Background: an optimization exercise with open tools, aiming at small area, a short achievable clock period and few clock cycles per item. Do not read the settings as production practice.
At most, simulation tests tie the RTL to the original design; equivalence was not proved.
The series may have gaps, and a smaller design here may also do less where the tests do not look.
No functional check of the RTL was part of runs 2 to 5.

File: design/flow/config.mk
export PLATFORM = sky130hd
export DESIGN_NAME = mult32x32
export DESIGN_NICKNAME = mult32x32
export VERILOG_FILES = /design/flow/design.v
export SDC_FILE = /design/flow/constraint.sdc
export NUM_CORES = 4
export LEC_CHECK = 0
export CAP_MARGIN = 20
export CORE_MARGIN = 2
export CORE_UTILIZATION = 50
export SLEW_MARGIN = 20
export SYNTH_HIERARCHICAL = 1
export SYNTH_MINIMUM_KEEP_SIZE = 0
File: design/flow/constraint.sdc
create_clock -name core_clock -period 12.0 [get_ports {clk}]
set_input_delay 2.4000 -clock core_clock [delete_from_list [all_inputs] [get_ports {clk}]]
set_output_delay 2.4000 -clock core_clock [all_outputs]
set_load 0.01 [all_outputs]
File: design/flow/design.v
module mult32x32_arith (
    input logic clk,              
    input logic reset,            
    input logic [31:0] a,         
    input logic [31:0] b,         
    input logic upd_prod,         
    output logic [63:0] product   
);
logic one0, two0, neg0;
logic [32:0] x0;
logic [32:0] pp0;
logic one1, two1, neg1;
logic [32:0] x1;
logic [32:0] pp1;
logic one2, two2, neg2;
logic [32:0] x2;
logic [32:0] pp2;
logic one3, two3, neg3;
logic [32:0] x3;
logic [32:0] pp3;
logic one4, two4, neg4;
logic [32:0] x4;
logic [32:0] pp4;
logic one5, two5, neg5;
logic [32:0] x5;
logic [32:0] pp5;
logic one6, two6, neg6;
logic [32:0] x6;
logic [32:0] pp6;
logic one7, two7, neg7;
logic [32:0] x7;
logic [32:0] pp7;
logic one8, two8, neg8;
logic [32:0] x8;
logic [32:0] pp8;
logic one9, two9, neg9;
logic [32:0] x9;
logic [32:0] pp9;
logic one10, two10, neg10;
logic [32:0] x10;
logic [32:0] pp10;
logic one11, two11, neg11;
logic [32:0] x11;
logic [32:0] pp11;
logic one12, two12, neg12;
logic [32:0] x12;
logic [32:0] pp12;
logic one13, two13, neg13;
logic [32:0] x13;
logic [32:0] pp13;
logic one14, two14, neg14;
logic [32:0] x14;
logic [32:0] pp14;
logic one15, two15, neg15;
logic [32:0] x15;
logic [32:0] pp15;
logic s1, c2;
logic s3, c4;
logic s5, c6;
logic s7, c8;
logic s9, c10;
logic s11, c12;
logic s13, c14;
logic s15, c16;
logic s17, c18;
logic s19, c20;
logic s21, c22;
logic s23, c24;
logic s25, c26;
logic s27, c28;
logic s29, c30;
logic s31, c32;
logic s33, c34;
logic s35, c36;
logic s37, c38;
logic s39, c40;
logic s41, c42;
logic s43, c44;
logic s45, c46;
logic s47, c48;
logic s49, c50;
logic s51, c52;
logic s53, c54;
logic s55, c56;
logic s57, c58;
logic s59, c60;
logic s61, c62;
logic s63, c64;
logic s65, c66;
logic s67, c68;
logic s69, c70;
logic s71, c72;
logic s73, c74;
logic s75, c76;
logic s77, c78;
logic s79, c80;
logic s81, c82;
logic s83, c84;
logic s85, c86;
logic s87, c88;
logic s89, c90;
logic s91, c92;
logic s93, c94;
logic s95, c96;
logic s97, c98;
logic s99, c100;
logic s101, c102;
logic s103, c104;
logic s105, c106;
logic s107, c108;
logic s109, c110;
logic s111, c112;
logic s113, c114;
logic s115, c116;
logic s117, c118;
logic s119, c120;
logic s121, c122;
logic s123, c124;
logic s125, c126;
logic s127, c128;
logic s129, c130;
logic s131, c132;
logic s133, c134;
logic s135, c136;
logic s137, c138;
logic s139, c140;
logic s141, c142;
logic s143, c144;
logic s145, c146;
logic s147, c148;
logic s149, c150;
logic s151, c152;
logic s153, c154;
logic s155, c156;
logic s157, c158;
logic s159, c160;
logic s161, c162;
logic s163, c164;
logic s165, c166;
logic s167, c168;
logic s169, c170;
logic s171, c172;
logic s173, c174;
logic s175, c176;
logic s177, c178;
logic s179, c180;
logic s181, c182;
logic s183, c184;
logic s185, c186;
logic s187, c188;
logic s189, c190;
logic s191, c192;
logic s193, c194;
logic s195, c196;
logic s197, c198;
logic s199, c200;
logic s201, c202;
logic s203, c204;
logic s205, c206;
logic s207, c208;
logic s209, c210;
logic s211, c212;
logic s213, c214;
logic s215, c216;
logic s217, c218;
logic s219, c220;
logic s221, c222;
logic s223, c224;
logic s225, c226;
logic s227, c228;
logic s229, c230;
logic s231, c232;
logic s233, c234;
logic s235, c236;
logic s237, c238;
logic s239, c240;
logic s241, c242;
logic s243, c244;
logic s245, c246;
logic s247, c248;
logic s249, c250;
logic s251, c252;
logic s253, c254;
logic s255, c256;
logic s257, c258;
logic s259, c260;
logic s261, c262;
logic s263, c264;
logic s265, c266;
logic s267, c268;
logic s269, c270;
logic s271, c272;
logic s273, c274;
logic s275, c276;
logic s277, c278;
logic s279, c280;
logic s281, c282;
logic s283, c284;
logic s285, c286;
logic s287, c288;
logic s289, c290;
logic s291, c292;
logic s293, c294;
logic s295, c296;
logic s297, c298;
logic s299, c300;
logic s301, c302;
logic s303, c304;
logic s305, c306;
logic s307, c308;
logic s309, c310;
logic s311, c312;
logic s313, c314;
logic s315, c316;
logic s317, c318;
logic s319, c320;
logic s321, c322;
logic s323, c324;
logic s325, c326;
logic s327, c328;
logic s329, c330;
logic s331, c332;
logic s333, c334;
logic s335, c336;
logic s337, c338;
logic s339, c340;
logic s341, c342;
logic s343, c344;
logic s345, c346;
logic s347, c348;
logic s349, c350;
logic s351, c352;
logic s353, c354;
logic s355, c356;
logic s357, c358;
logic s359, c360;
logic s361, c362;
logic s363, c364;
logic s365, c366;
logic s367, c368;
logic s369, c370;
logic s371, c372;
logic s373, c374;
logic s375, c376;
logic s377, c378;
logic s379, c380;
logic s381, c382;
logic s383, c384;
logic s385, c386;
logic s387, c388;
logic s389, c390;
logic s391, c392;
logic s393, c394;
logic s395, c396;
logic s397, c398;
logic s399, c400;
logic s401, c402;
logic s403, c404;
logic s405, c406;
logic s407, c408;
logic s409, c410;
logic s411, c412;
logic s413, c414;
logic s415, c416;
logic s417, c418;
logic s419, c420;
logic s421, c422;
logic s423, c424;
logic s425, c426;
logic s427, c428;
logic s429, c430;
logic s431, c432;
logic s433, c434;
logic s435, c436;
logic s437, c438;
logic s439, c440;
logic s441, c442;
logic s443, c444;
logic s445, c446;
logic s447, c448;
logic s449, c450;
logic s451, c452;
logic s453, c454;
logic s455, c456;
logic s457, c458;
logic s459, c460;
logic s461, c462;
logic s463, c464;
logic s465, c466;
logic s467, c468;
logic s469, c470;
logic s471, c472;
logic s473, c474;
logic s475, c476;
logic s477, c478;
logic s479, c480;
logic s481, c482;
logic s483, c484;
logic s485, c486;
logic s487, c488;
logic s489, c490;
logic s491, c492;
logic s493, c494;
logic s495, c496;
logic s497, c498;
logic s499, c500;
logic s501, c502;
logic s503, c504;
logic s505, c506;
logic s507, c508;
logic s509, c510;
logic s511, c512;
logic s513, c514;
logic s515, c516;
logic s517, c518;
logic s519, c520;
logic s521, c522;
logic s523, c524;
logic s525, c526;
logic s527, c528;
logic s529, c530;
logic s531, c532;
logic s533, c534;
logic s535, c536;
logic s537, c538;
logic s539, c540;
logic s541, c542;
logic s543, c544;
logic s545, c546;
logic s547, c548;
logic s549, c550;
logic s551, c552;
logic s553, c554;
logic s555, c556;
logic s557, c558;
logic s559, c560;
logic s561, c562;
logic s563, c564;
logic s565, c566;
logic s567, c568;
logic s569, c570;
logic s571, c572;
logic s573, c574;
logic s575, c576;
logic s577, c578;
logic s579, c580;
logic s581, c582;
logic s583, c584;
logic s585, c586;
logic s587, c588;
logic s589, c590;
logic s591, c592;
logic s593, c594;
logic s595, c596;
logic s597, c598;
logic s599, c600;
logic s601, c602;
logic s603, c604;
logic s605, c606;
logic s607, c608;
logic s609, c610;
logic s611, c612;
logic s613, c614;
logic s615, c616;
logic s617, c618;
logic s619, c620;
logic s621, c622;
logic s623, c624;
logic s625, c626;
logic s627, c628;
logic s629, c630;
logic s631, c632;
logic s633, c634;
logic s635, c636;
logic s637, c638;
logic s639, c640;
logic s641, c642;
logic s643, c644;
logic s645, c646;
logic s647, c648;
logic s649, c650;
logic s651, c652;
logic s653, c654;
logic s655, c656;
logic s657, c658;
logic s659, c660;
logic s661, c662;
logic s663, c664;
logic s665, c666;
logic s667, c668;
logic s669, c670;
logic s671, c672;
logic s673, c674;
logic s675, c676;
logic s677, c678;
logic s679, c680;
logic s681, c682;
logic s683, c684;
logic s685, c686;
logic s687, c688;
logic s689, c690;
logic s691, c692;
logic s693, c694;
logic s695, c696;
logic s697, c698;
logic s699, c700;
logic s701, c702;
logic s703, c704;
logic s705, c706;
logic s707, c708;
logic s709, c710;
logic s711, c712;
logic s713, c714;
logic s715, c716;
logic s717, c718;
logic s719, c720;
logic s721, c722;
logic s723, c724;
logic s725, c726;
logic s727, c728;
logic s729, c730;
logic s731, c732;
logic s733, c734;
logic s735, c736;
logic s737, c738;
logic s739, c740;
logic s741, c742;
logic s743, c744;
logic s745, c746;
logic s747, c748;
logic s749, c750;
logic s751, c752;
logic s753, c754;
logic s755, c756;
logic s757, c758;
logic s759, c760;
logic s761, c762;
logic s763, c764;
logic s765, c766;
logic s767, c768;
logic s769, c770;
logic s771, c772;
logic s773, c774;
logic s775, c776;
logic s777, c778;
logic s779, c780;
logic s781, c782;
logic s783, c784;
logic s785, c786;
logic s787, c788;
logic s789, c790;
logic s791, c792;
logic s793, c794;
logic s795, c796;
logic s797, c798;
logic s799, c800;
logic s801, c802;
logic s803, c804;
logic s805, c806;
logic s807, c808;
logic s809, c810;
logic s811, c812;
logic s813, c814;
logic s815, c816;
logic s817, c818;
logic s819, c820;
logic s821, c822;
logic s823, c824;
logic s825, c826;
logic s827, c828;
logic s829, c830;
logic s831, c832;
logic s833, c834;
logic s835, c836;
logic s837, c838;
logic s839, c840;
logic s841, c842;
logic s843, c844;
logic s845, c846;
logic s847, c848;
logic s849, c850;
logic s851, c852;
logic s853, c854;
logic s855, c856;
logic s857, c858;
logic s859, c860;
logic s861, c862;
logic s863, c864;
logic s865, c866;
logic s867, c868;
logic s869, c870;
logic s871, c872;
logic s873, c874;
logic s875, c876;
logic s877, c878;
logic s879, c880;
logic s881, c882;
logic s883, c884;
logic s885, c886;
logic s887, c888;
logic s889, c890;
logic s891, c892;
logic s893, c894;
logic s895, c896;
logic s897, c898;
logic s899, c900;
logic s901, c902;
logic s903, c904;
logic s905, c906;
logic s907, c908;
logic s909, c910;
logic s911, c912;
logic s913, c914;
logic s915, c916;
logic s917, c918;
logic s919, c920;
logic s921, c922;
logic s923, c924;
logic s925, c926;
logic s927, c928;
logic s929, c930;
logic s931, c932;
logic s933, c934;
logic s935, c936;
logic s937, c938;
logic s939, c940;
logic s941, c942;
logic s943, c944;
logic s945, c946;
logic s947, c948;
logic s949, c950;
logic s951, c952;
logic s953, c954;
logic s955, c956;
logic s957, c958;
logic s959, c960;
logic s961, c962;
logic s963, c964;
logic s965, c966;
logic s967, c968;
logic s969, c970;
logic s971, c972;
logic s973, c974;
logic s975, c976;
logic s977, c978;
logic s979, c980;
logic s981, c982;
logic s983, c984;
logic s985, c986;
logic s987, c988;
logic s989, c990;
logic s991, c992;
logic s993, c994;
logic s995, c996;
logic s997, c998;
logic s999, c1000;
logic s1001, c1002;
logic s1003, c1004;
logic s1005, c1006;
logic s1007, c1008;
logic s1009, c1010;
logic s1011, c1012;
logic s1013, c1014;
logic s1015, c1016;
logic s1017, c1018;
logic s1019, c1020;
logic s1021, c1022;
logic s1023, c1024;
logic s1025, c1026;
logic s1027, c1028;
logic s1029, c1030;
logic s1031, c1032;
logic s1033, c1034;
logic s1035, c1036;
logic s1037, c1038;
logic s1039, c1040;
logic s1041, c1042;
logic s1043, c1044;
logic s1045, c1046;
logic s1047, c1048;
logic s1049, c1050;
logic s1051, c1052;
logic [63:0] sum_d, carry_d;
logic [63:0] sum_q, carry_q;
logic valid;
assign one0 = b[0] ^ 1'b0;
assign two0 = (b[1] & ~b[0] & ~1'b0) | (~b[1] & b[0] & 1'b0);
assign neg0 = b[1] & ~(b[0] & 1'b0);
assign x0 = {1'b0, a} ^ {33{neg0}};
assign pp0[0] = (one0 & x0[0]) | (two0 & neg0);
assign pp0[1] = (one0 & x0[1]) | (two0 & x0[0]);
assign pp0[2] = (one0 & x0[2]) | (two0 & x0[1]);
assign pp0[3] = (one0 & x0[3]) | (two0 & x0[2]);
assign pp0[4] = (one0 & x0[4]) | (two0 & x0[3]);
assign pp0[5] = (one0 & x0[5]) | (two0 & x0[4]);
assign pp0[6] = (one0 & x0[6]) | (two0 & x0[5]);
assign pp0[7] = (one0 & x0[7]) | (two0 & x0[6]);
assign pp0[8] = (one0 & x0[8]) | (two0 & x0[7]);
assign pp0[9] = (one0 & x0[9]) | (two0 & x0[8]);
assign pp0[10] = (one0 & x0[10]) | (two0 & x0[9]);
assign pp0[11] = (one0 & x0[11]) | (two0 & x0[10]);
assign pp0[12] = (one0 & x0[12]) | (two0 & x0[11]);
assign pp0[13] = (one0 & x0[13]) | (two0 & x0[12]);
assign pp0[14] = (one0 & x0[14]) | (two0 & x0[13]);
assign pp0[15] = (one0 & x0[15]) | (two0 & x0[14]);
assign pp0[16] = (one0 & x0[16]) | (two0 & x0[15]);
assign pp0[17] = (one0 & x0[17]) | (two0 & x0[16]);
assign pp0[18] = (one0 & x0[18]) | (two0 & x0[17]);
assign pp0[19] = (one0 & x0[19]) | (two0 & x0[18]);
assign pp0[20] = (one0 & x0[20]) | (two0 & x0[19]);
assign pp0[21] = (one0 & x0[21]) | (two0 & x0[20]);
assign pp0[22] = (one0 & x0[22]) | (two0 & x0[21]);
assign pp0[23] = (one0 & x0[23]) | (two0 & x0[22]);
assign pp0[24] = (one0 & x0[24]) | (two0 & x0[23]);
assign pp0[25] = (one0 & x0[25]) | (two0 & x0[24]);
assign pp0[26] = (one0 & x0[26]) | (two0 & x0[25]);
assign pp0[27] = (one0 & x0[27]) | (two0 & x0[26]);
assign pp0[28] = (one0 & x0[28]) | (two0 & x0[27]);
assign pp0[29] = (one0 & x0[29]) | (two0 & x0[28]);
assign pp0[30] = (one0 & x0[30]) | (two0 & x0[29]);
assign pp0[31] = (one0 & x0[31]) | (two0 & x0[30]);
assign pp0[32] = (one0 & x0[32]) | (two0 & x0[31]);
assign one1 = b[2] ^ b[1];
assign two1 = (b[3] & ~b[2] & ~b[1]) | (~b[3] & b[2] & b[1]);
assign neg1 = b[3] & ~(b[2] & b[1]);
assign x1 = {1'b0, a} ^ {33{neg1}};
assign pp1[0] = (one1 & x1[0]) | (two1 & neg1);
assign pp1[1] = (one1 & x1[1]) | (two1 & x1[0]);
assign pp1[2] = (one1 & x1[2]) | (two1 & x1[1]);
assign pp1[3] = (one1 & x1[3]) | (two1 & x1[2]);
assign pp1[4] = (one1 & x1[4]) | (two1 & x1[3]);
assign pp1[5] = (one1 & x1[5]) | (two1 & x1[4]);
assign pp1[6] = (one1 & x1[6]) | (two1 & x1[5]);
assign pp1[7] = (one1 & x1[7]) | (two1 & x1[6]);
assign pp1[8] = (one1 & x1[8]) | (two1 & x1[7]);
assign pp1[9] = (one1 & x1[9]) | (two1 & x1[8]);
assign pp1[10] = (one1 & x1[10]) | (two1 & x1[9]);
assign pp1[11] = (one1 & x1[11]) | (two1 & x1[10]);
assign pp1[12] = (one1 & x1[12]) | (two1 & x1[11]);
assign pp1[13] = (one1 & x1[13]) | (two1 & x1[12]);
assign pp1[14] = (one1 & x1[14]) | (two1 & x1[13]);
assign pp1[15] = (one1 & x1[15]) | (two1 & x1[14]);
assign pp1[16] = (one1 & x1[16]) | (two1 & x1[15]);
assign pp1[17] = (one1 & x1[17]) | (two1 & x1[16]);
assign pp1[18] = (one1 & x1[18]) | (two1 & x1[17]);
assign pp1[19] = (one1 & x1[19]) | (two1 & x1[18]);
assign pp1[20] = (one1 & x1[20]) | (two1 & x1[19]);
assign pp1[21] = (one1 & x1[21]) | (two1 & x1[20]);
assign pp1[22] = (one1 & x1[22]) | (two1 & x1[21]);
assign pp1[23] = (one1 & x1[23]) | (two1 & x1[22]);
assign pp1[24] = (one1 & x1[24]) | (two1 & x1[23]);
assign pp1[25] = (one1 & x1[25]) | (two1 & x1[24]);
assign pp1[26] = (one1 & x1[26]) | (two1 & x1[25]);
assign pp1[27] = (one1 & x1[27]) | (two1 & x1[26]);
assign pp1[28] = (one1 & x1[28]) | (two1 & x1[27]);
assign pp1[29] = (one1 & x1[29]) | (two1 & x1[28]);
assign pp1[30] = (one1 & x1[30]) | (two1 & x1[29]);
assign pp1[31] = (one1 & x1[31]) | (two1 & x1[30]);
assign pp1[32] = (one1 & x1[32]) | (two1 & x1[31]);
assign one2 = b[4] ^ b[3];
assign two2 = (b[5] & ~b[4] & ~b[3]) | (~b[5] & b[4] & b[3]);
assign neg2 = b[5] & ~(b[4] & b[3]);
assign x2 = {1'b0, a} ^ {33{neg2}};
assign pp2[0] = (one2 & x2[0]) | (two2 & neg2);
assign pp2[1] = (one2 & x2[1]) | (two2 & x2[0]);
assign pp2[2] = (one2 & x2[2]) | (two2 & x2[1]);
assign pp2[3] = (one2 & x2[3]) | (two2 & x2[2]);
assign pp2[4] = (one2 & x2[4]) | (two2 & x2[3]);
assign pp2[5] = (one2 & x2[5]) | (two2 & x2[4]);
assign pp2[6] = (one2 & x2[6]) | (two2 & x2[5]);
assign pp2[7] = (one2 & x2[7]) | (two2 & x2[6]);
assign pp2[8] = (one2 & x2[8]) | (two2 & x2[7]);
assign pp2[9] = (one2 & x2[9]) | (two2 & x2[8]);
assign pp2[10] = (one2 & x2[10]) | (two2 & x2[9]);
assign pp2[11] = (one2 & x2[11]) | (two2 & x2[10]);
assign pp2[12] = (one2 & x2[12]) | (two2 & x2[11]);
assign pp2[13] = (one2 & x2[13]) | (two2 & x2[12]);
assign pp2[14] = (one2 & x2[14]) | (two2 & x2[13]);
assign pp2[15] = (one2 & x2[15]) | (two2 & x2[14]);
assign pp2[16] = (one2 & x2[16]) | (two2 & x2[15]);
assign pp2[17] = (one2 & x2[17]) | (two2 & x2[16]);
assign pp2[18] = (one2 & x2[18]) | (two2 & x2[17]);
assign pp2[19] = (one2 & x2[19]) | (two2 & x2[18]);
assign pp2[20] = (one2 & x2[20]) | (two2 & x2[19]);
assign pp2[21] = (one2 & x2[21]) | (two2 & x2[20]);
assign pp2[22] = (one2 & x2[22]) | (two2 & x2[21]);
assign pp2[23] = (one2 & x2[23]) | (two2 & x2[22]);
assign pp2[24] = (one2 & x2[24]) | (two2 & x2[23]);
assign pp2[25] = (one2 & x2[25]) | (two2 & x2[24]);
assign pp2[26] = (one2 & x2[26]) | (two2 & x2[25]);
assign pp2[27] = (one2 & x2[27]) | (two2 & x2[26]);
assign pp2[28] = (one2 & x2[28]) | (two2 & x2[27]);
assign pp2[29] = (one2 & x2[29]) | (two2 & x2[28]);
assign pp2[30] = (one2 & x2[30]) | (two2 & x2[29]);
assign pp2[31] = (one2 & x2[31]) | (two2 & x2[30]);
assign pp2[32] = (one2 & x2[32]) | (two2 & x2[31]);
assign one3 = b[6] ^ b[5];
assign two3 = (b[7] & ~b[6] & ~b[5]) | (~b[7] & b[6] & b[5]);
assign neg3 = b[7] & ~(b[6] & b[5]);
assign x3 = {1'b0, a} ^ {33{neg3}};
assign pp3[0] = (one3 & x3[0]) | (two3 & neg3);
assign pp3[1] = (one3 & x3[1]) | (two3 & x3[0]);
assign pp3[2] = (one3 & x3[2]) | (two3 & x3[1]);
assign pp3[3] = (one3 & x3[3]) | (two3 & x3[2]);
assign pp3[4] = (one3 & x3[4]) | (two3 & x3[3]);
assign pp3[5] = (one3 & x3[5]) | (two3 & x3[4]);
assign pp3[6] = (one3 & x3[6]) | (two3 & x3[5]);
assign pp3[7] = (one3 & x3[7]) | (two3 & x3[6]);
assign pp3[8] = (one3 & x3[8]) | (two3 & x3[7]);
assign pp3[9] = (one3 & x3[9]) | (two3 & x3[8]);
assign pp3[10] = (one3 & x3[10]) | (two3 & x3[9]);
assign pp3[11] = (one3 & x3[11]) | (two3 & x3[10]);
assign pp3[12] = (one3 & x3[12]) | (two3 & x3[11]);
assign pp3[13] = (one3 & x3[13]) | (two3 & x3[12]);
assign pp3[14] = (one3 & x3[14]) | (two3 & x3[13]);
assign pp3[15] = (one3 & x3[15]) | (two3 & x3[14]);
assign pp3[16] = (one3 & x3[16]) | (two3 & x3[15]);
assign pp3[17] = (one3 & x3[17]) | (two3 & x3[16]);
assign pp3[18] = (one3 & x3[18]) | (two3 & x3[17]);
assign pp3[19] = (one3 & x3[19]) | (two3 & x3[18]);
assign pp3[20] = (one3 & x3[20]) | (two3 & x3[19]);
assign pp3[21] = (one3 & x3[21]) | (two3 & x3[20]);
assign pp3[22] = (one3 & x3[22]) | (two3 & x3[21]);
assign pp3[23] = (one3 & x3[23]) | (two3 & x3[22]);
assign pp3[24] = (one3 & x3[24]) | (two3 & x3[23]);
assign pp3[25] = (one3 & x3[25]) | (two3 & x3[24]);
assign pp3[26] = (one3 & x3[26]) | (two3 & x3[25]);
assign pp3[27] = (one3 & x3[27]) | (two3 & x3[26]);
assign pp3[28] = (one3 & x3[28]) | (two3 & x3[27]);
assign pp3[29] = (one3 & x3[29]) | (two3 & x3[28]);
assign pp3[30] = (one3 & x3[30]) | (two3 & x3[29]);
assign pp3[31] = (one3 & x3[31]) | (two3 & x3[30]);
assign pp3[32] = (one3 & x3[32]) | (two3 & x3[31]);
assign one4 = b[8] ^ b[7];
assign two4 = (b[9] & ~b[8] & ~b[7]) | (~b[9] & b[8] & b[7]);
assign neg4 = b[9] & ~(b[8] & b[7]);
assign x4 = {1'b0, a} ^ {33{neg4}};
assign pp4[0] = (one4 & x4[0]) | (two4 & neg4);
assign pp4[1] = (one4 & x4[1]) | (two4 & x4[0]);
assign pp4[2] = (one4 & x4[2]) | (two4 & x4[1]);
assign pp4[3] = (one4 & x4[3]) | (two4 & x4[2]);
assign pp4[4] = (one4 & x4[4]) | (two4 & x4[3]);
assign pp4[5] = (one4 & x4[5]) | (two4 & x4[4]);
assign pp4[6] = (one4 & x4[6]) | (two4 & x4[5]);
assign pp4[7] = (one4 & x4[7]) | (two4 & x4[6]);
assign pp4[8] = (one4 & x4[8]) | (two4 & x4[7]);
assign pp4[9] = (one4 & x4[9]) | (two4 & x4[8]);
assign pp4[10] = (one4 & x4[10]) | (two4 & x4[9]);
assign pp4[11] = (one4 & x4[11]) | (two4 & x4[10]);
assign pp4[12] = (one4 & x4[12]) | (two4 & x4[11]);
assign pp4[13] = (one4 & x4[13]) | (two4 & x4[12]);
assign pp4[14] = (one4 & x4[14]) | (two4 & x4[13]);
assign pp4[15] = (one4 & x4[15]) | (two4 & x4[14]);
assign pp4[16] = (one4 & x4[16]) | (two4 & x4[15]);
assign pp4[17] = (one4 & x4[17]) | (two4 & x4[16]);
assign pp4[18] = (one4 & x4[18]) | (two4 & x4[17]);
assign pp4[19] = (one4 & x4[19]) | (two4 & x4[18]);
assign pp4[20] = (one4 & x4[20]) | (two4 & x4[19]);
assign pp4[21] = (one4 & x4[21]) | (two4 & x4[20]);
assign pp4[22] = (one4 & x4[22]) | (two4 & x4[21]);
assign pp4[23] = (one4 & x4[23]) | (two4 & x4[22]);
assign pp4[24] = (one4 & x4[24]) | (two4 & x4[23]);
assign pp4[25] = (one4 & x4[25]) | (two4 & x4[24]);
assign pp4[26] = (one4 & x4[26]) | (two4 & x4[25]);
assign pp4[27] = (one4 & x4[27]) | (two4 & x4[26]);
assign pp4[28] = (one4 & x4[28]) | (two4 & x4[27]);
assign pp4[29] = (one4 & x4[29]) | (two4 & x4[28]);
assign pp4[30] = (one4 & x4[30]) | (two4 & x4[29]);
assign pp4[31] = (one4 & x4[31]) | (two4 & x4[30]);
assign pp4[32] = (one4 & x4[32]) | (two4 & x4[31]);
assign one5 = b[10] ^ b[9];
assign two5 = (b[11] & ~b[10] & ~b[9]) | (~b[11] & b[10] & b[9]);
assign neg5 = b[11] & ~(b[10] & b[9]);
assign x5 = {1'b0, a} ^ {33{neg5}};
assign pp5[0] = (one5 & x5[0]) | (two5 & neg5);
assign pp5[1] = (one5 & x5[1]) | (two5 & x5[0]);
assign pp5[2] = (one5 & x5[2]) | (two5 & x5[1]);
assign pp5[3] = (one5 & x5[3]) | (two5 & x5[2]);
assign pp5[4] = (one5 & x5[4]) | (two5 & x5[3]);
assign pp5[5] = (one5 & x5[5]) | (two5 & x5[4]);
assign pp5[6] = (one5 & x5[6]) | (two5 & x5[5]);
assign pp5[7] = (one5 & x5[7]) | (two5 & x5[6]);
assign pp5[8] = (one5 & x5[8]) | (two5 & x5[7]);
assign pp5[9] = (one5 & x5[9]) | (two5 & x5[8]);
assign pp5[10] = (one5 & x5[10]) | (two5 & x5[9]);
assign pp5[11] = (one5 & x5[11]) | (two5 & x5[10]);
assign pp5[12] = (one5 & x5[12]) | (two5 & x5[11]);
assign pp5[13] = (one5 & x5[13]) | (two5 & x5[12]);
assign pp5[14] = (one5 & x5[14]) | (two5 & x5[13]);
assign pp5[15] = (one5 & x5[15]) | (two5 & x5[14]);
assign pp5[16] = (one5 & x5[16]) | (two5 & x5[15]);
assign pp5[17] = (one5 & x5[17]) | (two5 & x5[16]);
assign pp5[18] = (one5 & x5[18]) | (two5 & x5[17]);
assign pp5[19] = (one5 & x5[19]) | (two5 & x5[18]);
assign pp5[20] = (one5 & x5[20]) | (two5 & x5[19]);
assign pp5[21] = (one5 & x5[21]) | (two5 & x5[20]);
assign pp5[22] = (one5 & x5[22]) | (two5 & x5[21]);
assign pp5[23] = (one5 & x5[23]) | (two5 & x5[22]);
assign pp5[24] = (one5 & x5[24]) | (two5 & x5[23]);
assign pp5[25] = (one5 & x5[25]) | (two5 & x5[24]);
assign pp5[26] = (one5 & x5[26]) | (two5 & x5[25]);
assign pp5[27] = (one5 & x5[27]) | (two5 & x5[26]);
assign pp5[28] = (one5 & x5[28]) | (two5 & x5[27]);
assign pp5[29] = (one5 & x5[29]) | (two5 & x5[28]);
assign pp5[30] = (one5 & x5[30]) | (two5 & x5[29]);
assign pp5[31] = (one5 & x5[31]) | (two5 & x5[30]);
assign pp5[32] = (one5 & x5[32]) | (two5 & x5[31]);
assign one6 = b[12] ^ b[11];
assign two6 = (b[13] & ~b[12] & ~b[11]) | (~b[13] & b[12] & b[11]);
assign neg6 = b[13] & ~(b[12] & b[11]);
assign x6 = {1'b0, a} ^ {33{neg6}};
assign pp6[0] = (one6 & x6[0]) | (two6 & neg6);
assign pp6[1] = (one6 & x6[1]) | (two6 & x6[0]);
assign pp6[2] = (one6 & x6[2]) | (two6 & x6[1]);
assign pp6[3] = (one6 & x6[3]) | (two6 & x6[2]);
assign pp6[4] = (one6 & x6[4]) | (two6 & x6[3]);
assign pp6[5] = (one6 & x6[5]) | (two6 & x6[4]);
assign pp6[6] = (one6 & x6[6]) | (two6 & x6[5]);
assign pp6[7] = (one6 & x6[7]) | (two6 & x6[6]);
assign pp6[8] = (one6 & x6[8]) | (two6 & x6[7]);
assign pp6[9] = (one6 & x6[9]) | (two6 & x6[8]);
assign pp6[10] = (one6 & x6[10]) | (two6 & x6[9]);
assign pp6[11] = (one6 & x6[11]) | (two6 & x6[10]);
assign pp6[12] = (one6 & x6[12]) | (two6 & x6[11]);
assign pp6[13] = (one6 & x6[13]) | (two6 & x6[12]);
assign pp6[14] = (one6 & x6[14]) | (two6 & x6[13]);
assign pp6[15] = (one6 & x6[15]) | (two6 & x6[14]);
assign pp6[16] = (one6 & x6[16]) | (two6 & x6[15]);
assign pp6[17] = (one6 & x6[17]) | (two6 & x6[16]);
assign pp6[18] = (one6 & x6[18]) | (two6 & x6[17]);
assign pp6[19] = (one6 & x6[19]) | (two6 & x6[18]);
assign pp6[20] = (one6 & x6[20]) | (two6 & x6[19]);
assign pp6[21] = (one6 & x6[21]) | (two6 & x6[20]);
assign pp6[22] = (one6 & x6[22]) | (two6 & x6[21]);
assign pp6[23] = (one6 & x6[23]) | (two6 & x6[22]);
assign pp6[24] = (one6 & x6[24]) | (two6 & x6[23]);
assign pp6[25] = (one6 & x6[25]) | (two6 & x6[24]);
assign pp6[26] = (one6 & x6[26]) | (two6 & x6[25]);
assign pp6[27] = (one6 & x6[27]) | (two6 & x6[26]);
assign pp6[28] = (one6 & x6[28]) | (two6 & x6[27]);
assign pp6[29] = (one6 & x6[29]) | (two6 & x6[28]);
assign pp6[30] = (one6 & x6[30]) | (two6 & x6[29]);
assign pp6[31] = (one6 & x6[31]) | (two6 & x6[30]);
assign pp6[32] = (one6 & x6[32]) | (two6 & x6[31]);
assign one7 = b[14] ^ b[13];
assign two7 = (b[15] & ~b[14] & ~b[13]) | (~b[15] & b[14] & b[13]);
assign neg7 = b[15] & ~(b[14] & b[13]);
assign x7 = {1'b0, a} ^ {33{neg7}};
assign pp7[0] = (one7 & x7[0]) | (two7 & neg7);
assign pp7[1] = (one7 & x7[1]) | (two7 & x7[0]);
assign pp7[2] = (one7 & x7[2]) | (two7 & x7[1]);
assign pp7[3] = (one7 & x7[3]) | (two7 & x7[2]);
assign pp7[4] = (one7 & x7[4]) | (two7 & x7[3]);
assign pp7[5] = (one7 & x7[5]) | (two7 & x7[4]);
assign pp7[6] = (one7 & x7[6]) | (two7 & x7[5]);
assign pp7[7] = (one7 & x7[7]) | (two7 & x7[6]);
assign pp7[8] = (one7 & x7[8]) | (two7 & x7[7]);
assign pp7[9] = (one7 & x7[9]) | (two7 & x7[8]);
assign pp7[10] = (one7 & x7[10]) | (two7 & x7[9]);
assign pp7[11] = (one7 & x7[11]) | (two7 & x7[10]);
assign pp7[12] = (one7 & x7[12]) | (two7 & x7[11]);
assign pp7[13] = (one7 & x7[13]) | (two7 & x7[12]);
assign pp7[14] = (one7 & x7[14]) | (two7 & x7[13]);
assign pp7[15] = (one7 & x7[15]) | (two7 & x7[14]);
assign pp7[16] = (one7 & x7[16]) | (two7 & x7[15]);
assign pp7[17] = (one7 & x7[17]) | (two7 & x7[16]);
assign pp7[18] = (one7 & x7[18]) | (two7 & x7[17]);
assign pp7[19] = (one7 & x7[19]) | (two7 & x7[18]);
assign pp7[20] = (one7 & x7[20]) | (two7 & x7[19]);
assign pp7[21] = (one7 & x7[21]) | (two7 & x7[20]);
assign pp7[22] = (one7 & x7[22]) | (two7 & x7[21]);
assign pp7[23] = (one7 & x7[23]) | (two7 & x7[22]);
assign pp7[24] = (one7 & x7[24]) | (two7 & x7[23]);
assign pp7[25] = (one7 & x7[25]) | (two7 & x7[24]);
assign pp7[26] = (one7 & x7[26]) | (two7 & x7[25]);
assign pp7[27] = (one7 & x7[27]) | (two7 & x7[26]);
assign pp7[28] = (one7 & x7[28]) | (two7 & x7[27]);
assign pp7[29] = (one7 & x7[29]) | (two7 & x7[28]);
assign pp7[30] = (one7 & x7[30]) | (two7 & x7[29]);
assign pp7[31] = (one7 & x7[31]) | (two7 & x7[30]);
assign pp7[32] = (one7 & x7[32]) | (two7 & x7[31]);
assign one8 = b[16] ^ b[15];
assign two8 = (b[17] & ~b[16] & ~b[15]) | (~b[17] & b[16] & b[15]);
assign neg8 = b[17] & ~(b[16] & b[15]);
assign x8 = {1'b0, a} ^ {33{neg8}};
assign pp8[0] = (one8 & x8[0]) | (two8 & neg8);
assign pp8[1] = (one8 & x8[1]) | (two8 & x8[0]);
assign pp8[2] = (one8 & x8[2]) | (two8 & x8[1]);
assign pp8[3] = (one8 & x8[3]) | (two8 & x8[2]);
assign pp8[4] = (one8 & x8[4]) | (two8 & x8[3]);
assign pp8[5] = (one8 & x8[5]) | (two8 & x8[4]);
assign pp8[6] = (one8 & x8[6]) | (two8 & x8[5]);
assign pp8[7] = (one8 & x8[7]) | (two8 & x8[6]);
assign pp8[8] = (one8 & x8[8]) | (two8 & x8[7]);
assign pp8[9] = (one8 & x8[9]) | (two8 & x8[8]);
assign pp8[10] = (one8 & x8[10]) | (two8 & x8[9]);
assign pp8[11] = (one8 & x8[11]) | (two8 & x8[10]);
assign pp8[12] = (one8 & x8[12]) | (two8 & x8[11]);
assign pp8[13] = (one8 & x8[13]) | (two8 & x8[12]);
assign pp8[14] = (one8 & x8[14]) | (two8 & x8[13]);
assign pp8[15] = (one8 & x8[15]) | (two8 & x8[14]);
assign pp8[16] = (one8 & x8[16]) | (two8 & x8[15]);
assign pp8[17] = (one8 & x8[17]) | (two8 & x8[16]);
assign pp8[18] = (one8 & x8[18]) | (two8 & x8[17]);
assign pp8[19] = (one8 & x8[19]) | (two8 & x8[18]);
assign pp8[20] = (one8 & x8[20]) | (two8 & x8[19]);
assign pp8[21] = (one8 & x8[21]) | (two8 & x8[20]);
assign pp8[22] = (one8 & x8[22]) | (two8 & x8[21]);
assign pp8[23] = (one8 & x8[23]) | (two8 & x8[22]);
assign pp8[24] = (one8 & x8[24]) | (two8 & x8[23]);
assign pp8[25] = (one8 & x8[25]) | (two8 & x8[24]);
assign pp8[26] = (one8 & x8[26]) | (two8 & x8[25]);
assign pp8[27] = (one8 & x8[27]) | (two8 & x8[26]);
assign pp8[28] = (one8 & x8[28]) | (two8 & x8[27]);
assign pp8[29] = (one8 & x8[29]) | (two8 & x8[28]);
assign pp8[30] = (one8 & x8[30]) | (two8 & x8[29]);
assign pp8[31] = (one8 & x8[31]) | (two8 & x8[30]);
assign pp8[32] = (one8 & x8[32]) | (two8 & x8[31]);
assign one9 = b[18] ^ b[17];
assign two9 = (b[19] & ~b[18] & ~b[17]) | (~b[19] & b[18] & b[17]);
assign neg9 = b[19] & ~(b[18] & b[17]);
assign x9 = {1'b0, a} ^ {33{neg9}};
assign pp9[0] = (one9 & x9[0]) | (two9 & neg9);
assign pp9[1] = (one9 & x9[1]) | (two9 & x9[0]);
assign pp9[2] = (one9 & x9[2]) | (two9 & x9[1]);
assign pp9[3] = (one9 & x9[3]) | (two9 & x9[2]);
assign pp9[4] = (one9 & x9[4]) | (two9 & x9[3]);
assign pp9[5] = (one9 & x9[5]) | (two9 & x9[4]);
assign pp9[6] = (one9 & x9[6]) | (two9 & x9[5]);
assign pp9[7] = (one9 & x9[7]) | (two9 & x9[6]);
assign pp9[8] = (one9 & x9[8]) | (two9 & x9[7]);
assign pp9[9] = (one9 & x9[9]) | (two9 & x9[8]);
assign pp9[10] = (one9 & x9[10]) | (two9 & x9[9]);
assign pp9[11] = (one9 & x9[11]) | (two9 & x9[10]);
assign pp9[12] = (one9 & x9[12]) | (two9 & x9[11]);
assign pp9[13] = (one9 & x9[13]) | (two9 & x9[12]);
assign pp9[14] = (one9 & x9[14]) | (two9 & x9[13]);
assign pp9[15] = (one9 & x9[15]) | (two9 & x9[14]);
assign pp9[16] = (one9 & x9[16]) | (two9 & x9[15]);
assign pp9[17] = (one9 & x9[17]) | (two9 & x9[16]);
assign pp9[18] = (one9 & x9[18]) | (two9 & x9[17]);
assign pp9[19] = (one9 & x9[19]) | (two9 & x9[18]);
assign pp9[20] = (one9 & x9[20]) | (two9 & x9[19]);
assign pp9[21] = (one9 & x9[21]) | (two9 & x9[20]);
assign pp9[22] = (one9 & x9[22]) | (two9 & x9[21]);
assign pp9[23] = (one9 & x9[23]) | (two9 & x9[22]);
assign pp9[24] = (one9 & x9[24]) | (two9 & x9[23]);
assign pp9[25] = (one9 & x9[25]) | (two9 & x9[24]);
assign pp9[26] = (one9 & x9[26]) | (two9 & x9[25]);
assign pp9[27] = (one9 & x9[27]) | (two9 & x9[26]);
assign pp9[28] = (one9 & x9[28]) | (two9 & x9[27]);
assign pp9[29] = (one9 & x9[29]) | (two9 & x9[28]);
assign pp9[30] = (one9 & x9[30]) | (two9 & x9[29]);
assign pp9[31] = (one9 & x9[31]) | (two9 & x9[30]);
assign pp9[32] = (one9 & x9[32]) | (two9 & x9[31]);
assign one10 = b[20] ^ b[19];
assign two10 = (b[21] & ~b[20] & ~b[19]) | (~b[21] & b[20] & b[19]);
assign neg10 = b[21] & ~(b[20] & b[19]);
assign x10 = {1'b0, a} ^ {33{neg10}};
assign pp10[0] = (one10 & x10[0]) | (two10 & neg10);
assign pp10[1] = (one10 & x10[1]) | (two10 & x10[0]);
assign pp10[2] = (one10 & x10[2]) | (two10 & x10[1]);
assign pp10[3] = (one10 & x10[3]) | (two10 & x10[2]);
assign pp10[4] = (one10 & x10[4]) | (two10 & x10[3]);
assign pp10[5] = (one10 & x10[5]) | (two10 & x10[4]);
assign pp10[6] = (one10 & x10[6]) | (two10 & x10[5]);
assign pp10[7] = (one10 & x10[7]) | (two10 & x10[6]);
assign pp10[8] = (one10 & x10[8]) | (two10 & x10[7]);
assign pp10[9] = (one10 & x10[9]) | (two10 & x10[8]);
assign pp10[10] = (one10 & x10[10]) | (two10 & x10[9]);
assign pp10[11] = (one10 & x10[11]) | (two10 & x10[10]);
assign pp10[12] = (one10 & x10[12]) | (two10 & x10[11]);
assign pp10[13] = (one10 & x10[13]) | (two10 & x10[12]);
assign pp10[14] = (one10 & x10[14]) | (two10 & x10[13]);
assign pp10[15] = (one10 & x10[15]) | (two10 & x10[14]);
assign pp10[16] = (one10 & x10[16]) | (two10 & x10[15]);
assign pp10[17] = (one10 & x10[17]) | (two10 & x10[16]);
assign pp10[18] = (one10 & x10[18]) | (two10 & x10[17]);
assign pp10[19] = (one10 & x10[19]) | (two10 & x10[18]);
assign pp10[20] = (one10 & x10[20]) | (two10 & x10[19]);
assign pp10[21] = (one10 & x10[21]) | (two10 & x10[20]);
assign pp10[22] = (one10 & x10[22]) | (two10 & x10[21]);
assign pp10[23] = (one10 & x10[23]) | (two10 & x10[22]);
assign pp10[24] = (one10 & x10[24]) | (two10 & x10[23]);
assign pp10[25] = (one10 & x10[25]) | (two10 & x10[24]);
assign pp10[26] = (one10 & x10[26]) | (two10 & x10[25]);
assign pp10[27] = (one10 & x10[27]) | (two10 & x10[26]);
assign pp10[28] = (one10 & x10[28]) | (two10 & x10[27]);
assign pp10[29] = (one10 & x10[29]) | (two10 & x10[28]);
assign pp10[30] = (one10 & x10[30]) | (two10 & x10[29]);
assign pp10[31] = (one10 & x10[31]) | (two10 & x10[30]);
assign pp10[32] = (one10 & x10[32]) | (two10 & x10[31]);
assign one11 = b[22] ^ b[21];
assign two11 = (b[23] & ~b[22] & ~b[21]) | (~b[23] & b[22] & b[21]);
assign neg11 = b[23] & ~(b[22] & b[21]);
assign x11 = {1'b0, a} ^ {33{neg11}};
assign pp11[0] = (one11 & x11[0]) | (two11 & neg11);
assign pp11[1] = (one11 & x11[1]) | (two11 & x11[0]);
assign pp11[2] = (one11 & x11[2]) | (two11 & x11[1]);
assign pp11[3] = (one11 & x11[3]) | (two11 & x11[2]);
assign pp11[4] = (one11 & x11[4]) | (two11 & x11[3]);
assign pp11[5] = (one11 & x11[5]) | (two11 & x11[4]);
assign pp11[6] = (one11 & x11[6]) | (two11 & x11[5]);
assign pp11[7] = (one11 & x11[7]) | (two11 & x11[6]);
assign pp11[8] = (one11 & x11[8]) | (two11 & x11[7]);
assign pp11[9] = (one11 & x11[9]) | (two11 & x11[8]);
assign pp11[10] = (one11 & x11[10]) | (two11 & x11[9]);
assign pp11[11] = (one11 & x11[11]) | (two11 & x11[10]);
assign pp11[12] = (one11 & x11[12]) | (two11 & x11[11]);
assign pp11[13] = (one11 & x11[13]) | (two11 & x11[12]);
assign pp11[14] = (one11 & x11[14]) | (two11 & x11[13]);
assign pp11[15] = (one11 & x11[15]) | (two11 & x11[14]);
assign pp11[16] = (one11 & x11[16]) | (two11 & x11[15]);
assign pp11[17] = (one11 & x11[17]) | (two11 & x11[16]);
assign pp11[18] = (one11 & x11[18]) | (two11 & x11[17]);
assign pp11[19] = (one11 & x11[19]) | (two11 & x11[18]);
assign pp11[20] = (one11 & x11[20]) | (two11 & x11[19]);
assign pp11[21] = (one11 & x11[21]) | (two11 & x11[20]);
assign pp11[22] = (one11 & x11[22]) | (two11 & x11[21]);
assign pp11[23] = (one11 & x11[23]) | (two11 & x11[22]);
assign pp11[24] = (one11 & x11[24]) | (two11 & x11[23]);
assign pp11[25] = (one11 & x11[25]) | (two11 & x11[24]);
assign pp11[26] = (one11 & x11[26]) | (two11 & x11[25]);
assign pp11[27] = (one11 & x11[27]) | (two11 & x11[26]);
assign pp11[28] = (one11 & x11[28]) | (two11 & x11[27]);
assign pp11[29] = (one11 & x11[29]) | (two11 & x11[28]);
assign pp11[30] = (one11 & x11[30]) | (two11 & x11[29]);
assign pp11[31] = (one11 & x11[31]) | (two11 & x11[30]);
assign pp11[32] = (one11 & x11[32]) | (two11 & x11[31]);
assign one12 = b[24] ^ b[23];
assign two12 = (b[25] & ~b[24] & ~b[23]) | (~b[25] & b[24] & b[23]);
assign neg12 = b[25] & ~(b[24] & b[23]);
assign x12 = {1'b0, a} ^ {33{neg12}};
assign pp12[0] = (one12 & x12[0]) | (two12 & neg12);
assign pp12[1] = (one12 & x12[1]) | (two12 & x12[0]);
assign pp12[2] = (one12 & x12[2]) | (two12 & x12[1]);
assign pp12[3] = (one12 & x12[3]) | (two12 & x12[2]);
assign pp12[4] = (one12 & x12[4]) | (two12 & x12[3]);
assign pp12[5] = (one12 & x12[5]) | (two12 & x12[4]);
assign pp12[6] = (one12 & x12[6]) | (two12 & x12[5]);
assign pp12[7] = (one12 & x12[7]) | (two12 & x12[6]);
assign pp12[8] = (one12 & x12[8]) | (two12 & x12[7]);
assign pp12[9] = (one12 & x12[9]) | (two12 & x12[8]);
assign pp12[10] = (one12 & x12[10]) | (two12 & x12[9]);
assign pp12[11] = (one12 & x12[11]) | (two12 & x12[10]);
assign pp12[12] = (one12 & x12[12]) | (two12 & x12[11]);
assign pp12[13] = (one12 & x12[13]) | (two12 & x12[12]);
assign pp12[14] = (one12 & x12[14]) | (two12 & x12[13]);
assign pp12[15] = (one12 & x12[15]) | (two12 & x12[14]);
assign pp12[16] = (one12 & x12[16]) | (two12 & x12[15]);
assign pp12[17] = (one12 & x12[17]) | (two12 & x12[16]);
assign pp12[18] = (one12 & x12[18]) | (two12 & x12[17]);
assign pp12[19] = (one12 & x12[19]) | (two12 & x12[18]);
assign pp12[20] = (one12 & x12[20]) | (two12 & x12[19]);
assign pp12[21] = (one12 & x12[21]) | (two12 & x12[20]);
assign pp12[22] = (one12 & x12[22]) | (two12 & x12[21]);
assign pp12[23] = (one12 & x12[23]) | (two12 & x12[22]);
assign pp12[24] = (one12 & x12[24]) | (two12 & x12[23]);
assign pp12[25] = (one12 & x12[25]) | (two12 & x12[24]);
assign pp12[26] = (one12 & x12[26]) | (two12 & x12[25]);
assign pp12[27] = (one12 & x12[27]) | (two12 & x12[26]);
assign pp12[28] = (one12 & x12[28]) | (two12 & x12[27]);
assign pp12[29] = (one12 & x12[29]) | (two12 & x12[28]);
assign pp12[30] = (one12 & x12[30]) | (two12 & x12[29]);
assign pp12[31] = (one12 & x12[31]) | (two12 & x12[30]);
assign pp12[32] = (one12 & x12[32]) | (two12 & x12[31]);
assign one13 = b[26] ^ b[25];
assign two13 = (b[27] & ~b[26] & ~b[25]) | (~b[27] & b[26] & b[25]);
assign neg13 = b[27] & ~(b[26] & b[25]);
assign x13 = {1'b0, a} ^ {33{neg13}};
assign pp13[0] = (one13 & x13[0]) | (two13 & neg13);
assign pp13[1] = (one13 & x13[1]) | (two13 & x13[0]);
assign pp13[2] = (one13 & x13[2]) | (two13 & x13[1]);
assign pp13[3] = (one13 & x13[3]) | (two13 & x13[2]);
assign pp13[4] = (one13 & x13[4]) | (two13 & x13[3]);
assign pp13[5] = (one13 & x13[5]) | (two13 & x13[4]);
assign pp13[6] = (one13 & x13[6]) | (two13 & x13[5]);
assign pp13[7] = (one13 & x13[7]) | (two13 & x13[6]);
assign pp13[8] = (one13 & x13[8]) | (two13 & x13[7]);
assign pp13[9] = (one13 & x13[9]) | (two13 & x13[8]);
assign pp13[10] = (one13 & x13[10]) | (two13 & x13[9]);
assign pp13[11] = (one13 & x13[11]) | (two13 & x13[10]);
assign pp13[12] = (one13 & x13[12]) | (two13 & x13[11]);
assign pp13[13] = (one13 & x13[13]) | (two13 & x13[12]);
assign pp13[14] = (one13 & x13[14]) | (two13 & x13[13]);
assign pp13[15] = (one13 & x13[15]) | (two13 & x13[14]);
assign pp13[16] = (one13 & x13[16]) | (two13 & x13[15]);
assign pp13[17] = (one13 & x13[17]) | (two13 & x13[16]);
assign pp13[18] = (one13 & x13[18]) | (two13 & x13[17]);
assign pp13[19] = (one13 & x13[19]) | (two13 & x13[18]);
assign pp13[20] = (one13 & x13[20]) | (two13 & x13[19]);
assign pp13[21] = (one13 & x13[21]) | (two13 & x13[20]);
assign pp13[22] = (one13 & x13[22]) | (two13 & x13[21]);
assign pp13[23] = (one13 & x13[23]) | (two13 & x13[22]);
assign pp13[24] = (one13 & x13[24]) | (two13 & x13[23]);
assign pp13[25] = (one13 & x13[25]) | (two13 & x13[24]);
assign pp13[26] = (one13 & x13[26]) | (two13 & x13[25]);
assign pp13[27] = (one13 & x13[27]) | (two13 & x13[26]);
assign pp13[28] = (one13 & x13[28]) | (two13 & x13[27]);
assign pp13[29] = (one13 & x13[29]) | (two13 & x13[28]);
assign pp13[30] = (one13 & x13[30]) | (two13 & x13[29]);
assign pp13[31] = (one13 & x13[31]) | (two13 & x13[30]);
assign pp13[32] = (one13 & x13[32]) | (two13 & x13[31]);
assign one14 = b[28] ^ b[27];
assign two14 = (b[29] & ~b[28] & ~b[27]) | (~b[29] & b[28] & b[27]);
assign neg14 = b[29] & ~(b[28] & b[27]);
assign x14 = {1'b0, a} ^ {33{neg14}};
assign pp14[0] = (one14 & x14[0]) | (two14 & neg14);
assign pp14[1] = (one14 & x14[1]) | (two14 & x14[0]);
assign pp14[2] = (one14 & x14[2]) | (two14 & x14[1]);
assign pp14[3] = (one14 & x14[3]) | (two14 & x14[2]);
assign pp14[4] = (one14 & x14[4]) | (two14 & x14[3]);
assign pp14[5] = (one14 & x14[5]) | (two14 & x14[4]);
assign pp14[6] = (one14 & x14[6]) | (two14 & x14[5]);
assign pp14[7] = (one14 & x14[7]) | (two14 & x14[6]);
assign pp14[8] = (one14 & x14[8]) | (two14 & x14[7]);
assign pp14[9] = (one14 & x14[9]) | (two14 & x14[8]);
assign pp14[10] = (one14 & x14[10]) | (two14 & x14[9]);
assign pp14[11] = (one14 & x14[11]) | (two14 & x14[10]);
assign pp14[12] = (one14 & x14[12]) | (two14 & x14[11]);
assign pp14[13] = (one14 & x14[13]) | (two14 & x14[12]);
assign pp14[14] = (one14 & x14[14]) | (two14 & x14[13]);
assign pp14[15] = (one14 & x14[15]) | (two14 & x14[14]);
assign pp14[16] = (one14 & x14[16]) | (two14 & x14[15]);
assign pp14[17] = (one14 & x14[17]) | (two14 & x14[16]);
assign pp14[18] = (one14 & x14[18]) | (two14 & x14[17]);
assign pp14[19] = (one14 & x14[19]) | (two14 & x14[18]);
assign pp14[20] = (one14 & x14[20]) | (two14 & x14[19]);
assign pp14[21] = (one14 & x14[21]) | (two14 & x14[20]);
assign pp14[22] = (one14 & x14[22]) | (two14 & x14[21]);
assign pp14[23] = (one14 & x14[23]) | (two14 & x14[22]);
assign pp14[24] = (one14 & x14[24]) | (two14 & x14[23]);
assign pp14[25] = (one14 & x14[25]) | (two14 & x14[24]);
assign pp14[26] = (one14 & x14[26]) | (two14 & x14[25]);
assign pp14[27] = (one14 & x14[27]) | (two14 & x14[26]);
assign pp14[28] = (one14 & x14[28]) | (two14 & x14[27]);
assign pp14[29] = (one14 & x14[29]) | (two14 & x14[28]);
assign pp14[30] = (one14 & x14[30]) | (two14 & x14[29]);
assign pp14[31] = (one14 & x14[31]) | (two14 & x14[30]);
assign pp14[32] = (one14 & x14[32]) | (two14 & x14[31]);
assign one15 = b[30] ^ b[29];
assign two15 = (b[31] & ~b[30] & ~b[29]) | (~b[31] & b[30] & b[29]);
assign neg15 = b[31] & ~(b[30] & b[29]);
assign x15 = {1'b0, a} ^ {33{neg15}};
assign pp15[0] = (one15 & x15[0]) | (two15 & neg15);
assign pp15[1] = (one15 & x15[1]) | (two15 & x15[0]);
assign pp15[2] = (one15 & x15[2]) | (two15 & x15[1]);
assign pp15[3] = (one15 & x15[3]) | (two15 & x15[2]);
assign pp15[4] = (one15 & x15[4]) | (two15 & x15[3]);
assign pp15[5] = (one15 & x15[5]) | (two15 & x15[4]);
assign pp15[6] = (one15 & x15[6]) | (two15 & x15[5]);
assign pp15[7] = (one15 & x15[7]) | (two15 & x15[6]);
assign pp15[8] = (one15 & x15[8]) | (two15 & x15[7]);
assign pp15[9] = (one15 & x15[9]) | (two15 & x15[8]);
assign pp15[10] = (one15 & x15[10]) | (two15 & x15[9]);
assign pp15[11] = (one15 & x15[11]) | (two15 & x15[10]);
assign pp15[12] = (one15 & x15[12]) | (two15 & x15[11]);
assign pp15[13] = (one15 & x15[13]) | (two15 & x15[12]);
assign pp15[14] = (one15 & x15[14]) | (two15 & x15[13]);
assign pp15[15] = (one15 & x15[15]) | (two15 & x15[14]);
assign pp15[16] = (one15 & x15[16]) | (two15 & x15[15]);
assign pp15[17] = (one15 & x15[17]) | (two15 & x15[16]);
assign pp15[18] = (one15 & x15[18]) | (two15 & x15[17]);
assign pp15[19] = (one15 & x15[19]) | (two15 & x15[18]);
assign pp15[20] = (one15 & x15[20]) | (two15 & x15[19]);
assign pp15[21] = (one15 & x15[21]) | (two15 & x15[20]);
assign pp15[22] = (one15 & x15[22]) | (two15 & x15[21]);
assign pp15[23] = (one15 & x15[23]) | (two15 & x15[22]);
assign pp15[24] = (one15 & x15[24]) | (two15 & x15[23]);
assign pp15[25] = (one15 & x15[25]) | (two15 & x15[24]);
assign pp15[26] = (one15 & x15[26]) | (two15 & x15[25]);
assign pp15[27] = (one15 & x15[27]) | (two15 & x15[26]);
assign pp15[28] = (one15 & x15[28]) | (two15 & x15[27]);
assign pp15[29] = (one15 & x15[29]) | (two15 & x15[28]);
assign pp15[30] = (one15 & x15[30]) | (two15 & x15[29]);
assign pp15[31] = (one15 & x15[31]) | (two15 & x15[30]);
assign pp15[32] = (one15 & x15[32]) | (two15 & x15[31]);
mult32x32_ha s1_i (.x(neg12), .y(pp0[24]), .s(s1), .c(c2));
mult32x32_ha s3_i (.x(pp0[25]), .y(pp1[23]), .s(s3), .c(c4));
mult32x32_fa s5_i (.x(neg13), .y(pp0[26]), .z(pp1[24]), .s(s5), .c(c6));
mult32x32_ha s7_i (.x(pp2[22]), .y(pp3[20]), .s(s7), .c(c8));
mult32x32_fa s9_i (.x(pp0[27]), .y(pp1[25]), .z(pp2[23]), .s(s9), .c(c10));
mult32x32_ha s11_i (.x(pp3[21]), .y(pp4[19]), .s(s11), .c(c12));
mult32x32_fa s13_i (.x(neg14), .y(pp0[28]), .z(pp1[26]), .s(s13), .c(c14));
mult32x32_fa s15_i (.x(pp2[24]), .y(pp3[22]), .z(pp4[20]), .s(s15), .c(c16));
mult32x32_ha s17_i (.x(pp5[18]), .y(pp6[16]), .s(s17), .c(c18));
mult32x32_fa s19_i (.x(pp0[29]), .y(pp1[27]), .z(pp2[25]), .s(s19), .c(c20));
mult32x32_fa s21_i (.x(pp3[23]), .y(pp4[21]), .z(pp5[19]), .s(s21), .c(c22));
mult32x32_ha s23_i (.x(pp6[17]), .y(pp7[15]), .s(s23), .c(c24));
mult32x32_fa s25_i (.x(neg15), .y(pp0[30]), .z(pp1[28]), .s(s25), .c(c26));
mult32x32_fa s27_i (.x(pp2[26]), .y(pp3[24]), .z(pp4[22]), .s(s27), .c(c28));
mult32x32_fa s29_i (.x(pp5[20]), .y(pp6[18]), .z(pp7[16]), .s(s29), .c(c30));
mult32x32_ha s31_i (.x(pp8[14]), .y(pp9[12]), .s(s31), .c(c32));
mult32x32_fa s33_i (.x(pp0[31]), .y(pp1[29]), .z(pp2[27]), .s(s33), .c(c34));
mult32x32_fa s35_i (.x(pp3[25]), .y(pp4[23]), .z(pp5[21]), .s(s35), .c(c36));
mult32x32_fa s37_i (.x(pp6[19]), .y(pp7[17]), .z(pp8[15]), .s(s37), .c(c38));
mult32x32_ha s39_i (.x(pp9[13]), .y(pp10[11]), .s(s39), .c(c40));
mult32x32_fa s41_i (.x((a[0] & b[31])), .y(pp0[32]), .z(pp1[30]), .s(s41), .c(c42));
mult32x32_fa s43_i (.x(pp2[28]), .y(pp3[26]), .z(pp4[24]), .s(s43), .c(c44));
mult32x32_fa s45_i (.x(pp5[22]), .y(pp6[20]), .z(pp7[18]), .s(s45), .c(c46));
mult32x32_fa s47_i (.x(pp8[16]), .y(pp9[14]), .z(pp10[12]), .s(s47), .c(c48));
assign s49 = ~(~neg0 ^ (a[1] & b[31]));
assign c50 = ~neg0 | (a[1] & b[31]);
mult32x32_fa s51_i (.x(pp1[31]), .y(pp2[29]), .z(pp3[27]), .s(s51), .c(c52));
mult32x32_fa s53_i (.x(pp4[25]), .y(pp5[23]), .z(pp6[21]), .s(s53), .c(c54));
mult32x32_fa s55_i (.x(pp7[19]), .y(pp8[17]), .z(pp9[15]), .s(s55), .c(c56));
mult32x32_ha s57_i (.x(pp10[13]), .y(pp11[11]), .s(s57), .c(c58));
assign s59 = ~((a[2] & b[31]) ^ pp1[32]);
assign c60 = (a[2] & b[31]) | pp1[32];
mult32x32_fa s61_i (.x(pp2[30]), .y(pp3[28]), .z(pp4[26]), .s(s61), .c(c62));
mult32x32_fa s63_i (.x(pp5[24]), .y(pp6[22]), .z(pp7[20]), .s(s63), .c(c64));
mult32x32_fa s65_i (.x(pp8[18]), .y(pp9[16]), .z(pp10[14]), .s(s65), .c(c66));
mult32x32_ha s67_i (.x(pp11[12]), .y(pp12[10]), .s(s67), .c(c68));
mult32x32_fa s69_i (.x(~neg1), .y((a[3] & b[31])), .z(pp2[31]), .s(s69), .c(c70));
mult32x32_fa s71_i (.x(pp3[29]), .y(pp4[27]), .z(pp5[25]), .s(s71), .c(c72));
mult32x32_fa s73_i (.x(pp6[23]), .y(pp7[21]), .z(pp8[19]), .s(s73), .c(c74));
mult32x32_fa s75_i (.x(pp9[17]), .y(pp10[15]), .z(pp11[13]), .s(s75), .c(c76));
assign s77 = ~((a[4] & b[31]) ^ pp2[32]);
assign c78 = (a[4] & b[31]) | pp2[32];
mult32x32_fa s79_i (.x(pp3[30]), .y(pp4[28]), .z(pp5[26]), .s(s79), .c(c80));
mult32x32_fa s81_i (.x(pp6[24]), .y(pp7[22]), .z(pp8[20]), .s(s81), .c(c82));
mult32x32_ha s83_i (.x(pp9[18]), .y(pp10[16]), .s(s83), .c(c84));
mult32x32_fa s85_i (.x(~neg2), .y((a[5] & b[31])), .z(pp3[31]), .s(s85), .c(c86));
mult32x32_fa s87_i (.x(pp4[29]), .y(pp5[27]), .z(pp6[25]), .s(s87), .c(c88));
mult32x32_fa s89_i (.x(pp7[23]), .y(pp8[21]), .z(pp9[19]), .s(s89), .c(c90));
assign s91 = ~((a[6] & b[31]) ^ pp3[32]);
assign c92 = (a[6] & b[31]) | pp3[32];
mult32x32_fa s93_i (.x(pp4[30]), .y(pp5[28]), .z(pp6[26]), .s(s93), .c(c94));
mult32x32_ha s95_i (.x(pp7[24]), .y(pp8[22]), .s(s95), .c(c96));
mult32x32_fa s97_i (.x(~neg3), .y((a[7] & b[31])), .z(pp4[31]), .s(s97), .c(c98));
mult32x32_fa s99_i (.x(pp5[29]), .y(pp6[27]), .z(pp7[25]), .s(s99), .c(c100));
assign s101 = ~((a[8] & b[31]) ^ pp4[32]);
assign c102 = (a[8] & b[31]) | pp4[32];
mult32x32_ha s103_i (.x(pp5[30]), .y(pp6[28]), .s(s103), .c(c104));
mult32x32_fa s105_i (.x(~neg4), .y((a[9] & b[31])), .z(pp5[31]), .s(s105), .c(c106));
assign s107 = ~(a[10] & b[31]);
assign c108 = (a[10] & b[31]);
mult32x32_ha s109_i (.x(neg8), .y(pp0[16]), .s(s109), .c(c110));
mult32x32_ha s111_i (.x(pp0[17]), .y(pp1[15]), .s(s111), .c(c112));
mult32x32_fa s113_i (.x(neg9), .y(pp0[18]), .z(pp1[16]), .s(s113), .c(c114));
mult32x32_ha s115_i (.x(pp2[14]), .y(pp3[12]), .s(s115), .c(c116));
mult32x32_fa s117_i (.x(pp0[19]), .y(pp1[17]), .z(pp2[15]), .s(s117), .c(c118));
mult32x32_ha s119_i (.x(pp3[13]), .y(pp4[11]), .s(s119), .c(c120));
mult32x32_fa s121_i (.x(neg10), .y(pp0[20]), .z(pp1[18]), .s(s121), .c(c122));
mult32x32_fa s123_i (.x(pp2[16]), .y(pp3[14]), .z(pp4[12]), .s(s123), .c(c124));
mult32x32_ha s125_i (.x(pp5[10]), .y(pp6[8]), .s(s125), .c(c126));
mult32x32_fa s127_i (.x(pp0[21]), .y(pp1[19]), .z(pp2[17]), .s(s127), .c(c128));
mult32x32_fa s129_i (.x(pp3[15]), .y(pp4[13]), .z(pp5[11]), .s(s129), .c(c130));
mult32x32_ha s131_i (.x(pp6[9]), .y(pp7[7]), .s(s131), .c(c132));
mult32x32_fa s133_i (.x(neg11), .y(pp0[22]), .z(pp1[20]), .s(s133), .c(c134));
mult32x32_fa s135_i (.x(pp2[18]), .y(pp3[16]), .z(pp4[14]), .s(s135), .c(c136));
mult32x32_fa s137_i (.x(pp5[12]), .y(pp6[10]), .z(pp7[8]), .s(s137), .c(c138));
mult32x32_ha s139_i (.x(pp8[6]), .y(pp9[4]), .s(s139), .c(c140));
mult32x32_fa s141_i (.x(pp0[23]), .y(pp1[21]), .z(pp2[19]), .s(s141), .c(c142));
mult32x32_fa s143_i (.x(pp3[17]), .y(pp4[15]), .z(pp5[13]), .s(s143), .c(c144));
mult32x32_fa s145_i (.x(pp6[11]), .y(pp7[9]), .z(pp8[7]), .s(s145), .c(c146));
mult32x32_ha s147_i (.x(pp9[5]), .y(pp10[3]), .s(s147), .c(c148));
mult32x32_fa s149_i (.x(pp1[22]), .y(pp2[20]), .z(pp3[18]), .s(s149), .c(c150));
mult32x32_fa s151_i (.x(pp4[16]), .y(pp5[14]), .z(pp6[12]), .s(s151), .c(c152));
mult32x32_fa s153_i (.x(pp7[10]), .y(pp8[8]), .z(pp9[6]), .s(s153), .c(c154));
mult32x32_fa s155_i (.x(pp10[4]), .y(pp11[2]), .z(pp12[0]), .s(s155), .c(c156));
mult32x32_fa s157_i (.x(pp2[21]), .y(pp3[19]), .z(pp4[17]), .s(s157), .c(c158));
mult32x32_fa s159_i (.x(pp5[15]), .y(pp6[13]), .z(pp7[11]), .s(s159), .c(c160));
mult32x32_fa s161_i (.x(pp8[9]), .y(pp9[7]), .z(pp10[5]), .s(s161), .c(c162));
mult32x32_fa s163_i (.x(pp11[3]), .y(pp12[1]), .z(c2), .s(s163), .c(c164));
mult32x32_fa s165_i (.x(pp4[18]), .y(pp5[16]), .z(pp6[14]), .s(s165), .c(c166));
mult32x32_fa s167_i (.x(pp7[12]), .y(pp8[10]), .z(pp9[8]), .s(s167), .c(c168));
mult32x32_fa s169_i (.x(pp10[6]), .y(pp11[4]), .z(pp12[2]), .s(s169), .c(c170));
mult32x32_fa s171_i (.x(pp13[0]), .y(c4), .z(s7), .s(s171), .c(c172));
mult32x32_fa s173_i (.x(pp5[17]), .y(pp6[15]), .z(pp7[13]), .s(s173), .c(c174));
mult32x32_fa s175_i (.x(pp8[11]), .y(pp9[9]), .z(pp10[7]), .s(s175), .c(c176));
mult32x32_fa s177_i (.x(pp11[5]), .y(pp12[3]), .z(pp13[1]), .s(s177), .c(c178));
mult32x32_fa s179_i (.x(c8), .y(s11), .z(c6), .s(s179), .c(c180));
mult32x32_fa s181_i (.x(pp7[14]), .y(pp8[12]), .z(pp9[10]), .s(s181), .c(c182));
mult32x32_fa s183_i (.x(pp10[8]), .y(pp11[6]), .z(pp12[4]), .s(s183), .c(c184));
mult32x32_fa s185_i (.x(pp13[2]), .y(pp14[0]), .z(c12), .s(s185), .c(c186));
mult32x32_fa s187_i (.x(s17), .y(c10), .z(s13), .s(s187), .c(c188));
mult32x32_fa s189_i (.x(pp8[13]), .y(pp9[11]), .z(pp10[9]), .s(s189), .c(c190));
mult32x32_fa s191_i (.x(pp11[7]), .y(pp12[5]), .z(pp13[3]), .s(s191), .c(c192));
mult32x32_fa s193_i (.x(pp14[1]), .y(c18), .z(s23), .s(s193), .c(c194));
mult32x32_fa s195_i (.x(c14), .y(c16), .z(s19), .s(s195), .c(c196));
mult32x32_fa s197_i (.x(pp10[10]), .y(pp11[8]), .z(pp12[6]), .s(s197), .c(c198));
mult32x32_fa s199_i (.x(pp13[4]), .y(pp14[2]), .z(pp15[0]), .s(s199), .c(c200));
mult32x32_fa s201_i (.x(c24), .y(s31), .z(c20), .s(s201), .c(c202));
mult32x32_fa s203_i (.x(c22), .y(s25), .z(s27), .s(s203), .c(c204));
mult32x32_fa s205_i (.x(pp11[9]), .y(pp12[7]), .z(pp13[5]), .s(s205), .c(c206));
mult32x32_fa s207_i (.x(pp14[3]), .y(pp15[1]), .z(c32), .s(s207), .c(c208));
mult32x32_fa s209_i (.x(s39), .y(c26), .z(c28), .s(s209), .c(c210));
mult32x32_fa s211_i (.x(c30), .y(s33), .z(s35), .s(s211), .c(c212));
mult32x32_fa s213_i (.x(pp11[10]), .y(pp12[8]), .z(pp13[6]), .s(s213), .c(c214));
mult32x32_fa s215_i (.x(pp14[4]), .y(pp15[2]), .z(c40), .s(s215), .c(c216));
mult32x32_fa s217_i (.x(c34), .y(c36), .z(c38), .s(s217), .c(c218));
mult32x32_fa s219_i (.x(s41), .y(s43), .z(s45), .s(s219), .c(c220));
mult32x32_fa s221_i (.x(s49), .y(pp12[9]), .z(pp13[7]), .s(s221), .c(c222));
mult32x32_fa s223_i (.x(pp14[5]), .y(pp15[3]), .z(s57), .s(s223), .c(c224));
mult32x32_fa s225_i (.x(c42), .y(c44), .z(c46), .s(s225), .c(c226));
mult32x32_fa s227_i (.x(c48), .y(s51), .z(s53), .s(s227), .c(c228));
mult32x32_fa s229_i (.x(c50), .y(pp13[8]), .z(pp14[6]), .s(s229), .c(c230));
mult32x32_fa s231_i (.x(pp15[4]), .y(c58), .z(s59), .s(s231), .c(c232));
mult32x32_fa s233_i (.x(s67), .y(c52), .z(c54), .s(s233), .c(c234));
mult32x32_fa s235_i (.x(c56), .y(s61), .z(s63), .s(s235), .c(c236));
mult32x32_fa s237_i (.x(pp12[11]), .y(pp13[9]), .z(pp14[7]), .s(s237), .c(c238));
mult32x32_fa s239_i (.x(pp15[5]), .y(c60), .z(c68), .s(s239), .c(c240));
mult32x32_fa s241_i (.x(c62), .y(c64), .z(c66), .s(s241), .c(c242));
mult32x32_fa s243_i (.x(s69), .y(s71), .z(s73), .s(s243), .c(c244));
mult32x32_fa s245_i (.x(pp11[14]), .y(pp12[12]), .z(pp13[10]), .s(s245), .c(c246));
mult32x32_fa s247_i (.x(pp14[8]), .y(pp15[6]), .z(s77), .s(s247), .c(c248));
mult32x32_fa s249_i (.x(s83), .y(c70), .z(c72), .s(s249), .c(c250));
mult32x32_fa s251_i (.x(c74), .y(c76), .z(s79), .s(s251), .c(c252));
mult32x32_fa s253_i (.x(pp10[17]), .y(pp11[15]), .z(pp12[13]), .s(s253), .c(c254));
mult32x32_fa s255_i (.x(pp13[11]), .y(pp14[9]), .z(pp15[7]), .s(s255), .c(c256));
mult32x32_fa s257_i (.x(c78), .y(c84), .z(c80), .s(s257), .c(c258));
mult32x32_fa s259_i (.x(c82), .y(s85), .z(s87), .s(s259), .c(c260));
mult32x32_fa s261_i (.x(pp9[20]), .y(pp10[18]), .z(pp11[16]), .s(s261), .c(c262));
mult32x32_fa s263_i (.x(pp12[14]), .y(pp13[12]), .z(pp14[10]), .s(s263), .c(c264));
mult32x32_fa s265_i (.x(pp15[8]), .y(s91), .z(s95), .s(s265), .c(c266));
mult32x32_fa s267_i (.x(c86), .y(c88), .z(c90), .s(s267), .c(c268));
mult32x32_fa s269_i (.x(pp8[23]), .y(pp9[21]), .z(pp10[19]), .s(s269), .c(c270));
mult32x32_fa s271_i (.x(pp11[17]), .y(pp12[15]), .z(pp13[13]), .s(s271), .c(c272));
mult32x32_fa s273_i (.x(pp14[11]), .y(pp15[9]), .z(c92), .s(s273), .c(c274));
mult32x32_fa s275_i (.x(c96), .y(c94), .z(s97), .s(s275), .c(c276));
mult32x32_fa s277_i (.x(pp7[26]), .y(pp8[24]), .z(pp9[22]), .s(s277), .c(c278));
mult32x32_fa s279_i (.x(pp10[20]), .y(pp11[18]), .z(pp12[16]), .s(s279), .c(c280));
mult32x32_fa s281_i (.x(pp13[14]), .y(pp14[12]), .z(pp15[10]), .s(s281), .c(c282));
mult32x32_fa s283_i (.x(s101), .y(s103), .z(c98), .s(s283), .c(c284));
mult32x32_fa s285_i (.x(pp6[29]), .y(pp7[27]), .z(pp8[25]), .s(s285), .c(c286));
mult32x32_fa s287_i (.x(pp9[23]), .y(pp10[21]), .z(pp11[19]), .s(s287), .c(c288));
mult32x32_fa s289_i (.x(pp12[17]), .y(pp13[15]), .z(pp14[13]), .s(s289), .c(c290));
mult32x32_fa s291_i (.x(pp15[11]), .y(c102), .z(c104), .s(s291), .c(c292));
mult32x32_fa s293_i (.x(s107), .y(pp5[32]), .z(pp6[30]), .s(s293), .c(c294));
mult32x32_fa s295_i (.x(pp7[28]), .y(pp8[26]), .z(pp9[24]), .s(s295), .c(c296));
mult32x32_fa s297_i (.x(pp10[22]), .y(pp11[20]), .z(pp12[18]), .s(s297), .c(c298));
mult32x32_fa s299_i (.x(pp13[16]), .y(pp14[14]), .z(pp15[12]), .s(s299), .c(c300));
mult32x32_fa s301_i (.x(~neg5), .y(c108), .z((a[11] & b[31])), .s(s301), .c(c302));
mult32x32_fa s303_i (.x(pp6[31]), .y(pp7[29]), .z(pp8[27]), .s(s303), .c(c304));
mult32x32_fa s305_i (.x(pp9[25]), .y(pp10[23]), .z(pp11[21]), .s(s305), .c(c306));
mult32x32_fa s307_i (.x(pp12[19]), .y(pp13[17]), .z(pp14[15]), .s(s307), .c(c308));
assign s309 = ~((a[12] & b[31]) ^ pp6[32]);
assign c310 = (a[12] & b[31]) | pp6[32];
mult32x32_fa s311_i (.x(pp7[30]), .y(pp8[28]), .z(pp9[26]), .s(s311), .c(c312));
mult32x32_fa s313_i (.x(pp10[24]), .y(pp11[22]), .z(pp12[20]), .s(s313), .c(c314));
mult32x32_ha s315_i (.x(pp13[18]), .y(pp14[16]), .s(s315), .c(c316));
mult32x32_fa s317_i (.x(~neg6), .y((a[13] & b[31])), .z(pp7[31]), .s(s317), .c(c318));
mult32x32_fa s319_i (.x(pp8[29]), .y(pp9[27]), .z(pp10[25]), .s(s319), .c(c320));
mult32x32_fa s321_i (.x(pp11[23]), .y(pp12[21]), .z(pp13[19]), .s(s321), .c(c322));
assign s323 = ~((a[14] & b[31]) ^ pp7[32]);
assign c324 = (a[14] & b[31]) | pp7[32];
mult32x32_fa s325_i (.x(pp8[30]), .y(pp9[28]), .z(pp10[26]), .s(s325), .c(c326));
mult32x32_ha s327_i (.x(pp11[24]), .y(pp12[22]), .s(s327), .c(c328));
mult32x32_fa s329_i (.x(~neg7), .y((a[15] & b[31])), .z(pp8[31]), .s(s329), .c(c330));
mult32x32_fa s331_i (.x(pp9[29]), .y(pp10[27]), .z(pp11[25]), .s(s331), .c(c332));
assign s333 = ~((a[16] & b[31]) ^ pp8[32]);
assign c334 = (a[16] & b[31]) | pp8[32];
mult32x32_ha s335_i (.x(pp9[30]), .y(pp10[28]), .s(s335), .c(c336));
mult32x32_fa s337_i (.x(~neg8), .y((a[17] & b[31])), .z(pp9[31]), .s(s337), .c(c338));
assign s339 = ~(a[18] & b[31]);
assign c340 = (a[18] & b[31]);
mult32x32_ha s341_i (.x(neg5), .y(pp0[10]), .s(s341), .c(c342));
mult32x32_ha s343_i (.x(pp0[11]), .y(pp1[9]), .s(s343), .c(c344));
mult32x32_fa s345_i (.x(neg6), .y(pp0[12]), .z(pp1[10]), .s(s345), .c(c346));
mult32x32_ha s347_i (.x(pp2[8]), .y(pp3[6]), .s(s347), .c(c348));
mult32x32_fa s349_i (.x(pp0[13]), .y(pp1[11]), .z(pp2[9]), .s(s349), .c(c350));
mult32x32_ha s351_i (.x(pp3[7]), .y(pp4[5]), .s(s351), .c(c352));
mult32x32_fa s353_i (.x(neg7), .y(pp0[14]), .z(pp1[12]), .s(s353), .c(c354));
mult32x32_fa s355_i (.x(pp2[10]), .y(pp3[8]), .z(pp4[6]), .s(s355), .c(c356));
mult32x32_ha s357_i (.x(pp5[4]), .y(pp6[2]), .s(s357), .c(c358));
mult32x32_fa s359_i (.x(pp0[15]), .y(pp1[13]), .z(pp2[11]), .s(s359), .c(c360));
mult32x32_fa s361_i (.x(pp3[9]), .y(pp4[7]), .z(pp5[5]), .s(s361), .c(c362));
mult32x32_ha s363_i (.x(pp6[3]), .y(pp7[1]), .s(s363), .c(c364));
mult32x32_fa s365_i (.x(pp1[14]), .y(pp2[12]), .z(pp3[10]), .s(s365), .c(c366));
mult32x32_fa s367_i (.x(pp4[8]), .y(pp5[6]), .z(pp6[4]), .s(s367), .c(c368));
mult32x32_fa s369_i (.x(pp7[2]), .y(pp8[0]), .z(s109), .s(s369), .c(c370));
mult32x32_fa s371_i (.x(pp2[13]), .y(pp3[11]), .z(pp4[9]), .s(s371), .c(c372));
mult32x32_fa s373_i (.x(pp5[7]), .y(pp6[5]), .z(pp7[3]), .s(s373), .c(c374));
mult32x32_fa s375_i (.x(pp8[1]), .y(c110), .z(s111), .s(s375), .c(c376));
mult32x32_fa s377_i (.x(pp4[10]), .y(pp5[8]), .z(pp6[6]), .s(s377), .c(c378));
mult32x32_fa s379_i (.x(pp7[4]), .y(pp8[2]), .z(pp9[0]), .s(s379), .c(c380));
mult32x32_fa s381_i (.x(c112), .y(s115), .z(s113), .s(s381), .c(c382));
mult32x32_fa s383_i (.x(pp5[9]), .y(pp6[7]), .z(pp7[5]), .s(s383), .c(c384));
mult32x32_fa s385_i (.x(pp8[3]), .y(pp9[1]), .z(c116), .s(s385), .c(c386));
mult32x32_fa s387_i (.x(s119), .y(c114), .z(s117), .s(s387), .c(c388));
mult32x32_fa s389_i (.x(pp7[6]), .y(pp8[4]), .z(pp9[2]), .s(s389), .c(c390));
mult32x32_fa s391_i (.x(pp10[0]), .y(c120), .z(s125), .s(s391), .c(c392));
mult32x32_fa s393_i (.x(c118), .y(s121), .z(s123), .s(s393), .c(c394));
mult32x32_fa s395_i (.x(pp8[5]), .y(pp9[3]), .z(pp10[1]), .s(s395), .c(c396));
mult32x32_fa s397_i (.x(c126), .y(s131), .z(c122), .s(s397), .c(c398));
mult32x32_fa s399_i (.x(c124), .y(s127), .z(s129), .s(s399), .c(c400));
mult32x32_fa s401_i (.x(pp10[2]), .y(pp11[0]), .z(c132), .s(s401), .c(c402));
mult32x32_fa s403_i (.x(s139), .y(c128), .z(c130), .s(s403), .c(c404));
mult32x32_fa s405_i (.x(s133), .y(s135), .z(s137), .s(s405), .c(c406));
mult32x32_fa s407_i (.x(pp11[1]), .y(c140), .z(s147), .s(s407), .c(c408));
mult32x32_fa s409_i (.x(c134), .y(c136), .z(c138), .s(s409), .c(c410));
mult32x32_fa s411_i (.x(s141), .y(s143), .z(s145), .s(s411), .c(c412));
mult32x32_fa s413_i (.x(c148), .y(s1), .z(c142), .s(s413), .c(c414));
mult32x32_fa s415_i (.x(c144), .y(c146), .z(s149), .s(s415), .c(c416));
mult32x32_fa s417_i (.x(s151), .y(s153), .z(s155), .s(s417), .c(c418));
mult32x32_fa s419_i (.x(s3), .y(c150), .z(c152), .s(s419), .c(c420));
mult32x32_fa s421_i (.x(c154), .y(c156), .z(s157), .s(s421), .c(c422));
mult32x32_fa s423_i (.x(s159), .y(s161), .z(s163), .s(s423), .c(c424));
mult32x32_fa s425_i (.x(c158), .y(c160), .z(c162), .s(s425), .c(c426));
mult32x32_fa s427_i (.x(s165), .y(s167), .z(s169), .s(s427), .c(c428));
mult32x32_fa s429_i (.x(s5), .y(c164), .z(s171), .s(s429), .c(c430));
mult32x32_fa s431_i (.x(c166), .y(c168), .z(c170), .s(s431), .c(c432));
mult32x32_fa s433_i (.x(s173), .y(s175), .z(s177), .s(s433), .c(c434));
mult32x32_fa s435_i (.x(s9), .y(c172), .z(s179), .s(s435), .c(c436));
mult32x32_fa s437_i (.x(c174), .y(c176), .z(c178), .s(s437), .c(c438));
mult32x32_fa s439_i (.x(s181), .y(s183), .z(s15), .s(s439), .c(c440));
mult32x32_fa s441_i (.x(s185), .y(c180), .z(s187), .s(s441), .c(c442));
mult32x32_fa s443_i (.x(c182), .y(c184), .z(s189), .s(s443), .c(c444));
mult32x32_fa s445_i (.x(s191), .y(s21), .z(c186), .s(s445), .c(c446));
mult32x32_fa s447_i (.x(s193), .y(c188), .z(s195), .s(s447), .c(c448));
mult32x32_fa s449_i (.x(c190), .y(c192), .z(s197), .s(s449), .c(c450));
mult32x32_fa s451_i (.x(s199), .y(s29), .z(c194), .s(s451), .c(c452));
mult32x32_fa s453_i (.x(c196), .y(s201), .z(s203), .s(s453), .c(c454));
mult32x32_fa s455_i (.x(c198), .y(c200), .z(s205), .s(s455), .c(c456));
mult32x32_fa s457_i (.x(s37), .y(s207), .z(c202), .s(s457), .c(c458));
mult32x32_fa s459_i (.x(c204), .y(s209), .z(s211), .s(s459), .c(c460));
mult32x32_fa s461_i (.x(c206), .y(s213), .z(s47), .s(s461), .c(c462));
mult32x32_fa s463_i (.x(c208), .y(s215), .z(c210), .s(s463), .c(c464));
mult32x32_fa s465_i (.x(c212), .y(s217), .z(s219), .s(s465), .c(c466));
mult32x32_fa s467_i (.x(c214), .y(s221), .z(s55), .s(s467), .c(c468));
mult32x32_fa s469_i (.x(c216), .y(s223), .z(c218), .s(s469), .c(c470));
mult32x32_fa s471_i (.x(c220), .y(s225), .z(s227), .s(s471), .c(c472));
mult32x32_fa s473_i (.x(c222), .y(s229), .z(s65), .s(s473), .c(c474));
mult32x32_fa s475_i (.x(c224), .y(s231), .z(c226), .s(s475), .c(c476));
mult32x32_fa s477_i (.x(c228), .y(s233), .z(s235), .s(s477), .c(c478));
mult32x32_fa s479_i (.x(c230), .y(s237), .z(s75), .s(s479), .c(c480));
mult32x32_fa s481_i (.x(c232), .y(s239), .z(c234), .s(s481), .c(c482));
mult32x32_fa s483_i (.x(c236), .y(s241), .z(s243), .s(s483), .c(c484));
mult32x32_fa s485_i (.x(c238), .y(s245), .z(s81), .s(s485), .c(c486));
mult32x32_fa s487_i (.x(c240), .y(s247), .z(c242), .s(s487), .c(c488));
mult32x32_fa s489_i (.x(c244), .y(s249), .z(s251), .s(s489), .c(c490));
mult32x32_fa s491_i (.x(c246), .y(s253), .z(s255), .s(s491), .c(c492));
mult32x32_fa s493_i (.x(s89), .y(c248), .z(c250), .s(s493), .c(c494));
mult32x32_fa s495_i (.x(c252), .y(s257), .z(s259), .s(s495), .c(c496));
mult32x32_fa s497_i (.x(c254), .y(c256), .z(s261), .s(s497), .c(c498));
mult32x32_fa s499_i (.x(s263), .y(s93), .z(s265), .s(s499), .c(c500));
mult32x32_fa s501_i (.x(c258), .y(c260), .z(s267), .s(s501), .c(c502));
mult32x32_fa s503_i (.x(c262), .y(c264), .z(s269), .s(s503), .c(c504));
mult32x32_fa s505_i (.x(s271), .y(s99), .z(c266), .s(s505), .c(c506));
mult32x32_fa s507_i (.x(s273), .y(c268), .z(s275), .s(s507), .c(c508));
mult32x32_fa s509_i (.x(c270), .y(c272), .z(c100), .s(s509), .c(c510));
mult32x32_fa s511_i (.x(s277), .y(s279), .z(s281), .s(s511), .c(c512));
mult32x32_fa s513_i (.x(c274), .y(c276), .z(s283), .s(s513), .c(c514));
mult32x32_fa s515_i (.x(c278), .y(c280), .z(c282), .s(s515), .c(c516));
mult32x32_fa s517_i (.x(s285), .y(s287), .z(s289), .s(s517), .c(c518));
mult32x32_fa s519_i (.x(s105), .y(s291), .z(c284), .s(s519), .c(c520));
mult32x32_fa s521_i (.x(c286), .y(c288), .z(c290), .s(s521), .c(c522));
mult32x32_fa s523_i (.x(c106), .y(s293), .z(s295), .s(s523), .c(c524));
mult32x32_fa s525_i (.x(s297), .y(s299), .z(c292), .s(s525), .c(c526));
mult32x32_fa s527_i (.x(s301), .y(pp15[13]), .z(c294), .s(s527), .c(c528));
mult32x32_fa s529_i (.x(c296), .y(c298), .z(c300), .s(s529), .c(c530));
mult32x32_fa s531_i (.x(s303), .y(s305), .z(s307), .s(s531), .c(c532));
mult32x32_fa s533_i (.x(c302), .y(pp15[14]), .z(s309), .s(s533), .c(c534));
mult32x32_fa s535_i (.x(s315), .y(c304), .z(c306), .s(s535), .c(c536));
mult32x32_fa s537_i (.x(c308), .y(s311), .z(s313), .s(s537), .c(c538));
mult32x32_fa s539_i (.x(pp14[17]), .y(pp15[15]), .z(c310), .s(s539), .c(c540));
mult32x32_fa s541_i (.x(c316), .y(c312), .z(c314), .s(s541), .c(c542));
mult32x32_fa s543_i (.x(s317), .y(s319), .z(s321), .s(s543), .c(c544));
mult32x32_fa s545_i (.x(pp13[20]), .y(pp14[18]), .z(pp15[16]), .s(s545), .c(c546));
mult32x32_fa s547_i (.x(s323), .y(s327), .z(c318), .s(s547), .c(c548));
mult32x32_fa s549_i (.x(c320), .y(c322), .z(s325), .s(s549), .c(c550));
mult32x32_fa s551_i (.x(pp12[23]), .y(pp13[21]), .z(pp14[19]), .s(s551), .c(c552));
mult32x32_fa s553_i (.x(pp15[17]), .y(c324), .z(c328), .s(s553), .c(c554));
mult32x32_fa s555_i (.x(c326), .y(s329), .z(s331), .s(s555), .c(c556));
mult32x32_fa s557_i (.x(pp11[26]), .y(pp12[24]), .z(pp13[22]), .s(s557), .c(c558));
mult32x32_fa s559_i (.x(pp14[20]), .y(pp15[18]), .z(s333), .s(s559), .c(c560));
mult32x32_fa s561_i (.x(s335), .y(c330), .z(c332), .s(s561), .c(c562));
mult32x32_fa s563_i (.x(pp10[29]), .y(pp11[27]), .z(pp12[25]), .s(s563), .c(c564));
mult32x32_fa s565_i (.x(pp13[23]), .y(pp14[21]), .z(pp15[19]), .s(s565), .c(c566));
mult32x32_fa s567_i (.x(c334), .y(c336), .z(s337), .s(s567), .c(c568));
mult32x32_fa s569_i (.x(s339), .y(pp9[32]), .z(pp10[30]), .s(s569), .c(c570));
mult32x32_fa s571_i (.x(pp11[28]), .y(pp12[26]), .z(pp13[24]), .s(s571), .c(c572));
mult32x32_fa s573_i (.x(pp14[22]), .y(pp15[20]), .z(c338), .s(s573), .c(c574));
mult32x32_fa s575_i (.x(~neg9), .y(c340), .z((a[19] & b[31])), .s(s575), .c(c576));
mult32x32_fa s577_i (.x(pp10[31]), .y(pp11[29]), .z(pp12[27]), .s(s577), .c(c578));
mult32x32_fa s579_i (.x(pp13[25]), .y(pp14[23]), .z(pp15[21]), .s(s579), .c(c580));
assign s581 = ~((a[20] & b[31]) ^ pp10[32]);
assign c582 = (a[20] & b[31]) | pp10[32];
mult32x32_fa s583_i (.x(pp11[30]), .y(pp12[28]), .z(pp13[26]), .s(s583), .c(c584));
mult32x32_ha s585_i (.x(pp14[24]), .y(pp15[22]), .s(s585), .c(c586));
mult32x32_fa s587_i (.x(~neg10), .y((a[21] & b[31])), .z(pp11[31]), .s(s587), .c(c588));
mult32x32_fa s589_i (.x(pp12[29]), .y(pp13[27]), .z(pp14[25]), .s(s589), .c(c590));
assign s591 = ~((a[22] & b[31]) ^ pp11[32]);
assign c592 = (a[22] & b[31]) | pp11[32];
mult32x32_ha s593_i (.x(pp12[30]), .y(pp13[28]), .s(s593), .c(c594));
mult32x32_fa s595_i (.x(~neg11), .y((a[23] & b[31])), .z(pp12[31]), .s(s595), .c(c596));
assign s597 = ~(a[24] & b[31]);
assign c598 = (a[24] & b[31]);
mult32x32_ha s599_i (.x(neg3), .y(pp0[6]), .s(s599), .c(c600));
mult32x32_ha s601_i (.x(pp0[7]), .y(pp1[5]), .s(s601), .c(c602));
mult32x32_fa s603_i (.x(neg4), .y(pp0[8]), .z(pp1[6]), .s(s603), .c(c604));
mult32x32_ha s605_i (.x(pp2[4]), .y(pp3[2]), .s(s605), .c(c606));
mult32x32_fa s607_i (.x(pp0[9]), .y(pp1[7]), .z(pp2[5]), .s(s607), .c(c608));
mult32x32_ha s609_i (.x(pp3[3]), .y(pp4[1]), .s(s609), .c(c610));
mult32x32_fa s611_i (.x(pp1[8]), .y(pp2[6]), .z(pp3[4]), .s(s611), .c(c612));
mult32x32_fa s613_i (.x(pp4[2]), .y(pp5[0]), .z(s341), .s(s613), .c(c614));
mult32x32_fa s615_i (.x(pp2[7]), .y(pp3[5]), .z(pp4[3]), .s(s615), .c(c616));
mult32x32_fa s617_i (.x(pp5[1]), .y(c342), .z(s343), .s(s617), .c(c618));
mult32x32_fa s619_i (.x(pp4[4]), .y(pp5[2]), .z(pp6[0]), .s(s619), .c(c620));
mult32x32_fa s621_i (.x(c344), .y(s347), .z(s345), .s(s621), .c(c622));
mult32x32_fa s623_i (.x(pp5[3]), .y(pp6[1]), .z(c348), .s(s623), .c(c624));
mult32x32_fa s625_i (.x(s351), .y(c346), .z(s349), .s(s625), .c(c626));
mult32x32_fa s627_i (.x(pp7[0]), .y(c352), .z(s357), .s(s627), .c(c628));
mult32x32_fa s629_i (.x(c350), .y(s353), .z(s355), .s(s629), .c(c630));
mult32x32_fa s631_i (.x(c358), .y(s363), .z(c354), .s(s631), .c(c632));
mult32x32_fa s633_i (.x(c356), .y(s359), .z(s361), .s(s633), .c(c634));
mult32x32_fa s635_i (.x(c364), .y(c360), .z(c362), .s(s635), .c(c636));
mult32x32_fa s637_i (.x(s365), .y(s367), .z(s369), .s(s637), .c(c638));
mult32x32_fa s639_i (.x(c366), .y(c368), .z(s371), .s(s639), .c(c640));
mult32x32_fa s641_i (.x(s373), .y(c370), .z(s375), .s(s641), .c(c642));
mult32x32_fa s643_i (.x(c372), .y(c374), .z(s377), .s(s643), .c(c644));
mult32x32_fa s645_i (.x(s379), .y(c376), .z(s381), .s(s645), .c(c646));
mult32x32_fa s647_i (.x(c378), .y(c380), .z(s383), .s(s647), .c(c648));
mult32x32_fa s649_i (.x(s385), .y(c382), .z(s387), .s(s649), .c(c650));
mult32x32_fa s651_i (.x(c384), .y(s389), .z(c386), .s(s651), .c(c652));
mult32x32_fa s653_i (.x(s391), .y(c388), .z(s393), .s(s653), .c(c654));
mult32x32_fa s655_i (.x(c390), .y(s395), .z(c392), .s(s655), .c(c656));
mult32x32_fa s657_i (.x(c394), .y(s397), .z(s399), .s(s657), .c(c658));
mult32x32_fa s659_i (.x(c396), .y(s401), .z(c398), .s(s659), .c(c660));
mult32x32_fa s661_i (.x(c400), .y(s403), .z(s405), .s(s661), .c(c662));
mult32x32_fa s663_i (.x(c402), .y(s407), .z(c404), .s(s663), .c(c664));
mult32x32_fa s665_i (.x(c406), .y(s409), .z(s411), .s(s665), .c(c666));
mult32x32_fa s667_i (.x(c408), .y(c410), .z(c412), .s(s667), .c(c668));
mult32x32_fa s669_i (.x(s413), .y(s415), .z(s417), .s(s669), .c(c670));
mult32x32_fa s671_i (.x(c414), .y(c416), .z(c418), .s(s671), .c(c672));
mult32x32_fa s673_i (.x(s419), .y(s421), .z(s423), .s(s673), .c(c674));
mult32x32_fa s675_i (.x(c420), .y(c422), .z(s425), .s(s675), .c(c676));
mult32x32_fa s677_i (.x(s427), .y(c424), .z(s429), .s(s677), .c(c678));
mult32x32_fa s679_i (.x(c426), .y(c428), .z(s431), .s(s679), .c(c680));
mult32x32_fa s681_i (.x(s433), .y(c430), .z(s435), .s(s681), .c(c682));
mult32x32_fa s683_i (.x(c432), .y(c434), .z(s437), .s(s683), .c(c684));
mult32x32_fa s685_i (.x(s439), .y(c436), .z(s441), .s(s685), .c(c686));
mult32x32_fa s687_i (.x(c438), .y(c440), .z(s443), .s(s687), .c(c688));
mult32x32_fa s689_i (.x(s445), .y(c442), .z(s447), .s(s689), .c(c690));
mult32x32_fa s691_i (.x(c444), .y(s449), .z(c446), .s(s691), .c(c692));
mult32x32_fa s693_i (.x(s451), .y(c448), .z(s453), .s(s693), .c(c694));
mult32x32_fa s695_i (.x(c450), .y(s455), .z(c452), .s(s695), .c(c696));
mult32x32_fa s697_i (.x(s457), .y(c454), .z(s459), .s(s697), .c(c698));
mult32x32_fa s699_i (.x(c456), .y(s461), .z(c458), .s(s699), .c(c700));
mult32x32_fa s701_i (.x(s463), .y(c460), .z(s465), .s(s701), .c(c702));
mult32x32_fa s703_i (.x(c462), .y(s467), .z(c464), .s(s703), .c(c704));
mult32x32_fa s705_i (.x(s469), .y(c466), .z(s471), .s(s705), .c(c706));
mult32x32_fa s707_i (.x(c468), .y(s473), .z(c470), .s(s707), .c(c708));
mult32x32_fa s709_i (.x(s475), .y(c472), .z(s477), .s(s709), .c(c710));
mult32x32_fa s711_i (.x(c474), .y(s479), .z(c476), .s(s711), .c(c712));
mult32x32_fa s713_i (.x(s481), .y(c478), .z(s483), .s(s713), .c(c714));
mult32x32_fa s715_i (.x(c480), .y(s485), .z(c482), .s(s715), .c(c716));
mult32x32_fa s717_i (.x(s487), .y(c484), .z(s489), .s(s717), .c(c718));
mult32x32_fa s719_i (.x(c486), .y(s491), .z(c488), .s(s719), .c(c720));
mult32x32_fa s721_i (.x(s493), .y(c490), .z(s495), .s(s721), .c(c722));
mult32x32_fa s723_i (.x(c492), .y(s497), .z(s499), .s(s723), .c(c724));
mult32x32_fa s725_i (.x(c494), .y(c496), .z(s501), .s(s725), .c(c726));
mult32x32_fa s727_i (.x(c498), .y(s503), .z(c500), .s(s727), .c(c728));
mult32x32_fa s729_i (.x(s505), .y(c502), .z(s507), .s(s729), .c(c730));
mult32x32_fa s731_i (.x(c504), .y(s509), .z(s511), .s(s731), .c(c732));
mult32x32_fa s733_i (.x(c506), .y(c508), .z(s513), .s(s733), .c(c734));
mult32x32_fa s735_i (.x(c510), .y(c512), .z(s515), .s(s735), .c(c736));
mult32x32_fa s737_i (.x(s517), .y(c514), .z(s519), .s(s737), .c(c738));
mult32x32_fa s739_i (.x(c516), .y(c518), .z(s521), .s(s739), .c(c740));
mult32x32_fa s741_i (.x(s523), .y(s525), .z(c520), .s(s741), .c(c742));
mult32x32_fa s743_i (.x(c522), .y(c524), .z(s527), .s(s743), .c(c744));
mult32x32_fa s745_i (.x(s529), .y(s531), .z(c526), .s(s745), .c(c746));
mult32x32_fa s747_i (.x(s533), .y(c528), .z(c530), .s(s747), .c(c748));
mult32x32_fa s749_i (.x(c532), .y(s535), .z(s537), .s(s749), .c(c750));
mult32x32_fa s751_i (.x(c534), .y(s539), .z(c536), .s(s751), .c(c752));
mult32x32_fa s753_i (.x(c538), .y(s541), .z(s543), .s(s753), .c(c754));
mult32x32_fa s755_i (.x(s545), .y(c540), .z(c542), .s(s755), .c(c756));
mult32x32_fa s757_i (.x(c544), .y(s547), .z(s549), .s(s757), .c(c758));
mult32x32_fa s759_i (.x(c546), .y(s551), .z(s553), .s(s759), .c(c760));
mult32x32_fa s761_i (.x(c548), .y(c550), .z(s555), .s(s761), .c(c762));
mult32x32_fa s763_i (.x(c552), .y(s557), .z(c554), .s(s763), .c(c764));
mult32x32_fa s765_i (.x(s559), .y(c556), .z(s561), .s(s765), .c(c766));
mult32x32_fa s767_i (.x(c558), .y(s563), .z(s565), .s(s767), .c(c768));
mult32x32_fa s769_i (.x(c560), .y(c562), .z(s567), .s(s769), .c(c770));
mult32x32_fa s771_i (.x(c564), .y(c566), .z(s569), .s(s771), .c(c772));
mult32x32_fa s773_i (.x(s571), .y(c568), .z(s573), .s(s773), .c(c774));
mult32x32_fa s775_i (.x(s575), .y(c570), .z(c572), .s(s775), .c(c776));
mult32x32_fa s777_i (.x(s577), .y(s579), .z(c574), .s(s777), .c(c778));
mult32x32_fa s779_i (.x(c576), .y(s581), .z(s585), .s(s779), .c(c780));
mult32x32_fa s781_i (.x(c578), .y(c580), .z(s583), .s(s781), .c(c782));
mult32x32_fa s783_i (.x(pp15[23]), .y(c582), .z(c586), .s(s783), .c(c784));
mult32x32_fa s785_i (.x(c584), .y(s587), .z(s589), .s(s785), .c(c786));
mult32x32_fa s787_i (.x(pp14[26]), .y(pp15[24]), .z(s591), .s(s787), .c(c788));
mult32x32_fa s789_i (.x(s593), .y(c588), .z(c590), .s(s789), .c(c790));
mult32x32_fa s791_i (.x(pp13[29]), .y(pp14[27]), .z(pp15[25]), .s(s791), .c(c792));
mult32x32_fa s793_i (.x(c592), .y(c594), .z(s595), .s(s793), .c(c794));
mult32x32_fa s795_i (.x(s597), .y(pp12[32]), .z(pp13[30]), .s(s795), .c(c796));
mult32x32_fa s797_i (.x(pp14[28]), .y(pp15[26]), .z(c596), .s(s797), .c(c798));
mult32x32_fa s799_i (.x(~neg12), .y(c598), .z((a[25] & b[31])), .s(s799), .c(c800));
mult32x32_fa s801_i (.x(pp13[31]), .y(pp14[29]), .z(pp15[27]), .s(s801), .c(c802));
assign s803 = ~((a[26] & b[31]) ^ pp13[32]);
assign c804 = (a[26] & b[31]) | pp13[32];
mult32x32_ha s805_i (.x(pp14[30]), .y(pp15[28]), .s(s805), .c(c806));
mult32x32_fa s807_i (.x(~neg13), .y((a[27] & b[31])), .z(pp14[31]), .s(s807), .c(c808));
assign s809 = ~(a[28] & b[31]);
assign c810 = (a[28] & b[31]);
mult32x32_ha s811_i (.x(neg2), .y(pp0[4]), .s(s811), .c(c812));
mult32x32_ha s813_i (.x(pp0[5]), .y(pp1[3]), .s(s813), .c(c814));
mult32x32_fa s815_i (.x(pp1[4]), .y(pp2[2]), .z(pp3[0]), .s(s815), .c(c816));
mult32x32_fa s817_i (.x(pp2[3]), .y(pp3[1]), .z(c600), .s(s817), .c(c818));
mult32x32_fa s819_i (.x(pp4[0]), .y(c602), .z(s605), .s(s819), .c(c820));
mult32x32_fa s821_i (.x(c606), .y(s609), .z(c604), .s(s821), .c(c822));
mult32x32_fa s823_i (.x(c610), .y(c608), .z(s611), .s(s823), .c(c824));
mult32x32_fa s825_i (.x(c612), .y(s615), .z(c614), .s(s825), .c(c826));
mult32x32_fa s827_i (.x(c616), .y(s619), .z(c618), .s(s827), .c(c828));
mult32x32_fa s829_i (.x(c620), .y(s623), .z(c622), .s(s829), .c(c830));
mult32x32_fa s831_i (.x(c624), .y(s627), .z(c626), .s(s831), .c(c832));
mult32x32_fa s833_i (.x(c628), .y(c630), .z(s631), .s(s833), .c(c834));
mult32x32_fa s835_i (.x(c632), .y(c634), .z(s635), .s(s835), .c(c836));
mult32x32_fa s837_i (.x(c636), .y(s639), .z(c638), .s(s837), .c(c838));
mult32x32_fa s839_i (.x(c640), .y(s643), .z(c642), .s(s839), .c(c840));
mult32x32_fa s841_i (.x(c644), .y(s647), .z(c646), .s(s841), .c(c842));
mult32x32_fa s843_i (.x(c648), .y(s651), .z(c650), .s(s843), .c(c844));
mult32x32_fa s845_i (.x(c652), .y(s655), .z(c654), .s(s845), .c(c846));
mult32x32_fa s847_i (.x(c656), .y(s659), .z(c658), .s(s847), .c(c848));
mult32x32_fa s849_i (.x(c660), .y(s663), .z(c662), .s(s849), .c(c850));
mult32x32_fa s851_i (.x(c664), .y(c666), .z(s667), .s(s851), .c(c852));
mult32x32_fa s853_i (.x(c668), .y(c670), .z(s671), .s(s853), .c(c854));
mult32x32_fa s855_i (.x(c672), .y(s675), .z(c674), .s(s855), .c(c856));
mult32x32_fa s857_i (.x(c676), .y(s679), .z(c678), .s(s857), .c(c858));
mult32x32_fa s859_i (.x(c680), .y(s683), .z(c682), .s(s859), .c(c860));
mult32x32_fa s861_i (.x(c684), .y(s687), .z(c686), .s(s861), .c(c862));
mult32x32_fa s863_i (.x(c688), .y(s691), .z(c690), .s(s863), .c(c864));
mult32x32_fa s865_i (.x(c692), .y(s695), .z(c694), .s(s865), .c(c866));
mult32x32_fa s867_i (.x(c696), .y(s699), .z(c698), .s(s867), .c(c868));
mult32x32_fa s869_i (.x(c700), .y(s703), .z(c702), .s(s869), .c(c870));
mult32x32_fa s871_i (.x(c704), .y(s707), .z(c706), .s(s871), .c(c872));
mult32x32_fa s873_i (.x(c708), .y(s711), .z(c710), .s(s873), .c(c874));
mult32x32_fa s875_i (.x(c712), .y(s715), .z(c714), .s(s875), .c(c876));
mult32x32_fa s877_i (.x(c716), .y(s719), .z(c718), .s(s877), .c(c878));
mult32x32_fa s879_i (.x(c720), .y(s723), .z(c722), .s(s879), .c(c880));
mult32x32_fa s881_i (.x(c724), .y(s727), .z(c726), .s(s881), .c(c882));
mult32x32_fa s883_i (.x(s731), .y(c728), .z(c730), .s(s883), .c(c884));
mult32x32_fa s885_i (.x(c732), .y(s735), .z(c734), .s(s885), .c(c886));
mult32x32_fa s887_i (.x(c736), .y(s739), .z(c738), .s(s887), .c(c888));
mult32x32_fa s889_i (.x(c740), .y(s743), .z(s745), .s(s889), .c(c890));
mult32x32_fa s891_i (.x(c744), .y(s747), .z(s749), .s(s891), .c(c892));
mult32x32_fa s893_i (.x(c748), .y(s751), .z(c750), .s(s893), .c(c894));
mult32x32_fa s895_i (.x(c752), .y(s755), .z(c754), .s(s895), .c(c896));
mult32x32_fa s897_i (.x(s759), .y(c756), .z(c758), .s(s897), .c(c898));
mult32x32_fa s899_i (.x(s763), .y(c760), .z(c762), .s(s899), .c(c900));
mult32x32_fa s901_i (.x(s767), .y(c764), .z(c766), .s(s901), .c(c902));
mult32x32_fa s903_i (.x(c768), .y(s771), .z(c770), .s(s903), .c(c904));
mult32x32_fa s905_i (.x(c772), .y(s775), .z(c774), .s(s905), .c(c906));
mult32x32_fa s907_i (.x(s779), .y(c776), .z(s781), .s(s907), .c(c908));
mult32x32_fa s909_i (.x(c780), .y(s783), .z(c782), .s(s909), .c(c910));
mult32x32_fa s911_i (.x(c784), .y(s787), .z(c786), .s(s911), .c(c912));
mult32x32_fa s913_i (.x(s791), .y(c788), .z(c790), .s(s913), .c(c914));
mult32x32_fa s915_i (.x(c792), .y(s795), .z(c794), .s(s915), .c(c916));
mult32x32_fa s917_i (.x(s799), .y(c796), .z(s801), .s(s917), .c(c918));
mult32x32_fa s919_i (.x(c800), .y(s803), .z(s805), .s(s919), .c(c920));
mult32x32_fa s921_i (.x(pp15[29]), .y(c804), .z(c806), .s(s921), .c(c922));
mult32x32_fa s923_i (.x(s809), .y(pp14[32]), .z(pp15[30]), .s(s923), .c(c924));
mult32x32_fa s925_i (.x(~neg14), .y(c810), .z((a[29] & b[31])), .s(s925), .c(c926));
assign s927 = ~(a[30] & b[31]);
assign c928 = (a[30] & b[31]);
mult32x32_ha s929_i (.x(neg1), .y(pp0[2]), .s(s929), .c(c930));
mult32x32_ha s931_i (.x(pp0[3]), .y(pp1[1]), .s(s931), .c(c932));
mult32x32_fa s933_i (.x(pp1[2]), .y(pp2[0]), .z(s811), .s(s933), .c(c934));
mult32x32_fa s935_i (.x(pp2[1]), .y(c812), .z(s813), .s(s935), .c(c936));
mult32x32_fa s937_i (.x(c814), .y(s599), .z(s815), .s(s937), .c(c938));
mult32x32_fa s939_i (.x(s601), .y(c816), .z(s817), .s(s939), .c(c940));
mult32x32_fa s941_i (.x(s603), .y(c818), .z(s819), .s(s941), .c(c942));
mult32x32_fa s943_i (.x(s607), .y(c820), .z(s821), .s(s943), .c(c944));
mult32x32_fa s945_i (.x(s613), .y(c822), .z(s823), .s(s945), .c(c946));
mult32x32_fa s947_i (.x(s617), .y(c824), .z(s825), .s(s947), .c(c948));
mult32x32_fa s949_i (.x(s621), .y(c826), .z(s827), .s(s949), .c(c950));
mult32x32_fa s951_i (.x(s625), .y(c828), .z(s829), .s(s951), .c(c952));
mult32x32_fa s953_i (.x(s629), .y(c830), .z(s831), .s(s953), .c(c954));
mult32x32_fa s955_i (.x(s633), .y(c832), .z(s833), .s(s955), .c(c956));
mult32x32_fa s957_i (.x(s637), .y(c834), .z(s835), .s(s957), .c(c958));
mult32x32_fa s959_i (.x(s641), .y(c836), .z(s837), .s(s959), .c(c960));
mult32x32_fa s961_i (.x(s645), .y(c838), .z(s839), .s(s961), .c(c962));
mult32x32_fa s963_i (.x(s649), .y(c840), .z(s841), .s(s963), .c(c964));
mult32x32_fa s965_i (.x(s653), .y(c842), .z(s843), .s(s965), .c(c966));
mult32x32_fa s967_i (.x(s657), .y(c844), .z(s845), .s(s967), .c(c968));
mult32x32_fa s969_i (.x(s661), .y(c846), .z(s847), .s(s969), .c(c970));
mult32x32_fa s971_i (.x(s665), .y(c848), .z(s849), .s(s971), .c(c972));
mult32x32_fa s973_i (.x(s669), .y(c850), .z(s851), .s(s973), .c(c974));
mult32x32_fa s975_i (.x(s673), .y(c852), .z(s853), .s(s975), .c(c976));
mult32x32_fa s977_i (.x(s677), .y(c854), .z(s855), .s(s977), .c(c978));
mult32x32_fa s979_i (.x(s681), .y(c856), .z(s857), .s(s979), .c(c980));
mult32x32_fa s981_i (.x(s685), .y(c858), .z(s859), .s(s981), .c(c982));
mult32x32_fa s983_i (.x(s689), .y(c860), .z(s861), .s(s983), .c(c984));
mult32x32_fa s985_i (.x(s693), .y(c862), .z(s863), .s(s985), .c(c986));
mult32x32_fa s987_i (.x(s697), .y(c864), .z(s865), .s(s987), .c(c988));
mult32x32_fa s989_i (.x(s701), .y(c866), .z(s867), .s(s989), .c(c990));
mult32x32_fa s991_i (.x(s705), .y(c868), .z(s869), .s(s991), .c(c992));
mult32x32_fa s993_i (.x(s709), .y(c870), .z(s871), .s(s993), .c(c994));
mult32x32_fa s995_i (.x(s713), .y(c872), .z(s873), .s(s995), .c(c996));
mult32x32_fa s997_i (.x(s717), .y(c874), .z(s875), .s(s997), .c(c998));
mult32x32_fa s999_i (.x(s721), .y(c876), .z(s877), .s(s999), .c(c1000));
mult32x32_fa s1001_i (.x(s725), .y(c878), .z(s879), .s(s1001), .c(c1002));
mult32x32_fa s1003_i (.x(s729), .y(c880), .z(s881), .s(s1003), .c(c1004));
mult32x32_fa s1005_i (.x(s733), .y(c882), .z(s883), .s(s1005), .c(c1006));
mult32x32_fa s1007_i (.x(s737), .y(c884), .z(s885), .s(s1007), .c(c1008));
mult32x32_fa s1009_i (.x(s741), .y(c886), .z(s887), .s(s1009), .c(c1010));
mult32x32_fa s1011_i (.x(c742), .y(s889), .z(c888), .s(s1011), .c(c1012));
mult32x32_fa s1013_i (.x(c746), .y(s891), .z(c890), .s(s1013), .c(c1014));
mult32x32_fa s1015_i (.x(s753), .y(c892), .z(s893), .s(s1015), .c(c1016));
mult32x32_fa s1017_i (.x(s757), .y(c894), .z(s895), .s(s1017), .c(c1018));
mult32x32_fa s1019_i (.x(s761), .y(c896), .z(s897), .s(s1019), .c(c1020));
mult32x32_fa s1021_i (.x(s765), .y(c898), .z(s899), .s(s1021), .c(c1022));
mult32x32_fa s1023_i (.x(s769), .y(c900), .z(s901), .s(s1023), .c(c1024));
mult32x32_fa s1025_i (.x(s773), .y(c902), .z(s903), .s(s1025), .c(c1026));
mult32x32_fa s1027_i (.x(s777), .y(c904), .z(s905), .s(s1027), .c(c1028));
mult32x32_fa s1029_i (.x(c778), .y(s907), .z(c906), .s(s1029), .c(c1030));
mult32x32_fa s1031_i (.x(s785), .y(c908), .z(s909), .s(s1031), .c(c1032));
mult32x32_fa s1033_i (.x(s789), .y(c910), .z(s911), .s(s1033), .c(c1034));
mult32x32_fa s1035_i (.x(s793), .y(c912), .z(s913), .s(s1035), .c(c1036));
mult32x32_fa s1037_i (.x(s797), .y(c914), .z(s915), .s(s1037), .c(c1038));
mult32x32_fa s1039_i (.x(c798), .y(s917), .z(c916), .s(s1039), .c(c1040));
mult32x32_fa s1041_i (.x(c802), .y(s919), .z(c918), .s(s1041), .c(c1042));
mult32x32_fa s1043_i (.x(s807), .y(c920), .z(s921), .s(s1043), .c(c1044));
mult32x32_fa s1045_i (.x(c808), .y(s923), .z(c922), .s(s1045), .c(c1046));
mult32x32_fa s1047_i (.x(s925), .y(pp15[31]), .z(c924), .s(s1047), .c(c1048));
mult32x32_fa s1049_i (.x(s927), .y(c926), .z(pp15[32]), .s(s1049), .c(c1050));
mult32x32_fa s1051_i (.x(~neg15), .y(c928), .z((a[31] & b[31])), .s(s1051), .c(c1052));
assign sum_d[0] = neg0;
assign carry_d[0] = pp0[0];
assign sum_d[1] = pp0[1];
assign carry_d[1] = 1'b0;
assign sum_d[2] = s929;
assign carry_d[2] = pp1[0];
assign sum_d[3] = c930;
assign carry_d[3] = s931;
assign sum_d[4] = c932;
assign carry_d[4] = s933;
assign sum_d[5] = c934;
assign carry_d[5] = s935;
assign sum_d[6] = c936;
assign carry_d[6] = s937;
assign sum_d[7] = c938;
assign carry_d[7] = s939;
assign sum_d[8] = c940;
assign carry_d[8] = s941;
assign sum_d[9] = c942;
assign carry_d[9] = s943;
assign sum_d[10] = c944;
assign carry_d[10] = s945;
assign sum_d[11] = c946;
assign carry_d[11] = s947;
assign sum_d[12] = c948;
assign carry_d[12] = s949;
assign sum_d[13] = c950;
assign carry_d[13] = s951;
assign sum_d[14] = c952;
assign carry_d[14] = s953;
assign sum_d[15] = c954;
assign carry_d[15] = s955;
assign sum_d[16] = c956;
assign carry_d[16] = s957;
assign sum_d[17] = c958;
assign carry_d[17] = s959;
assign sum_d[18] = c960;
assign carry_d[18] = s961;
assign sum_d[19] = c962;
assign carry_d[19] = s963;
assign sum_d[20] = c964;
assign carry_d[20] = s965;
assign sum_d[21] = c966;
assign carry_d[21] = s967;
assign sum_d[22] = c968;
assign carry_d[22] = s969;
assign sum_d[23] = c970;
assign carry_d[23] = s971;
assign sum_d[24] = c972;
assign carry_d[24] = s973;
assign sum_d[25] = c974;
assign carry_d[25] = s975;
assign sum_d[26] = c976;
assign carry_d[26] = s977;
assign sum_d[27] = c978;
assign carry_d[27] = s979;
assign sum_d[28] = c980;
assign carry_d[28] = s981;
assign sum_d[29] = c982;
assign carry_d[29] = s983;
assign sum_d[30] = c984;
assign carry_d[30] = s985;
assign sum_d[31] = c986;
assign carry_d[31] = s987;
assign sum_d[32] = c988;
assign carry_d[32] = s989;
assign sum_d[33] = c990;
assign carry_d[33] = s991;
assign sum_d[34] = c992;
assign carry_d[34] = s993;
assign sum_d[35] = c994;
assign carry_d[35] = s995;
assign sum_d[36] = c996;
assign carry_d[36] = s997;
assign sum_d[37] = c998;
assign carry_d[37] = s999;
assign sum_d[38] = c1000;
assign carry_d[38] = s1001;
assign sum_d[39] = c1002;
assign carry_d[39] = s1003;
assign sum_d[40] = c1004;
assign carry_d[40] = s1005;
assign sum_d[41] = c1006;
assign carry_d[41] = s1007;
assign sum_d[42] = c1008;
assign carry_d[42] = s1009;
assign sum_d[43] = c1010;
assign carry_d[43] = s1011;
assign sum_d[44] = c1012;
assign carry_d[44] = s1013;
assign sum_d[45] = c1014;
assign carry_d[45] = s1015;
assign sum_d[46] = c1016;
assign carry_d[46] = s1017;
assign sum_d[47] = c1018;
assign carry_d[47] = s1019;
assign sum_d[48] = c1020;
assign carry_d[48] = s1021;
assign sum_d[49] = c1022;
assign carry_d[49] = s1023;
assign sum_d[50] = c1024;
assign carry_d[50] = s1025;
assign sum_d[51] = c1026;
assign carry_d[51] = s1027;
assign sum_d[52] = c1028;
assign carry_d[52] = s1029;
assign sum_d[53] = c1030;
assign carry_d[53] = s1031;
assign sum_d[54] = c1032;
assign carry_d[54] = s1033;
assign sum_d[55] = c1034;
assign carry_d[55] = s1035;
assign sum_d[56] = c1036;
assign carry_d[56] = s1037;
assign sum_d[57] = c1038;
assign carry_d[57] = s1039;
assign sum_d[58] = c1040;
assign carry_d[58] = s1041;
assign sum_d[59] = c1042;
assign carry_d[59] = s1043;
assign sum_d[60] = c1044;
assign carry_d[60] = s1045;
assign sum_d[61] = c1046;
assign carry_d[61] = s1047;
assign sum_d[62] = c1048;
assign carry_d[62] = s1049;
assign sum_d[63] = c1050;
assign carry_d[63] = s1051;
always_ff @(posedge clk) begin
	if (upd_prod == 1'b1) begin
		sum_q <= sum_d;
		carry_q <= carry_d;
	end
end
always_ff @(posedge clk, posedge reset) begin
	if (reset == 1'b1)
		valid <= 1'b0;
	else if (upd_prod == 1'b1)
		valid <= 1'b1;
end
assign product = valid ? (sum_q + carry_q) : 64'b0;
endmodule
module mult32x32_fa (
    input logic x, y, z,
    output logic s, c
);
assign s = x ^ y ^ z;
assign c = (x & y) | (x & z) | (y & z);
endmodule
module mult32x32_ha (
    input logic x, y,
    output logic s, c
);
assign s = x ^ y;
assign c = x & y;
endmodule
module mult32x32_fsm (
    input logic start,      
    output logic busy,      
    output logic upd_prod   
);
assign busy = 1'b0;
assign upd_prod = start;
endmodule
module mult32x32 (
    input logic clk,             
    input logic reset,           
    input logic start,           
    input logic [31:0] a,        
    input logic [31:0] b,        
    output logic busy,           
    output logic [63:0] product  
);
logic upd_prod;
mult32x32_arith arith(.clk(clk),
                      .reset(reset),
                      .a(a),
                      .b(b),
                      .upd_prod(upd_prod),
                      .product(product));
mult32x32_fsm fsm(.start(start),
                  .busy(busy),
                  .upd_prod(upd_prod));
endmodule
File: design/flow/flow/run.sh
#!/bin/bash
# Standard ORFS layout, with a plain buffer on each port and a tighter
# setup target for repair_timing.
set -euo pipefail
export BUFFER_PORTS_ARGS="-buffer_cell sky130_fd_sc_hd__buf_2"
export SETUP_SLACK_MARGIN=5.5
bash standard.sh > standard.log 2>&1
File: design/flow/standard.sh
#!/bin/bash
# synth_recipe.tcl (not shown) runs the flow's synth.tcl, then flattens the netlist and writes it again
# the make line also repeats each setting of config.mk as NAME=value (left out here)
make -C /OpenROAD-flow-scripts/flow DESIGN_CONFIG=/design/flow/config.mk WORK_HOME=/design/flow/orfs CLKGATE_MAP_FILE= SYNTH_SCRIPT=/design/flow/synth_recipe.tcl "${@:-finish}"
Fig. 1: run 1, floorplan with the power grid
Pins as bars on the die edge.
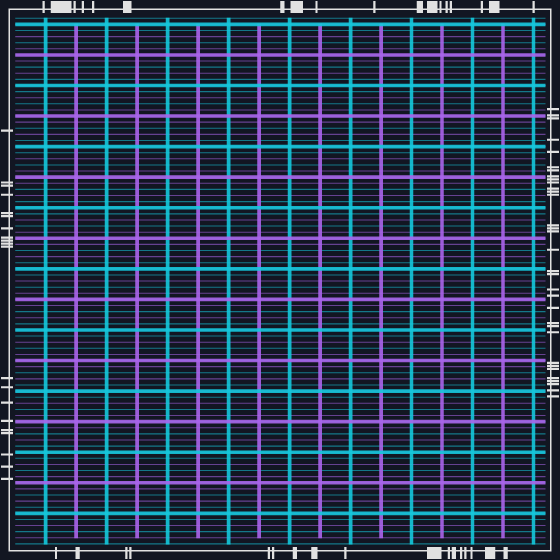
legend:
  cyan:
    net: VSS
  purple:
    net: VDD
met4 straps: 17
signal pins: 132
met1 rails: 87
rows: 86
met5 straps: 17
Horiz. Die Dim: 240 µm
height of the die: 240 µm
Std-Cell Core Area: 55200 µm²

Fig. 2: run 1, cell classes on the final placement
Bar = 50 µm.
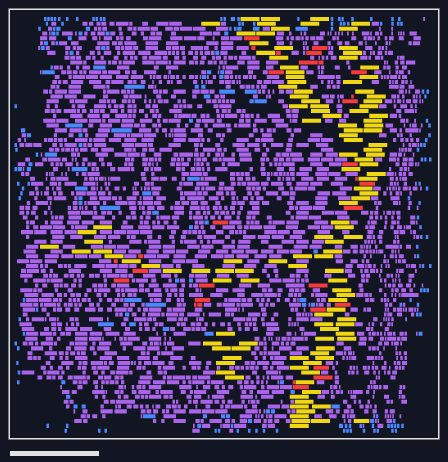
legend:
  yellow:
    class: registers
    cells: 128
    share_of_their_area: 13%
  red:
    class: clock drivers and dummy loads
    cells: 31
    share_of_their_area: 2.1%
  purple:
    class: remaining logic cells
    cells: 2403
    share_of_their_area: 80%
  blue:
    class: remaining buffers and delay cells
    cells: 209
    share_of_their_area: 5.3%
final core occ: 55.9%
sequential portion of the cell area: 12.4%
area of all placed cells without fillers: 30900 µm²
number of rows in the core area: 86

Fig. 3: run 1, routed clock nets over the placement
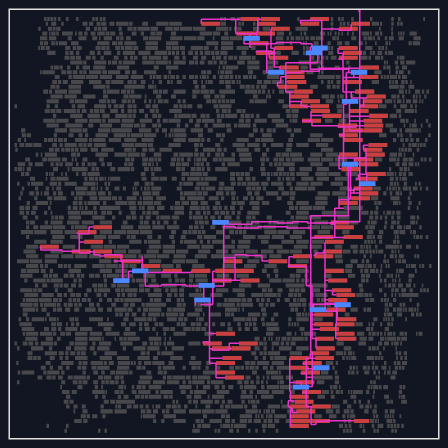
legend:
  red:
    item: flip-flops
    count: 128
  blue:
    item: clock-net drivers
    count: 17
  magenta:
    item: clock wires
    length: 2050 µm
routed clock nets: 18

==> impl_metrics.tcl, run 1 <==
set metrics [dict create \
    synth.distinct_cells 75 \
    slew_headroom_pct 31.6 \
    crit_path_max_fanout 20 \
    finalWeightedCongestion 0.964 \
    number_of_top_level_pins 132 \
    worstPathArrival_ns 6.62 \
    grt_max_degree 79 \
    die-area_um2 57800 \
    final_cell_mix "sky130_fd_sc_hd__xnor2_1, sky130_fd_sc_hd__o22ai_1, sky130_fd_sc_hd__fa_1" \
    h-tree-depth 4 \
    tritoncts_clock_tree "done" \
    critical_path_destination "arith.carry_q[43]$_DFFE_PP_" \
    critical_path.reg2reg.startpoint "arith.valid$_DFFE_PP0P_" \
    synth_seq_cells 128 \
    ys_top_cells_by_area "sky130_fd_sc_hd__fa_1, sky130_fd_sc_hd__xnor2_1, sky130_fd_sc_hd__edfxtp_1, sky130_fd_sc_hd__o22ai_1, sky130_fd_sc_hd__ha_1" \
    rsz0062_at_grt "true" \
    post_cts_resized 102 \
    path_delay_family "adder cells" \
    detailed_route_wirelength_on_metal3_mm 13.7 \
    grt_util_met3_pct 11.0 \
    final_hold_slack_ns 0.760 \
    grt_busiest_layer "met2" \
    timing.rr.end "arith.valid$_DFFE_PP0P_" \
    post_cts_setup_buffer_count 8 \
    whs_endpoint "arith.valid$_DFFE_PP0P_" \
    yosys_warnings 7 \
    cts_hold_buffers 0 \
    final_critical_path_setup_slack_ns 5.54 \
    max_reg_flops 64 \
    dp_wirelength_mm 75.3 \
    clock.fmax_mhz 155 \
    share_of_post_route_cells_with_drive_strength_above_1_pct 14.1 \
    top_area_cell_type_share_of_the_netlist_area_pct 33.6 \
    grt_pass1_vias 23500 \
    critical_path.cell_chain "buf_2 > ha_1 > nand2b_2 > inv_16 > buf_8 > xnor2_1 > o22ai_1 > fa_1 > fa_1 > fa_1 > fa_1 > fa_2" \
    dp.cells 3456 \
    synth_most_common_cell "sky130_fd_sc_hd__xnor2_1" \
    hold_viol 0 \
    leading_registers_by_flop_count "arith.sum_q (64), arith.carry_q (63), arith.valid (1)" \
    critical_path_cell_count 12 \
    cts_sinks 128 \
    maxCapViolCount 0 \
    library_cell_used_as_clock_root_buffer "sky130_fd_sc_hd__clkbuf_16" \
    use_met1_pct 50.7 \
    drt-vias-per-instance 6.66 \
    crit_top_cell "sky130_fd_sc_hd__fa_1" \
    final_setup_violation_count 0 \
    worst_r2r_path_depth 2 \
    timing.critical_path.slowest_cell_delay_ns 0.60 \
    worstPathBufferInverterCount 3 \
    post_synthesis_average_cell_area_um2 10.1 \
    run_status "finished clean" \
    place_area_um2 29000 \
    stdcell_count 3520 \
    top_signal_layer_used "met5" \
    synth_edf_count 127 \
    layout_commonest_cell "sky130_fd_sc_hd__xnor2_1" \
    worstSetupEndpointType "flip-flop" \
    post-route-drc-count 0 \
    synth_ff_type "sky130_fd_sc_hd__edfxtp_1" \
    overflow 0 \
    synth.largest_area_cell "sky130_fd_sc_hd__fa_1" \
    timing.setup.tns_ns 0 \
    fin_crit_sh_pct 53.8 \
    grt.total_usage_pct 35.9 \
    finalNetCount 3425 \
    initial_core_util_pct 50.6 \
    cp_slowest_cell "sky130_fd_sc_hd__fa_1" \
    detailed_router_s_first_iteration_violation_count 2700 \
    synth.cells.most_frequent "sky130_fd_sc_hd__xnor2_1, sky130_fd_sc_hd__o22ai_1, sky130_fd_sc_hd__fa_1" \
    synthCells 2772 \
    area_growth_syn_to_layout_pct 10.5 \
    totalWireLength_mm 103 \
    path_clk_slew_ns 0.06 \
    grt_first_pass_wirelength_mm 151 \
    cts_inserted_buffers 17 \
    synth.yosys.seq_area_share_pct 13.7 \
    placement.io_buffers 130 \
    dr_wl_met2_mm 42.9 \
    detailedPlace.worstSlack_ns 4.29 \
    met1Wirelength_mm 41.7 \
    gr-usage-met2_pct 50.7 \
    maximum_buffer_depth_of_the_clock_tree 2 \
    ff2ff_setup_slack_ns 11.01 \
    grt_antenna_before_repair 4 \
]
Testbench counts for the RTL of run 1, summed over its fixed seeds: cycles 3,200, items 3,200.
==> run 1: cells by family (layout without fill, tap and decap cells) <==
kind of cell	after synthesis	in the layout	share of synthesized area, %
fa+ha+maj	599	599	39.4
mux	29	29	1.04
other cells	1	2	0.0134
simple gates	379	379	6.66
flops	128	128	13.7
xor+xnor	529	529	16.6
buf+inv	315	314	4.31
compound gates	792	792	18.2
==> run 1: Yosys stat by module (local to each module, per instance), excerpt <==
module           cells inside  flip-flops and latches  copies in the design  cell area, µm²
mult32x32_fsm               3                       0                     1            18.8
mult32x32_arith          2259                     128                     1           18000
mult32x32_ha                1                       0                    41            12.5
mult32x32_fa                1                       0                   469            20.0
==> run 1: cell type report <==
| class | count | area (µm²) | area share (%) |
|---|---|---|---|
| Timing Repair inverter | 5 | 43.8 | 0.142 |
| Clock inverter | 14 | 189 | 0.612 |
| Tap cell | 748 | 936 | 3.03 |
| Clock buffer | 17 | 425 | 1.38 |
| Antenna cell | 1 | 2.50 | 0.00811 |
| Sequential cell | 128 | 3840 | 12.4 |
| Multi-Input combinational cell | 2329 | 23400 | 75.8 |
| Timing Repair Buffer | 209 | 1600 | 5.18 |
| Inverter | 69 | 429 | 1.39 |
==> run 2, diff against run 1 <==
--- a/design/flow/design.v
+++ b/design/flow/design.v
@@ -583,4 +583,5 @@
 logic [63:0] sum_d, carry_d;
 logic [63:0] sum_q, carry_q;
+logic [63:0] third_d, third_q;
 logic valid;
 assign one0 = b[0] ^ 1'b0;
@@ -1680,24 +1681,24 @@
 mult32x32_fa s973_i (.x(s669), .y(c850), .z(s851), .s(s973), .c(c974));
 mult32x32_fa s975_i (.x(s673), .y(c852), .z(s853), .s(s975), .c(c976));
-mult32x32_fa s977_i (.x(s677), .y(c854), .z(s855), .s(s977), .c(c978));
-mult32x32_fa s979_i (.x(s681), .y(c856), .z(s857), .s(s979), .c(c980));
-mult32x32_fa s981_i (.x(s685), .y(c858), .z(s859), .s(s981), .c(c982));
-mult32x32_fa s983_i (.x(s689), .y(c860), .z(s861), .s(s983), .c(c984));
-mult32x32_fa s985_i (.x(s693), .y(c862), .z(s863), .s(s985), .c(c986));
-mult32x32_fa s987_i (.x(s697), .y(c864), .z(s865), .s(s987), .c(c988));
-mult32x32_fa s989_i (.x(s701), .y(c866), .z(s867), .s(s989), .c(c990));
-mult32x32_fa s991_i (.x(s705), .y(c868), .z(s869), .s(s991), .c(c992));
-mult32x32_fa s993_i (.x(s709), .y(c870), .z(s871), .s(s993), .c(c994));
-mult32x32_fa s995_i (.x(s713), .y(c872), .z(s873), .s(s995), .c(c996));
-mult32x32_fa s997_i (.x(s717), .y(c874), .z(s875), .s(s997), .c(c998));
-mult32x32_fa s999_i (.x(s721), .y(c876), .z(s877), .s(s999), .c(c1000));
-mult32x32_fa s1001_i (.x(s725), .y(c878), .z(s879), .s(s1001), .c(c1002));
-mult32x32_fa s1003_i (.x(s729), .y(c880), .z(s881), .s(s1003), .c(c1004));
-mult32x32_fa s1005_i (.x(s733), .y(c882), .z(s883), .s(s1005), .c(c1006));
-mult32x32_fa s1007_i (.x(s737), .y(c884), .z(s885), .s(s1007), .c(c1008));
-mult32x32_fa s1009_i (.x(s741), .y(c886), .z(s887), .s(s1009), .c(c1010));
-mult32x32_fa s1011_i (.x(c742), .y(s889), .z(c888), .s(s1011), .c(c1012));
-mult32x32_fa s1013_i (.x(c746), .y(s891), .z(c890), .s(s1013), .c(c1014));
-mult32x32_fa s1015_i (.x(s753), .y(c892), .z(s893), .s(s1015), .c(c1016));
+mult32x32_ha s977_i (.x(s677), .y(c854), .s(s977), .c(c978));
+mult32x32_ha s979_i (.x(s681), .y(c856), .s(s979), .c(c980));
+mult32x32_ha s981_i (.x(s685), .y(c858), .s(s981), .c(c982));
+mult32x32_ha s983_i (.x(s689), .y(c860), .s(s983), .c(c984));
+mult32x32_ha s985_i (.x(s693), .y(c862), .s(s985), .c(c986));
+mult32x32_ha s987_i (.x(s697), .y(c864), .s(s987), .c(c988));
+mult32x32_ha s989_i (.x(s701), .y(c866), .s(s989), .c(c990));
+mult32x32_ha s991_i (.x(s705), .y(c868), .s(s991), .c(c992));
+mult32x32_ha s993_i (.x(s709), .y(c870), .s(s993), .c(c994));
+mult32x32_ha s995_i (.x(s713), .y(c872), .s(s995), .c(c996));
+mult32x32_ha s997_i (.x(s717), .y(c874), .s(s997), .c(c998));
+mult32x32_ha s999_i (.x(s721), .y(c876), .s(s999), .c(c1000));
+mult32x32_ha s1001_i (.x(s725), .y(c878), .s(s1001), .c(c1002));
+mult32x32_ha s1003_i (.x(s729), .y(c880), .s(s1003), .c(c1004));
+mult32x32_ha s1005_i (.x(s733), .y(c882), .s(s1005), .c(c1006));
+mult32x32_ha s1007_i (.x(s737), .y(c884), .s(s1007), .c(c1008));
+mult32x32_ha s1009_i (.x(s741), .y(c886), .s(s1009), .c(c1010));
+mult32x32_ha s1011_i (.x(c742), .y(s889), .s(s1011), .c(c1012));
+mult32x32_ha s1013_i (.x(c746), .y(s891), .s(s1013), .c(c1014));
+mult32x32_ha s1015_i (.x(s753), .y(c892), .s(s1015), .c(c1016));
 mult32x32_fa s1017_i (.x(s757), .y(c894), .z(s895), .s(s1017), .c(c1018));
 mult32x32_fa s1019_i (.x(s761), .y(c896), .z(s897), .s(s1019), .c(c1020));
@@ -1720,134 +1721,199 @@
 assign sum_d[0] = neg0;
 assign carry_d[0] = pp0[0];
+assign third_d[0] = 1'b0;
 assign sum_d[1] = pp0[1];
 assign carry_d[1] = 1'b0;
+assign third_d[1] = 1'b0;
 assign sum_d[2] = s929;
 assign carry_d[2] = pp1[0];
+assign third_d[2] = 1'b0;
 assign sum_d[3] = c930;
 assign carry_d[3] = s931;
+assign third_d[3] = 1'b0;
 assign sum_d[4] = c932;
 assign carry_d[4] = s933;
+assign third_d[4] = 1'b0;
 assign sum_d[5] = c934;
 assign carry_d[5] = s935;
+assign third_d[5] = 1'b0;
 assign sum_d[6] = c936;
 assign carry_d[6] = s937;
+assign third_d[6] = 1'b0;
 assign sum_d[7] = c938;
 assign carry_d[7] = s939;
+assign third_d[7] = 1'b0;
 assign sum_d[8] = c940;
 assign carry_d[8] = s941;
+assign third_d[8] = 1'b0;
 assign sum_d[9] = c942;
 assign carry_d[9] = s943;
+assign third_d[9] = 1'b0;
 assign sum_d[10] = c944;
 assign carry_d[10] = s945;
+assign third_d[10] = 1'b0;
 assign sum_d[11] = c946;
 assign carry_d[11] = s947;
+assign third_d[11] = 1'b0;
 assign sum_d[12] = c948;
 assign carry_d[12] = s949;
+assign third_d[12] = 1'b0;
 assign sum_d[13] = c950;
 assign carry_d[13] = s951;
+assign third_d[13] = 1'b0;
 assign sum_d[14] = c952;
 assign carry_d[14] = s953;
+assign third_d[14] = 1'b0;
 assign sum_d[15] = c954;
 assign carry_d[15] = s955;
+assign third_d[15] = 1'b0;
 assign sum_d[16] = c956;
 assign carry_d[16] = s957;
+assign third_d[16] = 1'b0;
 assign sum_d[17] = c958;
 assign carry_d[17] = s959;
+assign third_d[17] = 1'b0;
 assign sum_d[18] = c960;
 assign carry_d[18] = s961;
+assign third_d[18] = 1'b0;
 assign sum_d[19] = c962;
 assign carry_d[19] = s963;
+assign third_d[19] = 1'b0;
 assign sum_d[20] = c964;
 assign carry_d[20] = s965;
+assign third_d[20] = 1'b0;
 assign sum_d[21] = c966;
 assign carry_d[21] = s967;
+assign third_d[21] = 1'b0;
 assign sum_d[22] = c968;
 assign carry_d[22] = s969;
+assign third_d[22] = 1'b0;
 assign sum_d[23] = c970;
 assign carry_d[23] = s971;
+assign third_d[23] = 1'b0;
 assign sum_d[24] = c972;
 assign carry_d[24] = s973;
+assign third_d[24] = 1'b0;
 assign sum_d[25] = c974;
 assign carry_d[25] = s975;
+assign third_d[25] = 1'b0;
 assign sum_d[26] = c976;
 assign carry_d[26] = s977;
+assign third_d[26] = s855;
 assign sum_d[27] = c978;
 assign carry_d[27] = s979;
+assign third_d[27] = s857;
 assign sum_d[28] = c980;
 assign carry_d[28] = s981;
+assign third_d[28] = s859;
 assign sum_d[29] = c982;
 assign carry_d[29] = s983;
+assign third_d[29] = s861;
 assign sum_d[30] = c984;
 assign carry_d[30] = s985;
+assign third_d[30] = s863;
 assign sum_d[31] = c986;
 assign carry_d[31] = s987;
+assign third_d[31] = s865;
 assign sum_d[32] = c988;
 assign carry_d[32] = s989;
+assign third_d[32] = s867;
 assign sum_d[33] = c990;
 assign carry_d[33] = s991;
+assign third_d[33] = s869;
 assign sum_d[34] = c992;
 assign carry_d[34] = s993;
+assign third_d[34] = s871;
 assign sum_d[35] = c994;
 assign carry_d[35] = s995;
+assign third_d[35] = s873;
 assign sum_d[36] = c996;
 assign carry_d[36] = s997;
+assign third_d[36] = s875;
 assign sum_d[37] = c998;
 assign carry_d[37] = s999;
+assign third_d[37] = s877;
 assign sum_d[38] = c1000;
 assign carry_d[38] = s1001;
+assign third_d[38] = s879;
 assign sum_d[39] = c1002;
 assign carry_d[39] = s1003;
+assign third_d[39] = s881;
 assign sum_d[40] = c1004;
 assign carry_d[40] = s1005;
+assign third_d[40] = s883;
 assign sum_d[41] = c1006;
 assign carry_d[41] = s1007;
+assign third_d[41] = s885;
 assign sum_d[42] = c1008;
 assign carry_d[42] = s1009;
+assign third_d[42] = s887;
 assign sum_d[43] = c1010;
 assign carry_d[43] = s1011;
+assign third_d[43] = c888;
 assign sum_d[44] = c1012;
 assign carry_d[44] = s1013;
+assign third_d[44] = c890;
 assign sum_d[45] = c1014;
 assign carry_d[45] = s1015;
+assign third_d[45] = s893;
 assign sum_d[46] = c1016;
 assign carry_d[46] = s1017;
+assign third_d[46] = 1'b0;
 assign sum_d[47] = c1018;
 assign carry_d[47] = s1019;
+assign third_d[47] = 1'b0;
 assign sum_d[48] = c1020;
 assign carry_d[48] = s1021;
+assign third_d[48] = 1'b0;
 assign sum_d[49] = c1022;
 assign carry_d[49] = s1023;
+assign third_d[49] = 1'b0;
 assign sum_d[50] = c1024;
 assign carry_d[50] = s1025;
+assign third_d[50] = 1'b0;
 assign sum_d[51] = c1026;
 assign carry_d[51] = s1027;
+assign third_d[51] = 1'b0;
 assign sum_d[52] = c1028;
 assign carry_d[52] = s1029;
+assign third_d[52] = 1'b0;
 assign sum_d[53] = c1030;
 assign carry_d[53] = s1031;
+assign third_d[53] = 1'b0;
 assign sum_d[54] = c1032;
 assign carry_d[54] = s1033;
+assign third_d[54] = 1'b0;
 assign sum_d[55] = c1034;
 assign carry_d[55] = s1035;
+assign third_d[55] = 1'b0;
 assign sum_d[56] = c1036;
 assign carry_d[56] = s1037;
+assign third_d[56] = 1'b0;
 assign sum_d[57] = c1038;
 assign carry_d[57] = s1039;
+assign third_d[57] = 1'b0;
 assign sum_d[58] = c1040;
 assign carry_d[58] = s1041;
+assign third_d[58] = 1'b0;
 assign sum_d[59] = c1042;
 assign carry_d[59] = s1043;
+assign third_d[59] = 1'b0;
 assign sum_d[60] = c1044;
 assign carry_d[60] = s1045;
+assign third_d[60] = 1'b0;
 assign sum_d[61] = c1046;
 assign carry_d[61] = s1047;
+assign third_d[61] = 1'b0;
 assign sum_d[62] = c1048;
 assign carry_d[62] = s1049;
+assign third_d[62] = 1'b0;
 assign sum_d[63] = c1050;
 assign carry_d[63] = s1051;
+assign third_d[63] = 1'b0;
 always_ff @(posedge clk) begin
 	if (upd_prod == 1'b1) begin
 		sum_q <= sum_d;
 		carry_q <= carry_d;
+		third_q <= third_d;
 	end
 end
@@ -1858,5 +1924,5 @@
 		valid <= 1'b1;
 end
-assign product = valid ? (sum_q + carry_q) : 64'b0;
+assign product = valid ? (sum_q + carry_q + third_q) : 64'b0;
 endmodule
 module mult32x32_fa (
--- a/design/flow/flow/run.sh
+++ b/design/flow/flow/run.sh
@@ -4,4 +4,4 @@
 set -euo pipefail
 export BUFFER_PORTS_ARGS="-buffer_cell sky130_fd_sc_hd__buf_2"
-export SETUP_SLACK_MARGIN=5.5
+export SETUP_SLACK_MARGIN=5
 bash standard.sh > standard.log 2>&1
--- a/design/flow/config.mk
+++ b/design/flow/config.mk
@@ -8,5 +8,5 @@
 export CAP_MARGIN = 20
 export CORE_MARGIN = 2
-export CORE_UTILIZATION = 50
+export CORE_UTILIZATION = 40
 export SLEW_MARGIN = 20
 export SYNTH_HIERARCHICAL = 1
Fig. 4: run 2, routed metal, one colour a layer
Bar = 100 µm. Two of the layers only.
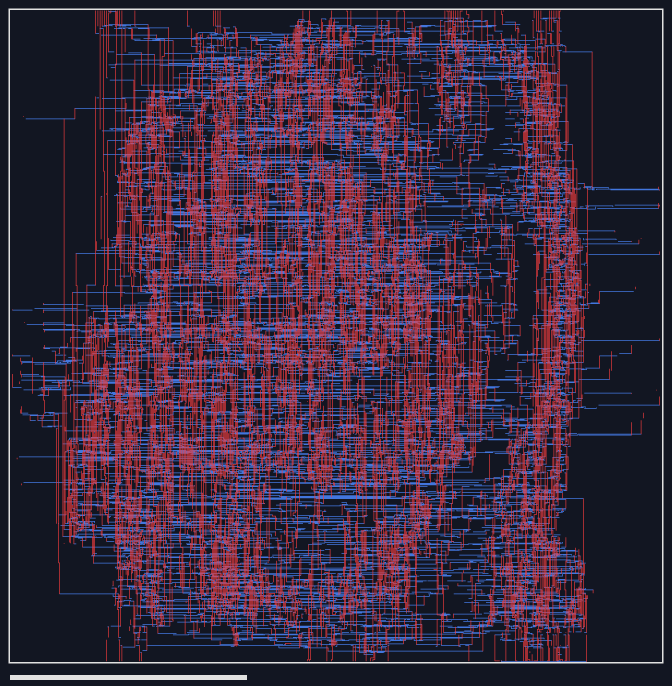
legend:
  red:
    layer: M2
    wire_length: 45.9 mm
  blue:
    layer: M1
    wire_length: 43.4 mm
average wire length per cell after detail routing: 27.8 µm
vias: 24100
total routed wirelength: 106 mm
Total Routing Usage GR: 28.0%

Fig. 5: run 2, cell classes on the final placement
Bar = 100 µm.
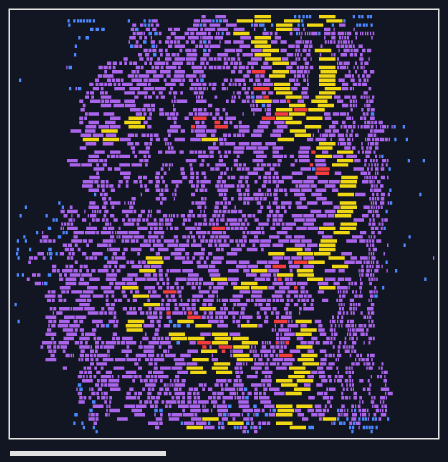
legend:
  yellow:
    class: registers
    cells: 148
    share_of_their_area: 15%
  red:
    class: clock drivers and dummy loads
    cells: 32
    share_of_their_area: 1.9%
  purple:
    class: remaining logic cells
    cells: 2492
    share_of_their_area: 80%
  blue:
    class: remaining buffers and delay cells
    cells: 182
    share_of_their_area: 3.5%
area of all placed cells without fillers: 31300 µm²
sequential portion of the cell area: 14.2%

==> impl_metrics.tcl, run 2 <==
set metrics [dict create \
    run_status "finished clean" \
    overflow 0 \
    detailed_router_s_first_iteration_violation_count 2820 \
    gr-usage-met2_pct 42.1 \
    yosys_warnings 7 \
    cts_inserted_buffers 17 \
    critical_path_cell_count 10 \
    grt_first_pass_wirelength_mm 157 \
    area_growth_syn_to_layout_pct 6.51 \
    dp_wirelength_mm 80.9 \
    worstPathArrival_ns 7.08 \
    top_area_cell_type_share_of_the_netlist_area_pct 32.0 \
    grt_antenna_before_repair 5 \
    num_antenna_cells 1 \
    rows 99 \
    layout_commonest_cell "sky130_fd_sc_hd__xnor2_1" \
    multi_input_area_share_pct 75.7 \
    grt_pass1_vias 24300 \
    cp_slowest_cell "sky130_fd_sc_hd__inv_2" \
    final_cell_mix "sky130_fd_sc_hd__xnor2_1, sky130_fd_sc_hd__o22ai_1, sky130_fd_sc_hd__fa_1" \
    final_setup_violation_count 0 \
    synth.largest_area_cell "sky130_fd_sc_hd__fa_1" \
    synth.cells.most_frequent "sky130_fd_sc_hd__xnor2_1, sky130_fd_sc_hd__o22ai_1, sky130_fd_sc_hd__fa_1" \
    leading_registers_by_flop_count "arith.sum_q (64), arith.carry_q (63), arith.third_q (20)" \
    multi_input_cells 2406 \
    timing.setup.tns_ns 0 \
    share_of_post_route_cells_with_drive_strength_above_1_pct 9.15 \
    fin_crit_sh_pct 57.7 \
    initial_core_util_pct 40.3 \
    synth_edf_count 147 \
    post-route-drc-count 0 \
    critical_path_destination "arith.carry_q[17]$_DFFE_PP_" \
    post_cts_setup_buffer_count 0 \
    synth_seq_cells 148 \
    synthCells 2889 \
    use_met1_pct 38.9 \
    max_reg_flops 64 \
    whs_endpoint "arith.valid$_DFFE_PP0P_" \
    finalNetCount 3568 \
    synth_most_common_cell "sky130_fd_sc_hd__xnor2_1" \
    rsz0062_at_grt "false" \
    worstSetupEndpointType "flip-flop" \
    multiInputGateArea_um2 23700 \
    critical_path.cell_chain "buf_2 > ha_1 > nand2b_1 > inv_2 > xnor2_1 > o22ai_1 > fa_1 > fa_1 > fa_1 > fa_1" \
    path_clk_slew_ns 0.07 \
    cts_sinks 148 \
    layout.area.top_class "multi-input gates" \
    crit_top_cell "sky130_fd_sc_hd__fa_1" \
    detailed_route_wirelength_on_metal3_mm 11.9 \
    library_cell_used_as_clock_root_buffer "sky130_fd_sc_hd__clkbuf_16" \
    synth.yosys.seq_area_share_pct 15.1 \
    ff2ff_setup_slack_ns 10.94 \
    path_delay_family "adder cells" \
    worst_r2r_path_depth 2 \
    critical_path.reg2reg.startpoint "arith.valid$_DFFE_PP0P_" \
    area_share_clock_buf_inv_pct 1.83 \
    tritoncts_clock_tree "done" \
    drt-vias-per-instance 6.32 \
    buffers_excl_clock 182 \
    number_of_non_clock_inverters_in_the_layout 86 \
    placement.io_buffers 130 \
    well_tap_count 959 \
    sequential_cell_area_um2 4440 \
    utilization_pct 42.9 \
    clock.fmax_mhz 144 \
    post_synthesis_average_cell_area_um2 10.2 \
    bufAreaShareNonClock_pct 3.37 \
    timing.critical_path.slowest_cell_delay_ns 0.77 \
    grt_max_degree 76 \
]
Fig. 6: run 2, floorplan with the power grid
Pins as bars on the die edge.
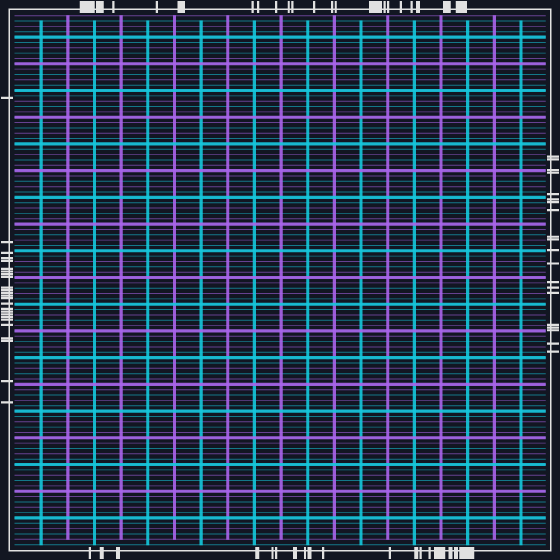
legend:
  cyan:
    net: VSS
  purple:
    net: VDD
met5 straps: 19
signal pins: 132
met1 rails: 100
rows: 99
Horiz. Die Dim: 275 µm
Std-Cell Core Area: 72800 µm²
height of the die: 275 µm

run 2: metrics by stage:
stage               instance area, µm²  hold slack (ns)  worst slack [ns]  cells
floorplan                        29400            0.891              5.45   2889
global placement                 30700            0.851              4.45   3781
detailed placement               30700            0.859              4.37   3781
CTS                              31200            0.874              5.13   3813
global route                     31300            0.907              5.00   3813
finish                           31300            0.884              5.08   3814
run 2: cells by family after synthesis:
| group | synth area share [%] |
|---|---|
| other cells | 0.0128 |
| xor+xnor | 15.6 |
| fa+ha+maj | 40.1 |
| buf+inv | 4.46 |
| mux | 1.09 |
| compound gates | 17.1 |
| flops | 15.1 |
| simple gates | 6.48 |
run 2: timing repair:
| item | 4_1_cts | 5_1_grt |
|---|---|---|
| gates cloned | 0 | 0 |
| resized for setup | 2 | 6 |
| setup endpoints to repair | 18 | 10 |
| hold buffers | 0 | 0 |
==> run 3, diff against run 2 <==
--- a/design/flow/design.v
+++ b/design/flow/design.v
@@ -519,66 +519,4 @@
 logic s925, c926;
 logic s927, c928;
-logic s929, c930;
-logic s931, c932;
-logic s933, c934;
-logic s935, c936;
-logic s937, c938;
-logic s939, c940;
-logic s941, c942;
-logic s943, c944;
-logic s945, c946;
-logic s947, c948;
-logic s949, c950;
-logic s951, c952;
-logic s953, c954;
-logic s955, c956;
-logic s957, c958;
-logic s959, c960;
-logic s961, c962;
-logic s963, c964;
-logic s965, c966;
-logic s967, c968;
-logic s969, c970;
-logic s971, c972;
-logic s973, c974;
-logic s975, c976;
-logic s977, c978;
-logic s979, c980;
-logic s981, c982;
-logic s983, c984;
-logic s985, c986;
-logic s987, c988;
-logic s989, c990;
-logic s991, c992;
-logic s993, c994;
-logic s995, c996;
-logic s997, c998;
-logic s999, c1000;
-logic s1001, c1002;
-logic s1003, c1004;
-logic s1005, c1006;
-logic s1007, c1008;
-logic s1009, c1010;
-logic s1011, c1012;
-logic s1013, c1014;
-logic s1015, c1016;
-logic s1017, c1018;
-logic s1019, c1020;
-logic s1021, c1022;
-logic s1023, c1024;
-logic s1025, c1026;
-logic s1027, c1028;
-logic s1029, c1030;
-logic s1031, c1032;
-logic s1033, c1034;
-logic s1035, c1036;
-logic s1037, c1038;
-logic s1039, c1040;
-logic s1041, c1042;
-logic s1043, c1044;
-logic s1045, c1046;
-logic s1047, c1048;
-logic s1049, c1050;
-logic s1051, c1052;
 logic [63:0] sum_d, carry_d;
 logic [63:0] sum_q, carry_q;
@@ -1657,66 +1595,4 @@
 assign s927 = ~(a[30] & b[31]);
 assign c928 = (a[30] & b[31]);
-mult32x32_ha s929_i (.x(neg1), .y(pp0[2]), .s(s929), .c(c930));
-mult32x32_ha s931_i (.x(pp0[3]), .y(pp1[1]), .s(s931), .c(c932));
-mult32x32_fa s933_i (.x(pp1[2]), .y(pp2[0]), .z(s811), .s(s933), .c(c934));
-mult32x32_fa s935_i (.x(pp2[1]), .y(c812), .z(s813), .s(s935), .c(c936));
-mult32x32_fa s937_i (.x(c814), .y(s599), .z(s815), .s(s937), .c(c938));
-mult32x32_fa s939_i (.x(s601), .y(c816), .z(s817), .s(s939), .c(c940));
-mult32x32_fa s941_i (.x(s603), .y(c818), .z(s819), .s(s941), .c(c942));
-mult32x32_fa s943_i (.x(s607), .y(c820), .z(s821), .s(s943), .c(c944));
-mult32x32_fa s945_i (.x(s613), .y(c822), .z(s823), .s(s945), .c(c946));
-mult32x32_fa s947_i (.x(s617), .y(c824), .z(s825), .s(s947), .c(c948));
-mult32x32_fa s949_i (.x(s621), .y(c826), .z(s827), .s(s949), .c(c950));
-mult32x32_fa s951_i (.x(s625), .y(c828), .z(s829), .s(s951), .c(c952));
-mult32x32_fa s953_i (.x(s629), .y(c830), .z(s831), .s(s953), .c(c954));
-mult32x32_fa s955_i (.x(s633), .y(c832), .z(s833), .s(s955), .c(c956));
-mult32x32_fa s957_i (.x(s637), .y(c834), .z(s835), .s(s957), .c(c958));
-mult32x32_fa s959_i (.x(s641), .y(c836), .z(s837), .s(s959), .c(c960));
-mult32x32_fa s961_i (.x(s645), .y(c838), .z(s839), .s(s961), .c(c962));
-mult32x32_fa s963_i (.x(s649), .y(c840), .z(s841), .s(s963), .c(c964));
-mult32x32_fa s965_i (.x(s653), .y(c842), .z(s843), .s(s965), .c(c966));
-mult32x32_fa s967_i (.x(s657), .y(c844), .z(s845), .s(s967), .c(c968));
-mult32x32_fa s969_i (.x(s661), .y(c846), .z(s847), .s(s969), .c(c970));
-mult32x32_fa s971_i (.x(s665), .y(c848), .z(s849), .s(s971), .c(c972));
-mult32x32_fa s973_i (.x(s669), .y(c850), .z(s851), .s(s973), .c(c974));
-mult32x32_fa s975_i (.x(s673), .y(c852), .z(s853), .s(s975), .c(c976));
-mult32x32_ha s977_i (.x(s677), .y(c854), .s(s977), .c(c978));
-mult32x32_ha s979_i (.x(s681), .y(c856), .s(s979), .c(c980));
-mult32x32_ha s981_i (.x(s685), .y(c858), .s(s981), .c(c982));
-mult32x32_ha s983_i (.x(s689), .y(c860), .s(s983), .c(c984));
-mult32x32_ha s985_i (.x(s693), .y(c862), .s(s985), .c(c986));
-mult32x32_ha s987_i (.x(s697), .y(c864), .s(s987), .c(c988));
-mult32x32_ha s989_i (.x(s701), .y(c866), .s(s989), .c(c990));
-mult32x32_ha s991_i (.x(s705), .y(c868), .s(s991), .c(c992));
-mult32x32_ha s993_i (.x(s709), .y(c870), .s(s993), .c(c994));
-mult32x32_ha s995_i (.x(s713), .y(c872), .s(s995), .c(c996));
-mult32x32_ha s997_i (.x(s717), .y(c874), .s(s997), .c(c998));
-mult32x32_ha s999_i (.x(s721), .y(c876), .s(s999), .c(c1000));
-mult32x32_ha s1001_i (.x(s725), .y(c878), .s(s1001), .c(c1002));
-mult32x32_ha s1003_i (.x(s729), .y(c880), .s(s1003), .c(c1004));
-mult32x32_ha s1005_i (.x(s733), .y(c882), .s(s1005), .c(c1006));
-mult32x32_ha s1007_i (.x(s737), .y(c884), .s(s1007), .c(c1008));
-mult32x32_ha s1009_i (.x(s741), .y(c886), .s(s1009), .c(c1010));
-mult32x32_ha s1011_i (.x(c742), .y(s889), .s(s1011), .c(c1012));
-mult32x32_ha s1013_i (.x(c746), .y(s891), .s(s1013), .c(c1014));
-mult32x32_ha s1015_i (.x(s753), .y(c892), .s(s1015), .c(c1016));
-mult32x32_fa s1017_i (.x(s757), .y(c894), .z(s895), .s(s1017), .c(c1018));
-mult32x32_fa s1019_i (.x(s761), .y(c896), .z(s897), .s(s1019), .c(c1020));
-mult32x32_fa s1021_i (.x(s765), .y(c898), .z(s899), .s(s1021), .c(c1022));
-mult32x32_fa s1023_i (.x(s769), .y(c900), .z(s901), .s(s1023), .c(c1024));
-mult32x32_fa s1025_i (.x(s773), .y(c902), .z(s903), .s(s1025), .c(c1026));
-mult32x32_fa s1027_i (.x(s777), .y(c904), .z(s905), .s(s1027), .c(c1028));
-mult32x32_fa s1029_i (.x(c778), .y(s907), .z(c906), .s(s1029), .c(c1030));
-mult32x32_fa s1031_i (.x(s785), .y(c908), .z(s909), .s(s1031), .c(c1032));
-mult32x32_fa s1033_i (.x(s789), .y(c910), .z(s911), .s(s1033), .c(c1034));
-mult32x32_fa s1035_i (.x(s793), .y(c912), .z(s913), .s(s1035), .c(c1036));
-mult32x32_fa s1037_i (.x(s797), .y(c914), .z(s915), .s(s1037), .c(c1038));
-mult32x32_fa s1039_i (.x(c798), .y(s917), .z(c916), .s(s1039), .c(c1040));
-mult32x32_fa s1041_i (.x(c802), .y(s919), .z(c918), .s(s1041), .c(c1042));
-mult32x32_fa s1043_i (.x(s807), .y(c920), .z(s921), .s(s1043), .c(c1044));
-mult32x32_fa s1045_i (.x(c808), .y(s923), .z(c922), .s(s1045), .c(c1046));
-mult32x32_fa s1047_i (.x(s925), .y(pp15[31]), .z(c924), .s(s1047), .c(c1048));
-mult32x32_fa s1049_i (.x(s927), .y(c926), .z(pp15[32]), .s(s1049), .c(c1050));
-mult32x32_fa s1051_i (.x(~neg15), .y(c928), .z((a[31] & b[31])), .s(s1051), .c(c1052));
 assign sum_d[0] = neg0;
 assign carry_d[0] = pp0[0];
@@ -1725,190 +1601,190 @@
 assign carry_d[1] = 1'b0;
 assign third_d[1] = 1'b0;
-assign sum_d[2] = s929;
-assign carry_d[2] = pp1[0];
-assign third_d[2] = 1'b0;
-assign sum_d[3] = c930;
-assign carry_d[3] = s931;
+assign sum_d[2] = neg1;
+assign carry_d[2] = pp0[2];
+assign third_d[2] = pp1[0];
+assign sum_d[3] = pp0[3];
+assign carry_d[3] = pp1[1];
 assign third_d[3] = 1'b0;
-assign sum_d[4] = c932;
-assign carry_d[4] = s933;
-assign third_d[4] = 1'b0;
-assign sum_d[5] = c934;
-assign carry_d[5] = s935;
-assign third_d[5] = 1'b0;
-assign sum_d[6] = c936;
-assign carry_d[6] = s937;
-assign third_d[6] = 1'b0;
-assign sum_d[7] = c938;
-assign carry_d[7] = s939;
-assign third_d[7] = 1'b0;
-assign sum_d[8] = c940;
-assign carry_d[8] = s941;
-assign third_d[8] = 1'b0;
-assign sum_d[9] = c942;
-assign carry_d[9] = s943;
-assign third_d[9] = 1'b0;
-assign sum_d[10] = c944;
-assign carry_d[10] = s945;
-assign third_d[10] = 1'b0;
-assign sum_d[11] = c946;
-assign carry_d[11] = s947;
-assign third_d[11] = 1'b0;
-assign sum_d[12] = c948;
-assign carry_d[12] = s949;
-assign third_d[12] = 1'b0;
-assign sum_d[13] = c950;
-assign carry_d[13] = s951;
-assign third_d[13] = 1'b0;
-assign sum_d[14] = c952;
-assign carry_d[14] = s953;
-assign third_d[14] = 1'b0;
-assign sum_d[15] = c954;
-assign carry_d[15] = s955;
-assign third_d[15] = 1'b0;
-assign sum_d[16] = c956;
-assign carry_d[16] = s957;
-assign third_d[16] = 1'b0;
-assign sum_d[17] = c958;
-assign carry_d[17] = s959;
-assign third_d[17] = 1'b0;
-assign sum_d[18] = c960;
-assign carry_d[18] = s961;
-assign third_d[18] = 1'b0;
-assign sum_d[19] = c962;
-assign carry_d[19] = s963;
-assign third_d[19] = 1'b0;
-assign sum_d[20] = c964;
-assign carry_d[20] = s965;
-assign third_d[20] = 1'b0;
-assign sum_d[21] = c966;
-assign carry_d[21] = s967;
-assign third_d[21] = 1'b0;
-assign sum_d[22] = c968;
-assign carry_d[22] = s969;
-assign third_d[22] = 1'b0;
-assign sum_d[23] = c970;
-assign carry_d[23] = s971;
-assign third_d[23] = 1'b0;
-assign sum_d[24] = c972;
-assign carry_d[24] = s973;
-assign third_d[24] = 1'b0;
-assign sum_d[25] = c974;
-assign carry_d[25] = s975;
-assign third_d[25] = 1'b0;
-assign sum_d[26] = c976;
-assign carry_d[26] = s977;
+assign sum_d[4] = pp1[2];
+assign carry_d[4] = pp2[0];
+assign third_d[4] = s811;
+assign sum_d[5] = pp2[1];
+assign carry_d[5] = c812;
+assign third_d[5] = s813;
+assign sum_d[6] = c814;
+assign carry_d[6] = s599;
+assign third_d[6] = s815;
+assign sum_d[7] = s601;
+assign carry_d[7] = c816;
+assign third_d[7] = s817;
+assign sum_d[8] = s603;
+assign carry_d[8] = c818;
+assign third_d[8] = s819;
+assign sum_d[9] = s607;
+assign carry_d[9] = c820;
+assign third_d[9] = s821;
+assign sum_d[10] = s613;
+assign carry_d[10] = c822;
+assign third_d[10] = s823;
+assign sum_d[11] = s617;
+assign carry_d[11] = c824;
+assign third_d[11] = s825;
+assign sum_d[12] = s621;
+assign carry_d[12] = c826;
+assign third_d[12] = s827;
+assign sum_d[13] = s625;
+assign carry_d[13] = c828;
+assign third_d[13] = s829;
+assign sum_d[14] = s629;
+assign carry_d[14] = c830;
+assign third_d[14] = s831;
+assign sum_d[15] = s633;
+assign carry_d[15] = c832;
+assign third_d[15] = s833;
+assign sum_d[16] = s637;
+assign carry_d[16] = c834;
+assign third_d[16] = s835;
+assign sum_d[17] = s641;
+assign carry_d[17] = c836;
+assign third_d[17] = s837;
+assign sum_d[18] = s645;
+assign carry_d[18] = c838;
+assign third_d[18] = s839;
+assign sum_d[19] = s649;
+assign carry_d[19] = c840;
+assign third_d[19] = s841;
+assign sum_d[20] = s653;
+assign carry_d[20] = c842;
+assign third_d[20] = s843;
+assign sum_d[21] = s657;
+assign carry_d[21] = c844;
+assign third_d[21] = s845;
+assign sum_d[22] = s661;
+assign carry_d[22] = c846;
+assign third_d[22] = s847;
+assign sum_d[23] = s665;
+assign carry_d[23] = c848;
+assign third_d[23] = s849;
+assign sum_d[24] = s669;
+assign carry_d[24] = c850;
+assign third_d[24] = s851;
+assign sum_d[25] = s673;
+assign carry_d[25] = c852;
+assign third_d[25] = s853;
+assign sum_d[26] = s677;
+assign carry_d[26] = c854;
 assign third_d[26] = s855;
-assign sum_d[27] = c978;
-assign carry_d[27] = s979;
+assign sum_d[27] = s681;
+assign carry_d[27] = c856;
 assign third_d[27] = s857;
-assign sum_d[28] = c980;
-assign carry_d[28] = s981;
+assign sum_d[28] = s685;
+assign carry_d[28] = c858;
 assign third_d[28] = s859;
-assign sum_d[29] = c982;
-assign carry_d[29] = s983;
+assign sum_d[29] = s689;
+assign carry_d[29] = c860;
 assign third_d[29] = s861;
-assign sum_d[30] = c984;
-assign carry_d[30] = s985;
+assign sum_d[30] = s693;
+assign carry_d[30] = c862;
 assign third_d[30] = s863;
-assign sum_d[31] = c986;
-assign carry_d[31] = s987;
+assign sum_d[31] = s697;
+assign carry_d[31] = c864;
 assign third_d[31] = s865;
-assign sum_d[32] = c988;
-assign carry_d[32] = s989;
+assign sum_d[32] = s701;
+assign carry_d[32] = c866;
 assign third_d[32] = s867;
-assign sum_d[33] = c990;
-assign carry_d[33] = s991;
+assign sum_d[33] = s705;
+assign carry_d[33] = c868;
 assign third_d[33] = s869;
-assign sum_d[34] = c992;
-assign carry_d[34] = s993;
+assign sum_d[34] = s709;
+assign carry_d[34] = c870;
 assign third_d[34] = s871;
-assign sum_d[35] = c994;
-assign carry_d[35] = s995;
+assign sum_d[35] = s713;
+assign carry_d[35] = c872;
 assign third_d[35] = s873;
-assign sum_d[36] = c996;
-assign carry_d[36] = s997;
+assign sum_d[36] = s717;
+assign carry_d[36] = c874;
 assign third_d[36] = s875;
-assign sum_d[37] = c998;
-assign carry_d[37] = s999;
+assign sum_d[37] = s721;
+assign carry_d[37] = c876;
 assign third_d[37] = s877;
-assign sum_d[38] = c1000;
-assign carry_d[38] = s1001;
+assign sum_d[38] = s725;
+assign carry_d[38] = c878;
 assign third_d[38] = s879;
-assign sum_d[39] = c1002;
-assign carry_d[39] = s1003;
+assign sum_d[39] = s729;
+assign carry_d[39] = c880;
 assign third_d[39] = s881;
-assign sum_d[40] = c1004;
-assign carry_d[40] = s1005;
+assign sum_d[40] = s733;
+assign carry_d[40] = c882;
 assign third_d[40] = s883;
-assign sum_d[41] = c1006;
-assign carry_d[41] = s1007;
+assign sum_d[41] = s737;
+assign carry_d[41] = c884;
 assign third_d[41] = s885;
-assign sum_d[42] = c1008;
-assign carry_d[42] = s1009;
+assign sum_d[42] = s741;
+assign carry_d[42] = c886;
 assign third_d[42] = s887;
-assign sum_d[43] = c1010;
-assign carry_d[43] = s1011;
+assign sum_d[43] = c742;
+assign carry_d[43] = s889;
 assign third_d[43] = c888;
-assign sum_d[44] = c1012;
-assign carry_d[44] = s1013;
+assign sum_d[44] = c746;
+assign carry_d[44] = s891;
 assign third_d[44] = c890;
-assign sum_d[45] = c1014;
-assign carry_d[45] = s1015;
+assign sum_d[45] = s753;
+assign carry_d[45] = c892;
 assign third_d[45] = s893;
-assign sum_d[46] = c1016;
-assign carry_d[46] = s1017;
-assign third_d[46] = 1'b0;
-assign sum_d[47] = c1018;
-assign carry_d[47] = s1019;
-assign third_d[47] = 1'b0;
-assign sum_d[48] = c1020;
-assign carry_d[48] = s1021;
-assign third_d[48] = 1'b0;
-assign sum_d[49] = c1022;
-assign carry_d[49] = s1023;
-assign third_d[49] = 1'b0;
-assign sum_d[50] = c1024;
-assign carry_d[50] = s1025;
-assign third_d[50] = 1'b0;
-assign sum_d[51] = c1026;
-assign carry_d[51] = s1027;
-assign third_d[51] = 1'b0;
-assign sum_d[52] = c1028;
-assign carry_d[52] = s1029;
-assign third_d[52] = 1'b0;
-assign sum_d[53] = c1030;
-assign carry_d[53] = s1031;
-assign third_d[53] = 1'b0;
-assign sum_d[54] = c1032;
-assign carry_d[54] = s1033;
-assign third_d[54] = 1'b0;
-assign sum_d[55] = c1034;
-assign carry_d[55] = s1035;
-assign third_d[55] = 1'b0;
-assign sum_d[56] = c1036;
-assign carry_d[56] = s1037;
-assign third_d[56] = 1'b0;
-assign sum_d[57] = c1038;
-assign carry_d[57] = s1039;
-assign third_d[57] = 1'b0;
-assign sum_d[58] = c1040;
-assign carry_d[58] = s1041;
-assign third_d[58] = 1'b0;
-assign sum_d[59] = c1042;
-assign carry_d[59] = s1043;
-assign third_d[59] = 1'b0;
-assign sum_d[60] = c1044;
-assign carry_d[60] = s1045;
-assign third_d[60] = 1'b0;
-assign sum_d[61] = c1046;
-assign carry_d[61] = s1047;
-assign third_d[61] = 1'b0;
-assign sum_d[62] = c1048;
-assign carry_d[62] = s1049;
-assign third_d[62] = 1'b0;
-assign sum_d[63] = c1050;
-assign carry_d[63] = s1051;
-assign third_d[63] = 1'b0;
+assign sum_d[46] = s757;
+assign carry_d[46] = c894;
+assign third_d[46] = s895;
+assign sum_d[47] = s761;
+assign carry_d[47] = c896;
+assign third_d[47] = s897;
+assign sum_d[48] = s765;
+assign carry_d[48] = c898;
+assign third_d[48] = s899;
+assign sum_d[49] = s769;
+assign carry_d[49] = c900;
+assign third_d[49] = s901;
+assign sum_d[50] = s773;
+assign carry_d[50] = c902;
+assign third_d[50] = s903;
+assign sum_d[51] = s777;
+assign carry_d[51] = c904;
+assign third_d[51] = s905;
+assign sum_d[52] = c778;
+assign carry_d[52] = s907;
+assign third_d[52] = c906;
+assign sum_d[53] = s785;
+assign carry_d[53] = c908;
+assign third_d[53] = s909;
+assign sum_d[54] = s789;
+assign carry_d[54] = c910;
+assign third_d[54] = s911;
+assign sum_d[55] = s793;
+assign carry_d[55] = c912;
+assign third_d[55] = s913;
+assign sum_d[56] = s797;
+assign carry_d[56] = c914;
+assign third_d[56] = s915;
+assign sum_d[57] = c798;
+assign carry_d[57] = s917;
+assign third_d[57] = c916;
+assign sum_d[58] = c802;
+assign carry_d[58] = s919;
+assign third_d[58] = c918;
+assign sum_d[59] = s807;
+assign carry_d[59] = c920;
+assign third_d[59] = s921;
+assign sum_d[60] = c808;
+assign carry_d[60] = s923;
+assign third_d[60] = c922;
+assign sum_d[61] = s925;
+assign carry_d[61] = pp15[31];
+assign third_d[61] = c924;
+assign sum_d[62] = s927;
+assign carry_d[62] = c926;
+assign third_d[62] = pp15[32];
+assign sum_d[63] = ~neg15;
+assign carry_d[63] = c928;
+assign third_d[63] = (a[31] & b[31]);
 always_ff @(posedge clk) begin
 	if (upd_prod == 1'b1) begin
Fig. 7: run 3, cell classes on the final placement
Bar = 100 µm.
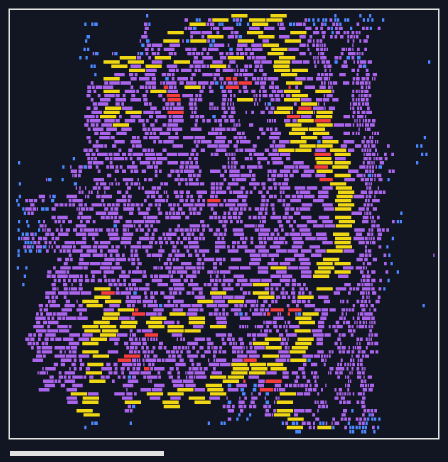
legend:
  red:
    class: clock drivers and dummy loads
    cells: 31
    share_of_their_area: 2.1%
  purple:
    class: remaining logic cells
    cells: 2412
    share_of_their_area: 76%
  yellow:
    class: registers
    cells: 189
    share_of_their_area: 18%
  blue:
    class: remaining buffers and delay cells
    cells: 185
    share_of_their_area: 3.5%
final core occ: 43.0%
number of rows in the core area: 100
area of all placed cells without fillers: 31900 µm²

Fig. 8: run 3, routed metal, one colour a layer
Bar = 100 µm. Two of the layers only.
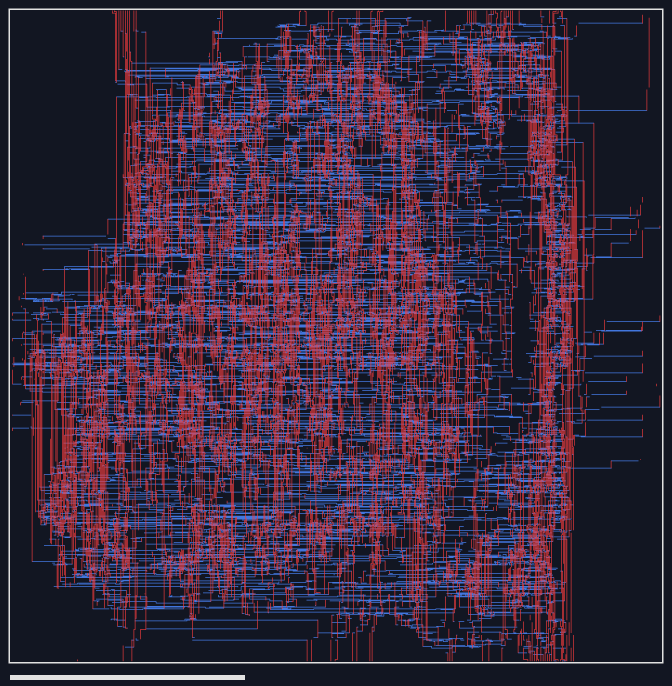
legend:
  red:
    layer: M2
    wire_length: 44.8 mm
  blue:
    layer: M1
    wire_length: 42.7 mm

==> impl_metrics.tcl, run 3 <==
set metrics [dict create \
    die-area_um2 76800 \
    post-route-min-period_ns 6.84 \
    layout.area.top_class "multi-input gates" \
    timing.critical_path.slowest_cell_delay_ns 0.77 \
    critical_path.reg2reg.startpoint "arith.valid$_DFFE_PP0P_" \
    grt_first_pass_wirelength_mm 155 \
    grt_busiest_layer "met2" \
    worstSetupStartpointType "flip-flop" \
    gr-usage-met2_pct 39.8 \
    maximum_buffer_depth_of_the_clock_tree 2 \
    core_area_um2 74200 \
    vias 23800 \
    area_share_clock_buf_inv_pct 2.02 \
    tritoncts_clock_tree "done" \
    synth.yosys.seq_area_share_pct 19.0 \
    grt_util_met3_pct 8.94 \
    multiInputGateArea_um2 23000 \
    initial_core_util_pct 40.2 \
    share_of_post_route_cells_with_drive_strength_above_1_pct 9.37 \
    grt.total_usage_pct 27.0 \
    area_growth_syn_to_layout_pct 6.86 \
    crit_path_start "arith.sum_q[17]$_DFFE_PP_" \
    library_cell_used_as_clock_root_buffer "sky130_fd_sc_hd__clkbuf_16" \
    clock.fmax_mhz 146 \
    grt_pass1_vias 24000 \
    final_cell_mix "sky130_fd_sc_hd__xnor2_1, sky130_fd_sc_hd__o22ai_1, sky130_fd_sc_hd__fa_1" \
    synth_compound_gate_area_share_pct 16.4 \
    whs_endpoint "arith.valid$_DFFE_PP0P_" \
    synth_seq_cells 189 \
    path_delay_family "adder cells" \
    maxCapViolCount 0 \
    cts_inserted_buffers 17 \
    synth.cells.most_frequent "sky130_fd_sc_hd__xnor2_1, sky130_fd_sc_hd__o22ai_1, sky130_fd_sc_hd__fa_1" \
    ys_top_cells_by_area "sky130_fd_sc_hd__fa_1, sky130_fd_sc_hd__edfxtp_1, sky130_fd_sc_hd__xnor2_1, sky130_fd_sc_hd__o22ai_1, sky130_fd_sc_hd__ha_1" \
    final_setup_violation_count 0 \
    grt_max_degree 68 \
    number_of_non_clock_inverters_in_the_layout 79 \
    fin_crit_sh_pct 57.0 \
    detailedPlace.worstSlack_ns 4.71 \
    finalWeightedCongestion 0.942 \
    layout_commonest_cell "sky130_fd_sc_hd__xnor2_1" \
    synth_fa_ha_area_share_pct 36.9 \
    cts_sinks 189 \
    min_delay_path_depth 1 \
    crit_top_cell "sky130_fd_sc_hd__and2_1" \
    crit_path_max_fanout 9 \
    post-route-drc-count 0 \
    xor_xnor_fraction_of_synth_area_pct 15.8 \
    fp.dieW_um 277 \
    timing.rr.end "arith.valid$_DFFE_PP0P_" \
    synth_ff_type "sky130_fd_sc_hd__edfxtp_1" \
    multi_input_area_share_pct 72.1 \
    run_status "finished clean" \
    stdcell_count 3786 \
    timing.setup.tns_ns 0 \
    post_cts_setup_buffer_count 0 \
    place_area_um2 31200 \
    dp_wirelength_mm 79.7 \
    cts_hold_buffers 0 \
    critical_path.cell_chain "fa_1 > ha_1 > and4_1 > and2_1 > a22o_1 > nor2b_1 > a2111o_1 > and2_1 > a31oi_1 > xnor2_1 > and2_1 > buf_2" \
    synthCells 2857 \
    hold_viol 0 \
    critPathKind "reg2out" \
    critical_path_cell_count 12 \
    worst_r2r_path_depth 1 \
    cp_slowest_cell "sky130_fd_sc_hd__fa_1" \
    yosys.area_share.simple_pct 6.83 \
    synth.largest_area_cell "sky130_fd_sc_hd__fa_1" \
    bufAreaShareNonClock_pct 3.36 \
    totalWireLength_mm 105 \
    finalNetCount 3470 \
    buffers_excl_clock 185 \
    drt-vias-per-instance 6.28 \
    well_tap_count 969 \
    h-tree-depth 4 \
    sequential_cell_area_um2 5670 \
    overflow 0 \
    muxShareOfSynthArea_pct 0.772 \
    detailed_router_s_first_iteration_violation_count 2644 \
    die_y_um 277 \
    path_clk_slew_ns 0.08 \
    critical_path_destination "product[51]" \
    synth.distinct_cells 69 \
    avgRoutedWirePerCell_um 27.7 \
    ff2ff_setup_slack_ns 10.76 \
    yosys_warnings 7 \
    placement.io_buffers 130 \
    num_antenna_cells 0 \
    worstSetupEndpointType "primary output" \
    final_critical_path_setup_slack_ns 5.16 \
    use_met1_pct 36.9 \
    worstPathArrival_ns 4.44 \
    max_reg_flops 64 \
    post_cts_resized 3 \
    number_of_top_level_pins 132 \
    largest_family_of_logic_cells_by_synthesized_area "adder cells" \
    rsz0062_at_grt "true" \
    worstPathBufferInverterCount 1 \
    multi_input_cells 2333 \
    seq_cell_count 189 \
    leading_registers_by_flop_count "arith.sum_q (64), arith.carry_q (63), arith.third_q (61)" \
    grt_antenna_before_repair 1 \
    top_area_cell_type_share_of_the_netlist_area_pct 31.5 \
    synth_most_common_cell "sky130_fd_sc_hd__xnor2_1" \
    area.share.sequential_pct 17.8 \
    synth_edf_count 188 \
    slew_headroom_pct 28.4 \
    clockBufferCount 19 \
    post_synthesis_average_cell_area_um2 10.4 \
    dp.cells 3752 \
]
Fig. 9: run 3, floorplan with the power grid
Pins as bars on the die edge.
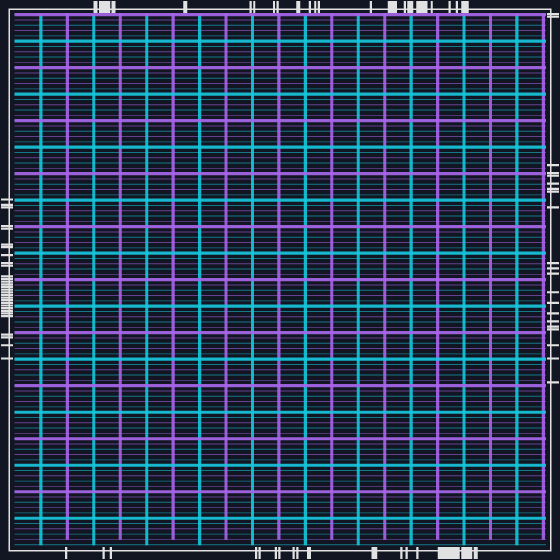
legend:
  purple:
    net: VDD
  cyan:
    net: VSS
met1 rails: 101
met4 straps: 20
met5 straps: 20
rows: 100
signal pins: 132

-- run 3: metrics by stage --
| step | util, % | hold WS (ns) |
|---|---|---|
| after global placement | 42.0 | 1.15 |
| after detailed placement | 42.0 | 1.19 |
| after global routing | 43.0 | 1.28 |
| after CTS | 42.9 | 1.20 |
| final | 43.0 | 1.16 |
| after floorplan | - | 0.730 |
-- run 3: metal layers --
metal | vias up | part of all wire (%)
li1 | 10100 | -
met1 | 11900 | 41
met2 | 1512 | 43
met3 | 216 | 13
met4 | 0 | 3.8
met5 | - | 0
-- run 3: logic make-up (layout without fill, tap and decap cells) --
group                    Yosys count  count (layout)
adder cells (fa/ha/maj)          598             598
AO/OA/AOI/OAI                    780             780
multiplexers                      23              23
flip-flops                       189             189
AND/OR/NAND/NOR                  392             392
buffers and inverters            335             295
other                              1               1
XOR/XNOR                         539             539
-- run 3: modules after synthesis (local to each module, per instance), excerpt --
module | cells | copies in the design
mult32x32_fa | 1 | 409
mult32x32_arith | 2406 | 1
mult32x32_fsm | 3 | 1
mult32x32_ha | 1 | 39
==> run 4: too many edits to list; what changed since run 3 <==
design/flow/design.v: 1845 -> 2391 lines; modules unchanged: 4
  mult32x32_arith: edited, 1803 -> 2341 lines
  mult32x32_benc: new, 8 lines
==> module mult32x32_benc as of run 4 <==
module mult32x32_benc (
    input logic b2, b1, b0,
    output logic one, two, neg
);
assign one = b1 ^ b0;
assign two = (b2 & ~b1 & ~b0) | (~b2 & b1 & b0);
assign neg = b2 & ~(b1 & b0);
endmodule
Fig. 10: run 4, routed metal, one colour a layer
Bar = 100 µm. Two of the layers only.
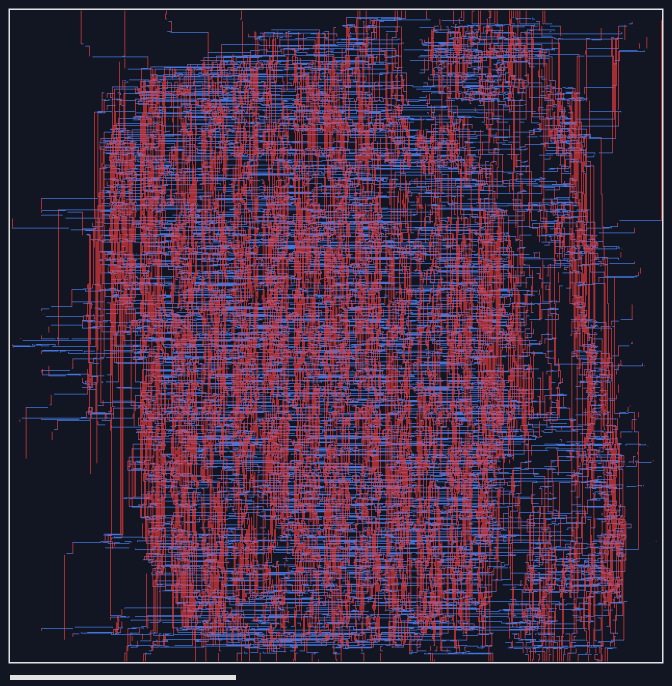
legend:
  blue:
    layer: M1
    wire_length: 51.7 mm
  red:
    layer: M2
    wire_length: 58.6 mm

Fig. 11: run 4, routed clock nets over the placement
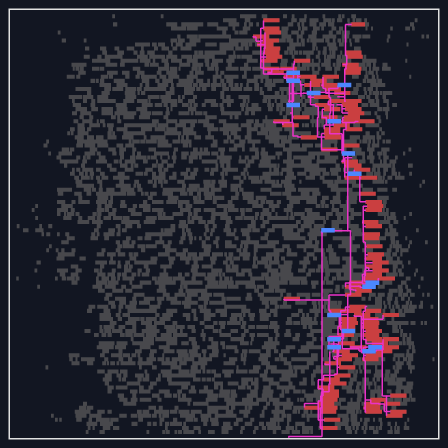
legend:
  blue:
    item: clock-net drivers
    count: 17
  magenta:
    item: clock wires
    length: 1780 µm
  red:
    item: flip-flops
    count: 128
flops lie: a vertical strip on the right
routed clock nets: 18

==> impl_metrics.tcl, run 4 <==
set metrics [dict create \
    cp_slowest_cell "sky130_fd_sc_hd__fa_1" \
    timing.critical_path.slowest_cell_delay_ns 0.61 \
    worstPathArrival_ns 7.09 \
    hold_viol 0 \
    area_growth_syn_to_layout_pct 5.73 \
    avgRoutedWirePerCell_um 31.7 \
    multi_input_area_share_pct 76.9 \
    synth.distinct_cells 71 \
    crit_top_cell "sky130_fd_sc_hd__fa_1" \
    critical_path.cell_chain "buf_2 > ha_2 > nor2b_4 > buf_4 > inv_1 > o21ai_0 > fa_1 > fa_1 > fa_1 > fa_1 > fa_1" \
    synth_ff_type "sky130_fd_sc_hd__edfxtp_1" \
    multi_input_cells 2815 \
    xor_xnor_fraction_of_synth_area_pct 1.19 \
    area_share_clock_buf_inv_pct 1.82 \
    library_cell_used_as_clock_root_buffer "sky130_fd_sc_hd__clkbuf_16" \
    clock.fmax_mhz 144 \
    number_of_non_clock_inverters_in_the_layout 91 \
    bufAreaShareNonClock_pct 5.12 \
    post-route-min-period_ns 6.95 \
    grt_pass1_vias 30400 \
    cts_inserted_buffers 17 \
    synth_most_common_cell "sky130_fd_sc_hd__a21oi_1" \
    path_delay_family "adder cells" \
    cts_sinks 128 \
    grt.total_usage_pct 32.6 \
    rsz0062_at_grt "true" \
    worst_r2r_path_depth 2 \
    post_synthesis_average_cell_area_um2 8.94 \
    utilization_pct 42.6 \
    muxShareOfSynthArea_pct 0.564 \
    yosys_warnings 7 \
    top_signal_layer_used "met5" \
    slew_headroom_pct 34.0 \
    crit_path_start "b[25]" \
    ff2ff_setup_slack_ns 10.95 \
    synth_edf_count 127 \
    final_setup_violation_count 0 \
    run_status "finished clean" \
    synth.largest_area_cell "sky130_fd_sc_hd__fa_1" \
    top_area_cell_type_share_of_the_netlist_area_pct 29.0 \
    sequential_cell_area_um2 3840 \
    crit_path_max_fanout 38 \
    path_clk_slew_ns 0.06 \
    area.share.sequential_pct 11.2 \
    multiInputGateArea_um2 26300 \
    dp.cells 4336 \
    fin_crit_sh_pct 57.9 \
    maximum_buffer_depth_of_the_clock_tree 2 \
    layout.area.top_class "multi-input gates" \
    timing.rr.end "arith.valid$_DFFE_PP0P_" \
    synthCells 3620 \
    grt_antenna_before_repair 9 \
    use_met1_pct 43.0 \
    met1Wirelength_mm 51.7 \
    gr-usage-met2_pct 47.6 \
    h-tree-depth 4 \
    dr_wl_met2_mm 58.6 \
    cts_hold_buffers 0 \
    buffers_excl_clock 267 \
    detailed_route_wirelength_on_metal3_mm 22.6 \
    worstSetupStartpointType "input port" \
    largest_family_of_logic_cells_by_synthesized_area "compound AO/OA/AOI/OAI gates" \
]
Fig. 12: run 4, the whole layout, all layers
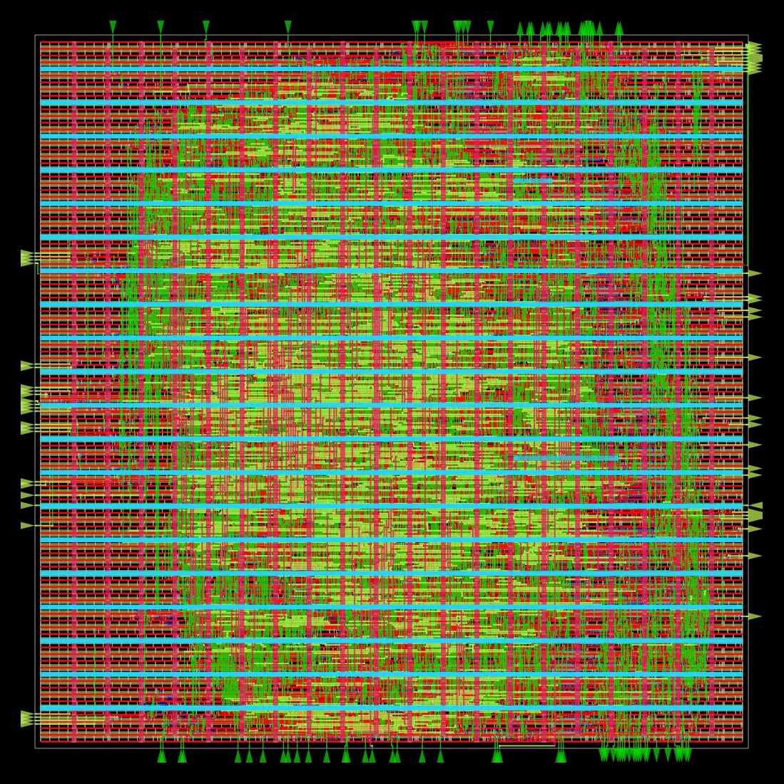
number of cells in the finished layout apart from fillers: 4397
number of rows in the core area: 104
height of the die: 288 µm
area of the die: 83200 µm²
Horiz. Die Dim: 288 µm

run 4: cell types whose count changed after synthesis, sizes merged, moves of 61 or more:
cell and delta:
o22ai -462, xnor2 -498, a22oi +495, edfxtp -61
clkbuf +331, a21oi +497, a221oi +500
run 4: worst register-to-register path: cells and delay by family (launching register included):
family	cells	cell delay (ns)
buf+inv	1	0.25
simple gates	1	0.34
flops	1	0.35
run 4: timing repair:
item	CTS	global route
endpoints found under the setup margin	15	41
pin swaps	1	1
resized for setup	2	24
gates cloned	4	3
setup buffers	1	17
run 4: worst min path at each step:
stage / start / to / slack [ns] / cells past startpoint
final: arith.valid$_DFFE_PP0P_ / arith.valid$_DFFE_PP0P_ / 0.88 / 2
after global placement: arith.valid$_DFFE_PP0P_ / arith.valid$_DFFE_PP0P_ / 0.89 / 2
after global routing: arith.valid$_DFFE_PP0P_ / arith.valid$_DFFE_PP0P_ / 0.93 / 2
after detailed placement: arith.valid$_DFFE_PP0P_ / arith.valid$_DFFE_PP0P_ / 0.89 / 2
after CTS: arith.valid$_DFFE_PP0P_ / arith.valid$_DFFE_PP0P_ / 0.91 / 2
after floorplan: arith.valid$_DFFE_PP0P_ / arith.valid$_DFFE_PP0P_ / 1.11 / 3
==> run 5: too many edits to list; what changed since run 4 <==
design/flow/design.v: 2391 -> 2415 lines; modules unchanged: 4
  mult32x32_arith: edited, 2341 -> 2373 lines
  removed: mult32x32_benc
--- a/design/flow/flow/run.sh
+++ b/design/flow/flow/run.sh
@@ -4,4 +4,4 @@
 set -euo pipefail
 export BUFFER_PORTS_ARGS="-buffer_cell sky130_fd_sc_hd__buf_2"
-export SETUP_SLACK_MARGIN=5
+export SETUP_SLACK_MARGIN=5.5
 bash standard.sh > standard.log 2>&1
Fig. 13: run 5, the whole layout, all layers
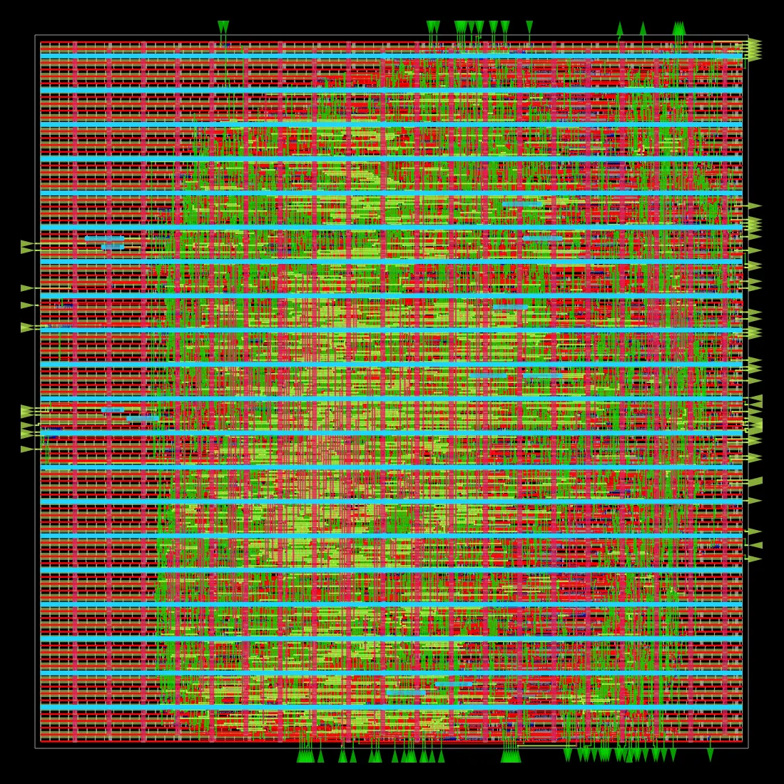
area of the die: 80100 µm²
number of cells in the finished layout apart from fillers: 4248
number of top-level pins: 132
final core occ: 44.5%

Fig. 14: run 5, floorplan with the power grid
Pins as bars on the die edge.
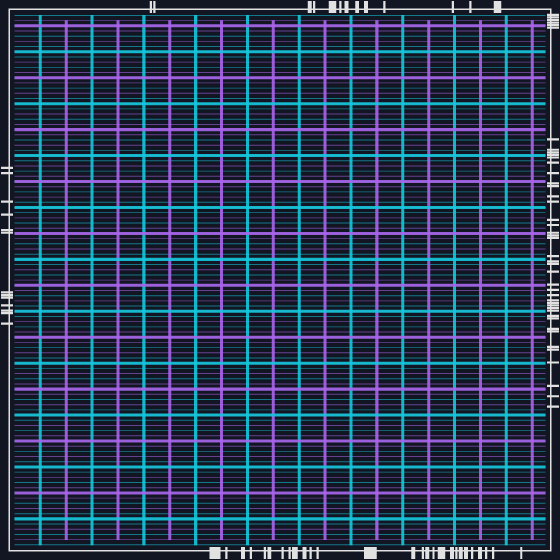
legend:
  purple:
    net: VDD
  cyan:
    net: VSS
rows: 102
met5 straps: 20
Horiz. Die Dim: 283 µm
Std-Cell Core Area: 77200 µm²

==> impl_metrics.tcl, run 5 <==
set metrics [dict create \
    run_status "finished clean" \
    leading_registers_by_flop_count "arith.sum_q (64), arith.carry_q (63), arith.valid (1)" \
    yosys_warnings 7 \
    layout.area.top_class "multi-input gates" \
    grt_util_met3_pct 8.90 \
    area_share_clock_buf_inv_pct 1.79 \
    grt_pass1_vias 27100 \
    sequential_cell_area_um2 3840 \
    final_hold_slack_ns 0.790 \
    bufAreaShareNonClock_pct 7.25 \
    maximum_buffer_depth_of_the_clock_tree 2 \
    timing.critical_path.slowest_cell_delay_ns 0.59 \
    top_area_cell_type_share_of_the_netlist_area_pct 30.2 \
    crit_top_cell "sky130_fd_sc_hd__fa_1" \
    synthCells 3353 \
    avgRoutedWirePerCell_um 30.4 \
    clock.fmax_mhz 154 \
    grt_max_degree 80 \
    multi_input_cells 2672 \
    worstPathArrival_ns 6.67 \
    area_growth_syn_to_layout_pct 10.4 \
    multiInputGateArea_um2 25600 \
    overflow 0 \
    max_reg_flops 64 \
    placement.io_buffers 130 \
    synth_ff_type "sky130_fd_sc_hd__edfxtp_1" \
    post_cts_setup_buffer_count 6 \
    synth_fa_ha_area_share_pct 36.7 \
    finalNetCount 3890 \
    cp_slowest_cell "sky130_fd_sc_hd__fa_1" \
    synth.distinct_cells 69 \
    place_area_um2 32100 \
    yosys.area_share.simple_pct 6.34 \
    detailedPlace.worstSlack_ns 4.17 \
    finalWeightedCongestion 0.979 \
    rsz0062_at_grt "true" \
    grt_busiest_layer "met2" \
    muxShareOfSynthArea_pct 0.241 \
    worstSetupEndpointType "flip-flop" \
    multi_input_area_share_pct 74.4 \
    layout_commonest_cell "sky130_fd_sc_hd__fa_1" \
    largest_family_of_logic_cells_by_synthesized_area "adder cells" \
    post-route-drc-count 0 \
    path_delay_family "adder cells" \
    maxCapViolCount 0 \
    post_cts_resized 138 \
    timing.setup.tns_ns 0 \
    critPathKind "in2reg" \
    post-route-min-period_ns 6.50 \
    final_cell_mix "sky130_fd_sc_hd__fa_1, sky130_fd_sc_hd__a21oi_1, sky130_fd_sc_hd__a221oi_1" \
    critical_path.cell_chain "buf_2 > buf_4 > clkinv_4 > a22oi_1 > a21oi_2 > fa_1 > fa_1 > fa_1 > fa_1 > fa_1 > fa_1" \
    cts_hold_buffers 0 \
    library_cell_used_as_clock_root_buffer "sky130_fd_sc_hd__clkbuf_16" \
    synth.largest_area_cell "sky130_fd_sc_hd__fa_1" \
    worstSetupStartpointType "input port" \
    detailed_router_s_first_iteration_violation_count 4311 \
    synth_most_common_cell "sky130_fd_sc_hd__fa_1" \
    clockBufferCount 17 \
    final_setup_violation_count 0 \
    grt_antenna_before_repair 19 \
    finalInstanceArea_um2 34400 \
    dr_wl_met2_mm 53.7 \
    h-tree-depth 4 \
    share_of_post_route_cells_with_drive_strength_above_1_pct 12.0 \
    dp_wirelength_mm 89.5 \
    path_clk_slew_ns 0.06 \
    gr-usage-met2_pct 44.3 \
    num_antenna_cells 3 \
    clock-skew-final_ns 0 \
    drt-vias-per-instance 6.85 \
    fin_crit_sh_pct 54.1 \
    crit_path_max_fanout 27 \
    dp.cells 4163 \
    post_synthesis_average_cell_area_um2 9.29 \
    antenna_violating_nets_left 0 \
    synth.cells.most_frequent "sky130_fd_sc_hd__fa_1, sky130_fd_sc_hd__a21oi_1, sky130_fd_sc_hd__clkbuf_1" \
    met1Wirelength_mm 51.2 \
    ff2ff_setup_slack_ns 11.00 \
    worstPathBufferInverterCount 3 \
    hold_viol 0 \
    cts_sinks 128 \
    area.share.sequential_pct 11.2 \
    xor_xnor_fraction_of_synth_area_pct 5.82 \
    detailed_route_wirelength_on_metal3_mm 16.3 \
    slew_headroom_pct 32.9 \
    synth.yosys.seq_area_share_pct 12.3 \
    final_critical_path_setup_slack_ns 5.50 \
    buffers_excl_clock 254 \
    number_of_non_clock_inverters_in_the_layout 119 \
    grt_first_pass_wirelength_mm 185 \
    use_met1_pct 42.1 \
    tritoncts_clock_tree "done" \
    well_tap_count 1040 \
    ys_top_cells_by_area "sky130_fd_sc_hd__fa_1, sky130_fd_sc_hd__edfxtp_1, sky130_fd_sc_hd__a221oi_1, sky130_fd_sc_hd__a21oi_1, sky130_fd_sc_hd__ha_1" \
    synth_seq_cells 128 \
    seq_cell_count 128 \
    top_signal_layer_used "met5" \
]
Fig. 15: run 5, routed metal, one colour a layer
Bar = 100 µm. Two of the layers only.
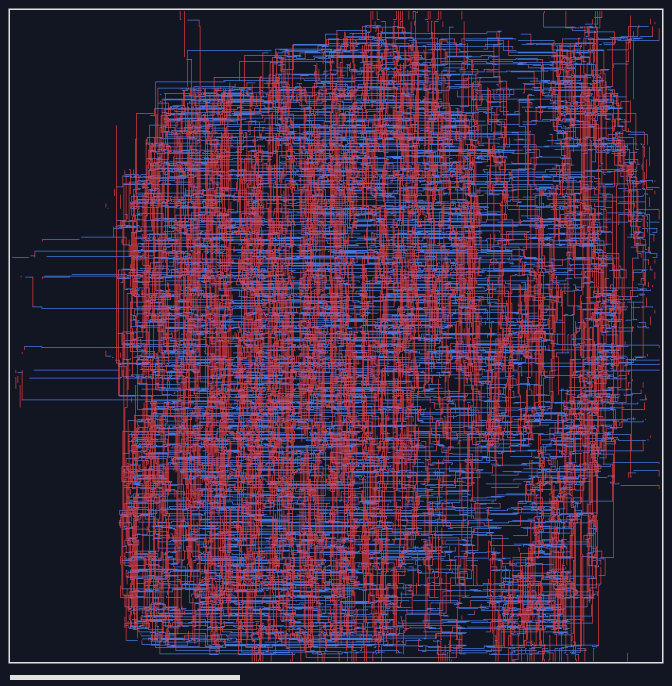
legend:
  red:
    layer: M2
    wire_length: 53.7 mm
  blue:
    layer: M1
    wire_length: 51.2 mm
Total Routing Usage GR: 30.5%
vias: 29100
total routed wirelength: 129 mm

-- run 5: tightest hold or removal path, cell delays in order, from the launching register on --
cell and delay, ns:
sky130_fd_sc_hd__dfrtp_1 0.32, sky130_fd_sc_hd__buf_4 0.28, sky130_fd_sc_hd__or2_2 0.16
-- run 5: final timing paths --
path / from / end / cells after the start
worst max-delay path: a[18] / arith.carry_q[33]$_DFFE_PP_ / 11
worst min-delay path: arith.valid$_DFFE_PP0P_ / arith.valid$_DFFE_PP0P_ / 2
worst min register to register: arith.valid$_DFFE_PP0P_ / arith.valid$_DFFE_PP0P_ / 2
max in group asynchronous: reset / arith.valid$_DFFE_PP0P_ / 2
min in group asynchronous: reset / arith.valid$_DFFE_PP0P_ / 2
worst max register to register: arith.valid$_DFFE_PP0P_ / arith.valid$_DFFE_PP0P_ / 2
-- run 5: Yosys stat by module (local to each module, per instance), excerpt --
module | copies in the design | cell area, µm² | cells | flops+latches
mult32x32_fa | 469 | 20.0 | 1 | 0
mult32x32_fsm | 1 | 18.8 | 3 | 0
mult32x32_arith | 1 | 21200 | 2840 | 128
mult32x32_ha | 41 | 12.5 | 1 | 0

static timing again, ports no longer ideal:
In the flow no input, the clock included, has a driving cell. The finished layouts below were timed again as built, in two steps. Step 1 sets driving cells, clkbuf_16 on the clock port and buf_2 on the other inputs (assumed; they add their load-dependent delay and slew). Step 2 times the ports against the registers' clock, not the clock port: input delays grow and output delays shrink by t, the midpoint of the rising clock arrivals with the driver on. Three values: ideal, step 1, step 2; two values: the first two.
run | t (ns) | setup slack, ns | worst setup path at the end | worst slew at a driven data input, ns
run 1 | 0.501 | 5.544 / 5.582 / 5.081 | input to register | 0.04
run 2 | 0.514 | 5.079 / 5.115 / 4.602 | input to register | 0.05
run 3 | 0.527 | 5.158 / 5.097 / 4.702 | input to register | 0.05
run 4 | 0.470 | 5.046 / 5.069 / 4.599 | input to register | 0.13
run 5 | 0.474 | 5.503 / 5.523 / 5.049 | input to register | 0.13
After both steps setup and hold are still met in every run listed. The setup slack of run 2, which loses most, moves by +0.036 ns with the drivers and by -0.477 ns with both steps.
